Source: an optimization exercise on an open RTL-to-GDS flow (aim: small area). Production flows keep margins and buffers that such runs may drop. Only simulation tests tie the RTL to the original design; equivalence was not proved. Some runs may be left out. An edit can pass the tests and still lose a function that they never use. Power and IR drop assume default switching activity.

Run 1, hierarchy map of the flops:
Scale: 1 px per um. Other sequential cells in the stronger grey, the rest of the logic in the fainter grey.
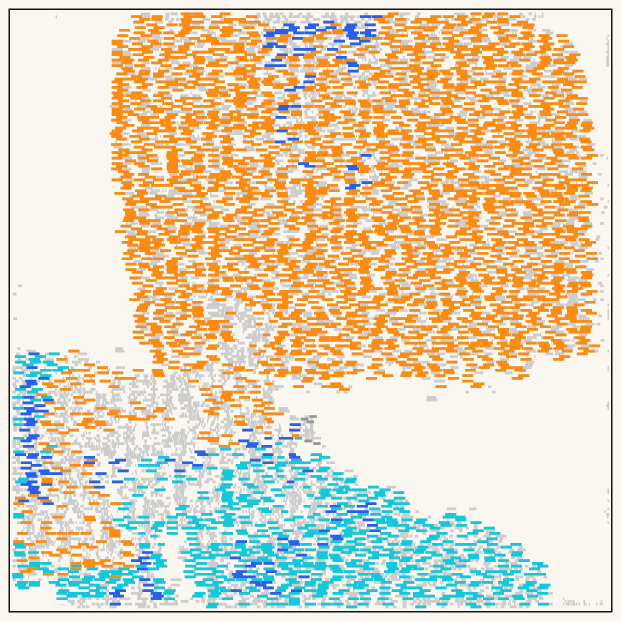
Run 1, track usage over the die:
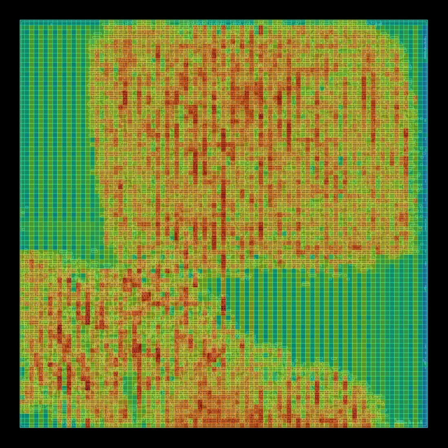
Run 1, metal 3:
Scale: 1 px per um.
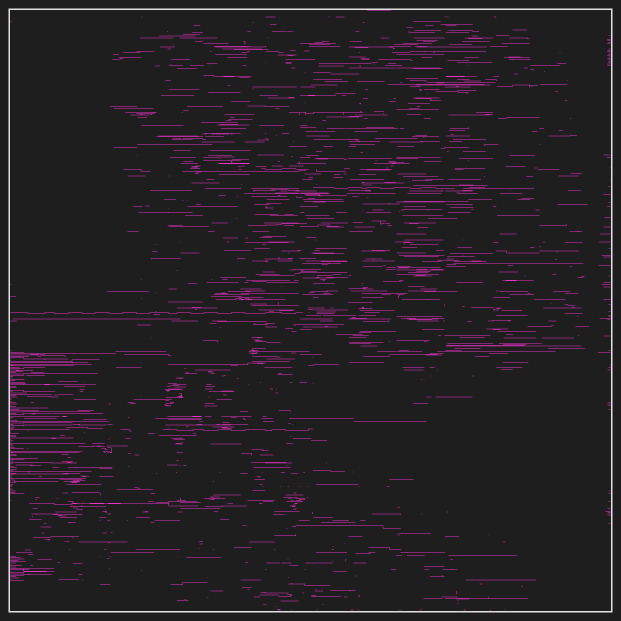
**flow/design.v**
```verilog
`resetall
`default_nettype none
module pulse_merge #
(
    parameter INPUT_WIDTH = 2,
    parameter COUNT_WIDTH = 4
)
(
    input  wire                   clk,
    input  wire                   rst,
    input  wire [INPUT_WIDTH-1:0] pulse_in,
    output wire [COUNT_WIDTH-1:0] count_out,
    output wire                   pulse_out
);
reg [COUNT_WIDTH-1:0] count_reg, count_next;
reg pulse_reg, pulse_next;
assign count_out = count_reg;
assign pulse_out = pulse_reg;
integer i;
always @* begin
    count_next = count_reg;
    pulse_next = count_reg > 0;
    if (count_reg > 0) begin
        count_next = count_reg - 1;
    end
    for (i = 0; i < INPUT_WIDTH; i = i + 1) begin
        count_next = count_next + pulse_in[i];
    end
end
always @(posedge clk) begin
    if (rst) begin
        count_reg <= {COUNT_WIDTH{1'b0}};
        pulse_reg <= 1'b0;
    end else begin
        count_reg <= count_next;
        pulse_reg <= pulse_next;
    end
end
endmodule
`resetall
`resetall
`default_nettype none
module pcie_tlp_demux #
(
    parameter PORTS = 2,
    parameter TLP_DATA_WIDTH = 256,
    parameter TLP_STRB_WIDTH = TLP_DATA_WIDTH/32,
    parameter TLP_HDR_WIDTH = 128,
    parameter SEQ_NUM_WIDTH = 6,
    parameter IN_TLP_SEG_COUNT = 1,
    parameter OUT_TLP_SEG_COUNT = IN_TLP_SEG_COUNT,
    parameter FIFO_ENABLE = 1,
    parameter FIFO_DEPTH = 2048,
    parameter FIFO_WATERMARK = FIFO_DEPTH/2
)
(
    input  wire                                              clk,
    input  wire                                              rst,
    input  wire [TLP_DATA_WIDTH-1:0]                         in_tlp_data,
    input  wire [TLP_STRB_WIDTH-1:0]                         in_tlp_strb,
    input  wire [IN_TLP_SEG_COUNT*TLP_HDR_WIDTH-1:0]         in_tlp_hdr,
    input  wire [IN_TLP_SEG_COUNT*SEQ_NUM_WIDTH-1:0]         in_tlp_seq,
    input  wire [IN_TLP_SEG_COUNT*3-1:0]                     in_tlp_bar_id,
    input  wire [IN_TLP_SEG_COUNT*8-1:0]                     in_tlp_func_num,
    input  wire [IN_TLP_SEG_COUNT*4-1:0]                     in_tlp_error,
    input  wire [IN_TLP_SEG_COUNT-1:0]                       in_tlp_valid,
    input  wire [IN_TLP_SEG_COUNT-1:0]                       in_tlp_sop,
    input  wire [IN_TLP_SEG_COUNT-1:0]                       in_tlp_eop,
    output wire                                              in_tlp_ready,
    output wire [PORTS*TLP_DATA_WIDTH-1:0]                   out_tlp_data,
    output wire [PORTS*TLP_STRB_WIDTH-1:0]                   out_tlp_strb,
    output wire [PORTS*OUT_TLP_SEG_COUNT*TLP_HDR_WIDTH-1:0]  out_tlp_hdr,
    output wire [PORTS*OUT_TLP_SEG_COUNT*SEQ_NUM_WIDTH-1:0]  out_tlp_seq,
    output wire [PORTS*OUT_TLP_SEG_COUNT*3-1:0]              out_tlp_bar_id,
    output wire [PORTS*OUT_TLP_SEG_COUNT*8-1:0]              out_tlp_func_num,
    output wire [PORTS*OUT_TLP_SEG_COUNT*4-1:0]              out_tlp_error,
    output wire [PORTS*OUT_TLP_SEG_COUNT-1:0]                out_tlp_valid,
    output wire [PORTS*OUT_TLP_SEG_COUNT-1:0]                out_tlp_sop,
    output wire [PORTS*OUT_TLP_SEG_COUNT-1:0]                out_tlp_eop,
    input  wire [PORTS-1:0]                                  out_tlp_ready,
    output wire [IN_TLP_SEG_COUNT*TLP_HDR_WIDTH-1:0]         match_tlp_hdr,
    output wire [IN_TLP_SEG_COUNT*3-1:0]                     match_tlp_bar_id,
    output wire [IN_TLP_SEG_COUNT*8-1:0]                     match_tlp_func_num,
    input  wire                                              enable,
    input  wire [IN_TLP_SEG_COUNT-1:0]                       drop,
    input  wire [PORTS*IN_TLP_SEG_COUNT-1:0]                 select,
    output wire [PORTS-1:0]                                  fifo_half_full,
    output wire [PORTS-1:0]                                  fifo_watermark
);
parameter CL_PORTS = $clog2(PORTS);
parameter TLP_SEG_DATA_WIDTH = TLP_DATA_WIDTH / IN_TLP_SEG_COUNT;
parameter TLP_SEG_STRB_WIDTH = TLP_STRB_WIDTH / IN_TLP_SEG_COUNT;
parameter SEG_SEL_WIDTH = $clog2(IN_TLP_SEG_COUNT);
initial begin
    if (!FIFO_ENABLE && IN_TLP_SEG_COUNT != OUT_TLP_SEG_COUNT) begin
        $error("Error: Output FIFO must be enabled for segment count adaptation (instance %m)");
        $finish;
    end
    if (TLP_HDR_WIDTH != 128) begin
        $error("Error: TLP segment header width must be 128 (instance %m)");
        $finish;
    end
    if (TLP_STRB_WIDTH*32 != TLP_DATA_WIDTH) begin
        $error("Error: PCIe interface requires dword (32-bit) granularity (instance %m)");
        $finish;
    end
end
reg [CL_PORTS-1:0] select_reg, select_ctl, select_next;
reg drop_reg, drop_ctl, drop_next;
reg frame_reg, frame_ctl, frame_next;
reg [TLP_DATA_WIDTH-1:0] out_tlp_data_reg, out_tlp_data_next;
reg [TLP_STRB_WIDTH-1:0] out_tlp_strb_reg, out_tlp_strb_next;
reg [IN_TLP_SEG_COUNT*TLP_HDR_WIDTH-1:0] out_tlp_hdr_reg, out_tlp_hdr_next;
reg [IN_TLP_SEG_COUNT*SEQ_NUM_WIDTH-1:0] out_tlp_seq_reg, out_tlp_seq_next;
reg [IN_TLP_SEG_COUNT*3-1:0] out_tlp_bar_id_reg, out_tlp_bar_id_next;
reg [IN_TLP_SEG_COUNT*8-1:0] out_tlp_func_num_reg, out_tlp_func_num_next;
reg [IN_TLP_SEG_COUNT*4-1:0] out_tlp_error_reg, out_tlp_error_next;
reg [PORTS*IN_TLP_SEG_COUNT-1:0] out_tlp_valid_reg, out_tlp_valid_next;
reg [IN_TLP_SEG_COUNT-1:0] out_tlp_sop_reg, out_tlp_sop_next;
reg [IN_TLP_SEG_COUNT-1:0] out_tlp_eop_reg, out_tlp_eop_next;
wire [PORTS-1:0] out_tlp_ready_int;
assign in_tlp_ready = (!out_tlp_valid_reg || &out_tlp_ready_int) && enable;
assign match_tlp_hdr = in_tlp_hdr;
assign match_tlp_bar_id = in_tlp_bar_id;
assign match_tlp_func_num = in_tlp_func_num;
generate
genvar n;
if (1) begin
    assign out_tlp_data = {PORTS{out_tlp_data_reg}};
    assign out_tlp_strb = {PORTS{out_tlp_strb_reg}};
    assign out_tlp_hdr = {PORTS{out_tlp_hdr_reg}};
    assign out_tlp_seq = {PORTS{out_tlp_seq_reg}};
    assign out_tlp_bar_id = {PORTS{out_tlp_bar_id_reg}};
    assign out_tlp_func_num = {PORTS{out_tlp_func_num_reg}};
    assign out_tlp_error = {PORTS{out_tlp_error_reg}};
    assign out_tlp_valid = out_tlp_valid_reg;
    assign out_tlp_sop = {PORTS{out_tlp_sop_reg}};
    assign out_tlp_eop = {PORTS{out_tlp_eop_reg}};
    assign out_tlp_ready_int = out_tlp_ready;
    assign fifo_half_full = 0;
    assign fifo_watermark = 0;
end
endgenerate
integer seg, port;
always @* begin
    select_next = select_reg;
    drop_next = drop_reg;
    frame_next = frame_reg;
    out_tlp_data_next = out_tlp_data_reg;
    out_tlp_strb_next = out_tlp_strb_reg;
    out_tlp_hdr_next = out_tlp_hdr_reg;
    out_tlp_seq_next = out_tlp_seq_reg;
    out_tlp_bar_id_next = out_tlp_bar_id_reg;
    out_tlp_func_num_next = out_tlp_func_num_reg;
    out_tlp_error_next = out_tlp_error_reg;
    out_tlp_valid_next = out_tlp_valid_reg;
    for (port = 0; port < PORTS; port = port + 1) begin
        if (out_tlp_ready_int[port]) begin
            out_tlp_valid_next[IN_TLP_SEG_COUNT*port +: IN_TLP_SEG_COUNT] = 0;
        end
    end
    out_tlp_sop_next = out_tlp_sop_reg;
    out_tlp_eop_next = out_tlp_eop_reg;
    if (in_tlp_ready) begin
        out_tlp_data_next = in_tlp_data;
        out_tlp_strb_next = in_tlp_strb;
        out_tlp_hdr_next = in_tlp_hdr;
        out_tlp_seq_next = in_tlp_seq;
        out_tlp_bar_id_next = in_tlp_bar_id;
        out_tlp_func_num_next = in_tlp_func_num;
        out_tlp_error_next = in_tlp_error;
        out_tlp_sop_next = in_tlp_sop;
        out_tlp_eop_next = in_tlp_eop;
        for (seg = 0; seg < IN_TLP_SEG_COUNT; seg = seg + 1) begin
            if (in_tlp_valid[seg]) begin
                if (in_tlp_sop[seg]) begin
                    frame_next = 1'b1;
                    select_next = 0;
                    drop_next = 1'b1;
                    for (port = 0; port < PORTS; port = port + 1) begin
                        if (select[IN_TLP_SEG_COUNT*port + seg]) begin
                            select_next = port;
                            drop_next = 1'b0;
                        end
                    end
                    if (drop[seg]) begin
                        drop_next = 1'b1;
                    end
                end
                if (frame_next && !drop_next) begin
                    out_tlp_valid_next[IN_TLP_SEG_COUNT*select_next + seg] = 1'b1;
                end
                if (in_tlp_eop[seg]) begin
                    frame_next = 1'b0;
                    drop_next = 1'b0;
                end
            end
        end
    end
end
always @(posedge clk) begin
    select_reg <= select_next;
    drop_reg <= drop_next;
    frame_reg <= frame_next;
    out_tlp_data_reg <= out_tlp_data_next;
    out_tlp_strb_reg <= out_tlp_strb_next;
    out_tlp_hdr_reg <= out_tlp_hdr_next;
    out_tlp_seq_reg <= out_tlp_seq_next;
    out_tlp_bar_id_reg <= out_tlp_bar_id_next;
    out_tlp_func_num_reg <= out_tlp_func_num_next;
    out_tlp_error_reg <= out_tlp_error_next;
    out_tlp_valid_reg <= out_tlp_valid_next;
    out_tlp_sop_reg <= out_tlp_sop_next;
    out_tlp_eop_reg <= out_tlp_eop_next;
    if (rst) begin
        select_reg <= 0;
        drop_reg <= 1'b0;
        frame_reg <= 1'b0;
        out_tlp_valid_reg <= 0;
    end
end
endmodule
`resetall
`resetall
`default_nettype none
module pcie_axi_master_rd #
(
    parameter TLP_DATA_WIDTH = 256,
    parameter TLP_STRB_WIDTH = TLP_DATA_WIDTH/32,
    parameter TLP_HDR_WIDTH = 128,
    parameter TLP_SEG_COUNT = 1,
    parameter AXI_DATA_WIDTH = TLP_DATA_WIDTH,
    parameter AXI_ADDR_WIDTH = 64,
    parameter AXI_STRB_WIDTH = (AXI_DATA_WIDTH/8),
    parameter AXI_ID_WIDTH = 8,
    parameter AXI_MAX_BURST_LEN = 256,
    parameter TLP_FORCE_64_BIT_ADDR = 0
)
(
    input  wire                                    clk,
    input  wire                                    rst,
    input  wire [TLP_SEG_COUNT*TLP_HDR_WIDTH-1:0]  rx_req_tlp_hdr,
    input  wire [TLP_SEG_COUNT-1:0]                rx_req_tlp_valid,
    input  wire [TLP_SEG_COUNT-1:0]                rx_req_tlp_sop,
    input  wire [TLP_SEG_COUNT-1:0]                rx_req_tlp_eop,
    output wire                                    rx_req_tlp_ready,
    output wire [TLP_DATA_WIDTH-1:0]               tx_cpl_tlp_data,
    output wire [TLP_STRB_WIDTH-1:0]               tx_cpl_tlp_strb,
    output wire [TLP_SEG_COUNT*TLP_HDR_WIDTH-1:0]  tx_cpl_tlp_hdr,
    output wire [TLP_SEG_COUNT-1:0]                tx_cpl_tlp_valid,
    output wire [TLP_SEG_COUNT-1:0]                tx_cpl_tlp_sop,
    output wire [TLP_SEG_COUNT-1:0]                tx_cpl_tlp_eop,
    input  wire                                    tx_cpl_tlp_ready,
    output wire [AXI_ID_WIDTH-1:0]                 m_axi_arid,
    output wire [AXI_ADDR_WIDTH-1:0]               m_axi_araddr,
    output wire [7:0]                              m_axi_arlen,
    output wire [2:0]                              m_axi_arsize,
    output wire [1:0]                              m_axi_arburst,
    output wire                                    m_axi_arlock,
    output wire [3:0]                              m_axi_arcache,
    output wire [2:0]                              m_axi_arprot,
    output wire                                    m_axi_arvalid,
    input  wire                                    m_axi_arready,
    input  wire [AXI_ID_WIDTH-1:0]                 m_axi_rid,
    input  wire [AXI_DATA_WIDTH-1:0]               m_axi_rdata,
    input  wire [1:0]                              m_axi_rresp,
    input  wire                                    m_axi_rlast,
    input  wire                                    m_axi_rvalid,
    output wire                                    m_axi_rready,
    input  wire [15:0]                             completer_id,
    input  wire [2:0]                              max_payload_size,
    output wire                                    status_error_cor,
    output wire                                    status_error_uncor
);
parameter AXI_WORD_WIDTH = AXI_STRB_WIDTH;
parameter AXI_WORD_SIZE = AXI_DATA_WIDTH/AXI_WORD_WIDTH;
parameter AXI_BURST_SIZE = $clog2(AXI_STRB_WIDTH);
parameter AXI_MAX_BURST_SIZE = AXI_MAX_BURST_LEN*AXI_WORD_WIDTH;
parameter PAYLOAD_MAX = AXI_MAX_BURST_SIZE < 4096 ? $clog2(AXI_MAX_BURST_SIZE/128) : 5;
parameter TLP_DATA_WIDTH_BYTES = TLP_DATA_WIDTH/8;
parameter TLP_DATA_WIDTH_DWORDS = TLP_DATA_WIDTH/32;
parameter OFFSET_WIDTH = $clog2(TLP_DATA_WIDTH_DWORDS);
initial begin
    if (TLP_SEG_COUNT != 1) begin
        $error("Error: TLP segment count must be 1 (instance %m)");
        $finish;
    end
    if (TLP_HDR_WIDTH != 128) begin
        $error("Error: TLP segment header width must be 128 (instance %m)");
        $finish;
    end
    if (TLP_STRB_WIDTH*32 != TLP_DATA_WIDTH) begin
        $error("Error: PCIe interface requires dword (32-bit) granularity (instance %m)");
        $finish;
    end
    if (AXI_DATA_WIDTH != TLP_DATA_WIDTH) begin
        $error("Error: AXI interface width must match PCIe interface width (instance %m)");
        $finish;
    end
    if (AXI_STRB_WIDTH * 8 != AXI_DATA_WIDTH) begin
        $error("Error: AXI interface requires byte (8-bit) granularity (instance %m)");
        $finish;
    end
    if (AXI_MAX_BURST_LEN < 1 || AXI_MAX_BURST_LEN > 256) begin
        $error("Error: AXI_MAX_BURST_LEN must be between 1 and 256 (instance %m)");
        $finish;
    end
    if (AXI_MAX_BURST_SIZE < 128) begin
        $error("Error: AXI max burst size must be at least 128 bytes (instance %m)");
        $finish;
    end
end
localparam [2:0]
    TLP_FMT_3DW = 3'b000,
    TLP_FMT_4DW = 3'b001,
    TLP_FMT_3DW_DATA = 3'b010,
    TLP_FMT_4DW_DATA = 3'b011,
    TLP_FMT_PREFIX = 3'b100;
localparam [2:0]
    CPL_STATUS_SC  = 3'b000,  
    CPL_STATUS_UR  = 3'b001,  
    CPL_STATUS_CRS = 3'b010,  
    CPL_STATUS_CA  = 3'b100;  
localparam [1:0]
    AXI_STATE_IDLE = 2'd0,
    AXI_STATE_START = 2'd1,
    AXI_STATE_WAIT_END = 2'd2;
reg [1:0] axi_state_reg, axi_state_next;
localparam [1:0]
    TLP_STATE_IDLE = 2'd0,
    TLP_STATE_HEADER = 2'd1,
    TLP_STATE_TRANSFER = 2'd2,
    TLP_STATE_CPL = 2'd3;
reg [1:0] tlp_state_reg, tlp_state_next;
reg transfer_in_save;
reg tlp_cmd_ready;
reg [AXI_ADDR_WIDTH-1:0] axi_addr_reg, axi_addr_next;
reg [12:0] op_count_reg, op_count_next;
reg [10:0] op_dword_count_reg, op_dword_count_next;
reg [10:0] tlp_dword_count_reg, tlp_dword_count_next;
reg [3:0] first_be_reg, first_be_next;
reg [3:0] last_be_reg, last_be_next;
reg [6:0] tlp_lower_addr_reg, tlp_lower_addr_next;
reg [12:0] tlp_len_reg, tlp_len_next;
reg [OFFSET_WIDTH-1:0] offset_reg, offset_next;
reg [10:0] dword_count_reg, dword_count_next;
reg [9:0] input_cycle_count_reg, input_cycle_count_next;
reg [9:0] output_cycle_count_reg, output_cycle_count_next;
reg input_active_reg, input_active_next;
reg bubble_cycle_reg, bubble_cycle_next;
reg last_cycle_reg, last_cycle_next;
reg last_tlp_reg, last_tlp_next;
reg [2:0] status_reg, status_next;
reg [15:0] requester_id_reg, requester_id_next;
reg [9:0] tag_reg, tag_next;
reg [2:0] tc_reg, tc_next;
reg [2:0] attr_reg, attr_next;
reg [6:0] tlp_cmd_lower_addr_reg, tlp_cmd_lower_addr_next;
reg [12:0] tlp_cmd_byte_len_reg, tlp_cmd_byte_len_next;
reg [10:0] tlp_cmd_dword_len_reg, tlp_cmd_dword_len_next;
reg [9:0] tlp_cmd_input_cycle_len_reg, tlp_cmd_input_cycle_len_next;
reg [9:0] tlp_cmd_output_cycle_len_reg, tlp_cmd_output_cycle_len_next;
reg [OFFSET_WIDTH-1:0] tlp_cmd_offset_reg, tlp_cmd_offset_next;
reg [2:0] tlp_cmd_status_reg, tlp_cmd_status_next;
reg [15:0] tlp_cmd_requester_id_reg, tlp_cmd_requester_id_next;
reg [9:0] tlp_cmd_tag_reg, tlp_cmd_tag_next;
reg [2:0] tlp_cmd_tc_reg, tlp_cmd_tc_next;
reg [2:0] tlp_cmd_attr_reg, tlp_cmd_attr_next;
reg tlp_cmd_bubble_cycle_reg, tlp_cmd_bubble_cycle_next;
reg tlp_cmd_last_reg, tlp_cmd_last_next;
reg tlp_cmd_valid_reg, tlp_cmd_valid_next;
reg [10:0] max_payload_size_dw_reg;
reg [2:0] rx_req_tlp_hdr_fmt;
reg [4:0] rx_req_tlp_hdr_type;
reg [2:0] rx_req_tlp_hdr_tc;
reg rx_req_tlp_hdr_ln;
reg rx_req_tlp_hdr_th;
reg rx_req_tlp_hdr_td;
reg rx_req_tlp_hdr_ep;
reg [2:0] rx_req_tlp_hdr_attr;
reg [1:0] rx_req_tlp_hdr_at;
reg [10:0] rx_req_tlp_hdr_length;
reg [15:0] rx_req_tlp_hdr_requester_id;
reg [9:0] rx_req_tlp_hdr_tag;
reg [7:0] rx_req_tlp_hdr_last_be;
reg [7:0] rx_req_tlp_hdr_first_be;
reg [63:0] rx_req_tlp_hdr_addr;
reg [1:0] rx_req_tlp_hdr_ph;
reg [1:0] rx_req_first_be_offset;
reg [1:0] rx_req_last_be_offset;
reg [2:0] rx_req_single_dword_len;
reg [127:0] cpl_tlp_hdr;
reg rx_req_tlp_ready_reg, rx_req_tlp_ready_next;
reg [AXI_ADDR_WIDTH-1:0] m_axi_araddr_reg, m_axi_araddr_next;
reg [7:0] m_axi_arlen_reg, m_axi_arlen_next;
reg m_axi_arvalid_reg, m_axi_arvalid_next;
reg m_axi_rready_reg, m_axi_rready_next;
reg [AXI_DATA_WIDTH-1:0] save_axi_rdata_reg;
wire [AXI_DATA_WIDTH-1:0] shift_axi_rdata = {m_axi_rdata, save_axi_rdata_reg} >> ((AXI_STRB_WIDTH/4-offset_reg)*32);
reg status_error_cor_reg, status_error_cor_next;
reg status_error_uncor_reg, status_error_uncor_next;
reg  [TLP_DATA_WIDTH-1:0]               tx_cpl_tlp_data_int;
reg  [TLP_STRB_WIDTH-1:0]               tx_cpl_tlp_strb_int;
reg  [TLP_SEG_COUNT*TLP_HDR_WIDTH-1:0]  tx_cpl_tlp_hdr_int;
reg  [TLP_SEG_COUNT-1:0]                tx_cpl_tlp_valid_int;
reg  [TLP_SEG_COUNT-1:0]                tx_cpl_tlp_sop_int;
reg  [TLP_SEG_COUNT-1:0]                tx_cpl_tlp_eop_int;
reg                                     tx_cpl_tlp_ready_int_reg;
wire                                    tx_cpl_tlp_ready_int_early;
assign rx_req_tlp_ready = rx_req_tlp_ready_reg;
assign m_axi_arid = {AXI_ID_WIDTH{1'b0}};
assign m_axi_araddr = m_axi_araddr_reg;
assign m_axi_arlen = m_axi_arlen_reg;
assign m_axi_arsize = AXI_BURST_SIZE;
assign m_axi_arburst = 2'b01;
assign m_axi_arlock = 1'b0;
assign m_axi_arcache = 4'b0011;
assign m_axi_arprot = 3'b010;
assign m_axi_arvalid = m_axi_arvalid_reg;
assign m_axi_rready = m_axi_rready_reg;
assign status_error_cor = status_error_cor_reg;
assign status_error_uncor = status_error_uncor_reg;
always @* begin
    axi_state_next = AXI_STATE_IDLE;
    rx_req_tlp_ready_next = 1'b0;
    m_axi_araddr_next = m_axi_araddr_reg;
    m_axi_arlen_next = m_axi_arlen_reg;
    m_axi_arvalid_next = m_axi_arvalid_reg && !m_axi_arready;
    axi_addr_next = axi_addr_reg;
    op_count_next = op_count_reg;
    op_dword_count_next = op_dword_count_reg;
    tlp_dword_count_next = tlp_dword_count_reg;
    first_be_next = first_be_reg;
    last_be_next = last_be_reg;
    tlp_cmd_lower_addr_next = tlp_cmd_lower_addr_reg;
    tlp_cmd_byte_len_next = tlp_cmd_byte_len_reg;
    tlp_cmd_dword_len_next = tlp_cmd_dword_len_reg;
    tlp_cmd_input_cycle_len_next = tlp_cmd_input_cycle_len_reg;
    tlp_cmd_output_cycle_len_next = tlp_cmd_output_cycle_len_reg;
    tlp_cmd_offset_next = tlp_cmd_offset_reg;
    tlp_cmd_status_next = tlp_cmd_status_reg;
    tlp_cmd_requester_id_next = tlp_cmd_requester_id_reg;
    tlp_cmd_tag_next = tlp_cmd_tag_reg;
    tlp_cmd_attr_next = tlp_cmd_attr_reg;
    tlp_cmd_tc_next = tlp_cmd_tc_reg;
    tlp_cmd_bubble_cycle_next = tlp_cmd_bubble_cycle_reg;
    tlp_cmd_last_next = tlp_cmd_last_reg;
    tlp_cmd_valid_next = tlp_cmd_valid_reg && !tlp_cmd_ready;
    status_error_cor_next = 1'b0;
    status_error_uncor_next = 1'b0;
    rx_req_tlp_hdr_fmt = rx_req_tlp_hdr[127:125];  
    rx_req_tlp_hdr_type = rx_req_tlp_hdr[124:120];  
    rx_req_tlp_hdr_tag[9] = rx_req_tlp_hdr[119];  
    rx_req_tlp_hdr_tc = rx_req_tlp_hdr[118:116];  
    rx_req_tlp_hdr_tag[8] = rx_req_tlp_hdr[115];  
    rx_req_tlp_hdr_attr[2] = rx_req_tlp_hdr[114];  
    rx_req_tlp_hdr_ln = rx_req_tlp_hdr[113];  
    rx_req_tlp_hdr_th = rx_req_tlp_hdr[112];  
    rx_req_tlp_hdr_td = rx_req_tlp_hdr[111];  
    rx_req_tlp_hdr_ep = rx_req_tlp_hdr[110];  
    rx_req_tlp_hdr_attr[1:0] = rx_req_tlp_hdr[109:108];  
    rx_req_tlp_hdr_at = rx_req_tlp_hdr[107:106];  
    rx_req_tlp_hdr_length = {rx_req_tlp_hdr[105:96] == 0, rx_req_tlp_hdr[105:96]};  
    rx_req_tlp_hdr_requester_id = rx_req_tlp_hdr[95:80];  
    rx_req_tlp_hdr_tag[7:0] = rx_req_tlp_hdr[79:72];  
    rx_req_tlp_hdr_last_be = rx_req_tlp_hdr[71:68];  
    rx_req_tlp_hdr_first_be = rx_req_tlp_hdr[67:64];  
    if (rx_req_tlp_hdr_fmt[0] || TLP_FORCE_64_BIT_ADDR) begin
        rx_req_tlp_hdr_addr = {rx_req_tlp_hdr[63:2], 2'b00};  
        rx_req_tlp_hdr_ph = rx_req_tlp_hdr[1:0];  
    end else begin
        rx_req_tlp_hdr_addr = {rx_req_tlp_hdr[63:34], 2'b00};  
        rx_req_tlp_hdr_ph = rx_req_tlp_hdr[33:32];  
    end
    casez (rx_req_tlp_hdr_first_be)
        4'b0000: rx_req_single_dword_len = 3'd1;
        4'b0001: rx_req_single_dword_len = 3'd1;
        4'b0010: rx_req_single_dword_len = 3'd1;
        4'b0100: rx_req_single_dword_len = 3'd1;
        4'b1000: rx_req_single_dword_len = 3'd1;
        4'b0011: rx_req_single_dword_len = 3'd2;
        4'b0110: rx_req_single_dword_len = 3'd2;
        4'b1100: rx_req_single_dword_len = 3'd2;
        4'b01z1: rx_req_single_dword_len = 3'd3;
        4'b1z10: rx_req_single_dword_len = 3'd3;
        4'b1zz1: rx_req_single_dword_len = 3'd4;
        default: rx_req_single_dword_len = 3'd1;
    endcase
    casez (rx_req_tlp_hdr_first_be)
        4'b0000: rx_req_first_be_offset = 2'b00;
        4'bzzz1: rx_req_first_be_offset = 2'b00;
        4'bzz10: rx_req_first_be_offset = 2'b01;
        4'bz100: rx_req_first_be_offset = 2'b10;
        4'b1000: rx_req_first_be_offset = 2'b11;
        default: rx_req_first_be_offset = 2'b00;
    endcase
    casez (rx_req_tlp_hdr_last_be)
        4'b0000: rx_req_last_be_offset = 2'b00;
        4'b1zzz: rx_req_last_be_offset = 2'b00;
        4'b01zz: rx_req_last_be_offset = 2'b01;
        4'b001z: rx_req_last_be_offset = 2'b10;
        4'b0001: rx_req_last_be_offset = 2'b11;
        default: rx_req_last_be_offset = 2'b00;
    endcase
    case (axi_state_reg)
        AXI_STATE_IDLE: begin
            rx_req_tlp_ready_next = (!m_axi_arvalid_reg || m_axi_arready) && !tlp_cmd_valid_reg;
            axi_addr_next = {rx_req_tlp_hdr_addr[63:2], rx_req_first_be_offset};
            op_dword_count_next = rx_req_tlp_hdr_length;
            if (rx_req_tlp_hdr_length == 1) begin
                op_count_next = rx_req_single_dword_len;
            end else begin
                op_count_next = (rx_req_tlp_hdr_length << 2) - rx_req_first_be_offset - rx_req_last_be_offset;
            end
            first_be_next = rx_req_tlp_hdr_first_be;
            last_be_next = op_dword_count_next == 1 ? rx_req_tlp_hdr_first_be : rx_req_tlp_hdr_last_be;
            if (rx_req_tlp_ready && rx_req_tlp_valid && rx_req_tlp_sop) begin
                tlp_cmd_status_next = CPL_STATUS_SC;
                tlp_cmd_requester_id_next = rx_req_tlp_hdr_requester_id;
                tlp_cmd_tag_next = rx_req_tlp_hdr_tag;
                tlp_cmd_tc_next = rx_req_tlp_hdr_tc;
                tlp_cmd_attr_next = rx_req_tlp_hdr_attr;
                if (!rx_req_tlp_hdr_fmt[1] && rx_req_tlp_hdr_type == 5'b00000) begin
                    rx_req_tlp_ready_next = 1'b0;
                    axi_state_next = AXI_STATE_START;
                end else begin
                    if ((rx_req_tlp_hdr_fmt[0] && rx_req_tlp_hdr_type & 5'b11000 == 5'b10000) || (rx_req_tlp_hdr_fmt[1] && rx_req_tlp_hdr_type == 5'b00000)) begin
                        status_error_uncor_next = 1'b1;
                    end else if (!rx_req_tlp_hdr_fmt[0] && (rx_req_tlp_hdr_type == 5'b01010 || rx_req_tlp_hdr_type == 5'b01011)) begin
                        status_error_cor_next = 1'b1;
                    end else begin
                        status_error_cor_next = 1'b1;
                        tlp_cmd_status_next = CPL_STATUS_UR;
                        tlp_cmd_byte_len_next = 12'd0;
                        tlp_cmd_dword_len_next = 10'd0;
                        tlp_cmd_valid_next = 1'b1;
                    end
                    if (rx_req_tlp_eop) begin
                        axi_state_next = AXI_STATE_IDLE;
                    end else begin
                        rx_req_tlp_ready_next = 1'b1;
                        axi_state_next = AXI_STATE_WAIT_END;
                    end
                end
            end else begin
                axi_state_next = AXI_STATE_IDLE;
            end
        end
        AXI_STATE_START: begin
            if (!tlp_cmd_valid_reg && !m_axi_arvalid) begin
                if (op_dword_count_reg <= max_payload_size_dw_reg) begin
                    tlp_dword_count_next = op_dword_count_reg;
                    tlp_cmd_last_next = 1'b1;
                    axi_addr_next[AXI_ADDR_WIDTH-1:12] = axi_addr_reg[AXI_ADDR_WIDTH-1:12];
                    axi_addr_next[11:0] = 12'd0;
                end else begin
                    tlp_dword_count_next = max_payload_size_dw_reg - axi_addr_reg[6:2];
                    tlp_cmd_last_next = 1'b0;
                    axi_addr_next[AXI_ADDR_WIDTH-1:12] = axi_addr_reg[AXI_ADDR_WIDTH-1:12];
                    axi_addr_next[11:0] = {{axi_addr_reg[11:7], 5'd0} + max_payload_size_dw_reg, 2'b00};
                end
                op_count_next = op_count_reg - (tlp_dword_count_next << 2) + axi_addr_reg[1:0];
                op_dword_count_next = op_dword_count_reg - tlp_dword_count_next;
                tlp_cmd_input_cycle_len_next = (tlp_dword_count_next + axi_addr_reg[OFFSET_WIDTH+2-1:2] - 1) >> (AXI_BURST_SIZE-2);
                tlp_cmd_output_cycle_len_next = (tlp_dword_count_next - 1) >> (AXI_BURST_SIZE-2);
                tlp_cmd_lower_addr_next = axi_addr_reg;
                tlp_cmd_byte_len_next = op_count_reg;
                tlp_cmd_dword_len_next = tlp_dword_count_next;
                tlp_cmd_offset_next = -axi_addr_reg[OFFSET_WIDTH+2-1:2];
                tlp_cmd_bubble_cycle_next = axi_addr_reg[OFFSET_WIDTH+2-1:2] != 0;
                tlp_cmd_valid_next = 1'b1;
                m_axi_araddr_next = axi_addr_reg;
                m_axi_arlen_next = (tlp_dword_count_next + axi_addr_reg[OFFSET_WIDTH+2-1:2] - 1) >> (AXI_BURST_SIZE-2);
                m_axi_arvalid_next = 1;
                if (!tlp_cmd_last_next) begin
                    axi_state_next = AXI_STATE_START;
                end else begin
                    axi_state_next = AXI_STATE_IDLE;
                end
            end else begin
                axi_state_next = AXI_STATE_START;
            end
        end
        AXI_STATE_WAIT_END: begin
            rx_req_tlp_ready_next = 1'b1;
            if (rx_req_tlp_ready && rx_req_tlp_valid) begin
                if (rx_req_tlp_eop) begin
                    rx_req_tlp_ready_next = (!m_axi_arvalid_reg || m_axi_arready) && !tlp_cmd_valid_reg;
                    axi_state_next = AXI_STATE_IDLE;
                end else begin
                    axi_state_next = AXI_STATE_WAIT_END;
                end
            end else begin
                axi_state_next = AXI_STATE_WAIT_END;
            end
        end
    endcase
end
always @* begin
    tlp_state_next = TLP_STATE_IDLE;
    transfer_in_save = 1'b0;
    tlp_cmd_ready = 1'b0;
    m_axi_rready_next = 1'b0;
    tlp_lower_addr_next = tlp_lower_addr_reg;
    tlp_len_next = tlp_len_reg;
    dword_count_next = dword_count_reg;
    offset_next = offset_reg;
    input_cycle_count_next = input_cycle_count_reg;
    output_cycle_count_next = output_cycle_count_reg;
    input_active_next = input_active_reg;
    bubble_cycle_next = bubble_cycle_reg;
    last_cycle_next = last_cycle_reg;
    last_tlp_next = last_tlp_reg;
    status_next = status_reg;
    requester_id_next = requester_id_reg;
    tag_next = tag_reg;
    tc_next = tc_reg;
    attr_next = attr_reg;
    cpl_tlp_hdr[127:125] = (status_reg == CPL_STATUS_SC) ? TLP_FMT_3DW_DATA : TLP_FMT_3DW;  
    cpl_tlp_hdr[124:120] = 5'b01010;  
    cpl_tlp_hdr[119] = tag_reg[9];  
    cpl_tlp_hdr[118:116] = tc_reg;  
    cpl_tlp_hdr[115] = tag_reg[8];  
    cpl_tlp_hdr[114] = attr_reg[2];  
    cpl_tlp_hdr[113] = 1'b0;  
    cpl_tlp_hdr[112] = 1'b0;  
    cpl_tlp_hdr[111] = 1'b0;  
    cpl_tlp_hdr[110] = 1'b0;  
    cpl_tlp_hdr[109:108] = attr_reg[1:0];  
    cpl_tlp_hdr[107:106] = 2'b00;  
    cpl_tlp_hdr[105:96] = dword_count_reg;  
    cpl_tlp_hdr[95:80] = completer_id;  
    cpl_tlp_hdr[79:77] = status_reg;  
    cpl_tlp_hdr[76] = 1'b0;  
    cpl_tlp_hdr[75:64] = tlp_len_reg;  
    cpl_tlp_hdr[63:48] = requester_id_reg;  
    cpl_tlp_hdr[47:40] = tag_reg[7:0];  
    cpl_tlp_hdr[39] = 1'b0;
    cpl_tlp_hdr[38:32] = tlp_lower_addr_reg;  
    cpl_tlp_hdr[31:0] = 32'd0;
    tx_cpl_tlp_data_int = shift_axi_rdata;
    tx_cpl_tlp_strb_int = 0;
    tx_cpl_tlp_hdr_int = cpl_tlp_hdr;
    tx_cpl_tlp_valid_int = 0;
    tx_cpl_tlp_sop_int = 0;
    tx_cpl_tlp_eop_int = 0;
    case (tlp_state_reg)
        TLP_STATE_IDLE: begin
            m_axi_rready_next = 1'b0;
            tlp_lower_addr_next = tlp_cmd_lower_addr_reg;
            tlp_len_next = tlp_cmd_byte_len_reg;
            dword_count_next = tlp_cmd_dword_len_reg;
            offset_next = tlp_cmd_offset_reg;
            input_cycle_count_next = tlp_cmd_input_cycle_len_reg;
            output_cycle_count_next = tlp_cmd_output_cycle_len_reg;
            input_active_next = 1'b1;
            bubble_cycle_next = tlp_cmd_bubble_cycle_reg;
            last_cycle_next = tlp_cmd_output_cycle_len_reg == 0;
            last_tlp_next = tlp_cmd_last_reg;
            status_next = tlp_cmd_status_reg;
            requester_id_next = tlp_cmd_requester_id_reg;
            tag_next = tlp_cmd_tag_reg;
            tc_next = tlp_cmd_tc_reg;
            attr_next = tlp_cmd_attr_reg;
            if (tlp_cmd_valid_reg) begin
                tlp_cmd_ready = 1'b1;
                if (status_next == CPL_STATUS_SC) begin
                    m_axi_rready_next = tx_cpl_tlp_ready_int_early;
                    tlp_state_next = TLP_STATE_HEADER;
                end else begin
                    tlp_state_next = TLP_STATE_CPL;
                end
            end else begin
                tlp_state_next = TLP_STATE_IDLE;
            end
        end
        TLP_STATE_HEADER: begin
                m_axi_rready_next = tx_cpl_tlp_ready_int_early && input_active_reg;
                if (tx_cpl_tlp_ready_int_reg && ((m_axi_rready && m_axi_rvalid) || !input_active_reg)) begin
                    transfer_in_save = m_axi_rready && m_axi_rvalid;
                    if (bubble_cycle_reg) begin
                        if (input_active_reg) begin
                            input_cycle_count_next = input_cycle_count_reg - 1;
                            input_active_next = input_cycle_count_reg > 0;
                        end
                        bubble_cycle_next = 1'b0;
                        m_axi_rready_next = tx_cpl_tlp_ready_int_early && input_active_next;
                        tlp_state_next = TLP_STATE_HEADER;
                    end else begin
                        dword_count_next = dword_count_reg - TLP_STRB_WIDTH;
                        if (input_active_reg) begin
                            input_cycle_count_next = input_cycle_count_reg - 1;
                            input_active_next = input_cycle_count_reg > 0;
                        end
                        output_cycle_count_next = output_cycle_count_reg - 1;
                        last_cycle_next = output_cycle_count_next == 0;
                        tx_cpl_tlp_data_int = shift_axi_rdata;
                        if (dword_count_reg >= TLP_STRB_WIDTH) begin
                            tx_cpl_tlp_strb_int = {TLP_STRB_WIDTH{1'b1}};
                        end else begin
                            tx_cpl_tlp_strb_int = {TLP_STRB_WIDTH{1'b1}} >> (TLP_STRB_WIDTH - dword_count_reg);
                        end
                        tx_cpl_tlp_hdr_int = cpl_tlp_hdr;
                        tx_cpl_tlp_valid_int = 1'b1;
                        tx_cpl_tlp_sop_int = 1'b1;
                        tx_cpl_tlp_eop_int = 1'b0;
                        if (last_cycle_reg) begin
                            tx_cpl_tlp_eop_int = 1'b1;
                            tlp_lower_addr_next = tlp_cmd_lower_addr_reg;
                            tlp_len_next = tlp_cmd_byte_len_reg;
                            dword_count_next = tlp_cmd_dword_len_reg;
                            offset_next = tlp_cmd_offset_reg;
                            input_cycle_count_next = tlp_cmd_input_cycle_len_reg;
                            output_cycle_count_next = tlp_cmd_output_cycle_len_reg;
                            input_active_next = 1'b1;
                            bubble_cycle_next = tlp_cmd_bubble_cycle_reg;
                            last_cycle_next = tlp_cmd_output_cycle_len_reg == 0;
                            last_tlp_next = tlp_cmd_last_reg;
                            status_next = tlp_cmd_status_reg;
                            requester_id_next = tlp_cmd_requester_id_reg;
                            tag_next = tlp_cmd_tag_reg;
                            tc_next = tlp_cmd_tc_reg;
                            attr_next = tlp_cmd_attr_reg;
                            if (tlp_cmd_valid_reg) begin
                                tlp_cmd_ready = 1'b1;
                                m_axi_rready_next = tx_cpl_tlp_ready_int_early;
                                tlp_state_next = TLP_STATE_HEADER;
                            end else begin
                                m_axi_rready_next = 1'b0;
                                tlp_state_next = TLP_STATE_IDLE;
                            end
                        end else begin
                            m_axi_rready_next = tx_cpl_tlp_ready_int_early && input_active_next;
                            tlp_state_next = TLP_STATE_TRANSFER;
                        end
                    end
                end else begin
                    tlp_state_next = TLP_STATE_HEADER;
                end
        end
        TLP_STATE_TRANSFER: begin
            m_axi_rready_next = tx_cpl_tlp_ready_int_early && input_active_reg;
            if (tx_cpl_tlp_ready_int_reg && ((m_axi_rready && m_axi_rvalid) || !input_active_reg)) begin
                transfer_in_save = 1'b1;
                dword_count_next = dword_count_reg - AXI_STRB_WIDTH/4;
                if (input_active_reg) begin
                    input_cycle_count_next = input_cycle_count_reg - 1;
                    input_active_next = input_cycle_count_reg > 0;
                end
                output_cycle_count_next = output_cycle_count_reg - 1;
                last_cycle_next = output_cycle_count_next == 0;
                tx_cpl_tlp_data_int = shift_axi_rdata;
                if (dword_count_reg >= TLP_STRB_WIDTH) begin
                    tx_cpl_tlp_strb_int = {TLP_STRB_WIDTH{1'b1}};
                end else begin
                    tx_cpl_tlp_strb_int = {TLP_STRB_WIDTH{1'b1}} >> (TLP_STRB_WIDTH - dword_count_reg);
                end
                tx_cpl_tlp_hdr_int = cpl_tlp_hdr;
                tx_cpl_tlp_valid_int = 1'b1;
                tx_cpl_tlp_sop_int = 1'b0;
                tx_cpl_tlp_eop_int = 1'b0;
                if (last_cycle_reg) begin
                    tx_cpl_tlp_eop_int = 1'b1;
                    tlp_lower_addr_next = tlp_cmd_lower_addr_reg;
                    tlp_len_next = tlp_cmd_byte_len_reg;
                    dword_count_next = tlp_cmd_dword_len_reg;
                    offset_next = tlp_cmd_offset_reg;
                    input_cycle_count_next = tlp_cmd_input_cycle_len_reg;
                    output_cycle_count_next = tlp_cmd_output_cycle_len_reg;
                    input_active_next = 1'b1;
                    bubble_cycle_next = tlp_cmd_bubble_cycle_reg;
                    last_cycle_next = tlp_cmd_output_cycle_len_reg == 0;
                    last_tlp_next = tlp_cmd_last_reg;
                    status_next = tlp_cmd_status_reg;
                    requester_id_next = tlp_cmd_requester_id_reg;
                    tag_next = tlp_cmd_tag_reg;
                    tc_next = tlp_cmd_tc_reg;
                    attr_next = tlp_cmd_attr_reg;
                    if (tlp_cmd_valid_reg) begin
                        tlp_cmd_ready = 1'b1;
                        m_axi_rready_next = tx_cpl_tlp_ready_int_early;
                        tlp_state_next = TLP_STATE_HEADER;
                    end else begin
                        m_axi_rready_next = 1'b0;
                        tlp_state_next = TLP_STATE_IDLE;
                    end
                end else begin
                    m_axi_rready_next = tx_cpl_tlp_ready_int_early && input_active_next;
                    tlp_state_next = TLP_STATE_TRANSFER;
                end
            end else begin
                tlp_state_next = TLP_STATE_TRANSFER;
            end
        end
        TLP_STATE_CPL: begin
            tx_cpl_tlp_strb_int = 0;
            tx_cpl_tlp_hdr_int = cpl_tlp_hdr;
            tx_cpl_tlp_valid_int = 1'b1;
            tx_cpl_tlp_sop_int = 1'b1;
            tx_cpl_tlp_eop_int = 1'b1;
            if (tx_cpl_tlp_ready_int_reg) begin
                tlp_lower_addr_next = tlp_cmd_lower_addr_reg;
                tlp_len_next = tlp_cmd_byte_len_reg;
                dword_count_next = tlp_cmd_dword_len_reg;
                offset_next = tlp_cmd_offset_reg;
                input_cycle_count_next = tlp_cmd_input_cycle_len_reg;
                output_cycle_count_next = tlp_cmd_output_cycle_len_reg;
                input_active_next = 1'b1;
                bubble_cycle_next = tlp_cmd_bubble_cycle_reg;
                last_cycle_next = tlp_cmd_output_cycle_len_reg == 0;
                last_tlp_next = tlp_cmd_last_reg;
                status_next = tlp_cmd_status_reg;
                requester_id_next = tlp_cmd_requester_id_reg;
                tag_next = tlp_cmd_tag_reg;
                tc_next = tlp_cmd_tc_reg;
                attr_next = tlp_cmd_attr_reg;
                if (tlp_cmd_valid_reg) begin
                    tlp_cmd_ready = 1'b1;
                    m_axi_rready_next = tx_cpl_tlp_ready_int_early;
                    tlp_state_next = TLP_STATE_HEADER;
                end else begin
                    m_axi_rready_next = 1'b0;
                    tlp_state_next = TLP_STATE_IDLE;
                end
            end else begin
                tlp_state_next = TLP_STATE_CPL;
            end
        end
    endcase
end
always @(posedge clk) begin
    axi_state_reg <= axi_state_next;
    tlp_state_reg <= tlp_state_next;
    axi_addr_reg <= axi_addr_next;
    op_count_reg <= op_count_next;
    op_dword_count_reg <= op_dword_count_next;
    tlp_dword_count_reg <= tlp_dword_count_next;
    first_be_reg <= first_be_next;
    last_be_reg <= last_be_next;
    tlp_lower_addr_reg <= tlp_lower_addr_next;
    tlp_len_reg <= tlp_len_next;
    dword_count_reg <= dword_count_next;
    offset_reg <= offset_next;
    input_cycle_count_reg <= input_cycle_count_next;
    output_cycle_count_reg <= output_cycle_count_next;
    input_active_reg <= input_active_next;
    bubble_cycle_reg <= bubble_cycle_next;
    last_cycle_reg <= last_cycle_next;
    last_tlp_reg <= last_tlp_next;
    status_reg <= status_next;
    requester_id_reg <= requester_id_next;
    tag_reg <= tag_next;
    tc_reg <= tc_next;
    attr_reg <= attr_next;
    tlp_cmd_lower_addr_reg <= tlp_cmd_lower_addr_next;
    tlp_cmd_byte_len_reg <= tlp_cmd_byte_len_next;
    tlp_cmd_dword_len_reg <= tlp_cmd_dword_len_next;
    tlp_cmd_input_cycle_len_reg <= tlp_cmd_input_cycle_len_next;
    tlp_cmd_output_cycle_len_reg <= tlp_cmd_output_cycle_len_next;
    tlp_cmd_offset_reg <= tlp_cmd_offset_next;
    tlp_cmd_status_reg <= tlp_cmd_status_next;
    tlp_cmd_requester_id_reg <= tlp_cmd_requester_id_next;
    tlp_cmd_tag_reg <= tlp_cmd_tag_next;
    tlp_cmd_tc_reg <= tlp_cmd_tc_next;
    tlp_cmd_attr_reg <= tlp_cmd_attr_next;
    tlp_cmd_bubble_cycle_reg <= tlp_cmd_bubble_cycle_next;
    tlp_cmd_last_reg <= tlp_cmd_last_next;
    tlp_cmd_valid_reg <= tlp_cmd_valid_next;
    rx_req_tlp_ready_reg <= rx_req_tlp_ready_next;
    m_axi_araddr_reg <= m_axi_araddr_next;
    m_axi_arlen_reg <= m_axi_arlen_next;
    m_axi_arvalid_reg <= m_axi_arvalid_next;
    m_axi_rready_reg <= m_axi_rready_next;
    max_payload_size_dw_reg <= 11'd32 << (max_payload_size > PAYLOAD_MAX ? PAYLOAD_MAX : max_payload_size);
    status_error_cor_reg <= status_error_cor_next;
    status_error_uncor_reg <= status_error_uncor_next;
    if (transfer_in_save) begin
        save_axi_rdata_reg <= m_axi_rdata;
    end
    if (rst) begin
        axi_state_reg <= AXI_STATE_IDLE;
        tlp_state_reg <= TLP_STATE_IDLE;
        tlp_cmd_valid_reg <= 1'b0;
        rx_req_tlp_ready_reg <= 1'b0;
        m_axi_arvalid_reg <= 1'b0;
        m_axi_rready_reg <= 1'b0;
        status_error_cor_reg <= 1'b0;
        status_error_uncor_reg <= 1'b0;
    end
end
reg [TLP_DATA_WIDTH-1:0]               tx_cpl_tlp_data_reg;
reg [TLP_STRB_WIDTH-1:0]               tx_cpl_tlp_strb_reg;
reg [TLP_SEG_COUNT*TLP_HDR_WIDTH-1:0]  tx_cpl_tlp_hdr_reg;
reg [TLP_SEG_COUNT-1:0]                tx_cpl_tlp_valid_reg, tx_cpl_tlp_valid_next;
reg [TLP_SEG_COUNT-1:0]                tx_cpl_tlp_sop_reg;
reg [TLP_SEG_COUNT-1:0]                tx_cpl_tlp_eop_reg;
reg [TLP_DATA_WIDTH-1:0]               temp_tx_cpl_tlp_data_reg;
reg [TLP_STRB_WIDTH-1:0]               temp_tx_cpl_tlp_strb_reg;
reg [TLP_SEG_COUNT*TLP_HDR_WIDTH-1:0]  temp_tx_cpl_tlp_hdr_reg;
reg [TLP_SEG_COUNT-1:0]                temp_tx_cpl_tlp_valid_reg, temp_tx_cpl_tlp_valid_next;
reg [TLP_SEG_COUNT-1:0]                temp_tx_cpl_tlp_sop_reg;
reg [TLP_SEG_COUNT-1:0]                temp_tx_cpl_tlp_eop_reg;
reg store_axis_int_to_output;
reg store_axis_int_to_temp;
reg store_axis_temp_to_output;
assign tx_cpl_tlp_data   = tx_cpl_tlp_data_reg;
assign tx_cpl_tlp_strb   = tx_cpl_tlp_strb_reg;
assign tx_cpl_tlp_hdr    = tx_cpl_tlp_hdr_reg;
assign tx_cpl_tlp_valid  = tx_cpl_tlp_valid_reg;
assign tx_cpl_tlp_sop    = tx_cpl_tlp_sop_reg;
assign tx_cpl_tlp_eop    = tx_cpl_tlp_eop_reg;
assign tx_cpl_tlp_ready_int_early = tx_cpl_tlp_ready || (!temp_tx_cpl_tlp_valid_reg && !tx_cpl_tlp_valid_reg);
always @* begin
    tx_cpl_tlp_valid_next = tx_cpl_tlp_valid_reg;
    temp_tx_cpl_tlp_valid_next = temp_tx_cpl_tlp_valid_reg;
    store_axis_int_to_output = 1'b0;
    store_axis_int_to_temp = 1'b0;
    store_axis_temp_to_output = 1'b0;
    if (tx_cpl_tlp_ready_int_reg) begin
        if (tx_cpl_tlp_ready || !tx_cpl_tlp_valid_reg) begin
            tx_cpl_tlp_valid_next = tx_cpl_tlp_valid_int;
            store_axis_int_to_output = 1'b1;
        end else begin
            temp_tx_cpl_tlp_valid_next = tx_cpl_tlp_valid_int;
            store_axis_int_to_temp = 1'b1;
        end
    end else if (tx_cpl_tlp_ready) begin
        tx_cpl_tlp_valid_next = temp_tx_cpl_tlp_valid_reg;
        temp_tx_cpl_tlp_valid_next = 1'b0;
        store_axis_temp_to_output = 1'b1;
    end
end
always @(posedge clk) begin
    tx_cpl_tlp_valid_reg <= tx_cpl_tlp_valid_next;
    tx_cpl_tlp_ready_int_reg <= tx_cpl_tlp_ready_int_early;
    temp_tx_cpl_tlp_valid_reg <= temp_tx_cpl_tlp_valid_next;
    if (store_axis_int_to_output) begin
        tx_cpl_tlp_data_reg <= tx_cpl_tlp_data_int;
        tx_cpl_tlp_strb_reg <= tx_cpl_tlp_strb_int;
        tx_cpl_tlp_hdr_reg <= tx_cpl_tlp_hdr_int;
        tx_cpl_tlp_sop_reg <= tx_cpl_tlp_sop_int;
        tx_cpl_tlp_eop_reg <= tx_cpl_tlp_eop_int;
    end else if (store_axis_temp_to_output) begin
        tx_cpl_tlp_data_reg <= temp_tx_cpl_tlp_data_reg;
        tx_cpl_tlp_strb_reg <= temp_tx_cpl_tlp_strb_reg;
        tx_cpl_tlp_hdr_reg <= temp_tx_cpl_tlp_hdr_reg;
        tx_cpl_tlp_sop_reg <= temp_tx_cpl_tlp_sop_reg;
        tx_cpl_tlp_eop_reg <= temp_tx_cpl_tlp_eop_reg;
    end
    if (store_axis_int_to_temp) begin
        temp_tx_cpl_tlp_data_reg <= tx_cpl_tlp_data_int;
        temp_tx_cpl_tlp_strb_reg <= tx_cpl_tlp_strb_int;
        temp_tx_cpl_tlp_hdr_reg <= tx_cpl_tlp_hdr_int;
        temp_tx_cpl_tlp_sop_reg <= tx_cpl_tlp_sop_int;
        temp_tx_cpl_tlp_eop_reg <= tx_cpl_tlp_eop_int;
    end
    if (rst) begin
        tx_cpl_tlp_valid_reg <= 1'b0;
        tx_cpl_tlp_ready_int_reg <= 1'b0;
        temp_tx_cpl_tlp_valid_reg <= 1'b0;
    end
end
endmodule
`resetall
`resetall
`default_nettype none
module pcie_axi_master_wr #
(
    parameter TLP_DATA_WIDTH = 256,
    parameter TLP_HDR_WIDTH = 128,
    parameter TLP_SEG_COUNT = 1,
    parameter AXI_DATA_WIDTH = TLP_DATA_WIDTH,
    parameter AXI_ADDR_WIDTH = 64,
    parameter AXI_STRB_WIDTH = (AXI_DATA_WIDTH/8),
    parameter AXI_ID_WIDTH = 8,
    parameter AXI_MAX_BURST_LEN = 256,
    parameter TLP_FORCE_64_BIT_ADDR = 0
)
(
    input  wire                                    clk,
    input  wire                                    rst,
    input  wire [TLP_DATA_WIDTH-1:0]               rx_req_tlp_data,
    input  wire [TLP_SEG_COUNT*TLP_HDR_WIDTH-1:0]  rx_req_tlp_hdr,
    input  wire [TLP_SEG_COUNT-1:0]                rx_req_tlp_valid,
    input  wire [TLP_SEG_COUNT-1:0]                rx_req_tlp_sop,
    input  wire [TLP_SEG_COUNT-1:0]                rx_req_tlp_eop,
    output wire                                    rx_req_tlp_ready,
    output wire [AXI_ID_WIDTH-1:0]                 m_axi_awid,
    output wire [AXI_ADDR_WIDTH-1:0]               m_axi_awaddr,
    output wire [7:0]                              m_axi_awlen,
    output wire [2:0]                              m_axi_awsize,
    output wire [1:0]                              m_axi_awburst,
    output wire                                    m_axi_awlock,
    output wire [3:0]                              m_axi_awcache,
    output wire [2:0]                              m_axi_awprot,
    output wire                                    m_axi_awvalid,
    input  wire                                    m_axi_awready,
    output wire [AXI_DATA_WIDTH-1:0]               m_axi_wdata,
    output wire [AXI_STRB_WIDTH-1:0]               m_axi_wstrb,
    output wire                                    m_axi_wlast,
    output wire                                    m_axi_wvalid,
    input  wire                                    m_axi_wready,
    input  wire [AXI_ID_WIDTH-1:0]                 m_axi_bid,
    input  wire [1:0]                              m_axi_bresp,
    input  wire                                    m_axi_bvalid,
    output wire                                    m_axi_bready,
    output wire                                    status_error_uncor
);
parameter AXI_WORD_WIDTH = AXI_STRB_WIDTH;
parameter AXI_WORD_SIZE = AXI_DATA_WIDTH/AXI_WORD_WIDTH;
parameter AXI_BURST_SIZE = $clog2(AXI_STRB_WIDTH);
parameter AXI_MAX_BURST_SIZE = AXI_MAX_BURST_LEN*AXI_WORD_WIDTH;
parameter TLP_DATA_WIDTH_BYTES = TLP_DATA_WIDTH/8;
parameter TLP_DATA_WIDTH_DWORDS = TLP_DATA_WIDTH/32;
parameter OFFSET_WIDTH = $clog2(TLP_DATA_WIDTH_DWORDS);
parameter OUTPUT_FIFO_ADDR_WIDTH = 5;
initial begin
    if (TLP_SEG_COUNT != 1) begin
        $error("Error: TLP segment count must be 1 (instance %m)");
        $finish;
    end
    if (TLP_HDR_WIDTH != 128) begin
        $error("Error: TLP segment header width must be 128 (instance %m)");
        $finish;
    end
    if (AXI_DATA_WIDTH != TLP_DATA_WIDTH) begin
        $error("Error: AXI interface width must match PCIe interface width (instance %m)");
        $finish;
    end
    if (AXI_STRB_WIDTH * 8 != AXI_DATA_WIDTH) begin
        $error("Error: AXI interface requires byte (8-bit) granularity (instance %m)");
        $finish;
    end
    if (AXI_MAX_BURST_LEN < 1 || AXI_MAX_BURST_LEN > 256) begin
        $error("Error: AXI_MAX_BURST_LEN must be between 1 and 256 (instance %m)");
        $finish;
    end
end
localparam [2:0]
    TLP_FMT_3DW = 3'b000,
    TLP_FMT_4DW = 3'b001,
    TLP_FMT_3DW_DATA = 3'b010,
    TLP_FMT_4DW_DATA = 3'b011,
    TLP_FMT_PREFIX = 3'b100;
localparam [1:0]
    STATE_IDLE = 2'd0,
    STATE_TRANSFER = 2'd1,
    STATE_WAIT_END = 2'd2;
reg [1:0] state_reg, state_next;
reg [AXI_ADDR_WIDTH-1:0] axi_addr_reg, axi_addr_next;
reg [10:0] op_dword_count_reg, op_dword_count_next;
reg [10:0] tr_dword_count_reg, tr_dword_count_next;
reg [12:0] input_cycle_count_reg, input_cycle_count_next;
reg [12:0] output_cycle_count_reg, output_cycle_count_next;
reg input_active_reg, input_active_next;
reg first_cycle_reg, first_cycle_next;
reg last_cycle_reg, last_cycle_next;
reg [3:0] type_reg, type_next;
reg [3:0] first_be_reg, first_be_next;
reg [3:0] last_be_reg, last_be_next;
reg [OFFSET_WIDTH-1:0] offset_reg, offset_next;
reg [OFFSET_WIDTH-1:0] last_cycle_offset_reg, last_cycle_offset_next;
reg [2:0] rx_req_tlp_hdr_fmt;
reg [4:0] rx_req_tlp_hdr_type;
reg [2:0] rx_req_tlp_hdr_tc;
reg rx_req_tlp_hdr_ln;
reg rx_req_tlp_hdr_th;
reg rx_req_tlp_hdr_td;
reg rx_req_tlp_hdr_ep;
reg [2:0] rx_req_tlp_hdr_attr;
reg [1:0] rx_req_tlp_hdr_at;
reg [10:0] rx_req_tlp_hdr_length;
reg [15:0] rx_req_tlp_hdr_requester_id;
reg [9:0] rx_req_tlp_hdr_tag;
reg [7:0] rx_req_tlp_hdr_last_be;
reg [7:0] rx_req_tlp_hdr_first_be;
reg [63:0] rx_req_tlp_hdr_addr;
reg [1:0] rx_req_tlp_hdr_ph;
reg rx_req_tlp_ready_reg, rx_req_tlp_ready_next;
reg [AXI_ADDR_WIDTH-1:0] m_axi_awaddr_reg, m_axi_awaddr_next;
reg [7:0] m_axi_awlen_reg, m_axi_awlen_next;
reg m_axi_awvalid_reg, m_axi_awvalid_next;
reg [TLP_DATA_WIDTH-1:0] save_tlp_data_reg;
wire [TLP_DATA_WIDTH-1:0] shift_tlp_data = {rx_req_tlp_data, save_tlp_data_reg} >> ((TLP_DATA_WIDTH_DWORDS-offset_reg)*32);
reg status_error_uncor_reg, status_error_uncor_next;
reg  [AXI_DATA_WIDTH-1:0]  m_axi_wdata_int;
reg  [AXI_STRB_WIDTH-1:0]  m_axi_wstrb_int;
reg                        m_axi_wvalid_int;
reg                        m_axi_wlast_int;
wire                       m_axi_wready_int;
assign rx_req_tlp_ready = rx_req_tlp_ready_reg;
assign m_axi_awid = {AXI_ID_WIDTH{1'b0}};
assign m_axi_awaddr = m_axi_awaddr_reg;
assign m_axi_awlen = m_axi_awlen_reg;
assign m_axi_awsize = $clog2(AXI_STRB_WIDTH);
assign m_axi_awburst = 2'b01;
assign m_axi_awlock = 1'b0;
assign m_axi_awcache = 4'b0011;
assign m_axi_awprot = 3'b010;
assign m_axi_awvalid = m_axi_awvalid_reg;
assign m_axi_bready = 1'b1;
assign status_error_uncor = status_error_uncor_reg;
always @* begin
    state_next = STATE_IDLE;
    type_next = type_reg;
    axi_addr_next = axi_addr_reg;
    op_dword_count_next = op_dword_count_reg;
    tr_dword_count_next = tr_dword_count_reg;
    input_cycle_count_next = input_cycle_count_reg;
    output_cycle_count_next = output_cycle_count_reg;
    input_active_next = input_active_reg;
    first_cycle_next = first_cycle_reg;
    last_cycle_next = last_cycle_reg;
    first_be_next = first_be_reg;
    last_be_next = last_be_reg;
    offset_next = offset_reg;
    last_cycle_offset_next = last_cycle_offset_reg;
    rx_req_tlp_ready_next = 1'b0;
    m_axi_awaddr_next = m_axi_awaddr_reg;
    m_axi_awlen_next = m_axi_awlen_reg;
    m_axi_awvalid_next = m_axi_awvalid_reg && !m_axi_awready;
    m_axi_wdata_int = shift_tlp_data;
    m_axi_wstrb_int = {AXI_STRB_WIDTH{1'b1}};
    m_axi_wvalid_int = 1'b0;
    m_axi_wlast_int = 1'b0;
    status_error_uncor_next = 1'b0;
    rx_req_tlp_hdr_fmt = rx_req_tlp_hdr[127:125];  
    rx_req_tlp_hdr_type = rx_req_tlp_hdr[124:120];  
    rx_req_tlp_hdr_tag[9] = rx_req_tlp_hdr[119];  
    rx_req_tlp_hdr_tc = rx_req_tlp_hdr[118:116];  
    rx_req_tlp_hdr_tag[8] = rx_req_tlp_hdr[115];  
    rx_req_tlp_hdr_attr[2] = rx_req_tlp_hdr[114];  
    rx_req_tlp_hdr_ln = rx_req_tlp_hdr[113];  
    rx_req_tlp_hdr_th = rx_req_tlp_hdr[112];  
    rx_req_tlp_hdr_td = rx_req_tlp_hdr[111];  
    rx_req_tlp_hdr_ep = rx_req_tlp_hdr[110];  
    rx_req_tlp_hdr_attr[1:0] = rx_req_tlp_hdr[109:108];  
    rx_req_tlp_hdr_at = rx_req_tlp_hdr[107:106];  
    rx_req_tlp_hdr_length = {rx_req_tlp_hdr[105:96] == 0, rx_req_tlp_hdr[105:96]};  
    rx_req_tlp_hdr_requester_id = rx_req_tlp_hdr[95:80];  
    rx_req_tlp_hdr_tag[7:0] = rx_req_tlp_hdr[79:72];  
    rx_req_tlp_hdr_last_be = rx_req_tlp_hdr[71:68];  
    rx_req_tlp_hdr_first_be = rx_req_tlp_hdr[67:64];  
    if (rx_req_tlp_hdr_fmt[0] || TLP_FORCE_64_BIT_ADDR) begin
        rx_req_tlp_hdr_addr = {rx_req_tlp_hdr[63:2], 2'b00};  
        rx_req_tlp_hdr_ph = rx_req_tlp_hdr[1:0];  
    end else begin
        rx_req_tlp_hdr_addr = {rx_req_tlp_hdr[63:34], 2'b00};  
        rx_req_tlp_hdr_ph = rx_req_tlp_hdr[33:32];  
    end
    case (state_reg)
        STATE_IDLE: begin
            rx_req_tlp_ready_next = (!m_axi_awvalid_reg || m_axi_awready) && m_axi_wready_int;
            axi_addr_next = rx_req_tlp_hdr_addr;
            op_dword_count_next = rx_req_tlp_hdr_length;
            first_be_next = rx_req_tlp_hdr_first_be;
            last_be_next = op_dword_count_next == 1 ? rx_req_tlp_hdr_first_be : rx_req_tlp_hdr_last_be;
            if (rx_req_tlp_ready && rx_req_tlp_valid && rx_req_tlp_sop) begin
                if (op_dword_count_next <= AXI_MAX_BURST_SIZE/4) begin
                    tr_dword_count_next = op_dword_count_next;
                    m_axi_awlen_next = (tr_dword_count_next + axi_addr_next[OFFSET_WIDTH+2-1:2] - 1) >> (AXI_BURST_SIZE-2);
                end else begin
                    tr_dword_count_next = AXI_MAX_BURST_SIZE/4 - axi_addr_next[OFFSET_WIDTH+2-1:2];
                    m_axi_awlen_next = (tr_dword_count_next - 1) >> (AXI_BURST_SIZE-2);
                end
                m_axi_awaddr_next = axi_addr_next;
                offset_next = axi_addr_next >> 2;
                first_cycle_next = 1'b1;
                input_cycle_count_next = (tr_dword_count_next - 1) >> (AXI_BURST_SIZE-2);
                output_cycle_count_next = m_axi_awlen_next;
                last_cycle_offset_next = offset_next + tr_dword_count_next;
                last_cycle_next = output_cycle_count_next == 0;
                input_active_next = input_cycle_count_next != 0;
                axi_addr_next = axi_addr_next + (tr_dword_count_next << 2);
                op_dword_count_next = op_dword_count_next - tr_dword_count_next;
                if (rx_req_tlp_hdr_fmt[1] && rx_req_tlp_hdr_type == 5'b00000 && !rx_req_tlp_hdr_ep) begin
                    m_axi_awvalid_next = 1'b1;
                    rx_req_tlp_ready_next = 1'b0;
                    state_next = STATE_TRANSFER;
                end else begin
                    status_error_uncor_next = 1'b1;
                    if (rx_req_tlp_eop) begin
                        state_next = STATE_IDLE;
                    end else begin
                        rx_req_tlp_ready_next = 1'b1;
                        state_next = STATE_WAIT_END;
                    end
                end
            end
        end
        STATE_TRANSFER: begin
            rx_req_tlp_ready_next = m_axi_wready_int && input_active_reg && !first_cycle_reg;
            if ((rx_req_tlp_ready && rx_req_tlp_valid) || !input_active_reg || first_cycle_reg) begin
                if (first_cycle_reg) begin
                    m_axi_wdata_int = {save_tlp_data_reg, {TLP_DATA_WIDTH{1'b0}}} >> ((TLP_DATA_WIDTH_DWORDS-offset_reg)*32);
                    rx_req_tlp_ready_next = m_axi_wready_int && input_active_reg;
                end else begin
                    m_axi_wdata_int = shift_tlp_data;
                end
                if (first_cycle_reg) begin
                    m_axi_wstrb_int = {{AXI_STRB_WIDTH-4{1'b1}}, first_be_reg} << (offset_reg*4);
                end else begin
                    m_axi_wstrb_int = {AXI_STRB_WIDTH{1'b1}};
                end
                if (input_active_reg && !first_cycle_reg) begin
                    input_cycle_count_next = input_cycle_count_reg - 1;
                    input_active_next = input_cycle_count_next != 0;
                end
                output_cycle_count_next = output_cycle_count_reg - 1;
                last_cycle_next = output_cycle_count_next == 0;
                if (last_cycle_reg) begin
                    if (op_dword_count_reg == 0) begin
                        if (last_cycle_offset_reg > 0) begin
                            m_axi_wstrb_int = m_axi_wstrb_int & {last_be_reg, {AXI_STRB_WIDTH-4{1'b1}}} >> (AXI_STRB_WIDTH-last_cycle_offset_reg*4);
                        end else begin
                            m_axi_wstrb_int = m_axi_wstrb_int & {last_be_reg, {AXI_STRB_WIDTH-4{1'b1}}};
                        end
                    end
                    m_axi_wlast_int = 1'b1;
                end
                m_axi_wvalid_int = 1'b1;
                first_cycle_next = 1'b0;
                if (!last_cycle_reg) begin
                    rx_req_tlp_ready_next = m_axi_wready_int && input_active_next;
                    state_next = STATE_TRANSFER;
                end else if (op_dword_count_reg > 0) begin
                    if (op_dword_count_reg <= AXI_MAX_BURST_SIZE/4) begin
                        tr_dword_count_next = op_dword_count_reg;
                        m_axi_awlen_next = (tr_dword_count_next + axi_addr_reg[OFFSET_WIDTH+2-1:2] - 1) >> (AXI_BURST_SIZE-2);
                    end else begin
                        tr_dword_count_next = AXI_MAX_BURST_SIZE/4 - axi_addr_reg[OFFSET_WIDTH+2-1:2];
                        m_axi_awlen_next = (tr_dword_count_next - 1) >> (AXI_BURST_SIZE-2);
                    end
                    m_axi_awaddr_next = axi_addr_reg;
                    input_cycle_count_next = (tr_dword_count_next - offset_reg - 1) >> (AXI_BURST_SIZE-2);
                    output_cycle_count_next = m_axi_awlen_next;
                    last_cycle_offset_next = axi_addr_reg[OFFSET_WIDTH+2-1:2] + tr_dword_count_next;
                    last_cycle_next = output_cycle_count_next == 0;
                    input_active_next = input_cycle_count_next != 0;
                    axi_addr_next = axi_addr_reg + (tr_dword_count_next << 2);
                    op_dword_count_next = op_dword_count_reg - tr_dword_count_next;
                    m_axi_awvalid_next = 1'b1;
                    rx_req_tlp_ready_next = m_axi_wready_int && input_active_next;
                    state_next = STATE_TRANSFER;
                end else begin
                    rx_req_tlp_ready_next = (!m_axi_awvalid_reg || m_axi_awready) && m_axi_wready_int;
                    state_next = STATE_IDLE;
                end
            end else begin
                state_next = STATE_TRANSFER;
            end
        end
        STATE_WAIT_END: begin
            rx_req_tlp_ready_next = 1'b1;
            if (rx_req_tlp_ready && rx_req_tlp_valid) begin
                if (rx_req_tlp_eop) begin
                    rx_req_tlp_ready_next = (!m_axi_awvalid_reg || m_axi_awready) && m_axi_wready_int;
                    state_next = STATE_IDLE;
                end else begin
                    state_next = STATE_WAIT_END;
                end
            end else begin
                state_next = STATE_WAIT_END;
            end
        end
    endcase
end
always @(posedge clk) begin
    state_reg <= state_next;
    axi_addr_reg <= axi_addr_next;
    op_dword_count_reg <= op_dword_count_next;
    tr_dword_count_reg <= tr_dword_count_next;
    input_cycle_count_reg <= input_cycle_count_next;
    output_cycle_count_reg <= output_cycle_count_next;
    input_active_reg <= input_active_next;
    first_cycle_reg <= first_cycle_next;
    last_cycle_reg <= last_cycle_next;
    type_reg <= type_next;
    first_be_reg <= first_be_next;
    last_be_reg <= last_be_next;
    offset_reg <= offset_next;
    last_cycle_offset_reg <= last_cycle_offset_next;
    rx_req_tlp_ready_reg <= rx_req_tlp_ready_next;
    m_axi_awaddr_reg <= m_axi_awaddr_next;
    m_axi_awlen_reg <= m_axi_awlen_next;
    m_axi_awvalid_reg <= m_axi_awvalid_next;
    status_error_uncor_reg <= status_error_uncor_next;
    if (rx_req_tlp_ready && rx_req_tlp_valid) begin
        save_tlp_data_reg <= rx_req_tlp_data;
    end
    if (rst) begin
        state_reg <= STATE_IDLE;
        rx_req_tlp_ready_reg <= 1'b0;
        m_axi_awvalid_reg <= 1'b0;
        status_error_uncor_reg <= 1'b0;
    end
end
reg [AXI_DATA_WIDTH-1:0] m_axi_wdata_reg;
reg [AXI_STRB_WIDTH-1:0] m_axi_wstrb_reg;
reg                      m_axi_wlast_reg;
reg                      m_axi_wvalid_reg;
reg [OUTPUT_FIFO_ADDR_WIDTH+1-1:0] out_fifo_wr_ptr_reg;
reg [OUTPUT_FIFO_ADDR_WIDTH+1-1:0] out_fifo_rd_ptr_reg;
reg out_fifo_half_full_reg;
wire out_fifo_full = out_fifo_wr_ptr_reg == (out_fifo_rd_ptr_reg ^ {1'b1, {OUTPUT_FIFO_ADDR_WIDTH{1'b0}}});
wire out_fifo_empty = out_fifo_wr_ptr_reg == out_fifo_rd_ptr_reg;
(* ram_style = "distributed", ramstyle = "no_rw_check, mlab" *)
reg [AXI_DATA_WIDTH-1:0] out_fifo_wdata[2**OUTPUT_FIFO_ADDR_WIDTH-1:0];
(* ram_style = "distributed", ramstyle = "no_rw_check, mlab" *)
reg [AXI_STRB_WIDTH-1:0] out_fifo_wstrb[2**OUTPUT_FIFO_ADDR_WIDTH-1:0];
(* ram_style = "distributed", ramstyle = "no_rw_check, mlab" *)
reg                      out_fifo_wlast[2**OUTPUT_FIFO_ADDR_WIDTH-1:0];
assign m_axi_wready_int = !out_fifo_half_full_reg;
assign m_axi_wdata  = m_axi_wdata_reg;
assign m_axi_wstrb  = m_axi_wstrb_reg;
assign m_axi_wvalid = m_axi_wvalid_reg;
assign m_axi_wlast  = m_axi_wlast_reg;
always @(posedge clk) begin
    m_axi_wvalid_reg <= m_axi_wvalid_reg && !m_axi_wready;
    out_fifo_half_full_reg <= $unsigned(out_fifo_wr_ptr_reg - out_fifo_rd_ptr_reg) >= 2**(OUTPUT_FIFO_ADDR_WIDTH-1);
    if (!out_fifo_full && m_axi_wvalid_int) begin
        out_fifo_wdata[out_fifo_wr_ptr_reg[OUTPUT_FIFO_ADDR_WIDTH-1:0]] <= m_axi_wdata_int;
        out_fifo_wstrb[out_fifo_wr_ptr_reg[OUTPUT_FIFO_ADDR_WIDTH-1:0]] <= m_axi_wstrb_int;
        out_fifo_wlast[out_fifo_wr_ptr_reg[OUTPUT_FIFO_ADDR_WIDTH-1:0]] <= m_axi_wlast_int;
        out_fifo_wr_ptr_reg <= out_fifo_wr_ptr_reg + 1;
    end
    if (!out_fifo_empty && (!m_axi_wvalid_reg || m_axi_wready)) begin
        m_axi_wdata_reg <= out_fifo_wdata[out_fifo_rd_ptr_reg[OUTPUT_FIFO_ADDR_WIDTH-1:0]];
        m_axi_wstrb_reg <= out_fifo_wstrb[out_fifo_rd_ptr_reg[OUTPUT_FIFO_ADDR_WIDTH-1:0]];
        m_axi_wlast_reg <= out_fifo_wlast[out_fifo_rd_ptr_reg[OUTPUT_FIFO_ADDR_WIDTH-1:0]];
        m_axi_wvalid_reg <= 1'b1;
        out_fifo_rd_ptr_reg <= out_fifo_rd_ptr_reg + 1;
    end
    if (rst) begin
        out_fifo_wr_ptr_reg <= 0;
        out_fifo_rd_ptr_reg <= 0;
        m_axi_wvalid_reg <= 1'b0;
    end
end
endmodule
`resetall
`resetall
`timescale 1ns / 1ps
`default_nettype none
module pcie_axi_master #
(
    parameter TLP_DATA_WIDTH = 64,
    parameter TLP_STRB_WIDTH = TLP_DATA_WIDTH/32,
    parameter TLP_HDR_WIDTH = 128,
    parameter TLP_SEG_COUNT = 1,
    parameter AXI_DATA_WIDTH = TLP_DATA_WIDTH,
    parameter AXI_ADDR_WIDTH = 64,
    parameter AXI_STRB_WIDTH = (AXI_DATA_WIDTH/8),
    parameter AXI_ID_WIDTH = 8,
    parameter AXI_MAX_BURST_LEN = 256,
    parameter TLP_FORCE_64_BIT_ADDR = 0
)
(
    input  wire                                    clk,
    input  wire                                    rst,
    input  wire [TLP_DATA_WIDTH-1:0]               rx_req_tlp_data,
    input  wire [TLP_SEG_COUNT*TLP_HDR_WIDTH-1:0]  rx_req_tlp_hdr,
    input  wire [TLP_SEG_COUNT-1:0]                rx_req_tlp_valid,
    input  wire [TLP_SEG_COUNT-1:0]                rx_req_tlp_sop,
    input  wire [TLP_SEG_COUNT-1:0]                rx_req_tlp_eop,
    output wire                                    rx_req_tlp_ready,
    output wire [TLP_DATA_WIDTH-1:0]               tx_cpl_tlp_data,
    output wire [TLP_STRB_WIDTH-1:0]               tx_cpl_tlp_strb,
    output wire [TLP_SEG_COUNT*TLP_HDR_WIDTH-1:0]  tx_cpl_tlp_hdr,
    output wire [TLP_SEG_COUNT-1:0]                tx_cpl_tlp_valid,
    output wire [TLP_SEG_COUNT-1:0]                tx_cpl_tlp_sop,
    output wire [TLP_SEG_COUNT-1:0]                tx_cpl_tlp_eop,
    input  wire                                    tx_cpl_tlp_ready,
    output wire [AXI_ID_WIDTH-1:0]                 m_axi_awid,
    output wire [AXI_ADDR_WIDTH-1:0]               m_axi_awaddr,
    output wire [7:0]                              m_axi_awlen,
    output wire [2:0]                              m_axi_awsize,
    output wire [1:0]                              m_axi_awburst,
    output wire                                    m_axi_awlock,
    output wire [3:0]                              m_axi_awcache,
    output wire [2:0]                              m_axi_awprot,
    output wire                                    m_axi_awvalid,
    input  wire                                    m_axi_awready,
    output wire [AXI_DATA_WIDTH-1:0]               m_axi_wdata,
    output wire [AXI_STRB_WIDTH-1:0]               m_axi_wstrb,
    output wire                                    m_axi_wlast,
    output wire                                    m_axi_wvalid,
    input  wire                                    m_axi_wready,
    input  wire [AXI_ID_WIDTH-1:0]                 m_axi_bid,
    input  wire [1:0]                              m_axi_bresp,
    input  wire                                    m_axi_bvalid,
    output wire                                    m_axi_bready,
    output wire [AXI_ID_WIDTH-1:0]                 m_axi_arid,
    output wire [AXI_ADDR_WIDTH-1:0]               m_axi_araddr,
    output wire [7:0]                              m_axi_arlen,
    output wire [2:0]                              m_axi_arsize,
    output wire [1:0]                              m_axi_arburst,
    output wire                                    m_axi_arlock,
    output wire [3:0]                              m_axi_arcache,
    output wire [2:0]                              m_axi_arprot,
    output wire                                    m_axi_arvalid,
    input  wire                                    m_axi_arready,
    input  wire [AXI_ID_WIDTH-1:0]                 m_axi_rid,
    input  wire [AXI_DATA_WIDTH-1:0]               m_axi_rdata,
    input  wire [1:0]                              m_axi_rresp,
    input  wire                                    m_axi_rlast,
    input  wire                                    m_axi_rvalid,
    output wire                                    m_axi_rready,
    input  wire [15:0]                             completer_id,
    input  wire [2:0]                              max_payload_size,
    output wire                                    status_error_cor,
    output wire                                    status_error_uncor
);
wire [1:0] status_error_uncor_int;
wire [TLP_DATA_WIDTH-1:0]               read_rx_req_tlp_data;
wire [TLP_SEG_COUNT*TLP_HDR_WIDTH-1:0]  read_rx_req_tlp_hdr;
wire [TLP_SEG_COUNT-1:0]                read_rx_req_tlp_valid;
wire [TLP_SEG_COUNT-1:0]                read_rx_req_tlp_sop;
wire [TLP_SEG_COUNT-1:0]                read_rx_req_tlp_eop;
wire                                    read_rx_req_tlp_ready;
wire [TLP_DATA_WIDTH-1:0]               write_rx_req_tlp_data;
wire [TLP_SEG_COUNT*TLP_HDR_WIDTH-1:0]  write_rx_req_tlp_hdr;
wire [TLP_SEG_COUNT-1:0]                write_rx_req_tlp_valid;
wire [TLP_SEG_COUNT-1:0]                write_rx_req_tlp_sop;
wire [TLP_SEG_COUNT-1:0]                write_rx_req_tlp_eop;
wire                                    write_rx_req_tlp_ready;
wire [TLP_SEG_COUNT*TLP_HDR_WIDTH-1:0] match_tlp_hdr;
wire [TLP_SEG_COUNT*2-1:0] select;
generate
    genvar n;
    for (n = 0; n < TLP_SEG_COUNT; n = n + 1) begin
        assign select[n*2+1] = match_tlp_hdr[n*TLP_HDR_WIDTH+120 +: 8] == 8'b010_00000 ||
            match_tlp_hdr[n*TLP_HDR_WIDTH+120 +: 8] == 8'b011_00000;
        assign select[n*2+0] = !select[n*2+1];
    end
endgenerate
pcie_tlp_demux #(
    .PORTS(2),
    .TLP_DATA_WIDTH(TLP_DATA_WIDTH),
    .TLP_STRB_WIDTH(TLP_STRB_WIDTH),
    .TLP_HDR_WIDTH(TLP_HDR_WIDTH),
    .IN_TLP_SEG_COUNT(TLP_SEG_COUNT),
    .OUT_TLP_SEG_COUNT(TLP_SEG_COUNT),
    .FIFO_ENABLE(0)
)
pcie_tlp_demux_inst (
    .clk(clk),
    .rst(rst),
    .in_tlp_data(rx_req_tlp_data),
    .in_tlp_strb(0),
    .in_tlp_hdr(rx_req_tlp_hdr),
    .in_tlp_bar_id(0),
    .in_tlp_func_num(0),
    .in_tlp_error(0),
    .in_tlp_valid(rx_req_tlp_valid),
    .in_tlp_sop(rx_req_tlp_sop),
    .in_tlp_eop(rx_req_tlp_eop),
    .in_tlp_ready(rx_req_tlp_ready),
    .out_tlp_data({write_rx_req_tlp_data, read_rx_req_tlp_data}),
    .out_tlp_strb(),
    .out_tlp_hdr({write_rx_req_tlp_hdr, read_rx_req_tlp_hdr}),
    .out_tlp_bar_id(),
    .out_tlp_func_num(),
    .out_tlp_error(),
    .out_tlp_valid({write_rx_req_tlp_valid, read_rx_req_tlp_valid}),
    .out_tlp_sop({write_rx_req_tlp_sop, read_rx_req_tlp_sop}),
    .out_tlp_eop({write_rx_req_tlp_eop, read_rx_req_tlp_eop}),
    .out_tlp_ready({write_rx_req_tlp_ready, read_rx_req_tlp_ready}),
    .match_tlp_hdr(match_tlp_hdr),
    .match_tlp_bar_id(),
    .match_tlp_func_num(),
    .enable(1'b1),
    .drop({TLP_SEG_COUNT{1'b0}}),
    .select(select),
    .fifo_half_full(),
    .fifo_watermark()
);
pcie_axi_master_rd #(
    .TLP_DATA_WIDTH(TLP_DATA_WIDTH),
    .TLP_STRB_WIDTH(TLP_STRB_WIDTH),
    .TLP_HDR_WIDTH(TLP_HDR_WIDTH),
    .TLP_SEG_COUNT(TLP_SEG_COUNT),
    .AXI_DATA_WIDTH(AXI_DATA_WIDTH),
    .AXI_ADDR_WIDTH(AXI_ADDR_WIDTH),
    .AXI_STRB_WIDTH(AXI_STRB_WIDTH),
    .AXI_ID_WIDTH(AXI_ID_WIDTH),
    .AXI_MAX_BURST_LEN(AXI_MAX_BURST_LEN),
    .TLP_FORCE_64_BIT_ADDR(TLP_FORCE_64_BIT_ADDR)
)
pcie_axi_master_rd_inst (
    .clk(clk),
    .rst(rst),
    .rx_req_tlp_hdr(read_rx_req_tlp_hdr),
    .rx_req_tlp_valid(read_rx_req_tlp_valid),
    .rx_req_tlp_sop(read_rx_req_tlp_sop),
    .rx_req_tlp_eop(read_rx_req_tlp_eop),
    .rx_req_tlp_ready(read_rx_req_tlp_ready),
    .tx_cpl_tlp_data(tx_cpl_tlp_data),
    .tx_cpl_tlp_strb(tx_cpl_tlp_strb),
    .tx_cpl_tlp_hdr(tx_cpl_tlp_hdr),
    .tx_cpl_tlp_valid(tx_cpl_tlp_valid),
    .tx_cpl_tlp_sop(tx_cpl_tlp_sop),
    .tx_cpl_tlp_eop(tx_cpl_tlp_eop),
    .tx_cpl_tlp_ready(tx_cpl_tlp_ready),
    .m_axi_arid(m_axi_arid),
    .m_axi_araddr(m_axi_araddr),
    .m_axi_arlen(m_axi_arlen),
    .m_axi_arsize(m_axi_arsize),
    .m_axi_arburst(m_axi_arburst),
    .m_axi_arlock(m_axi_arlock),
    .m_axi_arcache(m_axi_arcache),
    .m_axi_arprot(m_axi_arprot),
    .m_axi_arvalid(m_axi_arvalid),
    .m_axi_arready(m_axi_arready),
    .m_axi_rid(m_axi_rid),
    .m_axi_rdata(m_axi_rdata),
    .m_axi_rresp(m_axi_rresp),
    .m_axi_rlast(m_axi_rlast),
    .m_axi_rvalid(m_axi_rvalid),
    .m_axi_rready(m_axi_rready),
    .completer_id(completer_id),
    .max_payload_size(max_payload_size),
    .status_error_cor(status_error_cor),
    .status_error_uncor(status_error_uncor_int[0])
);
pcie_axi_master_wr #(
    .TLP_DATA_WIDTH(TLP_DATA_WIDTH),
    .TLP_HDR_WIDTH(TLP_HDR_WIDTH),
    .TLP_SEG_COUNT(TLP_SEG_COUNT),
    .AXI_DATA_WIDTH(AXI_DATA_WIDTH),
    .AXI_ADDR_WIDTH(AXI_ADDR_WIDTH),
    .AXI_STRB_WIDTH(AXI_STRB_WIDTH),
    .AXI_ID_WIDTH(AXI_ID_WIDTH),
    .AXI_MAX_BURST_LEN(AXI_MAX_BURST_LEN),
    .TLP_FORCE_64_BIT_ADDR(TLP_FORCE_64_BIT_ADDR)
)
pcie_axi_master_wr_inst (
    .clk(clk),
    .rst(rst),
    .rx_req_tlp_data(write_rx_req_tlp_data),
    .rx_req_tlp_hdr(write_rx_req_tlp_hdr),
    .rx_req_tlp_valid(write_rx_req_tlp_valid),
    .rx_req_tlp_sop(write_rx_req_tlp_sop),
    .rx_req_tlp_eop(write_rx_req_tlp_eop),
    .rx_req_tlp_ready(write_rx_req_tlp_ready),
    .m_axi_awid(m_axi_awid),
    .m_axi_awaddr(m_axi_awaddr),
    .m_axi_awlen(m_axi_awlen),
    .m_axi_awsize(m_axi_awsize),
    .m_axi_awburst(m_axi_awburst),
    .m_axi_awlock(m_axi_awlock),
    .m_axi_awcache(m_axi_awcache),
    .m_axi_awprot(m_axi_awprot),
    .m_axi_awvalid(m_axi_awvalid),
    .m_axi_awready(m_axi_awready),
    .m_axi_wdata(m_axi_wdata),
    .m_axi_wstrb(m_axi_wstrb),
    .m_axi_wlast(m_axi_wlast),
    .m_axi_wvalid(m_axi_wvalid),
    .m_axi_wready(m_axi_wready),
    .m_axi_bid(m_axi_bid),
    .m_axi_bresp(m_axi_bresp),
    .m_axi_bvalid(m_axi_bvalid),
    .m_axi_bready(m_axi_bready),
    .status_error_uncor(status_error_uncor_int[1])
);
pulse_merge #(
    .INPUT_WIDTH(2),
    .COUNT_WIDTH(4)
)
status_error_uncor_pm_inst (
    .clk(clk),
    .rst(rst),
    .pulse_in(status_error_uncor_int),
    .count_out(),
    .pulse_out(status_error_uncor)
);
endmodule
`resetall
```
**flow/config.mk**
```make
export PLATFORM = sky130hd
export DESIGN_NAME = pcie_axi_master
export DESIGN_NICKNAME = pcie_axi_master
export VERILOG_FILES = /design/flow/design.v
export SDC_FILE = /design/flow/constraint.sdc
export NUM_CORES = 4
export LEC_CHECK = 0
export CAP_MARGIN = 20
export CORE_MARGIN = 2
export CORE_UTILIZATION = 40
export SLEW_MARGIN = 20
```
**flow/run.sh**
```bash
#!/bin/bash
# synth_recipe.tcl (not shown) runs the flow's synth.tcl, then flattens the netlist and writes it again
# the make line also repeats each setting of config.mk as NAME=value (left out here)
make -C /OpenROAD-flow-scripts/flow DESIGN_CONFIG=/design/flow/config.mk WORK_HOME=/design/flow/orfs CLKGATE_MAP_FILE= SYNTH_SCRIPT=/design/flow/synth_recipe.tcl finish
```
**flow/constraint.sdc**
```tcl
create_clock -name core_clock -period 8.0 [get_ports {clk}]
set_input_delay 1.6000 -clock core_clock [delete_from_list [all_inputs] [get_ports {clk}]]
set_output_delay 1.6000 -clock core_clock [all_outputs]
set_load 0.01 [all_outputs]
```
==> results.ini, run 1 <==
[status]
outcome=complete, no violations

[setup_path]
critPathArrivalTime_ns=6.68
critical_path.max_stage_delay_ns=0.64
worstSetupStartpointType=flip-flop
rr_worst_depth=17
cp_max_fo=12
regToRegStartpoint=pcie_tlp_demux_inst.out_tlp_hdr_reg[100]
crit_path_frequent_cell=o21a_1

[synthesis]
ys_top_cells_by_count=edfxtp_1 (3,486), mux4_2 (730), nand2_1 (527)
ys_warn_count=8

[detailed_routing]
drt_pass1_iterations=6
post-route-drc-count=0

[timing]
setup_viol=0
fin_crit_ns=6.06
clock_skew_ns=0.0748
hold_viol=0
fin_crit_sh_pct=75.7

[finish]
design_area_sq_mm=0.167
drive_gt1_share_pct=20.3

[min_path]
whs_endpoint=pcie_axi_master_rd_inst.requester_id_reg[1]

[clocking]
path_clk_slew_ns=0.06
tritoncts=done
cts_sinks=3534
cts_setup_buffers=0
clockRootBuffer=clkbuf_16

[floorplanning]
core-area_sq_mm=0.355

[placed_design]
io_buffers=649
dp_worst_setup_slack_ns=2.03

-- 'hierarchy map of the flops' (at the start) --
colour	scope	sequential cells
cyan	`pcie_axi_master_rd_inst`	664
orange	`pcie_axi_master_wr_inst`	2,674
blue	`pcie_tlp_demux_inst`	191
not coloured	5
fin cells: 13,479
Layout Utilization: 47.1%
die area: 0.361 sq mm

-- 'track usage over the die' (at the start) --
Routed WL per cell: 28.0 um
most used routing layer: met2
all-layer global routing usage: 20.4%
grt met3 use: 2.94%

-- 'metal 3' (at the start) --
main direction	horizontal
longest straight run	167 um
wire length on this layer	23.8 mm
share of all routed wire	6.3%
WL final: 377,000 um
via count: 74,502

-- run 1: critical path, delay by kind of cell, from the launching register on --
family | cells | cell delay, ns
DFF | 1 | 0.64
AOI/OAI and AO/OA | 8 | 2.21
buffers and inverters | 1 | 0.20
xor gates and xnor gates | 1 | 0.45
and+or+nand+nor | 6 | 1.91
adders and majority gates | 1 | 0.37
-- run 1: final cells by class --
type | instances | area (sq um)
clock buffer | 467 | 9800
antenna | 8 | 20.0
sequential | 3534 | 106000
fill | 29475 | 188000
multi-input combinational | 3568 | 35400
inverter | 114 | 449
clock inverter | 203 | 1800
tap | 4751 | 5940
timing repair buffer | 834 | 8380
-- run 1: metal layers --
layer	GRT usage, %	vias to the layer above	part of all wire (%)
met2	35.1	2681	51
met4	5.49	8	2.8
li1	-	31829	-
met1	27.0	39444	40
met5	0	-	0.013
met3	2.94	540	6.3
-- run 1: placed cells by master (no fill, tap or decap), types with 32 or more instances in the layout --
master,synthesis,routed
nor3_1,72,72
clkdlybuf4s50_1,0,648
and3_1,72,72
clkbuf_1,253,88
a211oi_1,57,57
conb_1,2,95
clkinv_1,0,100
a21oi_1,188,160
clkbuf_16,0,378
mux4_2,730,730
xnor2_1,151,151
nand3_1,110,110
xor2_1,128,128
nand2_1,527,524
dfxtp_1,48,43
inv_1,112,109
a21o_1,32,32
nor2_4,0,34
buf_4,107,143
mux2i_1,82,81
edfxtp_1,3486,3486
clkinv_2,0,52
mux2_2,218,218
o21ai_0,219,185
ha_1,125,125
nor2_1,339,305
buf_12,0,36
-- run 1: cell families (layout without fill, tap and decap cells) --
| kind of cell | Yosys count | after routing | share of synthesized area, % |
|---|---|---|---|
| AO/OA/AOI/OAI | 663 | 663 | 2.82 |
| XOR/XNOR | 280 | 280 | 1.73 |
| adder cells (fa/ha/maj) | 133 | 133 | 1.21 |
| buffers and inverters | 575 | 1618 | 1.83 |
| flip-flops | 3534 | 3534 | 74.1 |
| multiplexers | 1030 | 1030 | 13.8 |
| other | 2 | 103 | 0.00527 |
| AND/OR/NAND/NOR | 1367 | 1367 | 4.47 |
-- run 1: power breakdown --
group | internal, mW | total (mW) | switching [mW]
Clock | 9.48 | 16.6 | 7.11
Combinational | 1.83 | 3.82 | 1.99
Sequential | 20.7 | 21.0 | 0.286
==> run 2: a larger rewrite; changed files in full <==
==> flow/design.v <==
`resetall
`default_nettype none
module pulse_merge
(
    input  wire clk,
    input  wire rst,
    input  wire pulse_in,
    output wire pulse_out
);
reg count_reg;
reg pulse_reg;
assign pulse_out = pulse_reg;
always @(posedge clk) begin
    if (rst) begin
        count_reg <= 1'b0;
        pulse_reg <= 1'b0;
    end else begin
        count_reg <= pulse_in;
        pulse_reg <= count_reg;
    end
end
endmodule
`resetall
`resetall
`default_nettype none
module pcie_tlp_demux #
(
    parameter PORTS = 2,
    parameter TLP_DATA_WIDTH = 256,
    parameter TLP_STRB_WIDTH = TLP_DATA_WIDTH/32,
    parameter TLP_HDR_WIDTH = 128,
    parameter SEQ_NUM_WIDTH = 6,
    parameter IN_TLP_SEG_COUNT = 1,
    parameter OUT_TLP_SEG_COUNT = IN_TLP_SEG_COUNT,
    parameter FIFO_ENABLE = 1,
    parameter FIFO_DEPTH = 2048,
    parameter FIFO_WATERMARK = FIFO_DEPTH/2
)
(
    input  wire                                              clk,
    input  wire                                              rst,
    input  wire [TLP_DATA_WIDTH-1:0]                         in_tlp_data,
    input  wire [TLP_STRB_WIDTH-1:0]                         in_tlp_strb,
    input  wire [IN_TLP_SEG_COUNT*TLP_HDR_WIDTH-1:0]         in_tlp_hdr,
    input  wire [IN_TLP_SEG_COUNT*SEQ_NUM_WIDTH-1:0]         in_tlp_seq,
    input  wire [IN_TLP_SEG_COUNT*3-1:0]                     in_tlp_bar_id,
    input  wire [IN_TLP_SEG_COUNT*8-1:0]                     in_tlp_func_num,
    input  wire [IN_TLP_SEG_COUNT*4-1:0]                     in_tlp_error,
    input  wire [IN_TLP_SEG_COUNT-1:0]                       in_tlp_valid,
    input  wire [IN_TLP_SEG_COUNT-1:0]                       in_tlp_sop,
    input  wire [IN_TLP_SEG_COUNT-1:0]                       in_tlp_eop,
    output wire                                              in_tlp_ready,
    output wire [PORTS*TLP_DATA_WIDTH-1:0]                   out_tlp_data,
    output wire [PORTS*TLP_STRB_WIDTH-1:0]                   out_tlp_strb,
    output wire [PORTS*OUT_TLP_SEG_COUNT*TLP_HDR_WIDTH-1:0]  out_tlp_hdr,
    output wire [PORTS*OUT_TLP_SEG_COUNT*SEQ_NUM_WIDTH-1:0]  out_tlp_seq,
    output wire [PORTS*OUT_TLP_SEG_COUNT*3-1:0]              out_tlp_bar_id,
    output wire [PORTS*OUT_TLP_SEG_COUNT*8-1:0]              out_tlp_func_num,
    output wire [PORTS*OUT_TLP_SEG_COUNT*4-1:0]              out_tlp_error,
    output wire [PORTS*OUT_TLP_SEG_COUNT-1:0]                out_tlp_valid,
    output wire [PORTS*OUT_TLP_SEG_COUNT-1:0]                out_tlp_sop,
    output wire [PORTS*OUT_TLP_SEG_COUNT-1:0]                out_tlp_eop,
    input  wire [PORTS-1:0]                                  out_tlp_ready,
    output wire [IN_TLP_SEG_COUNT*TLP_HDR_WIDTH-1:0]         match_tlp_hdr,
    output wire [IN_TLP_SEG_COUNT*3-1:0]                     match_tlp_bar_id,
    output wire [IN_TLP_SEG_COUNT*8-1:0]                     match_tlp_func_num,
    input  wire                                              enable,
    input  wire [IN_TLP_SEG_COUNT-1:0]                       drop,
    input  wire [PORTS*IN_TLP_SEG_COUNT-1:0]                 select,
    output wire [PORTS-1:0]                                  fifo_half_full,
    output wire [PORTS-1:0]                                  fifo_watermark
);
parameter CL_PORTS = $clog2(PORTS);
parameter TLP_SEG_DATA_WIDTH = TLP_DATA_WIDTH / IN_TLP_SEG_COUNT;
parameter TLP_SEG_STRB_WIDTH = TLP_STRB_WIDTH / IN_TLP_SEG_COUNT;
parameter SEG_SEL_WIDTH = $clog2(IN_TLP_SEG_COUNT);
initial begin
    if (!FIFO_ENABLE && IN_TLP_SEG_COUNT != OUT_TLP_SEG_COUNT) begin
        $error("Error: Output FIFO must be enabled for segment count adaptation (instance %m)");
        $finish;
    end
    if (TLP_HDR_WIDTH != 128) begin
        $error("Error: TLP segment header width must be 128 (instance %m)");
        $finish;
    end
    if (TLP_STRB_WIDTH*32 != TLP_DATA_WIDTH) begin
        $error("Error: PCIe interface requires dword (32-bit) granularity (instance %m)");
        $finish;
    end
end
reg [CL_PORTS-1:0] select_reg, select_ctl, select_next;
reg drop_reg, drop_ctl, drop_next;
reg frame_reg, frame_ctl, frame_next;
reg [TLP_DATA_WIDTH-1:0] out_tlp_data_reg, out_tlp_data_next;
reg [TLP_STRB_WIDTH-1:0] out_tlp_strb_reg, out_tlp_strb_next;
reg [IN_TLP_SEG_COUNT*TLP_HDR_WIDTH-1:0] out_tlp_hdr_reg, out_tlp_hdr_next;
reg [IN_TLP_SEG_COUNT*SEQ_NUM_WIDTH-1:0] out_tlp_seq_reg, out_tlp_seq_next;
reg [IN_TLP_SEG_COUNT*3-1:0] out_tlp_bar_id_reg, out_tlp_bar_id_next;
reg [IN_TLP_SEG_COUNT*8-1:0] out_tlp_func_num_reg, out_tlp_func_num_next;
reg [IN_TLP_SEG_COUNT*4-1:0] out_tlp_error_reg, out_tlp_error_next;
reg [PORTS*IN_TLP_SEG_COUNT-1:0] out_tlp_valid_reg, out_tlp_valid_next;
reg [IN_TLP_SEG_COUNT-1:0] out_tlp_sop_reg, out_tlp_sop_next;
reg [IN_TLP_SEG_COUNT-1:0] out_tlp_eop_reg, out_tlp_eop_next;
wire [PORTS-1:0] out_tlp_ready_int;
assign in_tlp_ready = (!out_tlp_valid_reg || &out_tlp_ready_int) && enable;
assign match_tlp_hdr = in_tlp_hdr;
assign match_tlp_bar_id = in_tlp_bar_id;
assign match_tlp_func_num = in_tlp_func_num;
generate
genvar n;
if (1) begin
    assign out_tlp_data = {PORTS{out_tlp_data_reg}};
    assign out_tlp_strb = {PORTS{out_tlp_strb_reg}};
    assign out_tlp_hdr = {PORTS{out_tlp_hdr_reg}};
    assign out_tlp_seq = {PORTS{out_tlp_seq_reg}};
    assign out_tlp_bar_id = {PORTS{out_tlp_bar_id_reg}};
    assign out_tlp_func_num = {PORTS{out_tlp_func_num_reg}};
    assign out_tlp_error = {PORTS{out_tlp_error_reg}};
    assign out_tlp_valid = out_tlp_valid_reg;
    assign out_tlp_sop = {PORTS{out_tlp_sop_reg}};
    assign out_tlp_eop = {PORTS{out_tlp_eop_reg}};
    assign out_tlp_ready_int = out_tlp_ready;
    assign fifo_half_full = 0;
    assign fifo_watermark = 0;
end
endgenerate
integer seg, port;
always @* begin
    select_next = select_reg;
    drop_next = drop_reg;
    frame_next = frame_reg;
    out_tlp_data_next = out_tlp_data_reg;
    out_tlp_strb_next = out_tlp_strb_reg;
    out_tlp_hdr_next = out_tlp_hdr_reg;
    out_tlp_seq_next = out_tlp_seq_reg;
    out_tlp_bar_id_next = out_tlp_bar_id_reg;
    out_tlp_func_num_next = out_tlp_func_num_reg;
    out_tlp_error_next = out_tlp_error_reg;
    out_tlp_valid_next = out_tlp_valid_reg;
    for (port = 0; port < PORTS; port = port + 1) begin
        if (out_tlp_ready_int[port]) begin
            out_tlp_valid_next[IN_TLP_SEG_COUNT*port +: IN_TLP_SEG_COUNT] = 0;
        end
    end
    out_tlp_sop_next = out_tlp_sop_reg;
    out_tlp_eop_next = out_tlp_eop_reg;
    if (in_tlp_ready) begin
        out_tlp_data_next = in_tlp_data;
        out_tlp_strb_next = in_tlp_strb;
        out_tlp_hdr_next = in_tlp_hdr;
        out_tlp_seq_next = in_tlp_seq;
        out_tlp_bar_id_next = in_tlp_bar_id;
        out_tlp_func_num_next = in_tlp_func_num;
        out_tlp_error_next = in_tlp_error;
        out_tlp_sop_next = in_tlp_sop;
        out_tlp_eop_next = in_tlp_eop;
        for (seg = 0; seg < IN_TLP_SEG_COUNT; seg = seg + 1) begin
            if (in_tlp_valid[seg]) begin
                if (in_tlp_sop[seg]) begin
                    frame_next = 1'b1;
                    select_next = 0;
                    drop_next = 1'b1;
                    for (port = 0; port < PORTS; port = port + 1) begin
                        if (select[IN_TLP_SEG_COUNT*port + seg]) begin
                            select_next = port;
                            drop_next = 1'b0;
                        end
                    end
                    if (drop[seg]) begin
                        drop_next = 1'b1;
                    end
                end
                if (frame_next && !drop_next) begin
                    out_tlp_valid_next[IN_TLP_SEG_COUNT*select_next + seg] = 1'b1;
                end
                if (in_tlp_eop[seg]) begin
                    frame_next = 1'b0;
                    drop_next = 1'b0;
                end
            end
        end
    end
end
always @(posedge clk) begin
    select_reg <= select_next;
    drop_reg <= drop_next;
    frame_reg <= frame_next;
    out_tlp_data_reg <= out_tlp_data_next;
    out_tlp_strb_reg <= out_tlp_strb_next;
    out_tlp_hdr_reg <= out_tlp_hdr_next;
    out_tlp_seq_reg <= out_tlp_seq_next;
    out_tlp_bar_id_reg <= out_tlp_bar_id_next;
    out_tlp_func_num_reg <= out_tlp_func_num_next;
    out_tlp_error_reg <= out_tlp_error_next;
    out_tlp_valid_reg <= out_tlp_valid_next;
    out_tlp_sop_reg <= out_tlp_sop_next;
    out_tlp_eop_reg <= out_tlp_eop_next;
    if (rst) begin
        select_reg <= 0;
        drop_reg <= 1'b0;
        frame_reg <= 1'b0;
        out_tlp_valid_reg <= 0;
    end
end
endmodule
`resetall
`resetall
`default_nettype none
module pcie_axi_master_rd #
(
    parameter TLP_DATA_WIDTH = 64,
    parameter TLP_STRB_WIDTH = TLP_DATA_WIDTH/32,
    parameter TLP_HDR_WIDTH = 128,
    parameter TLP_SEG_COUNT = 1,
    parameter AXI_DATA_WIDTH = TLP_DATA_WIDTH,
    parameter AXI_ADDR_WIDTH = 64,
    parameter AXI_STRB_WIDTH = (AXI_DATA_WIDTH/8),
    parameter AXI_ID_WIDTH = 8,
    parameter AXI_MAX_BURST_LEN = 256,
    parameter TLP_FORCE_64_BIT_ADDR = 0
)
(
    input  wire                                    clk,
    input  wire                                    rst,
    input  wire [TLP_SEG_COUNT*TLP_HDR_WIDTH-1:0]  rx_req_tlp_hdr,
    input  wire [TLP_SEG_COUNT-1:0]                rx_req_tlp_valid,
    input  wire [TLP_SEG_COUNT-1:0]                rx_req_tlp_sop,
    input  wire [TLP_SEG_COUNT-1:0]                rx_req_tlp_eop,
    output wire                                    rx_req_tlp_ready,
    output wire [TLP_DATA_WIDTH-1:0]               tx_cpl_tlp_data,
    output wire [TLP_STRB_WIDTH-1:0]               tx_cpl_tlp_strb,
    output wire [TLP_SEG_COUNT*TLP_HDR_WIDTH-1:0]  tx_cpl_tlp_hdr,
    output wire [TLP_SEG_COUNT-1:0]                tx_cpl_tlp_valid,
    output wire [TLP_SEG_COUNT-1:0]                tx_cpl_tlp_sop,
    output wire [TLP_SEG_COUNT-1:0]                tx_cpl_tlp_eop,
    input  wire                                    tx_cpl_tlp_ready,
    output wire [AXI_ID_WIDTH-1:0]                 m_axi_arid,
    output wire [AXI_ADDR_WIDTH-1:0]               m_axi_araddr,
    output wire [7:0]                              m_axi_arlen,
    output wire [2:0]                              m_axi_arsize,
    output wire [1:0]                              m_axi_arburst,
    output wire                                    m_axi_arlock,
    output wire [3:0]                              m_axi_arcache,
    output wire [2:0]                              m_axi_arprot,
    output wire                                    m_axi_arvalid,
    input  wire                                    m_axi_arready,
    input  wire [AXI_ID_WIDTH-1:0]                 m_axi_rid,
    input  wire [AXI_DATA_WIDTH-1:0]               m_axi_rdata,
    input  wire [1:0]                              m_axi_rresp,
    input  wire                                    m_axi_rlast,
    input  wire                                    m_axi_rvalid,
    output wire                                    m_axi_rready,
    input  wire [15:0]                             completer_id,
    input  wire [2:0]                              max_payload_size,
    output wire                                    status_error_cor,
    output wire                                    status_error_uncor
);
localparam [1:0]
    AXI_STATE_IDLE = 2'd0,
    AXI_STATE_START = 2'd1;
reg [1:0] axi_state_reg, axi_state_next;
localparam [1:0]
    TLP_STATE_IDLE = 2'd0,
    TLP_STATE_HEADER = 2'd1,
    TLP_STATE_TRANSFER = 2'd2;
reg [1:0] tlp_state_reg, tlp_state_next;
reg transfer_in_save;
reg tlp_cmd_ready;
reg [63:0] m_axi_araddr_reg, m_axi_araddr_next;
reg first_reg, first_next;
reg [12:0] op_count_reg, op_count_next;
reg [10:0] op_dword_count_reg, op_dword_count_next;
reg [6:0] tlp_lower_addr_reg, tlp_lower_addr_next;
reg [11:0] tlp_len_reg, tlp_len_next;
reg offset_reg, offset_next;
reg [10:0] dword_count_reg, dword_count_next;
reg [9:0] input_cycle_count_reg, input_cycle_count_next;
reg [9:0] output_cycle_count_reg, output_cycle_count_next;
reg input_active_reg, input_active_next;
reg bubble_cycle_reg, bubble_cycle_next;
reg last_cycle_reg, last_cycle_next;
reg [15:0] requester_id_reg, requester_id_next;
reg [9:0] tag_reg, tag_next;
reg [2:0] tc_reg, tc_next;
reg [2:0] attr_reg, attr_next;
reg [6:0] tlp_cmd_lower_addr_reg, tlp_cmd_lower_addr_next;
reg [11:0] tlp_cmd_byte_len_reg, tlp_cmd_byte_len_next;
reg [10:0] tlp_cmd_dword_len_reg, tlp_cmd_dword_len_next;
reg tlp_cmd_bubble_cycle_reg, tlp_cmd_bubble_cycle_next;
reg [15:0] tlp_cmd_requester_id_reg, tlp_cmd_requester_id_next;
reg [9:0] tlp_cmd_tag_reg, tlp_cmd_tag_next;
reg [2:0] tlp_cmd_tc_reg, tlp_cmd_tc_next;
reg [2:0] tlp_cmd_attr_reg, tlp_cmd_attr_next;
reg tlp_cmd_valid_reg, tlp_cmd_valid_next;
reg rx_req_tlp_ready_reg, rx_req_tlp_ready_next;
reg [7:0] m_axi_arlen_reg, m_axi_arlen_next;
reg m_axi_arvalid_reg, m_axi_arvalid_next;
reg m_axi_rready_reg, m_axi_rready_next;
reg [63:0] save_axi_rdata_reg;
wire [63:0] shift_axi_rdata = offset_reg ? {m_axi_rdata[31:0], save_axi_rdata_reg[63:32]} : m_axi_rdata;
wire [10:0] max_payload_size_dw = 11'd32 << (max_payload_size > 4 ? 3'd4 : max_payload_size);
wire        hdr_fmt0 = rx_req_tlp_hdr[125];
wire [9:0]  hdr_tag = {rx_req_tlp_hdr[119], rx_req_tlp_hdr[115], rx_req_tlp_hdr[79:72]};
wire [2:0]  hdr_tc = rx_req_tlp_hdr[118:116];
wire [2:0]  hdr_attr = {rx_req_tlp_hdr[114], rx_req_tlp_hdr[109:108]};
wire [10:0] hdr_length = {rx_req_tlp_hdr[105:96] == 0, rx_req_tlp_hdr[105:96]};
wire [15:0] hdr_requester_id = rx_req_tlp_hdr[95:80];
wire [3:0]  hdr_last_be = rx_req_tlp_hdr[71:68];
wire [3:0]  hdr_first_be = rx_req_tlp_hdr[67:64];
wire [63:2] hdr_addr = hdr_fmt0 ? rx_req_tlp_hdr[63:2] : {32'd0, rx_req_tlp_hdr[63:34]};
reg [1:0] first_be_offset;
reg [1:0] last_be_offset;
reg [2:0] single_dword_len;
reg [63:0] cur_addr;
reg [10:0] tlp_dword_count;
reg tlp_cmd_last;
reg [31:0] tmp;
reg  [63:0]  tx_cpl_tlp_data_int;
reg  [1:0]   tx_cpl_tlp_strb_int;
reg  [9:0]   tx_cpl_tlp_length_int;
reg          tx_cpl_tlp_valid_int;
reg          tx_cpl_tlp_sop_int;
reg          tx_cpl_tlp_eop_int;
reg          tx_cpl_tlp_ready_int_reg;
wire         tx_cpl_tlp_ready_int_early;
assign rx_req_tlp_ready = rx_req_tlp_ready_reg;
assign m_axi_arid = {AXI_ID_WIDTH{1'b0}};
assign m_axi_araddr = m_axi_araddr_reg;
assign m_axi_arlen = m_axi_arlen_reg;
assign m_axi_arsize = 3'd3;
assign m_axi_arburst = 2'b01;
assign m_axi_arlock = 1'b0;
assign m_axi_arcache = 4'b0011;
assign m_axi_arprot = 3'b010;
assign m_axi_arvalid = m_axi_arvalid_reg;
assign m_axi_rready = m_axi_rready_reg;
assign status_error_cor = 1'b0;
assign status_error_uncor = 1'b0;
always @* begin
    casez (hdr_first_be)
        4'b0000: single_dword_len = 3'd1;
        4'b0001: single_dword_len = 3'd1;
        4'b0010: single_dword_len = 3'd1;
        4'b0100: single_dword_len = 3'd1;
        4'b1000: single_dword_len = 3'd1;
        4'b0011: single_dword_len = 3'd2;
        4'b0110: single_dword_len = 3'd2;
        4'b1100: single_dword_len = 3'd2;
        4'b01z1: single_dword_len = 3'd3;
        4'b1z10: single_dword_len = 3'd3;
        4'b1zz1: single_dword_len = 3'd4;
        default: single_dword_len = 3'd1;
    endcase
    casez (hdr_first_be)
        4'b0000: first_be_offset = 2'b00;
        4'bzzz1: first_be_offset = 2'b00;
        4'bzz10: first_be_offset = 2'b01;
        4'bz100: first_be_offset = 2'b10;
        4'b1000: first_be_offset = 2'b11;
        default: first_be_offset = 2'b00;
    endcase
    casez (hdr_last_be)
        4'b0000: last_be_offset = 2'b00;
        4'b1zzz: last_be_offset = 2'b00;
        4'b01zz: last_be_offset = 2'b01;
        4'b001z: last_be_offset = 2'b10;
        4'b0001: last_be_offset = 2'b11;
        default: last_be_offset = 2'b00;
    endcase
end
always @* begin
    axi_state_next = AXI_STATE_IDLE;
    rx_req_tlp_ready_next = 1'b0;
    m_axi_araddr_next = m_axi_araddr_reg;
    first_next = first_reg;
    m_axi_arlen_next = m_axi_arlen_reg;
    m_axi_arvalid_next = m_axi_arvalid_reg && !m_axi_arready;
    op_count_next = op_count_reg;
    op_dword_count_next = op_dword_count_reg;
    tlp_cmd_lower_addr_next = tlp_cmd_lower_addr_reg;
    tlp_cmd_byte_len_next = tlp_cmd_byte_len_reg;
    tlp_cmd_dword_len_next = tlp_cmd_dword_len_reg;
    tlp_cmd_bubble_cycle_next = tlp_cmd_bubble_cycle_reg;
    tlp_cmd_requester_id_next = tlp_cmd_requester_id_reg;
    tlp_cmd_tag_next = tlp_cmd_tag_reg;
    tlp_cmd_tc_next = tlp_cmd_tc_reg;
    tlp_cmd_attr_next = tlp_cmd_attr_reg;
    tlp_cmd_valid_next = tlp_cmd_valid_reg && !tlp_cmd_ready;
    if (first_reg) begin
        cur_addr = m_axi_araddr_reg;
    end else begin
        cur_addr = {m_axi_araddr_reg[63:12], m_axi_araddr_reg[11:7] + max_payload_size_dw[9:5], 7'd0};
    end
    tlp_dword_count = 11'd0;
    tlp_cmd_last = 1'b0;
    tmp = 32'd0;
    case (axi_state_reg)
        AXI_STATE_IDLE: begin
            rx_req_tlp_ready_next = (!m_axi_arvalid_reg || m_axi_arready) && !tlp_cmd_valid_reg;
            if (rx_req_tlp_ready && rx_req_tlp_valid && rx_req_tlp_sop) begin
                m_axi_araddr_next = {hdr_addr[63:2], first_be_offset};
                first_next = 1'b1;
                op_dword_count_next = hdr_length;
                if (hdr_length == 1) begin
                    op_count_next = single_dword_len;
                end else begin
                    op_count_next = (hdr_length << 2) - first_be_offset - last_be_offset;
                end
                tlp_cmd_requester_id_next = hdr_requester_id;
                tlp_cmd_tag_next = hdr_tag;
                tlp_cmd_tc_next = hdr_tc;
                tlp_cmd_attr_next = hdr_attr;
                rx_req_tlp_ready_next = 1'b0;
                axi_state_next = AXI_STATE_START;
            end
        end
        AXI_STATE_START: begin
            if (!tlp_cmd_valid_reg && !m_axi_arvalid_reg) begin
                if (op_dword_count_reg <= max_payload_size_dw) begin
                    tlp_dword_count = op_dword_count_reg;
                    tlp_cmd_last = 1'b1;
                end else begin
                    tlp_dword_count = max_payload_size_dw - cur_addr[6:2];
                    tlp_cmd_last = 1'b0;
                end
                op_count_next = op_count_reg - (tlp_dword_count << 2) + cur_addr[1:0];
                op_dword_count_next = op_dword_count_reg - tlp_dword_count;
                tlp_cmd_lower_addr_next = cur_addr[6:0];
                tlp_cmd_byte_len_next = op_count_reg[11:0];
                tlp_cmd_dword_len_next = tlp_dword_count;
                tlp_cmd_bubble_cycle_next = cur_addr[2];
                tlp_cmd_valid_next = 1'b1;
                m_axi_araddr_next = cur_addr;
                first_next = 1'b0;
                tmp = (tlp_dword_count + cur_addr[2] - 1) >> 1;
                m_axi_arlen_next = tmp[7:0];
                m_axi_arvalid_next = 1'b1;
                if (!tlp_cmd_last) begin
                    axi_state_next = AXI_STATE_START;
                end else begin
                    axi_state_next = AXI_STATE_IDLE;
                end
            end else begin
                axi_state_next = AXI_STATE_START;
            end
        end
        default: begin
            axi_state_next = AXI_STATE_IDLE;
        end
    endcase
end
reg [10:0] tlp_cmd_dword_len_m1;
reg [9:0] tlp_cmd_input_cycle_len;
reg [9:0] tlp_cmd_output_cycle_len;
always @* begin
    tlp_cmd_dword_len_m1 = tlp_cmd_dword_len_reg - 1;
    tlp_cmd_output_cycle_len = tlp_cmd_dword_len_m1[10:1];
    tlp_cmd_input_cycle_len = tlp_cmd_bubble_cycle_reg ? tlp_cmd_dword_len_reg[10:1] : tlp_cmd_dword_len_m1[10:1];
end
always @* begin
    tlp_state_next = TLP_STATE_IDLE;
    transfer_in_save = 1'b0;
    tlp_cmd_ready = 1'b0;
    m_axi_rready_next = 1'b0;
    tlp_lower_addr_next = tlp_lower_addr_reg;
    tlp_len_next = tlp_len_reg;
    dword_count_next = dword_count_reg;
    offset_next = offset_reg;
    input_cycle_count_next = input_cycle_count_reg;
    output_cycle_count_next = output_cycle_count_reg;
    input_active_next = input_active_reg;
    bubble_cycle_next = bubble_cycle_reg;
    last_cycle_next = last_cycle_reg;
    requester_id_next = requester_id_reg;
    tag_next = tag_reg;
    tc_next = tc_reg;
    attr_next = attr_reg;
    tx_cpl_tlp_data_int = shift_axi_rdata;
    tx_cpl_tlp_strb_int = 2'b00;
    tx_cpl_tlp_valid_int = 1'b0;
    tx_cpl_tlp_sop_int = 1'b0;
    tx_cpl_tlp_eop_int = 1'b0;
    case (tlp_state_reg)
        TLP_STATE_IDLE: begin
            m_axi_rready_next = 1'b0;
            tlp_lower_addr_next = tlp_cmd_lower_addr_reg;
            tlp_len_next = tlp_cmd_byte_len_reg;
            dword_count_next = tlp_cmd_dword_len_reg;
            offset_next = tlp_cmd_bubble_cycle_reg;
            input_cycle_count_next = tlp_cmd_input_cycle_len;
            output_cycle_count_next = tlp_cmd_output_cycle_len;
            input_active_next = 1'b1;
            bubble_cycle_next = tlp_cmd_bubble_cycle_reg;
            last_cycle_next = tlp_cmd_output_cycle_len == 0;
            requester_id_next = tlp_cmd_requester_id_reg;
            tag_next = tlp_cmd_tag_reg;
            tc_next = tlp_cmd_tc_reg;
            attr_next = tlp_cmd_attr_reg;
            if (tlp_cmd_valid_reg) begin
                tlp_cmd_ready = 1'b1;
                m_axi_rready_next = tx_cpl_tlp_ready_int_early;
                tlp_state_next = TLP_STATE_HEADER;
            end else begin
                tlp_state_next = TLP_STATE_IDLE;
            end
        end
        TLP_STATE_HEADER, TLP_STATE_TRANSFER: begin
            m_axi_rready_next = tx_cpl_tlp_ready_int_early && input_active_reg;
            if (tx_cpl_tlp_ready_int_reg && ((m_axi_rready && m_axi_rvalid) || !input_active_reg)) begin
                transfer_in_save = tlp_state_reg == TLP_STATE_TRANSFER || (m_axi_rready && m_axi_rvalid);
                if (input_active_reg) begin
                    input_cycle_count_next = input_cycle_count_reg - 1;
                    input_active_next = input_cycle_count_reg != 0;
                end
                if (tlp_state_reg == TLP_STATE_HEADER && bubble_cycle_reg) begin
                    bubble_cycle_next = 1'b0;
                    m_axi_rready_next = tx_cpl_tlp_ready_int_early && input_active_next;
                    tlp_state_next = TLP_STATE_HEADER;
                end else begin
                    dword_count_next = dword_count_reg - 2;
                    output_cycle_count_next = output_cycle_count_reg - 1;
                    last_cycle_next = output_cycle_count_next == 0;
                    tx_cpl_tlp_data_int = shift_axi_rdata;
                    if (dword_count_reg >= 2) begin
                        tx_cpl_tlp_strb_int = 2'b11;
                    end else begin
                        tx_cpl_tlp_strb_int = 2'b11 >> (2 - dword_count_reg);
                    end
                    tx_cpl_tlp_valid_int = 1'b1;
                    tx_cpl_tlp_sop_int = tlp_state_reg == TLP_STATE_HEADER;
                    tx_cpl_tlp_eop_int = 1'b0;
                    if (last_cycle_reg) begin
                        tx_cpl_tlp_eop_int = 1'b1;
                        tlp_lower_addr_next = tlp_cmd_lower_addr_reg;
                        tlp_len_next = tlp_cmd_byte_len_reg;
                        dword_count_next = tlp_cmd_dword_len_reg;
                        offset_next = tlp_cmd_bubble_cycle_reg;
                        input_cycle_count_next = tlp_cmd_input_cycle_len;
                        output_cycle_count_next = tlp_cmd_output_cycle_len;
                        input_active_next = 1'b1;
                        bubble_cycle_next = tlp_cmd_bubble_cycle_reg;
                        last_cycle_next = tlp_cmd_output_cycle_len == 0;
                        requester_id_next = tlp_cmd_requester_id_reg;
                        tag_next = tlp_cmd_tag_reg;
                        tc_next = tlp_cmd_tc_reg;
                        attr_next = tlp_cmd_attr_reg;
                        if (tlp_cmd_valid_reg) begin
                            tlp_cmd_ready = 1'b1;
                            m_axi_rready_next = tx_cpl_tlp_ready_int_early;
                            tlp_state_next = TLP_STATE_HEADER;
                        end else begin
                            m_axi_rready_next = 1'b0;
                            tlp_state_next = TLP_STATE_IDLE;
                        end
                    end else begin
                        m_axi_rready_next = tx_cpl_tlp_ready_int_early && input_active_next;
                        tlp_state_next = TLP_STATE_TRANSFER;
                    end
                end
            end else begin
                tlp_state_next = tlp_state_reg;
            end
        end
        default: begin
            tlp_state_next = TLP_STATE_IDLE;
        end
    endcase
    tx_cpl_tlp_length_int = dword_count_reg[9:0];
end
always @(posedge clk) begin
    axi_state_reg <= axi_state_next;
    tlp_state_reg <= tlp_state_next;
    m_axi_araddr_reg <= m_axi_araddr_next;
    first_reg <= first_next;
    op_count_reg <= op_count_next;
    op_dword_count_reg <= op_dword_count_next;
    tlp_lower_addr_reg <= tlp_lower_addr_next;
    tlp_len_reg <= tlp_len_next;
    dword_count_reg <= dword_count_next;
    offset_reg <= offset_next;
    input_cycle_count_reg <= input_cycle_count_next;
    output_cycle_count_reg <= output_cycle_count_next;
    input_active_reg <= input_active_next;
    bubble_cycle_reg <= bubble_cycle_next;
    last_cycle_reg <= last_cycle_next;
    requester_id_reg <= requester_id_next;
    tag_reg <= tag_next;
    tc_reg <= tc_next;
    attr_reg <= attr_next;
    tlp_cmd_lower_addr_reg <= tlp_cmd_lower_addr_next;
    tlp_cmd_byte_len_reg <= tlp_cmd_byte_len_next;
    tlp_cmd_dword_len_reg <= tlp_cmd_dword_len_next;
    tlp_cmd_bubble_cycle_reg <= tlp_cmd_bubble_cycle_next;
    tlp_cmd_requester_id_reg <= tlp_cmd_requester_id_next;
    tlp_cmd_tag_reg <= tlp_cmd_tag_next;
    tlp_cmd_tc_reg <= tlp_cmd_tc_next;
    tlp_cmd_attr_reg <= tlp_cmd_attr_next;
    tlp_cmd_valid_reg <= tlp_cmd_valid_next;
    rx_req_tlp_ready_reg <= rx_req_tlp_ready_next;
    m_axi_arlen_reg <= m_axi_arlen_next;
    m_axi_arvalid_reg <= m_axi_arvalid_next;
    m_axi_rready_reg <= m_axi_rready_next;
    if (transfer_in_save) begin
        save_axi_rdata_reg <= m_axi_rdata;
    end
    if (rst) begin
        axi_state_reg <= AXI_STATE_IDLE;
        tlp_state_reg <= TLP_STATE_IDLE;
        tlp_cmd_valid_reg <= 1'b0;
        rx_req_tlp_ready_reg <= 1'b0;
        m_axi_arvalid_reg <= 1'b0;
        m_axi_rready_reg <= 1'b0;
    end
end
localparam OW = 1+1+2+10+7+12+16+10+3+3;
reg [63:0]   tx_cpl_tlp_data_reg;
reg [OW-1:0] tx_cpl_tlp_info_reg;
reg          tx_cpl_tlp_valid_reg, tx_cpl_tlp_valid_next;
reg [63:0]   temp_tx_cpl_tlp_data_reg;
reg [OW-1:0] temp_tx_cpl_tlp_info_reg;
reg          temp_tx_cpl_tlp_valid_reg, temp_tx_cpl_tlp_valid_next;
wire [OW-1:0] tx_cpl_tlp_info_int = {tx_cpl_tlp_sop_int, tx_cpl_tlp_eop_int, tx_cpl_tlp_strb_int,
    tx_cpl_tlp_length_int, tlp_lower_addr_reg, tlp_len_reg, requester_id_reg, tag_reg, tc_reg, attr_reg};
reg store_axis_int_to_output;
reg store_axis_int_to_temp;
reg store_axis_temp_to_output;
wire        o_sop, o_eop;
wire [1:0]  o_strb;
wire [9:0]  o_length;
wire [6:0]  o_lower_addr;
wire [11:0] o_byte_count;
wire [15:0] o_requester_id;
wire [9:0]  o_tag;
wire [2:0]  o_tc;
wire [2:0]  o_attr;
assign {o_sop, o_eop, o_strb, o_length, o_lower_addr, o_byte_count, o_requester_id, o_tag, o_tc, o_attr} = tx_cpl_tlp_info_reg;
assign tx_cpl_tlp_data   = tx_cpl_tlp_data_reg;
assign tx_cpl_tlp_strb   = o_strb;
assign tx_cpl_tlp_hdr    = {
    3'b010,              
    5'b01010,            
    o_tag[9],            
    o_tc,                
    o_tag[8],            
    o_attr[2],           
    1'b0,                
    1'b0,                
    1'b0,                
    1'b0,                
    o_attr[1:0],         
    2'b00,               
    o_length,            
    completer_id,        
    3'b000,              
    1'b0,                
    o_byte_count,        
    o_requester_id,      
    o_tag[7:0],          
    1'b0,
    o_lower_addr,        
    32'd0
};
assign tx_cpl_tlp_valid  = tx_cpl_tlp_valid_reg;
assign tx_cpl_tlp_sop    = o_sop;
assign tx_cpl_tlp_eop    = o_eop;
assign tx_cpl_tlp_ready_int_early = tx_cpl_tlp_ready || (!temp_tx_cpl_tlp_valid_reg && !tx_cpl_tlp_valid_reg);
always @* begin
    tx_cpl_tlp_valid_next = tx_cpl_tlp_valid_reg;
    temp_tx_cpl_tlp_valid_next = temp_tx_cpl_tlp_valid_reg;
    store_axis_int_to_output = 1'b0;
    store_axis_int_to_temp = 1'b0;
    store_axis_temp_to_output = 1'b0;
    if (tx_cpl_tlp_ready_int_reg) begin
        if (tx_cpl_tlp_ready || !tx_cpl_tlp_valid_reg) begin
            tx_cpl_tlp_valid_next = tx_cpl_tlp_valid_int;
            store_axis_int_to_output = 1'b1;
        end else begin
            temp_tx_cpl_tlp_valid_next = tx_cpl_tlp_valid_int;
            store_axis_int_to_temp = 1'b1;
        end
    end else if (tx_cpl_tlp_ready) begin
        tx_cpl_tlp_valid_next = temp_tx_cpl_tlp_valid_reg;
        temp_tx_cpl_tlp_valid_next = 1'b0;
        store_axis_temp_to_output = 1'b1;
    end
end
always @(posedge clk) begin
    tx_cpl_tlp_valid_reg <= tx_cpl_tlp_valid_next;
    tx_cpl_tlp_ready_int_reg <= tx_cpl_tlp_ready_int_early;
    temp_tx_cpl_tlp_valid_reg <= temp_tx_cpl_tlp_valid_next;
    if (store_axis_int_to_output) begin
        tx_cpl_tlp_data_reg <= tx_cpl_tlp_data_int;
        tx_cpl_tlp_info_reg <= tx_cpl_tlp_info_int;
    end else if (store_axis_temp_to_output) begin
        tx_cpl_tlp_data_reg <= temp_tx_cpl_tlp_data_reg;
        tx_cpl_tlp_info_reg <= temp_tx_cpl_tlp_info_reg;
    end
    if (store_axis_int_to_temp) begin
        temp_tx_cpl_tlp_data_reg <= tx_cpl_tlp_data_int;
        temp_tx_cpl_tlp_info_reg <= tx_cpl_tlp_info_int;
    end
    if (rst) begin
        tx_cpl_tlp_valid_reg <= 1'b0;
        tx_cpl_tlp_ready_int_reg <= 1'b0;
        temp_tx_cpl_tlp_valid_reg <= 1'b0;
    end
end
endmodule
`resetall
`resetall
`default_nettype none
module pcie_axi_master_wr #
(
    parameter TLP_DATA_WIDTH = 64,
    parameter TLP_HDR_WIDTH = 128,
    parameter TLP_SEG_COUNT = 1,
    parameter AXI_DATA_WIDTH = TLP_DATA_WIDTH,
    parameter AXI_ADDR_WIDTH = 64,
    parameter AXI_STRB_WIDTH = (AXI_DATA_WIDTH/8),
    parameter AXI_ID_WIDTH = 8,
    parameter AXI_MAX_BURST_LEN = 256,
    parameter TLP_FORCE_64_BIT_ADDR = 0
)
(
    input  wire                                    clk,
    input  wire                                    rst,
    input  wire [TLP_DATA_WIDTH-1:0]               rx_req_tlp_data,
    input  wire [TLP_SEG_COUNT*TLP_HDR_WIDTH-1:0]  rx_req_tlp_hdr,
    input  wire [TLP_SEG_COUNT-1:0]                rx_req_tlp_valid,
    input  wire [TLP_SEG_COUNT-1:0]                rx_req_tlp_sop,
    input  wire [TLP_SEG_COUNT-1:0]                rx_req_tlp_eop,
    output wire                                    rx_req_tlp_ready,
    output wire [AXI_ID_WIDTH-1:0]                 m_axi_awid,
    output wire [AXI_ADDR_WIDTH-1:0]               m_axi_awaddr,
    output wire [7:0]                              m_axi_awlen,
    output wire [2:0]                              m_axi_awsize,
    output wire [1:0]                              m_axi_awburst,
    output wire                                    m_axi_awlock,
    output wire [3:0]                              m_axi_awcache,
    output wire [2:0]                              m_axi_awprot,
    output wire                                    m_axi_awvalid,
    input  wire                                    m_axi_awready,
    output wire [AXI_DATA_WIDTH-1:0]               m_axi_wdata,
    output wire [AXI_STRB_WIDTH-1:0]               m_axi_wstrb,
    output wire                                    m_axi_wlast,
    output wire                                    m_axi_wvalid,
    input  wire                                    m_axi_wready,
    input  wire [AXI_ID_WIDTH-1:0]                 m_axi_bid,
    input  wire [1:0]                              m_axi_bresp,
    input  wire                                    m_axi_bvalid,
    output wire                                    m_axi_bready,
    output wire                                    status_error_uncor
);
localparam FIFO_DEPTH = 20;
localparam [1:0]
    STATE_IDLE = 2'd0,
    STATE_TRANSFER = 2'd1,
    STATE_WAIT_END = 2'd2;
reg [1:0] state_reg, state_next;
reg [10:0] op_dword_count_reg, op_dword_count_next;
reg [7:0] input_cycle_count_reg, input_cycle_count_next;
reg [7:0] output_cycle_count_reg, output_cycle_count_next;
reg input_active_reg, input_active_next;
reg first_cycle_reg, first_cycle_next;
reg last_cycle_reg, last_cycle_next;
reg [3:0] first_be_reg, first_be_next;
reg [3:0] last_be_reg, last_be_next;
reg offset_reg, offset_next;
reg last_cycle_offset_reg, last_cycle_offset_next;
reg rx_req_tlp_ready_reg, rx_req_tlp_ready_next;
reg [63:2] m_axi_awaddr_reg, m_axi_awaddr_next;
reg [7:0] m_axi_awlen_reg, m_axi_awlen_next;
reg m_axi_awvalid_reg, m_axi_awvalid_next;
reg [63:0] save_tlp_data_reg;
reg status_error_uncor_reg, status_error_uncor_next;
reg [10:0] tr_dword_count;
reg [31:0] tmp;
reg  [63:0] m_axi_wdata_int;
reg  [7:0]  m_axi_wstrb_int;
reg         m_axi_wvalid_int;
reg         m_axi_wlast_int;
wire        m_axi_wready_int;
wire        hdr_fmt0 = rx_req_tlp_hdr[125];
wire        hdr_ep = rx_req_tlp_hdr[110];
wire [10:0] hdr_length = {rx_req_tlp_hdr[105:96] == 0, rx_req_tlp_hdr[105:96]};
wire [3:0]  hdr_last_be = rx_req_tlp_hdr[71:68];
wire [3:0]  hdr_first_be = rx_req_tlp_hdr[67:64];
wire [63:2] hdr_addr = hdr_fmt0 ? rx_req_tlp_hdr[63:2] : {32'd0, rx_req_tlp_hdr[63:34]};
wire [63:2] next_addr = {m_axi_awaddr_reg[63:11] + 53'd1, m_axi_awaddr_reg[10:3], 1'b0};
assign rx_req_tlp_ready = rx_req_tlp_ready_reg;
assign m_axi_awid = {AXI_ID_WIDTH{1'b0}};
assign m_axi_awaddr = {m_axi_awaddr_reg, 2'b00};
assign m_axi_awlen = m_axi_awlen_reg;
assign m_axi_awsize = 3'd3;
assign m_axi_awburst = 2'b01;
assign m_axi_awlock = 1'b0;
assign m_axi_awcache = 4'b0011;
assign m_axi_awprot = 3'b010;
assign m_axi_awvalid = m_axi_awvalid_reg;
assign m_axi_bready = 1'b1;
assign status_error_uncor = status_error_uncor_reg;
always @* begin
    state_next = STATE_IDLE;
    op_dword_count_next = op_dword_count_reg;
    input_cycle_count_next = input_cycle_count_reg;
    output_cycle_count_next = output_cycle_count_reg;
    input_active_next = input_active_reg;
    first_cycle_next = first_cycle_reg;
    last_cycle_next = last_cycle_reg;
    first_be_next = first_be_reg;
    last_be_next = last_be_reg;
    offset_next = offset_reg;
    last_cycle_offset_next = last_cycle_offset_reg;
    rx_req_tlp_ready_next = 1'b0;
    m_axi_awaddr_next = m_axi_awaddr_reg;
    m_axi_awlen_next = m_axi_awlen_reg;
    m_axi_awvalid_next = m_axi_awvalid_reg && !m_axi_awready;
    m_axi_wdata_int = offset_reg ? {rx_req_tlp_data[31:0], save_tlp_data_reg[63:32]} : rx_req_tlp_data;
    m_axi_wstrb_int = 8'hff;
    m_axi_wvalid_int = 1'b0;
    m_axi_wlast_int = 1'b0;
    status_error_uncor_next = 1'b0;
    tr_dword_count = 11'd0;
    tmp = 32'd0;
    case (state_reg)
        STATE_IDLE: begin
            rx_req_tlp_ready_next = (!m_axi_awvalid_reg || m_axi_awready) && m_axi_wready_int;
            if (rx_req_tlp_ready && rx_req_tlp_valid && rx_req_tlp_sop) begin
                op_dword_count_next = hdr_length;
                first_be_next = hdr_first_be;
                last_be_next = hdr_length == 1 ? hdr_first_be : hdr_last_be;
                if (hdr_length <= 11'd512) begin
                    tr_dword_count = hdr_length;
                    tmp = (tr_dword_count + hdr_addr[2] - 1) >> 1;
                end else begin
                    tr_dword_count = 11'd512 - hdr_addr[2];
                    tmp = (tr_dword_count - 1) >> 1;
                end
                m_axi_awlen_next = tmp[7:0];
                m_axi_awaddr_next = hdr_addr;
                offset_next = hdr_addr[2];
                first_cycle_next = 1'b1;
                tmp = (tr_dword_count - 1) >> 1;
                input_cycle_count_next = tmp[7:0];
                output_cycle_count_next = m_axi_awlen_next;
                last_cycle_offset_next = hdr_addr[2] ^ tr_dword_count[0];
                last_cycle_next = m_axi_awlen_next == 0;
                input_active_next = tmp[12:0] != 0;
                op_dword_count_next = hdr_length - tr_dword_count;
                if (!hdr_ep) begin
                    m_axi_awvalid_next = 1'b1;
                    rx_req_tlp_ready_next = 1'b0;
                    state_next = STATE_TRANSFER;
                end else begin
                    status_error_uncor_next = 1'b1;
                    if (rx_req_tlp_eop) begin
                        state_next = STATE_IDLE;
                    end else begin
                        rx_req_tlp_ready_next = 1'b1;
                        state_next = STATE_WAIT_END;
                    end
                end
            end
        end
        STATE_TRANSFER: begin
            rx_req_tlp_ready_next = m_axi_wready_int && input_active_reg && !first_cycle_reg;
            if ((rx_req_tlp_ready && rx_req_tlp_valid) || !input_active_reg || first_cycle_reg) begin
                if (first_cycle_reg) begin
                    m_axi_wdata_int = offset_reg ? {save_tlp_data_reg[31:0], save_tlp_data_reg[63:32]} : save_tlp_data_reg;
                    rx_req_tlp_ready_next = m_axi_wready_int && input_active_reg;
                    m_axi_wstrb_int = offset_reg ? {first_be_reg, 4'b0000} : {4'b1111, first_be_reg};
                end
                if (input_active_reg && !first_cycle_reg) begin
                    input_cycle_count_next = input_cycle_count_reg - 1;
                    input_active_next = input_cycle_count_next != 0;
                end
                output_cycle_count_next = output_cycle_count_reg - 1;
                last_cycle_next = output_cycle_count_next == 0;
                if (last_cycle_reg) begin
                    if (op_dword_count_reg == 0) begin
                        if (last_cycle_offset_reg) begin
                            m_axi_wstrb_int = m_axi_wstrb_int & {4'b0000, last_be_reg};
                        end else begin
                            m_axi_wstrb_int = m_axi_wstrb_int & {last_be_reg, 4'b1111};
                        end
                    end
                    m_axi_wlast_int = 1'b1;
                end
                m_axi_wvalid_int = 1'b1;
                first_cycle_next = 1'b0;
                if (!last_cycle_reg) begin
                    rx_req_tlp_ready_next = m_axi_wready_int && input_active_next;
                    state_next = STATE_TRANSFER;
                end else if (op_dword_count_reg != 0) begin
                    if (op_dword_count_reg <= 11'd512) begin
                        tr_dword_count = op_dword_count_reg;
                    end else begin
                        tr_dword_count = 11'd512;
                    end
                    tmp = (tr_dword_count - 1) >> 1;
                    m_axi_awlen_next = tmp[7:0];
                    m_axi_awaddr_next = next_addr;
                    tmp = (tr_dword_count - offset_reg - 1) >> 1;
                    input_cycle_count_next = tmp[7:0];
                    output_cycle_count_next = m_axi_awlen_next;
                    last_cycle_offset_next = tr_dword_count[0];
                    last_cycle_next = m_axi_awlen_next == 0;
                    input_active_next = tmp[12:0] != 0;
                    op_dword_count_next = op_dword_count_reg - tr_dword_count;
                    m_axi_awvalid_next = 1'b1;
                    rx_req_tlp_ready_next = m_axi_wready_int && input_active_next;
                    state_next = STATE_TRANSFER;
                end else begin
                    rx_req_tlp_ready_next = (!m_axi_awvalid_reg || m_axi_awready) && m_axi_wready_int;
                    state_next = STATE_IDLE;
                end
            end else begin
                state_next = STATE_TRANSFER;
            end
        end
        STATE_WAIT_END: begin
            rx_req_tlp_ready_next = 1'b1;
            if (rx_req_tlp_ready && rx_req_tlp_valid) begin
                if (rx_req_tlp_eop) begin
                    rx_req_tlp_ready_next = (!m_axi_awvalid_reg || m_axi_awready) && m_axi_wready_int;
                    state_next = STATE_IDLE;
                end else begin
                    state_next = STATE_WAIT_END;
                end
            end else begin
                state_next = STATE_WAIT_END;
            end
        end
        default: begin
            state_next = STATE_IDLE;
        end
    endcase
end
always @(posedge clk) begin
    state_reg <= state_next;
    op_dword_count_reg <= op_dword_count_next;
    input_cycle_count_reg <= input_cycle_count_next;
    output_cycle_count_reg <= output_cycle_count_next;
    input_active_reg <= input_active_next;
    first_cycle_reg <= first_cycle_next;
    last_cycle_reg <= last_cycle_next;
    first_be_reg <= first_be_next;
    last_be_reg <= last_be_next;
    offset_reg <= offset_next;
    last_cycle_offset_reg <= last_cycle_offset_next;
    rx_req_tlp_ready_reg <= rx_req_tlp_ready_next;
    m_axi_awaddr_reg <= m_axi_awaddr_next;
    m_axi_awlen_reg <= m_axi_awlen_next;
    m_axi_awvalid_reg <= m_axi_awvalid_next;
    status_error_uncor_reg <= status_error_uncor_next;
    if (rx_req_tlp_ready && rx_req_tlp_valid) begin
        save_tlp_data_reg <= rx_req_tlp_data;
    end
    if (rst) begin
        state_reg <= STATE_IDLE;
        rx_req_tlp_ready_reg <= 1'b0;
        m_axi_awvalid_reg <= 1'b0;
        status_error_uncor_reg <= 1'b0;
    end
end
reg [63:0] m_axi_wdata_reg;
reg [7:0]  m_axi_wstrb_reg;
reg        m_axi_wlast_reg;
reg        m_axi_wvalid_reg;
reg [4:0] out_fifo_wr_ptr_reg;
reg [4:0] out_fifo_rd_ptr_reg;
reg [4:0] out_fifo_count_reg;
reg out_fifo_half_full_reg;
reg [72:0] out_fifo_mem [FIFO_DEPTH-1:0];
wire out_fifo_empty = out_fifo_count_reg == 0;
wire out_fifo_rd = !out_fifo_empty && (!m_axi_wvalid_reg || m_axi_wready);
assign m_axi_wready_int = !out_fifo_half_full_reg;
assign m_axi_wdata  = m_axi_wdata_reg;
assign m_axi_wstrb  = m_axi_wstrb_reg;
assign m_axi_wvalid = m_axi_wvalid_reg;
assign m_axi_wlast  = m_axi_wlast_reg;
integer i;
always @(posedge clk) begin
    for (i = 0; i < FIFO_DEPTH; i = i + 1) begin
        if (m_axi_wvalid_int && out_fifo_wr_ptr_reg == i) begin
            out_fifo_mem[i] <= {m_axi_wlast_int, m_axi_wstrb_int, m_axi_wdata_int};
        end
    end
end
always @(posedge clk) begin
    m_axi_wvalid_reg <= m_axi_wvalid_reg && !m_axi_wready;
    out_fifo_half_full_reg <= out_fifo_count_reg >= 16;
    if (m_axi_wvalid_int) begin
        out_fifo_wr_ptr_reg <= out_fifo_wr_ptr_reg == FIFO_DEPTH-1 ? 5'd0 : out_fifo_wr_ptr_reg + 5'd1;
    end
    out_fifo_count_reg <= out_fifo_count_reg + m_axi_wvalid_int - out_fifo_rd;
    if (out_fifo_rd) begin
        {m_axi_wlast_reg, m_axi_wstrb_reg, m_axi_wdata_reg} <= out_fifo_mem[out_fifo_rd_ptr_reg];
        m_axi_wvalid_reg <= 1'b1;
        out_fifo_rd_ptr_reg <= out_fifo_rd_ptr_reg == FIFO_DEPTH-1 ? 5'd0 : out_fifo_rd_ptr_reg + 5'd1;
    end
    if (rst) begin
        out_fifo_wr_ptr_reg <= 0;
        out_fifo_rd_ptr_reg <= 0;
        out_fifo_count_reg <= 0;
        m_axi_wvalid_reg <= 1'b0;
    end
end
endmodule
`resetall
`resetall
`timescale 1ns / 1ps
`default_nettype none
module pcie_axi_master #
(
    parameter TLP_DATA_WIDTH = 64,
    parameter TLP_STRB_WIDTH = TLP_DATA_WIDTH/32,
    parameter TLP_HDR_WIDTH = 128,
    parameter TLP_SEG_COUNT = 1,
    parameter AXI_DATA_WIDTH = TLP_DATA_WIDTH,
    parameter AXI_ADDR_WIDTH = 64,
    parameter AXI_STRB_WIDTH = (AXI_DATA_WIDTH/8),
    parameter AXI_ID_WIDTH = 8,
    parameter AXI_MAX_BURST_LEN = 256,
    parameter TLP_FORCE_64_BIT_ADDR = 0
)
(
    input  wire                                    clk,
    input  wire                                    rst,
    input  wire [TLP_DATA_WIDTH-1:0]               rx_req_tlp_data,
    input  wire [TLP_SEG_COUNT*TLP_HDR_WIDTH-1:0]  rx_req_tlp_hdr,
    input  wire [TLP_SEG_COUNT-1:0]                rx_req_tlp_valid,
    input  wire [TLP_SEG_COUNT-1:0]                rx_req_tlp_sop,
    input  wire [TLP_SEG_COUNT-1:0]                rx_req_tlp_eop,
    output wire                                    rx_req_tlp_ready,
    output wire [TLP_DATA_WIDTH-1:0]               tx_cpl_tlp_data,
    output wire [TLP_STRB_WIDTH-1:0]               tx_cpl_tlp_strb,
    output wire [TLP_SEG_COUNT*TLP_HDR_WIDTH-1:0]  tx_cpl_tlp_hdr,
    output wire [TLP_SEG_COUNT-1:0]                tx_cpl_tlp_valid,
    output wire [TLP_SEG_COUNT-1:0]                tx_cpl_tlp_sop,
    output wire [TLP_SEG_COUNT-1:0]                tx_cpl_tlp_eop,
    input  wire                                    tx_cpl_tlp_ready,
    output wire [AXI_ID_WIDTH-1:0]                 m_axi_awid,
    output wire [AXI_ADDR_WIDTH-1:0]               m_axi_awaddr,
    output wire [7:0]                              m_axi_awlen,
    output wire [2:0]                              m_axi_awsize,
    output wire [1:0]                              m_axi_awburst,
    output wire                                    m_axi_awlock,
    output wire [3:0]                              m_axi_awcache,
    output wire [2:0]                              m_axi_awprot,
    output wire                                    m_axi_awvalid,
    input  wire                                    m_axi_awready,
    output wire [AXI_DATA_WIDTH-1:0]               m_axi_wdata,
    output wire [AXI_STRB_WIDTH-1:0]               m_axi_wstrb,
    output wire                                    m_axi_wlast,
    output wire                                    m_axi_wvalid,
    input  wire                                    m_axi_wready,
    input  wire [AXI_ID_WIDTH-1:0]                 m_axi_bid,
    input  wire [1:0]                              m_axi_bresp,
    input  wire                                    m_axi_bvalid,
    output wire                                    m_axi_bready,
    output wire [AXI_ID_WIDTH-1:0]                 m_axi_arid,
    output wire [AXI_ADDR_WIDTH-1:0]               m_axi_araddr,
    output wire [7:0]                              m_axi_arlen,
    output wire [2:0]                              m_axi_arsize,
    output wire [1:0]                              m_axi_arburst,
    output wire                                    m_axi_arlock,
    output wire [3:0]                              m_axi_arcache,
    output wire [2:0]                              m_axi_arprot,
    output wire                                    m_axi_arvalid,
    input  wire                                    m_axi_arready,
    input  wire [AXI_ID_WIDTH-1:0]                 m_axi_rid,
    input  wire [AXI_DATA_WIDTH-1:0]               m_axi_rdata,
    input  wire [1:0]                              m_axi_rresp,
    input  wire                                    m_axi_rlast,
    input  wire                                    m_axi_rvalid,
    output wire                                    m_axi_rready,
    input  wire [15:0]                             completer_id,
    input  wire [2:0]                              max_payload_size,
    output wire                                    status_error_cor,
    output wire                                    status_error_uncor
);
wire [1:0] status_error_uncor_int;   
wire [TLP_DATA_WIDTH-1:0]               read_rx_req_tlp_data;
wire [TLP_SEG_COUNT*TLP_HDR_WIDTH-1:0]  read_rx_req_tlp_hdr;
wire [TLP_SEG_COUNT-1:0]                read_rx_req_tlp_valid;
wire [TLP_SEG_COUNT-1:0]                read_rx_req_tlp_sop;
wire [TLP_SEG_COUNT-1:0]                read_rx_req_tlp_eop;
wire                                    read_rx_req_tlp_ready;
wire [TLP_DATA_WIDTH-1:0]               write_rx_req_tlp_data;
wire [TLP_SEG_COUNT*TLP_HDR_WIDTH-1:0]  write_rx_req_tlp_hdr;
wire [TLP_SEG_COUNT-1:0]                write_rx_req_tlp_valid;
wire [TLP_SEG_COUNT-1:0]                write_rx_req_tlp_sop;
wire [TLP_SEG_COUNT-1:0]                write_rx_req_tlp_eop;
wire                                    write_rx_req_tlp_ready;
wire [TLP_SEG_COUNT*TLP_HDR_WIDTH-1:0] match_tlp_hdr;
wire [TLP_SEG_COUNT*2-1:0] select;
generate
    genvar n;
    for (n = 0; n < TLP_SEG_COUNT; n = n + 1) begin
        assign select[n*2+1] = match_tlp_hdr[n*TLP_HDR_WIDTH+126];
        assign select[n*2+0] = !select[n*2+1];
    end
endgenerate
pcie_tlp_demux #(
    .PORTS(2),
    .TLP_DATA_WIDTH(TLP_DATA_WIDTH),
    .TLP_STRB_WIDTH(TLP_STRB_WIDTH),
    .TLP_HDR_WIDTH(TLP_HDR_WIDTH),
    .IN_TLP_SEG_COUNT(TLP_SEG_COUNT),
    .OUT_TLP_SEG_COUNT(TLP_SEG_COUNT),
    .FIFO_ENABLE(0)
)
pcie_tlp_demux_inst (
    .clk(clk),
    .rst(rst),
    .in_tlp_data(rx_req_tlp_data),
    .in_tlp_strb(0),
    .in_tlp_hdr(rx_req_tlp_hdr),
    .in_tlp_bar_id(0),
    .in_tlp_func_num(0),
    .in_tlp_error(0),
    .in_tlp_valid(rx_req_tlp_valid),
    .in_tlp_sop(rx_req_tlp_sop),
    .in_tlp_eop(rx_req_tlp_eop),
    .in_tlp_ready(rx_req_tlp_ready),
    .out_tlp_data({write_rx_req_tlp_data, read_rx_req_tlp_data}),
    .out_tlp_strb(),
    .out_tlp_hdr({write_rx_req_tlp_hdr, read_rx_req_tlp_hdr}),
    .out_tlp_bar_id(),
    .out_tlp_func_num(),
    .out_tlp_error(),
    .out_tlp_valid({write_rx_req_tlp_valid, read_rx_req_tlp_valid}),
    .out_tlp_sop({write_rx_req_tlp_sop, read_rx_req_tlp_sop}),
    .out_tlp_eop({write_rx_req_tlp_eop, read_rx_req_tlp_eop}),
    .out_tlp_ready({write_rx_req_tlp_ready, read_rx_req_tlp_ready}),
    .match_tlp_hdr(match_tlp_hdr),
    .match_tlp_bar_id(),
    .match_tlp_func_num(),
    .enable(1'b1),
    .drop({TLP_SEG_COUNT{1'b0}}),
    .select(select),
    .fifo_half_full(),
    .fifo_watermark()
);
pcie_axi_master_rd #(
    .TLP_DATA_WIDTH(TLP_DATA_WIDTH),
    .TLP_STRB_WIDTH(TLP_STRB_WIDTH),
    .TLP_HDR_WIDTH(TLP_HDR_WIDTH),
    .TLP_SEG_COUNT(TLP_SEG_COUNT),
    .AXI_DATA_WIDTH(AXI_DATA_WIDTH),
    .AXI_ADDR_WIDTH(AXI_ADDR_WIDTH),
    .AXI_STRB_WIDTH(AXI_STRB_WIDTH),
    .AXI_ID_WIDTH(AXI_ID_WIDTH),
    .AXI_MAX_BURST_LEN(AXI_MAX_BURST_LEN),
    .TLP_FORCE_64_BIT_ADDR(TLP_FORCE_64_BIT_ADDR)
)
pcie_axi_master_rd_inst (
    .clk(clk),
    .rst(rst),
    .rx_req_tlp_hdr(read_rx_req_tlp_hdr),
    .rx_req_tlp_valid(read_rx_req_tlp_valid),
    .rx_req_tlp_sop(read_rx_req_tlp_sop),
    .rx_req_tlp_eop(read_rx_req_tlp_eop),
    .rx_req_tlp_ready(read_rx_req_tlp_ready),
    .tx_cpl_tlp_data(tx_cpl_tlp_data),
    .tx_cpl_tlp_strb(tx_cpl_tlp_strb),
    .tx_cpl_tlp_hdr(tx_cpl_tlp_hdr),
    .tx_cpl_tlp_valid(tx_cpl_tlp_valid),
    .tx_cpl_tlp_sop(tx_cpl_tlp_sop),
    .tx_cpl_tlp_eop(tx_cpl_tlp_eop),
    .tx_cpl_tlp_ready(tx_cpl_tlp_ready),
    .m_axi_arid(m_axi_arid),
    .m_axi_araddr(m_axi_araddr),
    .m_axi_arlen(m_axi_arlen),
    .m_axi_arsize(m_axi_arsize),
    .m_axi_arburst(m_axi_arburst),
    .m_axi_arlock(m_axi_arlock),
    .m_axi_arcache(m_axi_arcache),
    .m_axi_arprot(m_axi_arprot),
    .m_axi_arvalid(m_axi_arvalid),
    .m_axi_arready(m_axi_arready),
    .m_axi_rid(m_axi_rid),
    .m_axi_rdata(m_axi_rdata),
    .m_axi_rresp(m_axi_rresp),
    .m_axi_rlast(m_axi_rlast),
    .m_axi_rvalid(m_axi_rvalid),
    .m_axi_rready(m_axi_rready),
    .completer_id(completer_id),
    .max_payload_size(max_payload_size),
    .status_error_cor(status_error_cor),
    .status_error_uncor(status_error_uncor_int[0])
);
pcie_axi_master_wr #(
    .TLP_DATA_WIDTH(TLP_DATA_WIDTH),
    .TLP_HDR_WIDTH(TLP_HDR_WIDTH),
    .TLP_SEG_COUNT(TLP_SEG_COUNT),
    .AXI_DATA_WIDTH(AXI_DATA_WIDTH),
    .AXI_ADDR_WIDTH(AXI_ADDR_WIDTH),
    .AXI_STRB_WIDTH(AXI_STRB_WIDTH),
    .AXI_ID_WIDTH(AXI_ID_WIDTH),
    .AXI_MAX_BURST_LEN(AXI_MAX_BURST_LEN),
    .TLP_FORCE_64_BIT_ADDR(TLP_FORCE_64_BIT_ADDR)
)
pcie_axi_master_wr_inst (
    .clk(clk),
    .rst(rst),
    .rx_req_tlp_data(write_rx_req_tlp_data),
    .rx_req_tlp_hdr(write_rx_req_tlp_hdr),
    .rx_req_tlp_valid(write_rx_req_tlp_valid),
    .rx_req_tlp_sop(write_rx_req_tlp_sop),
    .rx_req_tlp_eop(write_rx_req_tlp_eop),
    .rx_req_tlp_ready(write_rx_req_tlp_ready),
    .m_axi_awid(m_axi_awid),
    .m_axi_awaddr(m_axi_awaddr),
    .m_axi_awlen(m_axi_awlen),
    .m_axi_awsize(m_axi_awsize),
    .m_axi_awburst(m_axi_awburst),
    .m_axi_awlock(m_axi_awlock),
    .m_axi_awcache(m_axi_awcache),
    .m_axi_awprot(m_axi_awprot),
    .m_axi_awvalid(m_axi_awvalid),
    .m_axi_awready(m_axi_awready),
    .m_axi_wdata(m_axi_wdata),
    .m_axi_wstrb(m_axi_wstrb),
    .m_axi_wlast(m_axi_wlast),
    .m_axi_wvalid(m_axi_wvalid),
    .m_axi_wready(m_axi_wready),
    .m_axi_bid(m_axi_bid),
    .m_axi_bresp(m_axi_bresp),
    .m_axi_bvalid(m_axi_bvalid),
    .m_axi_bready(m_axi_bready),
    .status_error_uncor(status_error_uncor_int[1])
);
pulse_merge
status_error_uncor_pm_inst (
    .clk(clk),
    .rst(rst),
    .pulse_in(status_error_uncor_int[1]),
    .pulse_out(status_error_uncor)
);
endmodule
`resetall
Run 2, track usage over the die:
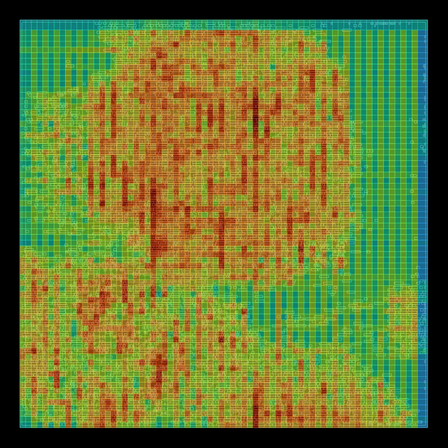
Routed WL per cell: 27.5 um
Layout Utilization: 47.9%
met2 GRT Util: 34.6%
all-layer global routing usage: 21.8%
GR Util met1: 30.5%

==> run 2 against run 1 <==
Effect of this change:
- register-to-register slack better by 1.3 ns
- combinational power is 14% higher
- sequential power decreased by 28%
- global-route usage is 1.4 points higher
- first-iteration DRC count is 12% lower
- synthesized cell count down 22%
==> results.ini, run 2 <==
[status]
outcome=complete, no violations

[global_routing]
antenna_found_initial=28

[finish]
largest_reg_flops=1460
drive_gt1_share_pct=12.6  ; -7.7 points
multi_input_area_sq_mm=0.0214  ; -39%
most-common-layout-cells=edfxtp_1 (2,420), clkdlybuf4s50_1 (605), nor2_1 (296)
area_growth_pct=19.3
register_area_sq_mm=0.0735  ; -30%
final_common_cell=edfxtp_1
fillers=20337  ; -31%

[detailed_routing]
drt_pass1_iterations=9  ; +3
vias=56504  ; -24%
via_per_inst=5.66
post-route-drc-count=0  ; unchanged

[min_path]
hp-start=pcie_axi_master_wr_inst.out_fifo_count_reg[4]
holdPathStages=0
whs_endpoint=pcie_axi_master_wr_inst.out_fifo_half_full_reg

[setup_path]
cp_top_family=compound AO/OA/AOI/OAI gates
rr_worst_depth=15  ; -2
crit_type=in -> reg
worstSetupStartpointType=input port
critical_path.max_stage_delay_ns=0.53  ; -0.11 ns
critPathArrivalTime_ns=6.45  ; -0.23 ns
cp_num_buf_inv=3  ; +2
crit_path_frequent_cell=ha_1
cp_max_fo=18  ; +6
regToRegStartpoint=pcie_axi_master_rd_inst.op_dword_count_reg[5]
crit_required_ns=8.64

[timing]
fin_tns_setup_ns=0
setup_viol=0  ; unchanged
maxSlewHeadroom_pct=19.7
fin_crit_sh_pct=72.7  ; -3.1 points
fin_crit_ns=5.81  ; -0.246 ns
worstMarginPinSlew_ns=1.21
clock_skew_ns=0.0773  ; +0.00253 ns
rsz0062_at_grt=no
hold_viol=0  ; unchanged

[clocking]
cts_sinks=2459  ; -30%
tritoncts=done
clk_latency_ns=0.94
cts_setup_buffers=0  ; unchanged
clockRootBuffer=clkbuf_16
path_clk_slew_ns=0.06  ; about the same

[synthesis]
ys_warn_count=9  ; +1
ys_top_cells_by_count=edfxtp_1 (2,420), nor2_1 (320), a22oi_1 (283)
synth_edf_count=2420
synth.top_cell.area_share_pct=75.3

[placed_design]
io_buffers=606  ; -6.6%
dp_worst_setup_slack_ns=1.28  ; -0.754 ns

[floorplanning]
core-area_sq_mm=0.240  ; -32%
die_area_sq_mm=0.245  ; -32%

Run 2, the whole layout, all layers:
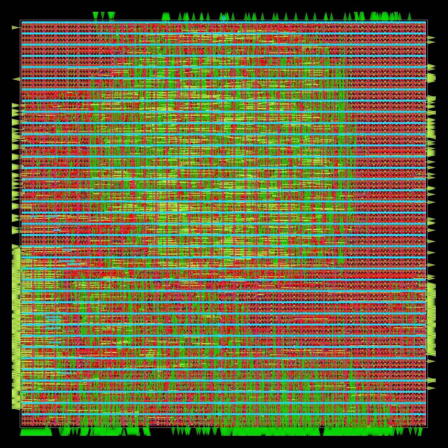
Die W: 495 um
WL final: 274,000 um
# IOs: 771

-- run 2: worst max-delay path by stage --
| stage | end | slack, ns | cells after the start |
|---|---|---|---|
| finish | pcie_axi_master_rd_inst.op_count_reg[11] | 2.19 | 17 |
| global route | pcie_axi_master_rd_inst.op_count_reg[11] | 1.72 | 18 |
| CTS | pcie_axi_master_rd_inst.op_count_reg[11] | 2.27 | 17 |
| detailed placement | pcie_axi_master_rd_inst.op_count_reg[11] | 1.28 | 17 |
| global placement | pcie_axi_master_rd_inst.op_count_reg[11] | 1.23 | 17 |
| floorplan | flip-flop | 0.17 | 5 |
-- run 2: routing by layer --
metal | share of wire (%) | up-vias | GRT usage (%)
met5 | 0.049 | - | 0
met3 | 9.7 | 387 | 4.80
li1 | - | 24650 | -
met4 | 2.1 | 22 | 5.45
met1 | 42 | 28765 | 30.5
met2 | 47 | 2680 | 34.6
-- run 2: stage by stage --
step / instance area, sq um / hold slack (ns) / std cells
after global placement: 106000 / 0.386 / 9498
final: 115000 / 0.400 / 9983
after global routing: 115000 / 0.413 / 9977
after detailed placement: 106000 / 0.394 / 9499
after floorplan: 96900 / 0.400 / 5998
after CTS: 115000 / 0.405 / 9971
-- run 2: report_power, final --
part	internal, mW	total, mW	switching, mW
Clock	7.22	12.2	4.98
Sequential	14.9	15.2	0.304
Combinational	1.54	4.37	2.83
Total	23.7	31.8	8.12
-- run 2: area by class of cell --
type	count	area share (%)
sequential	2459	63.8
multi-input combinational	3028	18.6
clock buffer	347	6.40
timing repair buffer	727	6.23
tap	3185	3.46
clock inverter	125	1.06
inverter	100	0.331
antenna	12	0.0261
-- run 2: cells by family (layout without fill, tap and decap cells) --
logic type / count (synthesis) / in the layout / synth area share, %
AOI/OAI and AO/OA: 1083 / 1083 / 8.13
xor gates and xnor gates: 172 / 172 / 1.56
adders and majority gates: 103 / 103 / 1.37
buffers and inverters: 511 / 1299 / 2.47
DFF: 2459 / 2459 / 76.1
muxes: 371 / 371 / 4.19
other: 2 / 111 / 0.00779
and+or+nand+nor: 1200 / 1200 / 6.13
==> run 2 -> run 3 <==
--- a/flow/design.v
+++ b/flow/design.v
@@ -273,19 +273,17 @@
 reg [6:0] tlp_lower_addr_reg, tlp_lower_addr_next;
 reg [11:0] tlp_len_reg, tlp_len_next;
 reg offset_reg, offset_next;
-reg [10:0] dword_count_reg, dword_count_next;
-reg [9:0] input_cycle_count_reg, input_cycle_count_next;
-reg [9:0] output_cycle_count_reg, output_cycle_count_next;
-reg input_active_reg, input_active_next;
+reg [9:0] dword_count_reg, dword_count_next;
 reg bubble_cycle_reg, bubble_cycle_next;
-reg last_cycle_reg, last_cycle_next;
+wire last_cycle_reg = dword_count_reg <= 2;
+wire input_active_reg = !(offset_reg && !bubble_cycle_reg && dword_count_reg == 1);
 reg [15:0] requester_id_reg, requester_id_next;
 reg [9:0] tag_reg, tag_next;
 reg [2:0] tc_reg, tc_next;
 reg [2:0] attr_reg, attr_next;
 reg [6:0] tlp_cmd_lower_addr_reg, tlp_cmd_lower_addr_next;
 reg [11:0] tlp_cmd_byte_len_reg, tlp_cmd_byte_len_next;
-reg [10:0] tlp_cmd_dword_len_reg, tlp_cmd_dword_len_next;
+reg [9:0] tlp_cmd_dword_len_reg, tlp_cmd_dword_len_next;
 reg tlp_cmd_bubble_cycle_reg, tlp_cmd_bubble_cycle_next;
 reg [15:0] tlp_cmd_requester_id_reg, tlp_cmd_requester_id_next;
 reg [9:0] tlp_cmd_tag_reg, tlp_cmd_tag_next;
@@ -427,7 +425,7 @@
                 op_dword_count_next = op_dword_count_reg - tlp_dword_count;
                 tlp_cmd_lower_addr_next = cur_addr[6:0];
                 tlp_cmd_byte_len_next = op_count_reg[11:0];
-                tlp_cmd_dword_len_next = tlp_dword_count;
+                tlp_cmd_dword_len_next = tlp_dword_count[9:0];
                 tlp_cmd_bubble_cycle_next = cur_addr[2];
                 tlp_cmd_valid_next = 1'b1;
                 m_axi_araddr_next = cur_addr;
@@ -449,14 +447,6 @@
         end
     endcase
 end
-reg [10:0] tlp_cmd_dword_len_m1;
-reg [9:0] tlp_cmd_input_cycle_len;
-reg [9:0] tlp_cmd_output_cycle_len;
-always @* begin
-    tlp_cmd_dword_len_m1 = tlp_cmd_dword_len_reg - 1;
-    tlp_cmd_output_cycle_len = tlp_cmd_dword_len_m1[10:1];
-    tlp_cmd_input_cycle_len = tlp_cmd_bubble_cycle_reg ? tlp_cmd_dword_len_reg[10:1] : tlp_cmd_dword_len_m1[10:1];
-end
 always @* begin
     tlp_state_next = TLP_STATE_IDLE;
     transfer_in_save = 1'b0;
@@ -466,11 +456,7 @@
     tlp_len_next = tlp_len_reg;
     dword_count_next = dword_count_reg;
     offset_next = offset_reg;
-    input_cycle_count_next = input_cycle_count_reg;
-    output_cycle_count_next = output_cycle_count_reg;
-    input_active_next = input_active_reg;
     bubble_cycle_next = bubble_cycle_reg;
-    last_cycle_next = last_cycle_reg;
     requester_id_next = requester_id_reg;
     tag_next = tag_reg;
     tc_next = tc_reg;
@@ -487,11 +473,7 @@
             tlp_len_next = tlp_cmd_byte_len_reg;
             dword_count_next = tlp_cmd_dword_len_reg;
             offset_next = tlp_cmd_bubble_cycle_reg;
-            input_cycle_count_next = tlp_cmd_input_cycle_len;
-            output_cycle_count_next = tlp_cmd_output_cycle_len;
-            input_active_next = 1'b1;
             bubble_cycle_next = tlp_cmd_bubble_cycle_reg;
-            last_cycle_next = tlp_cmd_output_cycle_len == 0;
             requester_id_next = tlp_cmd_requester_id_reg;
             tag_next = tlp_cmd_tag_reg;
             tc_next = tlp_cmd_tc_reg;
@@ -508,18 +490,12 @@
             m_axi_rready_next = tx_cpl_tlp_ready_int_early && input_active_reg;
             if (tx_cpl_tlp_ready_int_reg && ((m_axi_rready && m_axi_rvalid) || !input_active_reg)) begin
                 transfer_in_save = tlp_state_reg == TLP_STATE_TRANSFER || (m_axi_rready && m_axi_rvalid);
-                if (input_active_reg) begin
-                    input_cycle_count_next = input_cycle_count_reg - 1;
-                    input_active_next = input_cycle_count_reg != 0;
-                end
                 if (tlp_state_reg == TLP_STATE_HEADER && bubble_cycle_reg) begin
                     bubble_cycle_next = 1'b0;
-                    m_axi_rready_next = tx_cpl_tlp_ready_int_early && input_active_next;
+                    m_axi_rready_next = tx_cpl_tlp_ready_int_early && dword_count_reg != 1;
                     tlp_state_next = TLP_STATE_HEADER;
                 end else begin
                     dword_count_next = dword_count_reg - 2;
-                    output_cycle_count_next = output_cycle_count_reg - 1;
-                    last_cycle_next = output_cycle_count_next == 0;
                     tx_cpl_tlp_data_int = shift_axi_rdata;
                     if (dword_count_reg >= 2) begin
                         tx_cpl_tlp_strb_int = 2'b11;
@@ -535,11 +511,7 @@
                         tlp_len_next = tlp_cmd_byte_len_reg;
                         dword_count_next = tlp_cmd_dword_len_reg;
                         offset_next = tlp_cmd_bubble_cycle_reg;
-                        input_cycle_count_next = tlp_cmd_input_cycle_len;
-                        output_cycle_count_next = tlp_cmd_output_cycle_len;
-                        input_active_next = 1'b1;
                         bubble_cycle_next = tlp_cmd_bubble_cycle_reg;
-                        last_cycle_next = tlp_cmd_output_cycle_len == 0;
                         requester_id_next = tlp_cmd_requester_id_reg;
                         tag_next = tlp_cmd_tag_reg;
                         tc_next = tlp_cmd_tc_reg;
@@ -553,7 +525,7 @@
                             tlp_state_next = TLP_STATE_IDLE;
                         end
                     end else begin
-                        m_axi_rready_next = tx_cpl_tlp_ready_int_early && input_active_next;
+                        m_axi_rready_next = tx_cpl_tlp_ready_int_early && !(offset_reg && dword_count_next == 1);
                         tlp_state_next = TLP_STATE_TRANSFER;
                     end
                 end
@@ -565,7 +537,7 @@
             tlp_state_next = TLP_STATE_IDLE;
         end
     endcase
-    tx_cpl_tlp_length_int = dword_count_reg[9:0];
+    tx_cpl_tlp_length_int = dword_count_reg;
 end
 always @(posedge clk) begin
     axi_state_reg <= axi_state_next;
@@ -578,11 +550,7 @@
     tlp_len_reg <= tlp_len_next;
     dword_count_reg <= dword_count_next;
     offset_reg <= offset_next;
-    input_cycle_count_reg <= input_cycle_count_next;
-    output_cycle_count_reg <= output_cycle_count_next;
-    input_active_reg <= input_active_next;
     bubble_cycle_reg <= bubble_cycle_next;
-    last_cycle_reg <= last_cycle_next;
     requester_id_reg <= requester_id_next;
     tag_reg <= tag_next;
     tc_reg <= tc_next;
@@ -612,20 +580,19 @@
         m_axi_rready_reg <= 1'b0;
     end
 end
-localparam OW = 1+1+2+10+7+12+16+10+3+3;
+localparam OW = 1+10+7+12+16+10+3+3;
 reg [63:0]   tx_cpl_tlp_data_reg;
 reg [OW-1:0] tx_cpl_tlp_info_reg;
 reg          tx_cpl_tlp_valid_reg, tx_cpl_tlp_valid_next;
 reg [63:0]   temp_tx_cpl_tlp_data_reg;
 reg [OW-1:0] temp_tx_cpl_tlp_info_reg;
 reg          temp_tx_cpl_tlp_valid_reg, temp_tx_cpl_tlp_valid_next;
-wire [OW-1:0] tx_cpl_tlp_info_int = {tx_cpl_tlp_sop_int, tx_cpl_tlp_eop_int, tx_cpl_tlp_strb_int,
+wire [OW-1:0] tx_cpl_tlp_info_int = {tx_cpl_tlp_sop_int,
     tx_cpl_tlp_length_int, tlp_lower_addr_reg, tlp_len_reg, requester_id_reg, tag_reg, tc_reg, attr_reg};
 reg store_axis_int_to_output;
 reg store_axis_int_to_temp;
 reg store_axis_temp_to_output;
-wire        o_sop, o_eop;
-wire [1:0]  o_strb;
+wire        o_sop;
 wire [9:0]  o_length;
 wire [6:0]  o_lower_addr;
 wire [11:0] o_byte_count;
@@ -633,9 +600,9 @@
 wire [9:0]  o_tag;
 wire [2:0]  o_tc;
 wire [2:0]  o_attr;
-assign {o_sop, o_eop, o_strb, o_length, o_lower_addr, o_byte_count, o_requester_id, o_tag, o_tc, o_attr} = tx_cpl_tlp_info_reg;
+assign {o_sop, o_length, o_lower_addr, o_byte_count, o_requester_id, o_tag, o_tc, o_attr} = tx_cpl_tlp_info_reg;
 assign tx_cpl_tlp_data   = tx_cpl_tlp_data_reg;
-assign tx_cpl_tlp_strb   = o_strb;
+assign tx_cpl_tlp_strb   = {o_length >= 2, o_length != 0};
 assign tx_cpl_tlp_hdr    = {
     3'b010,              
     5'b01010,            
@@ -662,7 +629,7 @@
 };
 assign tx_cpl_tlp_valid  = tx_cpl_tlp_valid_reg;
 assign tx_cpl_tlp_sop    = o_sop;
-assign tx_cpl_tlp_eop    = o_eop;
+assign tx_cpl_tlp_eop    = o_length <= 2;
 assign tx_cpl_tlp_ready_int_early = tx_cpl_tlp_ready || (!temp_tx_cpl_tlp_valid_reg && !tx_cpl_tlp_valid_reg);
 always @* begin
     tx_cpl_tlp_valid_next = tx_cpl_tlp_valid_reg;
@@ -771,7 +738,7 @@
 reg [63:2] m_axi_awaddr_reg, m_axi_awaddr_next;
 reg [7:0] m_axi_awlen_reg, m_axi_awlen_next;
 reg m_axi_awvalid_reg, m_axi_awvalid_next;
-reg [63:0] save_tlp_data_reg;
+reg [63:32] save_tlp_data_reg;
 reg status_error_uncor_reg, status_error_uncor_next;
 reg [10:0] tr_dword_count;
 reg [31:0] tmp;
@@ -780,6 +747,8 @@
 reg         m_axi_wvalid_int;
 reg         m_axi_wlast_int;
 wire        m_axi_wready_int;
+reg         fifo_data_we;
+reg         data_offset;
 wire        hdr_fmt0 = rx_req_tlp_hdr[125];
 wire        hdr_ep = rx_req_tlp_hdr[110];
 wire [10:0] hdr_length = {rx_req_tlp_hdr[105:96] == 0, rx_req_tlp_hdr[105:96]};
@@ -815,10 +784,11 @@
     m_axi_awaddr_next = m_axi_awaddr_reg;
     m_axi_awlen_next = m_axi_awlen_reg;
     m_axi_awvalid_next = m_axi_awvalid_reg && !m_axi_awready;
-    m_axi_wdata_int = offset_reg ? {rx_req_tlp_data[31:0], save_tlp_data_reg[63:32]} : rx_req_tlp_data;
+    data_offset = offset_reg;
     m_axi_wstrb_int = 8'hff;
     m_axi_wvalid_int = 1'b0;
     m_axi_wlast_int = 1'b0;
+    fifo_data_we = 1'b0;
     status_error_uncor_next = 1'b0;
     tr_dword_count = 11'd0;
     tmp = 32'd0;
@@ -847,7 +817,20 @@
                 last_cycle_next = m_axi_awlen_next == 0;
                 input_active_next = tmp[12:0] != 0;
                 op_dword_count_next = hdr_length - tr_dword_count;
+                data_offset = hdr_addr[2];
+                m_axi_wstrb_int = hdr_addr[2] ? {hdr_first_be, 4'b0000} : {4'b1111, hdr_first_be};
+                if (last_cycle_next) begin
+                    if (op_dword_count_next == 0) begin
+                        if (last_cycle_offset_next) begin
+                            m_axi_wstrb_int = m_axi_wstrb_int & {4'b0000, last_be_next};
+                        end else begin
+                            m_axi_wstrb_int = m_axi_wstrb_int & {last_be_next, 4'b1111};
+                        end
+                    end
+                    m_axi_wlast_int = 1'b1;
+                end
                 if (!hdr_ep) begin
+                    fifo_data_we = 1'b1;
                     m_axi_awvalid_next = 1'b1;
                     rx_req_tlp_ready_next = 1'b0;
                     state_next = STATE_TRANSFER;
@@ -866,9 +849,7 @@
             rx_req_tlp_ready_next = m_axi_wready_int && input_active_reg && !first_cycle_reg;
             if ((rx_req_tlp_ready && rx_req_tlp_valid) || !input_active_reg || first_cycle_reg) begin
                 if (first_cycle_reg) begin
-                    m_axi_wdata_int = offset_reg ? {save_tlp_data_reg[31:0], save_tlp_data_reg[63:32]} : save_tlp_data_reg;
                     rx_req_tlp_ready_next = m_axi_wready_int && input_active_reg;
-                    m_axi_wstrb_int = offset_reg ? {first_be_reg, 4'b0000} : {4'b1111, first_be_reg};
                 end
                 if (input_active_reg && !first_cycle_reg) begin
                     input_cycle_count_next = input_cycle_count_reg - 1;
@@ -887,6 +868,7 @@
                     m_axi_wlast_int = 1'b1;
                 end
                 m_axi_wvalid_int = 1'b1;
+                fifo_data_we = !first_cycle_reg;
                 first_cycle_next = 1'b0;
                 if (!last_cycle_reg) begin
                     rx_req_tlp_ready_next = m_axi_wready_int && input_active_next;
@@ -954,7 +936,7 @@
     m_axi_awvalid_reg <= m_axi_awvalid_next;
     status_error_uncor_reg <= status_error_uncor_next;
     if (rx_req_tlp_ready && rx_req_tlp_valid) begin
-        save_tlp_data_reg <= rx_req_tlp_data;
+        save_tlp_data_reg <= rx_req_tlp_data[63:32];
     end
     if (rst) begin
         state_reg <= STATE_IDLE;
@@ -964,26 +946,51 @@
     end
 end
 reg [63:0] m_axi_wdata_reg;
-reg [7:0]  m_axi_wstrb_reg;
+reg [5:0]  m_axi_wstrb_reg;
 reg        m_axi_wlast_reg;
 reg        m_axi_wvalid_reg;
 reg [4:0] out_fifo_wr_ptr_reg;
 reg [4:0] out_fifo_rd_ptr_reg;
 reg [4:0] out_fifo_count_reg;
 reg out_fifo_half_full_reg;
-reg [72:0] out_fifo_mem [FIFO_DEPTH-1:0];
+reg [70:0] out_fifo_mem [FIFO_DEPTH-1:0];
+reg [2:0] strb_first, strb_last;
+integer k;
+always @* begin
+    strb_first = 3'd7;
+    strb_last = 3'd0;
+    for (k = 7; k >= 0; k = k - 1) begin
+        if (m_axi_wstrb_int[k]) begin
+            strb_first = k;
+        end
+    end
+    for (k = 0; k < 8; k = k + 1) begin
+        if (m_axi_wstrb_int[k]) begin
+            strb_last = k;
+        end
+    end
+end
+reg [7:0] wstrb_out;
+always @* begin
+    for (k = 0; k < 8; k = k + 1) begin
+        wstrb_out[k] = k >= m_axi_wstrb_reg[5:3] && k <= m_axi_wstrb_reg[2:0];
+    end
+end
 wire out_fifo_empty = out_fifo_count_reg == 0;
 wire out_fifo_rd = !out_fifo_empty && (!m_axi_wvalid_reg || m_axi_wready);
 assign m_axi_wready_int = !out_fifo_half_full_reg;
 assign m_axi_wdata  = m_axi_wdata_reg;
-assign m_axi_wstrb  = m_axi_wstrb_reg;
+assign m_axi_wstrb  = wstrb_out;
 assign m_axi_wvalid = m_axi_wvalid_reg;
 assign m_axi_wlast  = m_axi_wlast_reg;
 integer i;
+always @* begin
+    m_axi_wdata_int = data_offset ? {rx_req_tlp_data[31:0], save_tlp_data_reg[63:32]} : rx_req_tlp_data;
+end
 always @(posedge clk) begin
     for (i = 0; i < FIFO_DEPTH; i = i + 1) begin
-        if (m_axi_wvalid_int && out_fifo_wr_ptr_reg == i) begin
-            out_fifo_mem[i] <= {m_axi_wlast_int, m_axi_wstrb_int, m_axi_wdata_int};
+        if (fifo_data_we && out_fifo_wr_ptr_reg == i) begin
+            out_fifo_mem[i] <= {m_axi_wlast_int, strb_first, strb_last, m_axi_wdata_int};
         end
     end
 end
==> flow/flow/run.sh (new file) <==
#!/bin/bash
set -e
export CTS_ARGS="-sink_clustering_enable -repair_clock_nets -dont_use_dummy_load -sink_clustering_size 25 -sink_clustering_max_diameter 100"
export BUFFER_PORTS_ARGS="-buffer_cell sky130_fd_sc_hd__buf_1"
bash standard.sh > standard.log 2>&1
==> flow/standard.sh (new file) <==
#!/bin/bash
# synth_recipe.tcl (not shown) runs the flow's synth.tcl, then flattens the netlist and writes it again
# the make line also repeats each setting of config.mk as NAME=value (left out here)
make -C /OpenROAD-flow-scripts/flow DESIGN_CONFIG=/design/flow/config.mk WORK_HOME=/design/flow/orfs CLKGATE_MAP_FILE= SYNTH_SCRIPT=/design/flow/synth_recipe.tcl "${@:-finish}"
removed: flow/run.sh
Run 3, the whole layout, all layers:
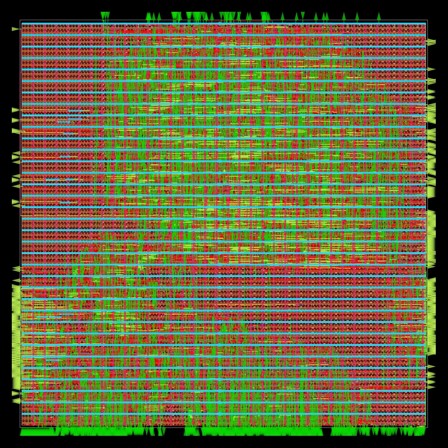
WL final: 254,000 um
fin cells: 9,007
Die H: 483 um

==> run 3 against run 2 <==
Effect of this change:
- sequential power barely moved
- largest cell class unchanged
- first-iteration DRC count fell by 11%
- register-to-register slack got worse by 2.3 ns
- count of clock-buffer cells in the layout fell by 237
- worst setup slack got worse by 1.2 ns
- critical path depth rose by 2
- still clean
- synthesized cell count fell by 7.4%
- critical path type is now reg -> reg
- sequential share of layout area rose by 6.1 points
- via count fell by 7.3%
- synthesized area fell by 4.9%
- clock skew rose by 0.036 ns
- non-clock buffer count fell by 10
==> results.ini, run 3 <==
[status]
outcome=complete, no violations

[clocking]
cts_sinks=2351  ; -4.4%
tritoncts=done
cts_setup_buffers=0  ; unchanged

[finish]
most-common-layout-cells=edfxtp_1 (2,311), buf_1 (605), mux2_2 (258)
multi_input_area_sq_mm=0.0200  ; -6.8%
area_growth_pct=9.39

[synthesis]
muxShareOfSynthArea_pct=3.72  ; -0.47 points
synth_xor_area_share_pct=1.42  ; -0.14 points
yosys.area_share.simple_pct=5.00  ; -1.1 points
synth_edf_count=2311  ; -4.5%

[power]
comb_cell_power_mw=4.41  ; +0.9%
p_int_mw=18.4  ; -22%
powerSeq_mw=14.9  ; about the same
switching_share_pct=27.7  ; +2.2 points
power_leader=sequential cells

[setup_path]
regToRegStartpoint=pcie_tlp_demux_inst.out_tlp_hdr_reg[101]
crit_required_ns=8.40  ; -0.24 ns
critical_path.max_stage_delay_ns=0.83  ; +0.30 ns

[timing]
setup_viol=0  ; unchanged
rsz0062_at_grt=no
clock_skew_ns=0.114  ; +0.0362 ns
hold_viol=0  ; unchanged
fin_crit_sh_pct=88.0  ; +15 points

[global_routing]
grt_use_total_pct=21.0  ; -0.84 points
antenna_found_initial=27  ; -3.6%

[detailed_routing]
vias=52400  ; -7.3%
post-route-drc-count=0  ; unchanged
routed.top_layer=met5

Run 3, close-up of the layout:
Region (217, 120) to (267, 170) um. Cells in grey, sequential cells in the stronger grey; small squares are vias.
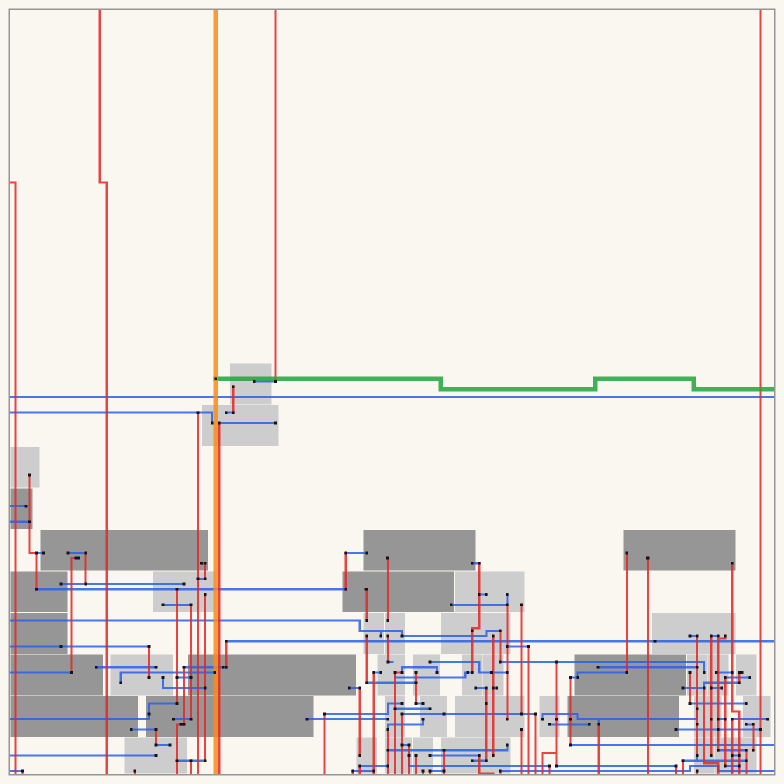
colour	layer
red	met2
green	met3
orange	met4
blue	met1
netlist names of flops here include	`pcie_axi_master_rd_inst.temp_tx_cpl_tlp_info_reg` (3), `pcie_axi_master_rd_inst.tlp_state_reg` (2), `pcie_axi_master_rd_inst.tx_cpl_tlp_info_reg` (2)
cells with their middle in the window	39
sequential cells in the window	10

==> run 3: changes by cell type after synthesis, moves of 36 or more <==
cell | previous run | this run
nand2_1 | 273 | 192
nor2_1 | 320 | 222
a22oi_1 | 283 | 216
a221oi_1 | 86 | 183
a222oi_1 | 123 | 71
a22o_1 | 74 | 184
a21oi_1 | 156 | 116
nand3_1 | 126 | 162
mux2i_1 | 109 | 51
o22a_1 | 16 | 63
o21ai_0 | 187 | 136
edfxtp_1 | 2420 | 2311
nor3_1 | 103 | 42
nand4_1 | 139 | 88
==> run 3: logic make-up after synthesis <==
kind of cell | after synthesis
DFF | 2351
AOI/OAI and AO/OA | 1141
and+or+nand+nor | 917
buffers and inverters | 500
muxes | 309
xor gates and xnor gates | 147
adders and majority gates | 95
other | 2
==> run 3: how the worst min path moves through the flow <==
stage                                                                 start                                            end  slack [ns]  cells after the start
after floorplan                 pcie_axi_master_rd_inst.tlp_cmd_attr_reg[0]            pcie_axi_master_rd_inst.attr_reg[0]        0.40                      0
after global placement                                            flip-flop   pcie_axi_master_rd_inst.requester_id_reg[10]        0.40                      0
after detailed placement                                          flip-flop    pcie_axi_master_rd_inst.requester_id_reg[1]        0.40                      0
after CTS                          pcie_tlp_demux_inst.out_tlp_data_reg[62]  pcie_axi_master_wr_inst.save_tlp_data_reg[62]        0.37                      0
after global routing      pcie_axi_master_rd_inst.tlp_cmd_lower_addr_reg[0]  pcie_axi_master_rd_inst.tlp_lower_addr_reg[0]        0.40                      0
final                              pcie_tlp_demux_inst.out_tlp_data_reg[62]  pcie_axi_master_wr_inst.save_tlp_data_reg[62]        0.38                      0
==> run 3: critical path: cells and delay by family, from the launching register on <==
family | cells | cell delay (ns)
DFF | 1 | 0.68
AOI/OAI and AO/OA | 7 | 1.95
and+or+nand+nor | 8 | 3.39
adders and majority gates | 2 | 0.50
buffers and inverters | 2 | 0.17
==> run 3: metrics by stage <==
stage               util (%)  hold WS, ns  area [sq um]
detailed placement      42.9        0.405         97600
global route            44.1        0.395        100000
CTS                     44.1        0.368        100000
finish                  44.1        0.376        100000
floorplan                  -        0.400         92100
global placement        42.9        0.401         97600
==> run 3: layout make-up <==
type,count,area share (%)
Tap cell,3009,3.75
Sequential cell,2351,69.9
Timing Repair Buffer,717,3.27
Antenna cell,8,0.0199
Inverter,104,0.390
Clock buffer,110,2.74
Multi-Input combinational cell,2708,19.9
==> run 3 -> run 4 <==
--- a/flow/design.v
+++ b/flow/design.v
@@ -88,9 +88,6 @@
         $finish;
     end
 end
-reg [CL_PORTS-1:0] select_reg, select_ctl, select_next;
-reg drop_reg, drop_ctl, drop_next;
-reg frame_reg, frame_ctl, frame_next;
 reg [TLP_DATA_WIDTH-1:0] out_tlp_data_reg, out_tlp_data_next;
 reg [TLP_STRB_WIDTH-1:0] out_tlp_strb_reg, out_tlp_strb_next;
 reg [IN_TLP_SEG_COUNT*TLP_HDR_WIDTH-1:0] out_tlp_hdr_reg, out_tlp_hdr_next;
@@ -126,9 +123,6 @@
 endgenerate
 integer seg, port;
 always @* begin
-    select_next = select_reg;
-    drop_next = drop_reg;
-    frame_next = frame_reg;
     out_tlp_data_next = out_tlp_data_reg;
     out_tlp_strb_next = out_tlp_strb_reg;
     out_tlp_hdr_next = out_tlp_hdr_reg;
@@ -155,36 +149,17 @@
         out_tlp_sop_next = in_tlp_sop;
         out_tlp_eop_next = in_tlp_eop;
         for (seg = 0; seg < IN_TLP_SEG_COUNT; seg = seg + 1) begin
-            if (in_tlp_valid[seg]) begin
-                if (in_tlp_sop[seg]) begin
-                    frame_next = 1'b1;
-                    select_next = 0;
-                    drop_next = 1'b1;
-                    for (port = 0; port < PORTS; port = port + 1) begin
-                        if (select[IN_TLP_SEG_COUNT*port + seg]) begin
-                            select_next = port;
-                            drop_next = 1'b0;
-                        end
-                    end
-                    if (drop[seg]) begin
-                        drop_next = 1'b1;
+            if (in_tlp_valid[seg] && !drop[seg]) begin
+                for (port = 0; port < PORTS; port = port + 1) begin
+                    if (select[IN_TLP_SEG_COUNT*port + seg]) begin
+                        out_tlp_valid_next[IN_TLP_SEG_COUNT*port + seg] = 1'b1;
                     end
                 end
-                if (frame_next && !drop_next) begin
-                    out_tlp_valid_next[IN_TLP_SEG_COUNT*select_next + seg] = 1'b1;
-                end
-                if (in_tlp_eop[seg]) begin
-                    frame_next = 1'b0;
-                    drop_next = 1'b0;
-                end
             end
         end
     end
 end
 always @(posedge clk) begin
-    select_reg <= select_next;
-    drop_reg <= drop_next;
-    frame_reg <= frame_next;
     out_tlp_data_reg <= out_tlp_data_next;
     out_tlp_strb_reg <= out_tlp_strb_next;
     out_tlp_hdr_reg <= out_tlp_hdr_next;
@@ -196,9 +171,6 @@
     out_tlp_sop_reg <= out_tlp_sop_next;
     out_tlp_eop_reg <= out_tlp_eop_next;
     if (rst) begin
-        select_reg <= 0;
-        drop_reg <= 1'b0;
-        frame_reg <= 1'b0;
         out_tlp_valid_reg <= 0;
     end
 end
@@ -297,7 +269,6 @@
 reg [63:0] save_axi_rdata_reg;
 wire [63:0] shift_axi_rdata = offset_reg ? {m_axi_rdata[31:0], save_axi_rdata_reg[63:32]} : m_axi_rdata;
 wire [10:0] max_payload_size_dw = 11'd32 << (max_payload_size > 4 ? 3'd4 : max_payload_size);
-wire        hdr_fmt0 = rx_req_tlp_hdr[125];
 wire [9:0]  hdr_tag = {rx_req_tlp_hdr[119], rx_req_tlp_hdr[115], rx_req_tlp_hdr[79:72]};
 wire [2:0]  hdr_tc = rx_req_tlp_hdr[118:116];
 wire [2:0]  hdr_attr = {rx_req_tlp_hdr[114], rx_req_tlp_hdr[109:108]};
@@ -305,7 +276,7 @@
 wire [15:0] hdr_requester_id = rx_req_tlp_hdr[95:80];
 wire [3:0]  hdr_last_be = rx_req_tlp_hdr[71:68];
 wire [3:0]  hdr_first_be = rx_req_tlp_hdr[67:64];
-wire [63:2] hdr_addr = hdr_fmt0 ? rx_req_tlp_hdr[63:2] : {32'd0, rx_req_tlp_hdr[63:34]};
+wire [63:2] hdr_addr = rx_req_tlp_hdr[63:2];   
 reg [1:0] first_be_offset;
 reg [1:0] last_be_offset;
 reg [2:0] single_dword_len;
@@ -749,12 +720,11 @@
 wire        m_axi_wready_int;
 reg         fifo_data_we;
 reg         data_offset;
-wire        hdr_fmt0 = rx_req_tlp_hdr[125];
 wire        hdr_ep = rx_req_tlp_hdr[110];
 wire [10:0] hdr_length = {rx_req_tlp_hdr[105:96] == 0, rx_req_tlp_hdr[105:96]};
 wire [3:0]  hdr_last_be = rx_req_tlp_hdr[71:68];
 wire [3:0]  hdr_first_be = rx_req_tlp_hdr[67:64];
-wire [63:2] hdr_addr = hdr_fmt0 ? rx_req_tlp_hdr[63:2] : {32'd0, rx_req_tlp_hdr[63:34]};
+wire [63:2] hdr_addr = rx_req_tlp_hdr[63:2];   
 wire [63:2] next_addr = {m_axi_awaddr_reg[63:11] + 53'd1, m_axi_awaddr_reg[10:3], 1'b0};
 assign rx_req_tlp_ready = rx_req_tlp_ready_reg;
 assign m_axi_awid = {AXI_ID_WIDTH{1'b0}};
@@ -1102,6 +1072,8 @@
 wire                                    write_rx_req_tlp_ready;
 wire [TLP_SEG_COUNT*TLP_HDR_WIDTH-1:0] match_tlp_hdr;
 wire [TLP_SEG_COUNT*2-1:0] select;
+wire [127:0] rx_req_tlp_hdr_addr = {rx_req_tlp_hdr[127:64],
+    rx_req_tlp_hdr[125] ? rx_req_tlp_hdr[63:2] : {32'd0, rx_req_tlp_hdr[63:34]}, 2'b00};
 generate
     genvar n;
     for (n = 0; n < TLP_SEG_COUNT; n = n + 1) begin
@@ -1123,7 +1095,7 @@
     .rst(rst),
     .in_tlp_data(rx_req_tlp_data),
     .in_tlp_strb(0),
-    .in_tlp_hdr(rx_req_tlp_hdr),
+    .in_tlp_hdr(rx_req_tlp_hdr_addr),
     .in_tlp_bar_id(0),
     .in_tlp_func_num(0),
     .in_tlp_error(0),
==> flow/flow/run.sh (replaced) <==
#!/bin/bash
set -e
export CTS_ARGS="-sink_clustering_enable -repair_clock_nets -dont_use_dummy_load -sink_clustering_size 16 -sink_clustering_max_diameter 70 -buf_list sky130_fd_sc_hd__clkbuf_8"
export BUFFER_PORTS_ARGS="-buffer_cell sky130_fd_sc_hd__buf_1"
bash standard.sh > standard.log 2>&1
--- a/flow/config.mk
+++ b/flow/config.mk
@@ -5,7 +5,7 @@
 export SDC_FILE = /design/flow/constraint.sdc
 export NUM_CORES = 4
 export LEC_CHECK = 0
-export CAP_MARGIN = 20
+export CAP_MARGIN = 5
 export CORE_MARGIN = 2
-export CORE_UTILIZATION = 40
-export SLEW_MARGIN = 20
+export CORE_UTILIZATION = 60
+export SLEW_MARGIN = 5
Run 4, hierarchy map of the flops:
Scale: 1.5 px per um. Other sequential cells in the stronger grey, the rest of the logic in the fainter grey.
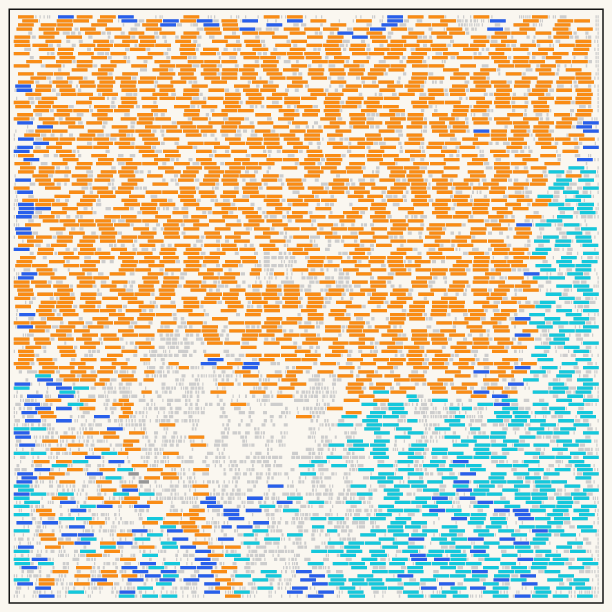
colour	scope	sequential cells
blue	`pcie_tlp_demux_inst`	181
orange	`pcie_axi_master_wr_inst`	1,651
cyan	`pcie_axi_master_rd_inst`	513
die area: 0.156 sq mm
fin cells: 8,107
Layout Utilization: 64.9%

==> run 4 against run 3 <==
Effect of this change:
- maximum frequency rose by 1.6%
- cell count down 10%
- critical path depth shrank 1
==> results.ini, run 4 <==
[status]
outcome=complete, no violations

[timing]
fin_crit_sh_pct=86.6  ; -1.4 points
rsz0062_at_grt=no
clock_skew_ns=0.148  ; +0.0345 ns
fin_crit_ns=6.93
setup_viol=0  ; unchanged
hold_viol=0  ; unchanged
fin_tns_setup_ns=0
drv_slew=0

[power]
p_clk_share_pct=21.8
powerSeq_mw=15.1  ; about the same
powerDensity_mw_per_mm2=255
pwr-share-comb_pct=17.9
switching_share_pct=28.0  ; +0.27 points
power_leader=sequential cells
comb_cell_power_mw=4.50  ; +2%
p_int_mw=18.1  ; -1.6%

[synthesis]
yosys.area_share.simple_pct=5.37  ; +0.37 points
muxShareOfSynthArea_pct=3.73  ; +0.0074 points
post-synth-top-area-cell=edfxtp_1
async_flop_share_pct=0
synth_xor_area_share_pct=1.43  ; +0.010 points
synth_area_sq_mm=0.0917
synthFlopType=edfxtp_1
ys_warn_count=9
synth_edf_count=2310  ; -0.043%

[finish]
most-common-layout-cells=edfxtp_1 (2,310), buf_1 (604), mux2_2 (292)
drive_gt1_share_pct=10.6
area_growth_pct=7.47

[clocking]
path_clk_slew_ns=0.09
cts_sinks=2347  ; -0.17%
cts_setup_buffers=0  ; unchanged
tritoncts=done
cts_max_level=4

[detailed_routing]
post-route-drc-count=0  ; unchanged
vias=52341  ; -0.11%
drt_iter0_markers=6717
detail_route.wirelength_um=245000  ; -3.7%

[global_routing]
grt_use_total_pct=30.9  ; +10 points
grt_max_degree=119
grt_pass1_wl_um=349000
antenna_found_initial=15  ; -44%

[setup_path]
worstSetupStartpointType=flip-flop
critical_path.max_stage_delay_ns=0.89  ; +0.06 ns
cp_num_buf_inv=1  ; -1
cp_top_family=simple AND/OR/NAND/NOR gates
crit_required_ns=8.44  ; +0.04 ns
cp_cell_sequence=or4_1 -> or4_4 -> nand2_1 -> and2_1 -> nand2b_1 -> ha_1 -> inv_1 -> ha_1 -> and2_1 -> a21oi_1 -> a21oi_1 -> or4_1 -> o311ai_1 -> nor4b_4 -> nand3_2 -> o21ai_1 -> o221ai_1 -> nor3b_2
cp_max_fo=20
crit_type=reg -> reg
cpMaxStageDelayCell=nor3b_2

[placed_design]
dp_worst_setup_slack_ns=1.09

[flow_run]
drv_cap=0

[floorplanning]
core-area_sq_mm=0.152

Run 4, the whole layout, all layers:
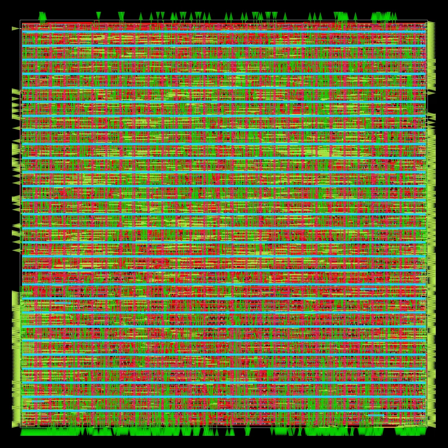
Die H: 395 um
Final Cell Area: 0.0985 sq mm
Die W: 395 um

run 4: cell types whose count changed in the layout (fill, tap and decap cells not counted), sizes merged, moves of 19 or more:
cell,change
nand2,+67
clkbuf,+61
nand3,-51
nor2b,+49
mux2i,-38
nor2,-38
mux2,+34
and2,+19
run 4: cell families after synthesis:
group                      count (synthesis)
buffers and inverters                    495
adders and majority gates                 96
DFF                                     2347
muxes                                    305
xor gates and xnor gates                 150
and+or+nand+nor                          981
other                                      2
AOI/OAI and AO/OA                       1101
run 4: per-layer routing:
| layer | share of wire, % | routed length [um] | track usage, % | vias to the layer above |
|---|---|---|---|---|
| met5 | 0.021 | 51 | 0.154 | - |
| met4 | 3.3 | 7980 | 9.83 | 8 |
| met3 | 9.6 | 23500 | 6.12 | 416 |
| met2 | 47 | 115000 | 48.7 | 2792 |
| met1 | 40 | 98300 | 44.0 | 26548 |
| li1 | - | - | - | 22577 |
run 4: final cells by class:
cell class	count	area [sq um]
diodes	9	22.5
well taps	2030	2540
multi-input cells	2732	20000
fillers	10856	53400
inverters	102	385
repair buffers	717	3150
flip-flops and latches	2347	70100
clock buffers	170	2340
run 4: final timing paths:
check	from	end	slack [ns]	cells past startpoint
max	pcie_tlp_demux_inst.out_tlp_hdr_reg[98]	pcie_axi_master_wr_inst.out_fifo_mem[16][69]	1.07	18
min	pcie_tlp_demux_inst.out_tlp_hdr_reg[95]	flip-flop	0.37	0
max reg2reg	pcie_tlp_demux_inst.out_tlp_hdr_reg[98]	pcie_axi_master_wr_inst.out_fifo_mem[16][69]	1.07	18
min reg2reg	pcie_tlp_demux_inst.out_tlp_hdr_reg[95]	flip-flop	0.37	0
run 4: through the flow:
stage | power (mW) | util, % | hold slack (ns) | cells | instance area, sq um
global route | 26.0 | 64.8 | 0.388 | 8103 | 98500
global placement | 19.8 | 63.3 | 0.381 | 7928 | 96100
finish | 25.1 | 64.9 | 0.374 | 8107 | 98500
floorplan | 18.0 | - | 0.400 | 5574 | 92000
detailed placement | 19.9 | 63.3 | 0.386 | 7928 | 96100
CTS | 25.2 | 64.8 | 0.365 | 8098 | 98500
run 4: worst reg2reg max path, delay by kind of cell, from the launching register on:
family / cells / cell delay (ns)
compound gates: 5 / 0.88
flops: 1 / 0.69
buf+inv: 1 / 0.08
fa+ha+maj: 2 / 0.51
simple gates: 10 / 4.41
==> run 4 -> run 5 <==
--- a/flow/config.mk
+++ b/flow/config.mk
@@ -5,7 +5,7 @@
 export SDC_FILE = /design/flow/constraint.sdc
 export NUM_CORES = 4
 export LEC_CHECK = 0
-export CAP_MARGIN = 5
+export CAP_MARGIN = 20
 export CORE_MARGIN = 2
 export CORE_UTILIZATION = 60
-export SLEW_MARGIN = 5
+export SLEW_MARGIN = 20
Run 5, track usage over the die:
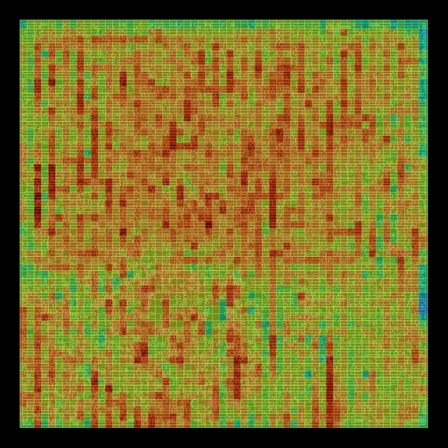
all-layer global routing usage: 30.9%
Routed WL per cell: 30.2 um
met2 GRT Util: 49.8%
Layout Utilization: 64.9%

==> run 5 against run 4 <==
Effect of this change:
- highest routed layer unchanged
- core utilization is essentially flat
- still clean
- wire length shrank 0.20%
- worst setup slack gained 0.074 ns
==> results.ini, run 5 <==
[clocking]
tritoncts=done
cts_max_level=4  ; unchanged

[floorplanning]
dieWidth_um=395  ; unchanged
core-area_sq_mm=0.152  ; unchanged
die_y_um=395  ; unchanged

[timing]
hold_viol=0  ; unchanged
fin_crit_sh_pct=85.7  ; -0.93 points
fin_crit_ns=6.85  ; -0.0741 ns
drv_slew=0  ; unchanged
fin_tns_setup_ns=0  ; unchanged

[setup_path]
cp_cell_sequence=or4_1 -> or4_4 -> nand2_1 -> and2_1 -> nand2b_1 -> ha_1 -> inv_1 -> ha_1 -> and2_1 -> a21oi_1 -> a21oi_1 -> or4_1 -> o311ai_1 -> nor4b_4 -> nand3_2 -> o21ai_1 -> o221ai_1 -> nor3b_2
cp.depth=18  ; unchanged
cp_max_fo=20  ; unchanged
r2r_end=pcie_axi_master_wr_inst.out_fifo_mem[14][69]
critPathLaunch=pcie_tlp_demux_inst.out_tlp_hdr_reg[98]
crit_end=pcie_axi_master_wr_inst.out_fifo_mem[14][69]
rr_worst_depth=18  ; unchanged

[status]
outcome=complete, no violations

[power]
p_total_mw=25.1  ; about the same

[detailed_routing]
vias=52280  ; -0.12%

[placed_design]
placedCellCount=7928  ; unchanged

[global_routing]
antenna_found_initial=12  ; -3

[min_path]
holdPathStages=0  ; unchanged

[finish]
drive_gt1_share_pct=10.6  ; unchanged
area_growth_pct=7.47  ; about the same
most-common-layout-cells=edfxtp_1 (2,310), buf_1 (604), mux2_2 (292)

[synthesis]
synth_edf_count=2310  ; unchanged

[flow_run]
drv_cap=0  ; unchanged

Run 5, the whole layout, all layers:
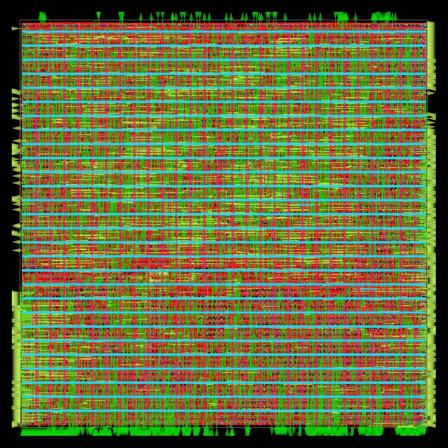
fin cells: 8,106
Final Cell Area: 0.0985 sq mm
WL final: 244,000 um

[run 5: cell counts after synthesis]
Identical to the previous run, type by type.
[run 5: cells by family (layout without fill, tap and decap cells)]
| kind of cell | count (synthesis) | count (layout) | share of synthesized area, % |
|---|---|---|---|
| mux | 305 | 305 | 3.73 |
| fa+ha+maj | 96 | 96 | 1.34 |
| xor+xnor | 150 | 150 | 1.43 |
| simple gates | 981 | 981 | 5.37 |
| buf+inv | 495 | 989 | 2.52 |
| other cells | 2 | 107 | 0.00819 |
| flops | 2347 | 2347 | 76.5 |
| compound gates | 1101 | 1101 | 9.13 |
[run 5: layout make-up]
| cell class | instances | area (sq um) | share of cell area [%] |
|---|---|---|---|
| diodes | 8 | 20.0 | 0.0203 |
| clock buffers | 170 | 2340 | 2.38 |
| inverters | 102 | 385 | 0.391 |
| multi-input cells | 2732 | 20000 | 20.3 |
| flip-flops and latches | 2347 | 70100 | 71.2 |
| well taps | 2030 | 2540 | 2.58 |
| repair buffers | 717 | 3150 | 3.20 |
[run 5: power by group]
group	switching [mW]	internal, mW	total [mW]	leakage, nW
combinational	3.14	1.35	4.49	8.75
clock	3.55	1.90	5.45	1.22
sequential	0.316	14.8	15.1	21.8
total	7.01	18.1	25.1	31.8
[run 5: metal layers]
metal  vias up  part of all wire (%)  track usage (%)
met1     26669                    41             44.4
li1      22598                     -                -
met3       344                   8.9             5.33
met4         4                   2.4             7.58
met2      2665                    48             49.8
met5         -                 0.011                0
[run 5: worst min path at each step]
stage | to | start
3_5_place_dp | pcie_axi_master_wr_inst.out_fifo_half_full_reg | pcie_axi_master_wr_inst.out_fifo_count_reg[4]
6_report | flip-flop | pcie_tlp_demux_inst.out_tlp_hdr_reg[95]
4_1_cts | flip-flop | pcie_tlp_demux_inst.out_tlp_hdr_reg[95]
2_1_floorplan | pcie_axi_master_rd_inst.attr_reg[0] | pcie_axi_master_rd_inst.tlp_cmd_attr_reg[0]
5_1_grt | flip-flop | pcie_tlp_demux_inst.out_tlp_hdr_reg[95]
3_3_place_gp | pcie_axi_master_wr_inst.out_fifo_half_full_reg | pcie_axi_master_wr_inst.out_fifo_count_reg[4]
==> run 5 -> run 6 <==
--- a/flow/design.v
+++ b/flow/design.v
@@ -240,7 +240,10 @@
 reg tlp_cmd_ready;
 reg [63:0] m_axi_araddr_reg, m_axi_araddr_next;
 reg first_reg, first_next;
-reg [12:0] op_count_reg, op_count_next;
+reg op_single_reg, op_single_next;
+reg [2:0] op_single_len_reg, op_single_len_next;
+reg [1:0] op_last_be_offset_reg, op_last_be_offset_next;
+reg [12:0] op_count;
 reg [10:0] op_dword_count_reg, op_dword_count_next;
 reg [6:0] tlp_lower_addr_reg, tlp_lower_addr_next;
 reg [11:0] tlp_len_reg, tlp_len_next;
@@ -344,7 +347,9 @@
     first_next = first_reg;
     m_axi_arlen_next = m_axi_arlen_reg;
     m_axi_arvalid_next = m_axi_arvalid_reg && !m_axi_arready;
-    op_count_next = op_count_reg;
+    op_single_next = op_single_reg;
+    op_single_len_next = op_single_len_reg;
+    op_last_be_offset_next = op_last_be_offset_reg;
     op_dword_count_next = op_dword_count_reg;
     tlp_cmd_lower_addr_next = tlp_cmd_lower_addr_reg;
     tlp_cmd_byte_len_next = tlp_cmd_byte_len_reg;
@@ -360,6 +365,11 @@
     end else begin
         cur_addr = {m_axi_araddr_reg[63:12], m_axi_araddr_reg[11:7] + max_payload_size_dw[9:5], 7'd0};
     end
+    if (op_single_reg) begin
+        op_count = op_single_len_reg;
+    end else begin
+        op_count = {op_dword_count_reg, 2'b00} - op_last_be_offset_reg - cur_addr[1:0];
+    end
     tlp_dword_count = 11'd0;
     tlp_cmd_last = 1'b0;
     tmp = 32'd0;
@@ -370,11 +380,9 @@
                 m_axi_araddr_next = {hdr_addr[63:2], first_be_offset};
                 first_next = 1'b1;
                 op_dword_count_next = hdr_length;
-                if (hdr_length == 1) begin
-                    op_count_next = single_dword_len;
-                end else begin
-                    op_count_next = (hdr_length << 2) - first_be_offset - last_be_offset;
-                end
+                op_single_next = hdr_length == 1;
+                op_single_len_next = single_dword_len;
+                op_last_be_offset_next = last_be_offset;
                 tlp_cmd_requester_id_next = hdr_requester_id;
                 tlp_cmd_tag_next = hdr_tag;
                 tlp_cmd_tc_next = hdr_tc;
@@ -392,10 +400,9 @@
                     tlp_dword_count = max_payload_size_dw - cur_addr[6:2];
                     tlp_cmd_last = 1'b0;
                 end
-                op_count_next = op_count_reg - (tlp_dword_count << 2) + cur_addr[1:0];
                 op_dword_count_next = op_dword_count_reg - tlp_dword_count;
                 tlp_cmd_lower_addr_next = cur_addr[6:0];
-                tlp_cmd_byte_len_next = op_count_reg[11:0];
+                tlp_cmd_byte_len_next = op_count[11:0];
                 tlp_cmd_dword_len_next = tlp_dword_count[9:0];
                 tlp_cmd_bubble_cycle_next = cur_addr[2];
                 tlp_cmd_valid_next = 1'b1;
@@ -515,7 +522,9 @@
     tlp_state_reg <= tlp_state_next;
     m_axi_araddr_reg <= m_axi_araddr_next;
     first_reg <= first_next;
-    op_count_reg <= op_count_next;
+    op_single_reg <= op_single_next;
+    op_single_len_reg <= op_single_len_next;
+    op_last_be_offset_reg <= op_last_be_offset_next;
     op_dword_count_reg <= op_dword_count_next;
     tlp_lower_addr_reg <= tlp_lower_addr_next;
     tlp_len_reg <= tlp_len_next;
--- a/flow/config.mk
+++ b/flow/config.mk
@@ -7,5 +7,5 @@
 export LEC_CHECK = 0
 export CAP_MARGIN = 20
 export CORE_MARGIN = 2
-export CORE_UTILIZATION = 60
+export CORE_UTILIZATION = 70
 export SLEW_MARGIN = 20
Run 6, hierarchy map of the flops:
Scale: 2 px per um. Other sequential cells in the stronger grey, the rest of the logic in the fainter grey.
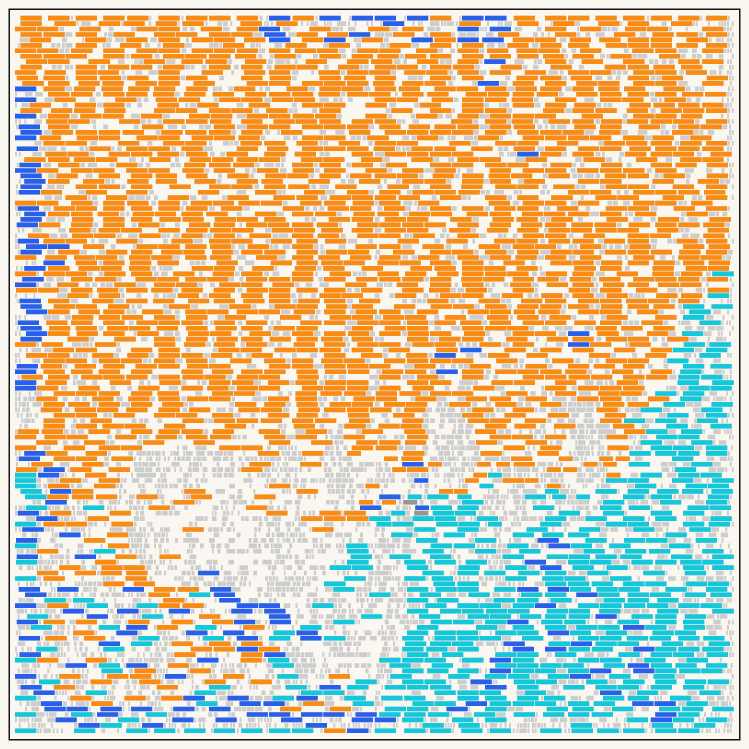
colour	scope	sequential cells
cyan	`pcie_axi_master_rd_inst`	507
blue	`pcie_tlp_demux_inst`	181
orange	`pcie_axi_master_wr_inst`	1,651
die area: 0.133 sq mm
Layout Utilization: 75.4%
fin cells: 7,766

==> run 6 against run 5 <==
Effect of this change:
- count of clock-buffer cells in the layout decreased by 1
- synthesized cell count fell by 0.73%
- worst setup slack improved by 0.058 ns
- synthesized area down 0.77%
- clock skew decreased by 0.043 ns
- first-iteration DRC count rose by 27%
- cell area down 1.1%
- sequential cell count shrank 6
- cell count shrank 4.2%
- total power fell by 1.6%
- critical endpoint is now pcie_axi_master_wr_inst.out_fifo_mem[5][69]
- largest cell class unchanged
==> results.ini, run 6 <==
[power]
p_total_mw=24.7  ; -1.6%
p_int_mw=17.9  ; -0.89%
power.switching_mw=6.76  ; -3.5%
p_clk_share_pct=21.8  ; about the same
p_leak_nw=30.9
power_frac_seq_pct=61.2  ; +0.8 points
switching_share_pct=27.4  ; -0.53 points
pwr-share-comb_pct=17.1  ; -0.8 points

[clocking]
cts_setup_buffers=0
clockRootBuffer=clkbuf_8
cts_max_level=4  ; unchanged
tritoncts=done

[flow_run]
drv_cap=0  ; unchanged

[finish]
area_growth_pct=7.09
most-common-layout-cells=edfxtp_1 (2,304), buf_1 (604), a22oi_1 (540)
drive_gt1_share_pct=10.8  ; +0.17 points

[floorplanning]
core-area_sq_mm=0.129  ; -15%
die_y_um=364  ; -7.7%
io_pins=771
dieWidth_um=364  ; -7.7%

[timing]
hold_viol=0  ; unchanged
fin_crit_sh_pct=84.9  ; -0.73 points
fmax_mhz=147
maxSlewHeadroom_pct=18.3
fin_tns_setup_ns=0  ; unchanged
fin_crit_ns=6.80  ; -0.0584 ns
drv_slew=0  ; unchanged

[synthesis]
synth_xor_area_share_pct=1.32  ; -0.12 points
synth_top_family_by_area=compound AO/OA/AOI/OAI gates
synth_edf_count=2304  ; -0.26%
synth_compound_area_share_pct=8.92  ; -0.20 points
ys_warn_count=9
muxShareOfSynthArea_pct=3.83  ; +0.10 points
yosys.area_share.simple_pct=5.44  ; +0.072 points
async_flop_share_pct=0
ys_seq_area_share_pct=76.9
synth_fa_ha_area_share_pct=1.08  ; -0.26 points
synth_area_sq_mm=0.0910

[min_path]
hp-start=pcie_axi_master_rd_inst.tlp_cmd_attr_reg[2]
holdPathStages=0  ; unchanged

[status]
outcome=complete, no violations

[global_routing]
grt_max_degree=120
grt_use_total_pct=35.4  ; +4.5 points
antenna_found_initial=16  ; +4

[detailed_routing]
wl_per_cell_um=30.4  ; +0.89%
drt_iter0_markers=7973
via_per_inst=6.81

[setup_path]
cp_cell_sequence=nor4_4 -> nand3_1 -> xnor2_1 -> and2_1 -> a21o_1 -> inv_1 -> ha_1 -> nand2_1 -> nor4_1 -> nor2_1 -> nand3b_1 -> a211oi_2 -> a31oi_1 -> o21bai_1 -> nor3b_2
cp_max_fo=20  ; unchanged
rrSetupSlack_ns=1.20
rr_worst_depth=15  ; -3
critPathLaunch=pcie_tlp_demux_inst.out_tlp_hdr_reg[99]

[placed_design]
io_buffers=606

Run 6, metal 3:
Scale: 2 px per um.
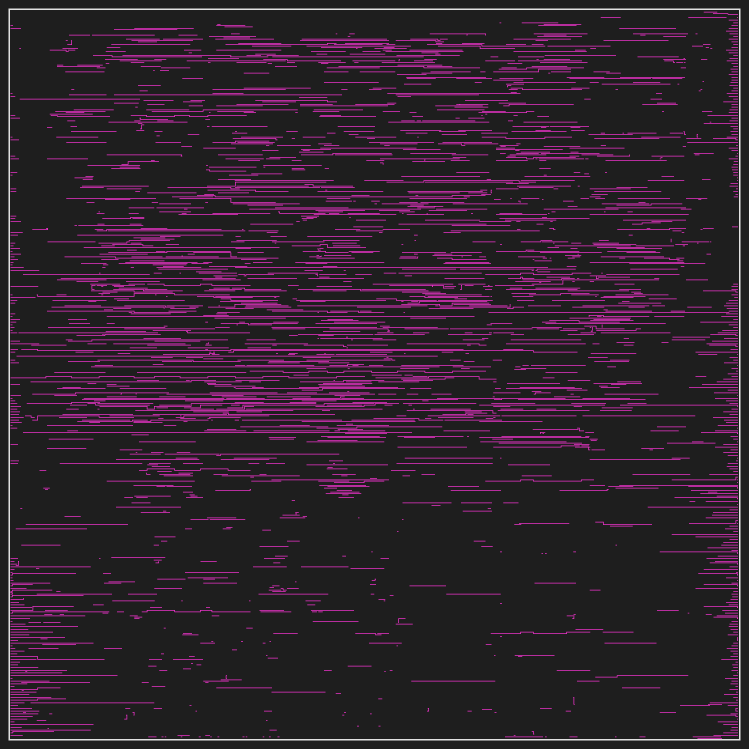
nets with wire on the layer	927
main direction	horizontal
wire length on this layer	29.6 mm
share of all routed wire	13%
longest straight run	210 um
grt met3 use: 7.72%
WL final: 236,000 um
via count: 52,907

[run 6: cell count changes after synthesis, moves of 16 or more]
cell,before,now
o22a_1,60,1
nand3_1,110,211
a22oi_1,218,540
xnor2_1,92,59
nand2_1,259,217
nor2_1,184,165
nand2b_1,31,15
o32a_1,1,70
a22o_1,183,18
ha_1,91,72
a221oi_1,179,20
xor2_1,58,76
[run 6: layout make-up]
cell class | count | area (sq um)
Tap cell | 1742 | 2180
Multi-Input combinational cell | 2701 | 19500
Antenna cell | 17 | 42.5
Sequential cell | 2341 | 69900
Fill cell | 7842 | 31700
Inverter | 93 | 353
Timing Repair Buffer | 703 | 3090
Clock buffer | 169 | 2330
[run 6: power groups by stage]
stage / registers (mW) / logic, mW / clock network, mW
final: 15.1 / 4.21 / 5.37
after global routing: 15.1 / 4.50 / 5.83
after global placement: 15.3 / 4.02 / 0
after floorplan: 15.3 / 2.46 / 0
after detailed placement: 15.4 / 4.10 / 0
after CTS: 15.1 / 4.13 / 5.43
[run 6: through the flow]
step           std cells  worst slack, ns  instance area [sq um]
2_1_floorplan       5534            0.339                  91300
3_3_place_gp        7577             1.48                  95000
3_5_place_dp        7578             1.46                  95000
4_1_cts             7747             1.50                  97300
5_1_grt             7761            0.831                  97400
6_report            7766             1.20                  97400
[run 6: final timing paths]
check | to
min | pcie_axi_master_rd_inst.attr_reg[2]
max | pcie_axi_master_wr_inst.out_fifo_mem[5][69]
max reg2reg | pcie_axi_master_wr_inst.out_fifo_mem[5][69]
min reg2reg | pcie_axi_master_rd_inst.attr_reg[2]
[run 6: worst max-delay path, delay by kind of cell, from the launching register on]
kind            cells  cell delay (ns)
simple gates        8             3.36
compound gates      4             1.34
xor+xnor            1             0.69
flops               1             0.66
fa+ha+maj           1             0.33
buf+inv             1             0.07
[run 6: cells by family after synthesis]
kind of cell / after synthesis
adder cells (fa/ha/maj): 76
buffers and inverters: 492
AO/OA/AOI/OAI: 1099
XOR/XNOR: 136
flip-flops: 2341
multiplexers: 310
other: 2
AND/OR/NAND/NOR: 981
[run 6: per-layer routing]
metal | GRT usage [%] | wire length (um)
met2 | 54.8 | 110000
met5 | 0 | 36
met1 | 50.8 | 89000
met3 | 7.72 | 29600
met4 | 12.0 | 7730
==> run 6 -> run 7 <==
--- a/flow/config.mk
+++ b/flow/config.mk
@@ -7,5 +7,5 @@
 export LEC_CHECK = 0
 export CAP_MARGIN = 20
 export CORE_MARGIN = 2
-export CORE_UTILIZATION = 70
+export CORE_UTILIZATION = 60
 export SLEW_MARGIN = 20
Run 7, metal 3:
Scale: 2 px per um.
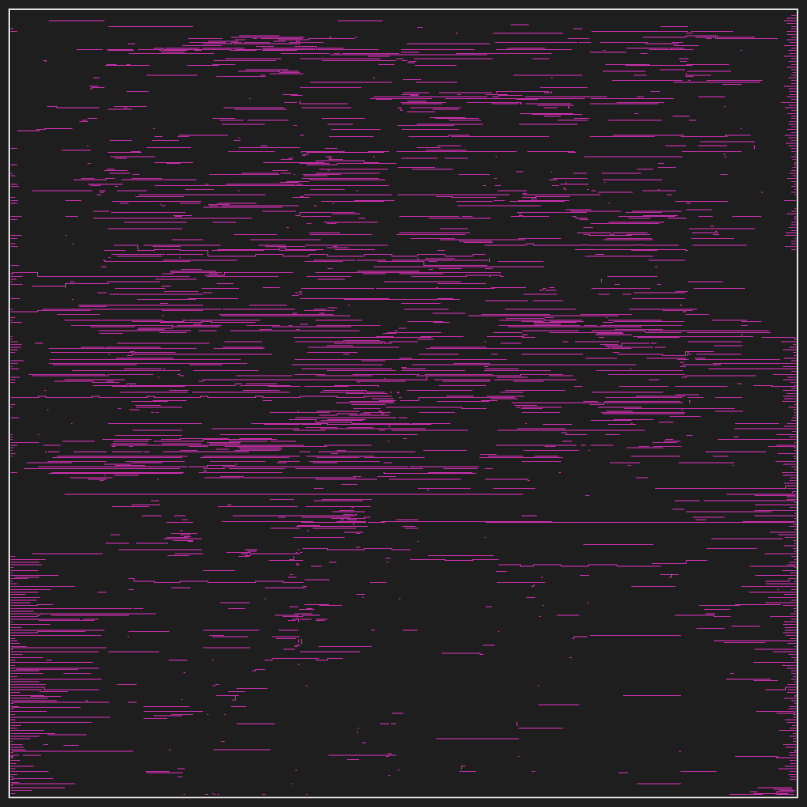
main direction	horizontal
share of all routed wire	11%
grt met3 use: 5.82%
via count: 52,153

==> run 7 against run 6 <==
Effect of this change:
- total power is 0.57% higher
- global-route usage is 4.4 points lower
- combinational power is 1% higher
- largest cell class unchanged
==> results.ini, run 7 <==
[setup_path]
rr_worst_depth=14  ; -1
rrSetupSlack_ns=1.54  ; +0.33 ns
cp_max_fo=20  ; unchanged

[timing]
fin_tns_setup_ns=0  ; unchanged
maxSlewHeadroom_pct=22.1  ; +3.8 points
fin_crit_ns=6.46  ; -0.332 ns
hold_viol=0  ; unchanged
fmax_mhz=155  ; +5.1%
drv_slew=0  ; unchanged

[flow_run]
drv_cap=0  ; unchanged

[detailed_routing]
wirelength_met1_um=98600  ; +11%
wl_met3_um=26700  ; -9.7%
dr_wl_met2_um=113000  ; +3.0%
routed.top_layer=met5
via_per_inst=6.50  ; -4.7%
wl_per_cell_um=30.4  ; about the same
detail_route.wirelength_um=244000  ; +3.4%

[power]
p_leak_nw=30.9  ; about the same

[finish]
drive_gt1_share_pct=10.7  ; -0.059 points
stdcell_count=8029  ; +3.4%
most-common-layout-cells=edfxtp_1 (2,304), buf_1 (604), a22oi_1 (540)

[clocking]
cts_setup_buffers=0  ; unchanged
tritoncts=done
cts_max_level=4  ; unchanged

[floorplanning]
die_y_um=393  ; +7.9%
core-area_sq_mm=0.150  ; +16%

[global_routing]
grt_max_degree=127  ; +5.8%
antenna_found_initial=13  ; -3

[status]
outcome=complete, no violations

[synthesis]
synth_edf_count=2304  ; unchanged

[placed_design]
placed_cell_area_sq_mm=0.0954  ; +0.39%

[min_path]
holdPathStages=0  ; unchanged

Run 7, hierarchy map of the flops:
Scale: 1.5 px per um. Other sequential cells in the stronger grey, the rest of the logic in the fainter grey.
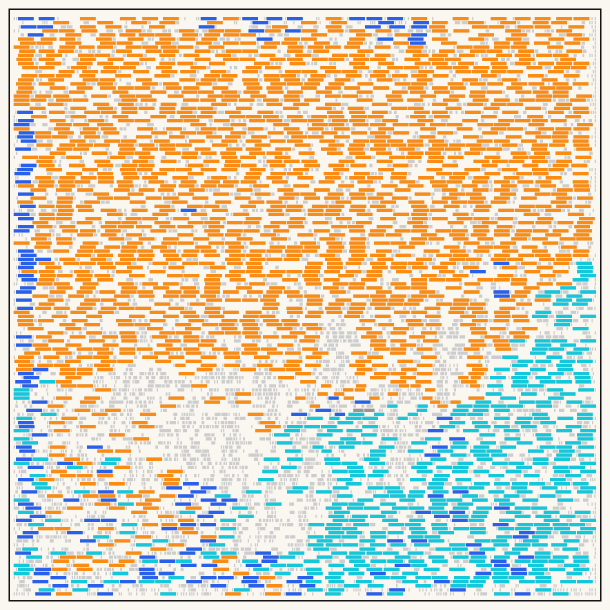
colour	scope	sequential cells
orange	`pcie_axi_master_wr_inst`	1,651
blue	`pcie_tlp_demux_inst`	181
cyan	`pcie_axi_master_rd_inst`	507
not coloured	2
Layout Utilization: 65.1%
die area: 0.155 sq mm

## run 7: cell counts after synthesis
Identical to the previous run, type by type.
## run 7: final cells by class
class                      count  area, sq um  share of cell area [%]
clock buffer                 169         2330                    2.38
multi-input combinational   2701        19500                    20.0
inverter                      93          354                   0.362
timing repair buffer         699         3080                    3.15
sequential                  2341        69900                    71.6
antenna                       10         25.0                  0.0256
tap                         2016         2520                    2.58
## run 7: logic make-up (layout without fill, tap and decap cells)
kind of cell    count (synthesis)  after routing  share of synthesized area [%]
compound gates               1099           1099                           8.92
xor+xnor                      136            136                           1.32
fa+ha+maj                      76             76                           1.08
buf+inv                       492            961                           2.52
flops                        2341           2341                           76.9
mux                           310            310                           3.83
other cells                     2            109                        0.00826
simple gates                  981            981                           5.44
## run 7: final timing paths
path / startpoint / end
worst max-delay path: pcie_tlp_demux_inst.out_tlp_hdr_reg[98] / pcie_axi_master_wr_inst.out_fifo_mem[8][69]
worst max register to register: pcie_tlp_demux_inst.out_tlp_hdr_reg[98] / pcie_axi_master_wr_inst.out_fifo_mem[8][69]
worst min-delay path: pcie_tlp_demux_inst.out_tlp_hdr_reg[108] / pcie_axi_master_rd_inst.tlp_cmd_attr_reg[0]
worst min register to register: pcie_tlp_demux_inst.out_tlp_hdr_reg[108] / pcie_axi_master_rd_inst.tlp_cmd_attr_reg[0]
## run 7: critical path, cell delays in order, from the launching register on
cell and delay (ns):
edfxtp_1 0.63, nor4_4 0.55, nand3_1 0.29, xnor2_1 0.71
and2_1 0.43, a21oi_1 0.11, ha_1 0.41, a21o_1 0.28
or3_1 0.36, a221oi_1 0.40, nand3_1 0.14, a211oi_2 0.61
nor4b_1 0.33, a21oi_1 0.23, nor3b_4 0.70
## run 7: report_power, final
part	leakage, nW	switching, mW	internal [mW]
Combinational	8.01	2.97	1.28
Sequential	21.7	0.359	14.8
Clock	1.22	3.57	1.89
Total	30.9	6.90	17.9
## run 7: per-stage QoR
step           utilization (%)  worst slack (ns)
3_5_place_dp              63.5              1.38
2_1_floorplan                -             0.339
6_report                  65.1              1.54
5_1_grt                   65.1              1.01
4_1_cts                   65.1              1.36
3_3_place_gp              63.5              1.54
## run 7: layer usage
metal / vias to the layer above / GRT usage [%]
met5: - / 0
met4: 4 / 7.46
met3: 354 / 5.82
met2: 2881 / 48.4
met1: 26504 / 45.7
li1: 22410 / -
==> run 7 -> run 8 <==
==> flow/flow/run.sh (replaced) <==
#!/bin/bash
set -e
export CTS_ARGS="-sink_clustering_enable -repair_clock_nets -dont_use_dummy_load -sink_clustering_size 16 -sink_clustering_max_diameter 70 -buf_list sky130_fd_sc_hd__clkbuf_8"
export BUFFER_PORTS_ARGS="-buffer_cell sky130_fd_sc_hd__buf_1"
export SKIP_REPAIR_TIE_FANOUT=1
bash standard.sh > standard.log 2>&1
Run 8, hierarchy map of the flops:
Scale: 1.5 px per um. Other sequential cells in the stronger grey, the rest of the logic in the fainter grey.
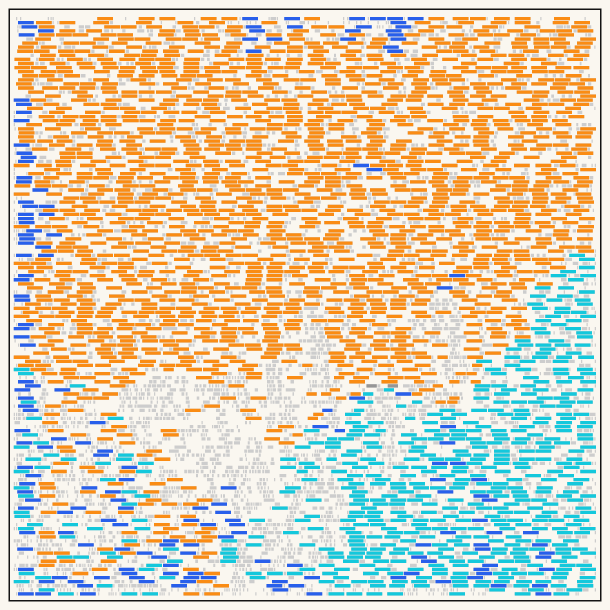
colour	scope	sequential cells
orange	`pcie_axi_master_wr_inst`	1,651
blue	`pcie_tlp_demux_inst`	181
cyan	`pcie_axi_master_rd_inst`	507
not coloured	2
fin cells: 7,948
Layout Utilization: 64.9%

==> run 8 against run 7 <==
Effect of this change:
- first-iteration DRC count rose by 1.8%
- sequential share of layout area rose by 0.19 points
- synthesized cell count did not move
- clock power barely moved
- clock skew fell by 0.0024 ns
- worst hold slack got worse by 0.0013 ns
- register-to-register slack got worse by 0.08 ns
- core utilization fell by 0.17 points
- count of clock-buffer cells in the layout rose by 1
- cell area fell by 0.26%
- non-clock buffer count rose by 14
- critical endpoint is now pcie_axi_master_wr_inst.out_fifo_mem[7][69]
- largest power group unchanged
- highest routed layer unchanged
==> results.ini, run 8 <==
[status]
outcome=complete, no violations

[clocking]
tritoncts=done
path_clk_slew_ns=0.10
cts_setup_buffers=0  ; unchanged
hold_buffers=0
cts_max_level=4  ; unchanged

[detailed_routing]
wl_per_cell_um=31.3  ; +3.0%
post-route-drc-count=0
via_per_inst=6.53  ; +0.59%

[global_routing]
use_met1_pct=45.4  ; -0.29 points
antenna_found_initial=21  ; +8
grt_max_degree=127  ; unchanged
grt_util_met2_pct=49.5  ; +1.1 points
gr-max-usage-layer=met2
grt_pass1_vias=49896

[timing]
hold_viol=0  ; unchanged
hold_ws_ns=0.389
fin_crit_sh_pct=81.8
fmax_mhz=153  ; -1.3%
maxSlewHeadroom_pct=26.3  ; +4.2 points
fin_tns_setup_ns=0  ; unchanged
layout_setup_ws_ns=1.45  ; -0.0832 ns
drv_slew=0  ; unchanged
fin_crit_ns=6.55  ; +0.0832 ns

[setup_path]
crit_type=reg -> reg
cp_num_buf_inv=0  ; unchanged
critical_path.max_stage_delay_ns=0.72  ; about the same
cp_max_fo=20  ; unchanged
cpMaxStageDelayCell=nor3b_4
cp_top_family=simple AND/OR/NAND/NOR gates
worstSetupStartpointType=flip-flop
crit_required_ns=8.59
crit_path_frequent_cell=a21oi_1
cp_cell_sequence=nor4_4 -> nand3_1 -> xnor2_1 -> and2_1 -> a21oi_1 -> ha_1 -> a21oi_1 -> nor3_1 -> a311oi_1 -> nand3_1 -> a211oi_2 -> nor4b_1 -> a21oi_1 -> nor3b_4

[placed_design]
dp_worst_setup_slack_ns=1.41  ; +0.0243 ns
placed_cell_area_sq_mm=0.0951  ; -0.28%

[power]
p_total_mw=24.8
p_leak_nw=30.7  ; -0.75%

[min_path]
holdCritPathClass=reg -> reg

[floorplanning]
die_area_sq_mm=0.155  ; unchanged
start_util_pct=60.6
die_y_um=393  ; unchanged
core-area_sq_mm=0.150  ; unchanged

[flow_run]
drv_cap=0  ; unchanged

[finish]
design_area_sq_mm=0.0975
largest_reg_flops=1420
most-common-layout-cells=edfxtp_1 (2,304), buf_1 (604), a22oi_1 (540)
drive_gt1_share_pct=11.1  ; +0.37 points

[synthesis]
synth_edf_count=2304  ; unchanged
ys_types=84

Run 8, metal 3:
Scale: 2 px per um.
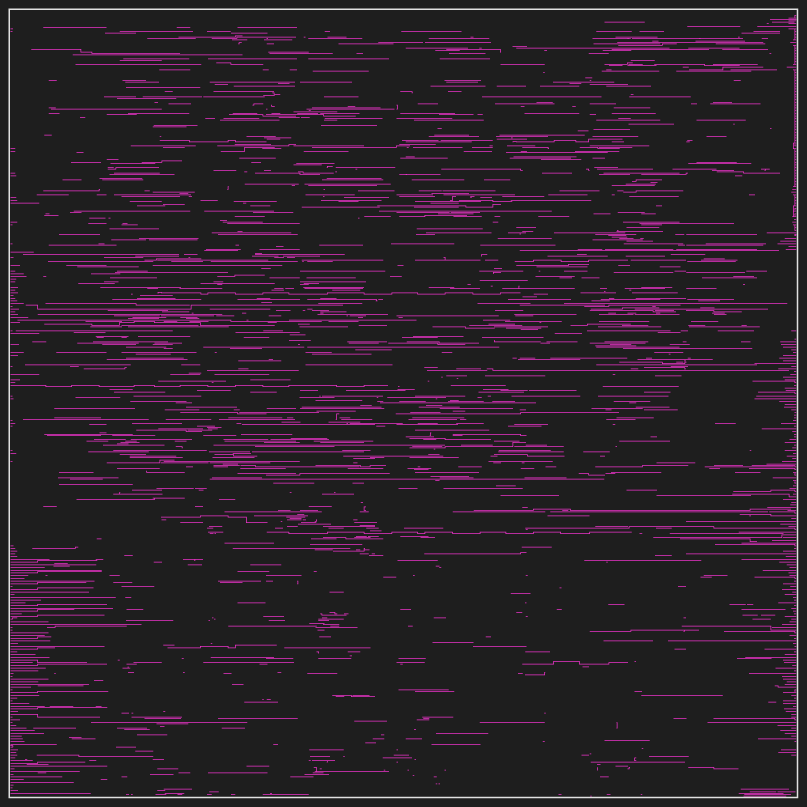
longest straight run	197 um
nets with wire on the layer	768
via count: 51,929
WL final: 249,000 um
grt met3 use: 6.91%

-- run 8: changes by cell type in the layout (fill, tap and decap cells not counted), sizes merged --
cell / before / now
conb: 99 / 2
buf: 697 / 711
clkbuf: 171 / 172
diode: 10 / 11
-- run 8: worst register-to-register path, stage by stage, from the launching register on --
cell      delay (ns)
edfxtp_1        0.65
nor4_4          0.55
nand3_1         0.33
xnor2_1         0.62
and2_1          0.45
a21oi_1         0.08
ha_1            0.41
a21oi_1         0.52
nor3_1          0.10
a311oi_1        0.39
nand3_1         0.18
a211oi_2        0.64
nor4b_1         0.35
a21oi_1         0.23
nor3b_4         0.72
-- run 8: cell type report --
class / instances / area (sq um)
antenna: 11 / 27.5
clock buffer: 170 / 2340
fill: 10824 / 52700
inverter: 93 / 354
multi-input combinational: 2604 / 19100
sequential: 2341 / 69900
tap: 2016 / 2520
timing repair buffer: 713 / 3180
-- run 8: routing by layer --
metal,part of all wire [%],routed length [um]
met1,40,99300
met2,47,116000
met3,11,26500
met4,2.7,6620
met5,0.025,62
-- run 8: where the power goes --
group / leakage, nW / internal [mW] / total, mW / switching [mW]
clock network: 1.22 / 1.90 / 5.47 / 3.56
registers: 21.7 / 14.8 / 15.1 / 0.377
logic: 7.77 / 1.28 / 4.22 / 2.94
-- run 8: logic make-up (layout without fill, tap and decap cells) --
| group | after synthesis | in the layout | share of synthesized area, % |
|---|---|---|---|
| flops | 2341 | 2341 | 76.9 |
| compound gates | 1099 | 1099 | 8.92 |
| simple gates | 981 | 981 | 5.44 |
| buf+inv | 492 | 976 | 2.52 |
| mux | 310 | 310 | 3.83 |
| xor+xnor | 136 | 136 | 1.32 |
| fa+ha+maj | 76 | 76 | 1.08 |
| other cells | 2 | 13 | 0.00826 |
-- run 8: path summary, 6_finish.rpt --
check	start	endpoint	slack [ns]	cells past startpoint
worst max-delay path	pcie_tlp_demux_inst.out_tlp_hdr_reg[98]	pcie_axi_master_wr_inst.out_fifo_mem[7][69]	1.45	14
worst min-delay path	pcie_tlp_demux_inst.out_tlp_hdr_reg[92]	flip-flop	0.39	0
worst max register to register	pcie_tlp_demux_inst.out_tlp_hdr_reg[98]	pcie_axi_master_wr_inst.out_fifo_mem[7][69]	1.45	14
worst min register to register	pcie_tlp_demux_inst.out_tlp_hdr_reg[92]	flip-flop	0.39	0

-- separate check: timing with driven ports --
The results above use ideal ports. As a check the final layouts listed here were re-extracted and re-timed, cells and wires unchanged. Step 1: set_driving_cell puts a clkbuf_16 on clk and a buf_2 on each other input, an assumption about the parent block. Step 2, shift: input delay + t, output delay - t, t = (earliest + latest rising clock arrival at the registers) / 2. This alone moves slack from input paths to output paths. Three values: ideal, step 1, step 2; two values: the first two.
run	shift t [ns]	setup WS [ns]	worst hold slack (ns)	pins driven straight from the clock port
run 1	1.015	1.941 / 1.941 / 1.941	0.415 / 0.415 / 0.415	1
run 2	0.992	2.187 / 2.246 / 1.255	0.400 / 0.400 / 0.400	1
run 3	0.841	0.963 / 0.963 / 0.963	0.376 / 0.376 / 0.376	1
run 4	0.941	1.072 / 1.072 / 1.072	0.374 / 0.374 / 0.374	1
run 5	0.933	1.146 / 1.146 / 1.146	0.394 / 0.394 / 0.394	1
run 6	0.972	1.204 / 1.204 / 1.204	0.410 / 0.410 / 0.410	1
run 7	0.953	1.536 / 1.536 / 1.536	0.391 / 0.391 / 0.391	1
run 8	0.982	1.453 / 1.453 / 1.453	0.389 / 0.389 / 0.389	1
After both steps every run listed still meets setup and hold. The setup slack of run 2, which loses most, moves by +0.059 ns with the drivers and by -0.932 ns with both steps.
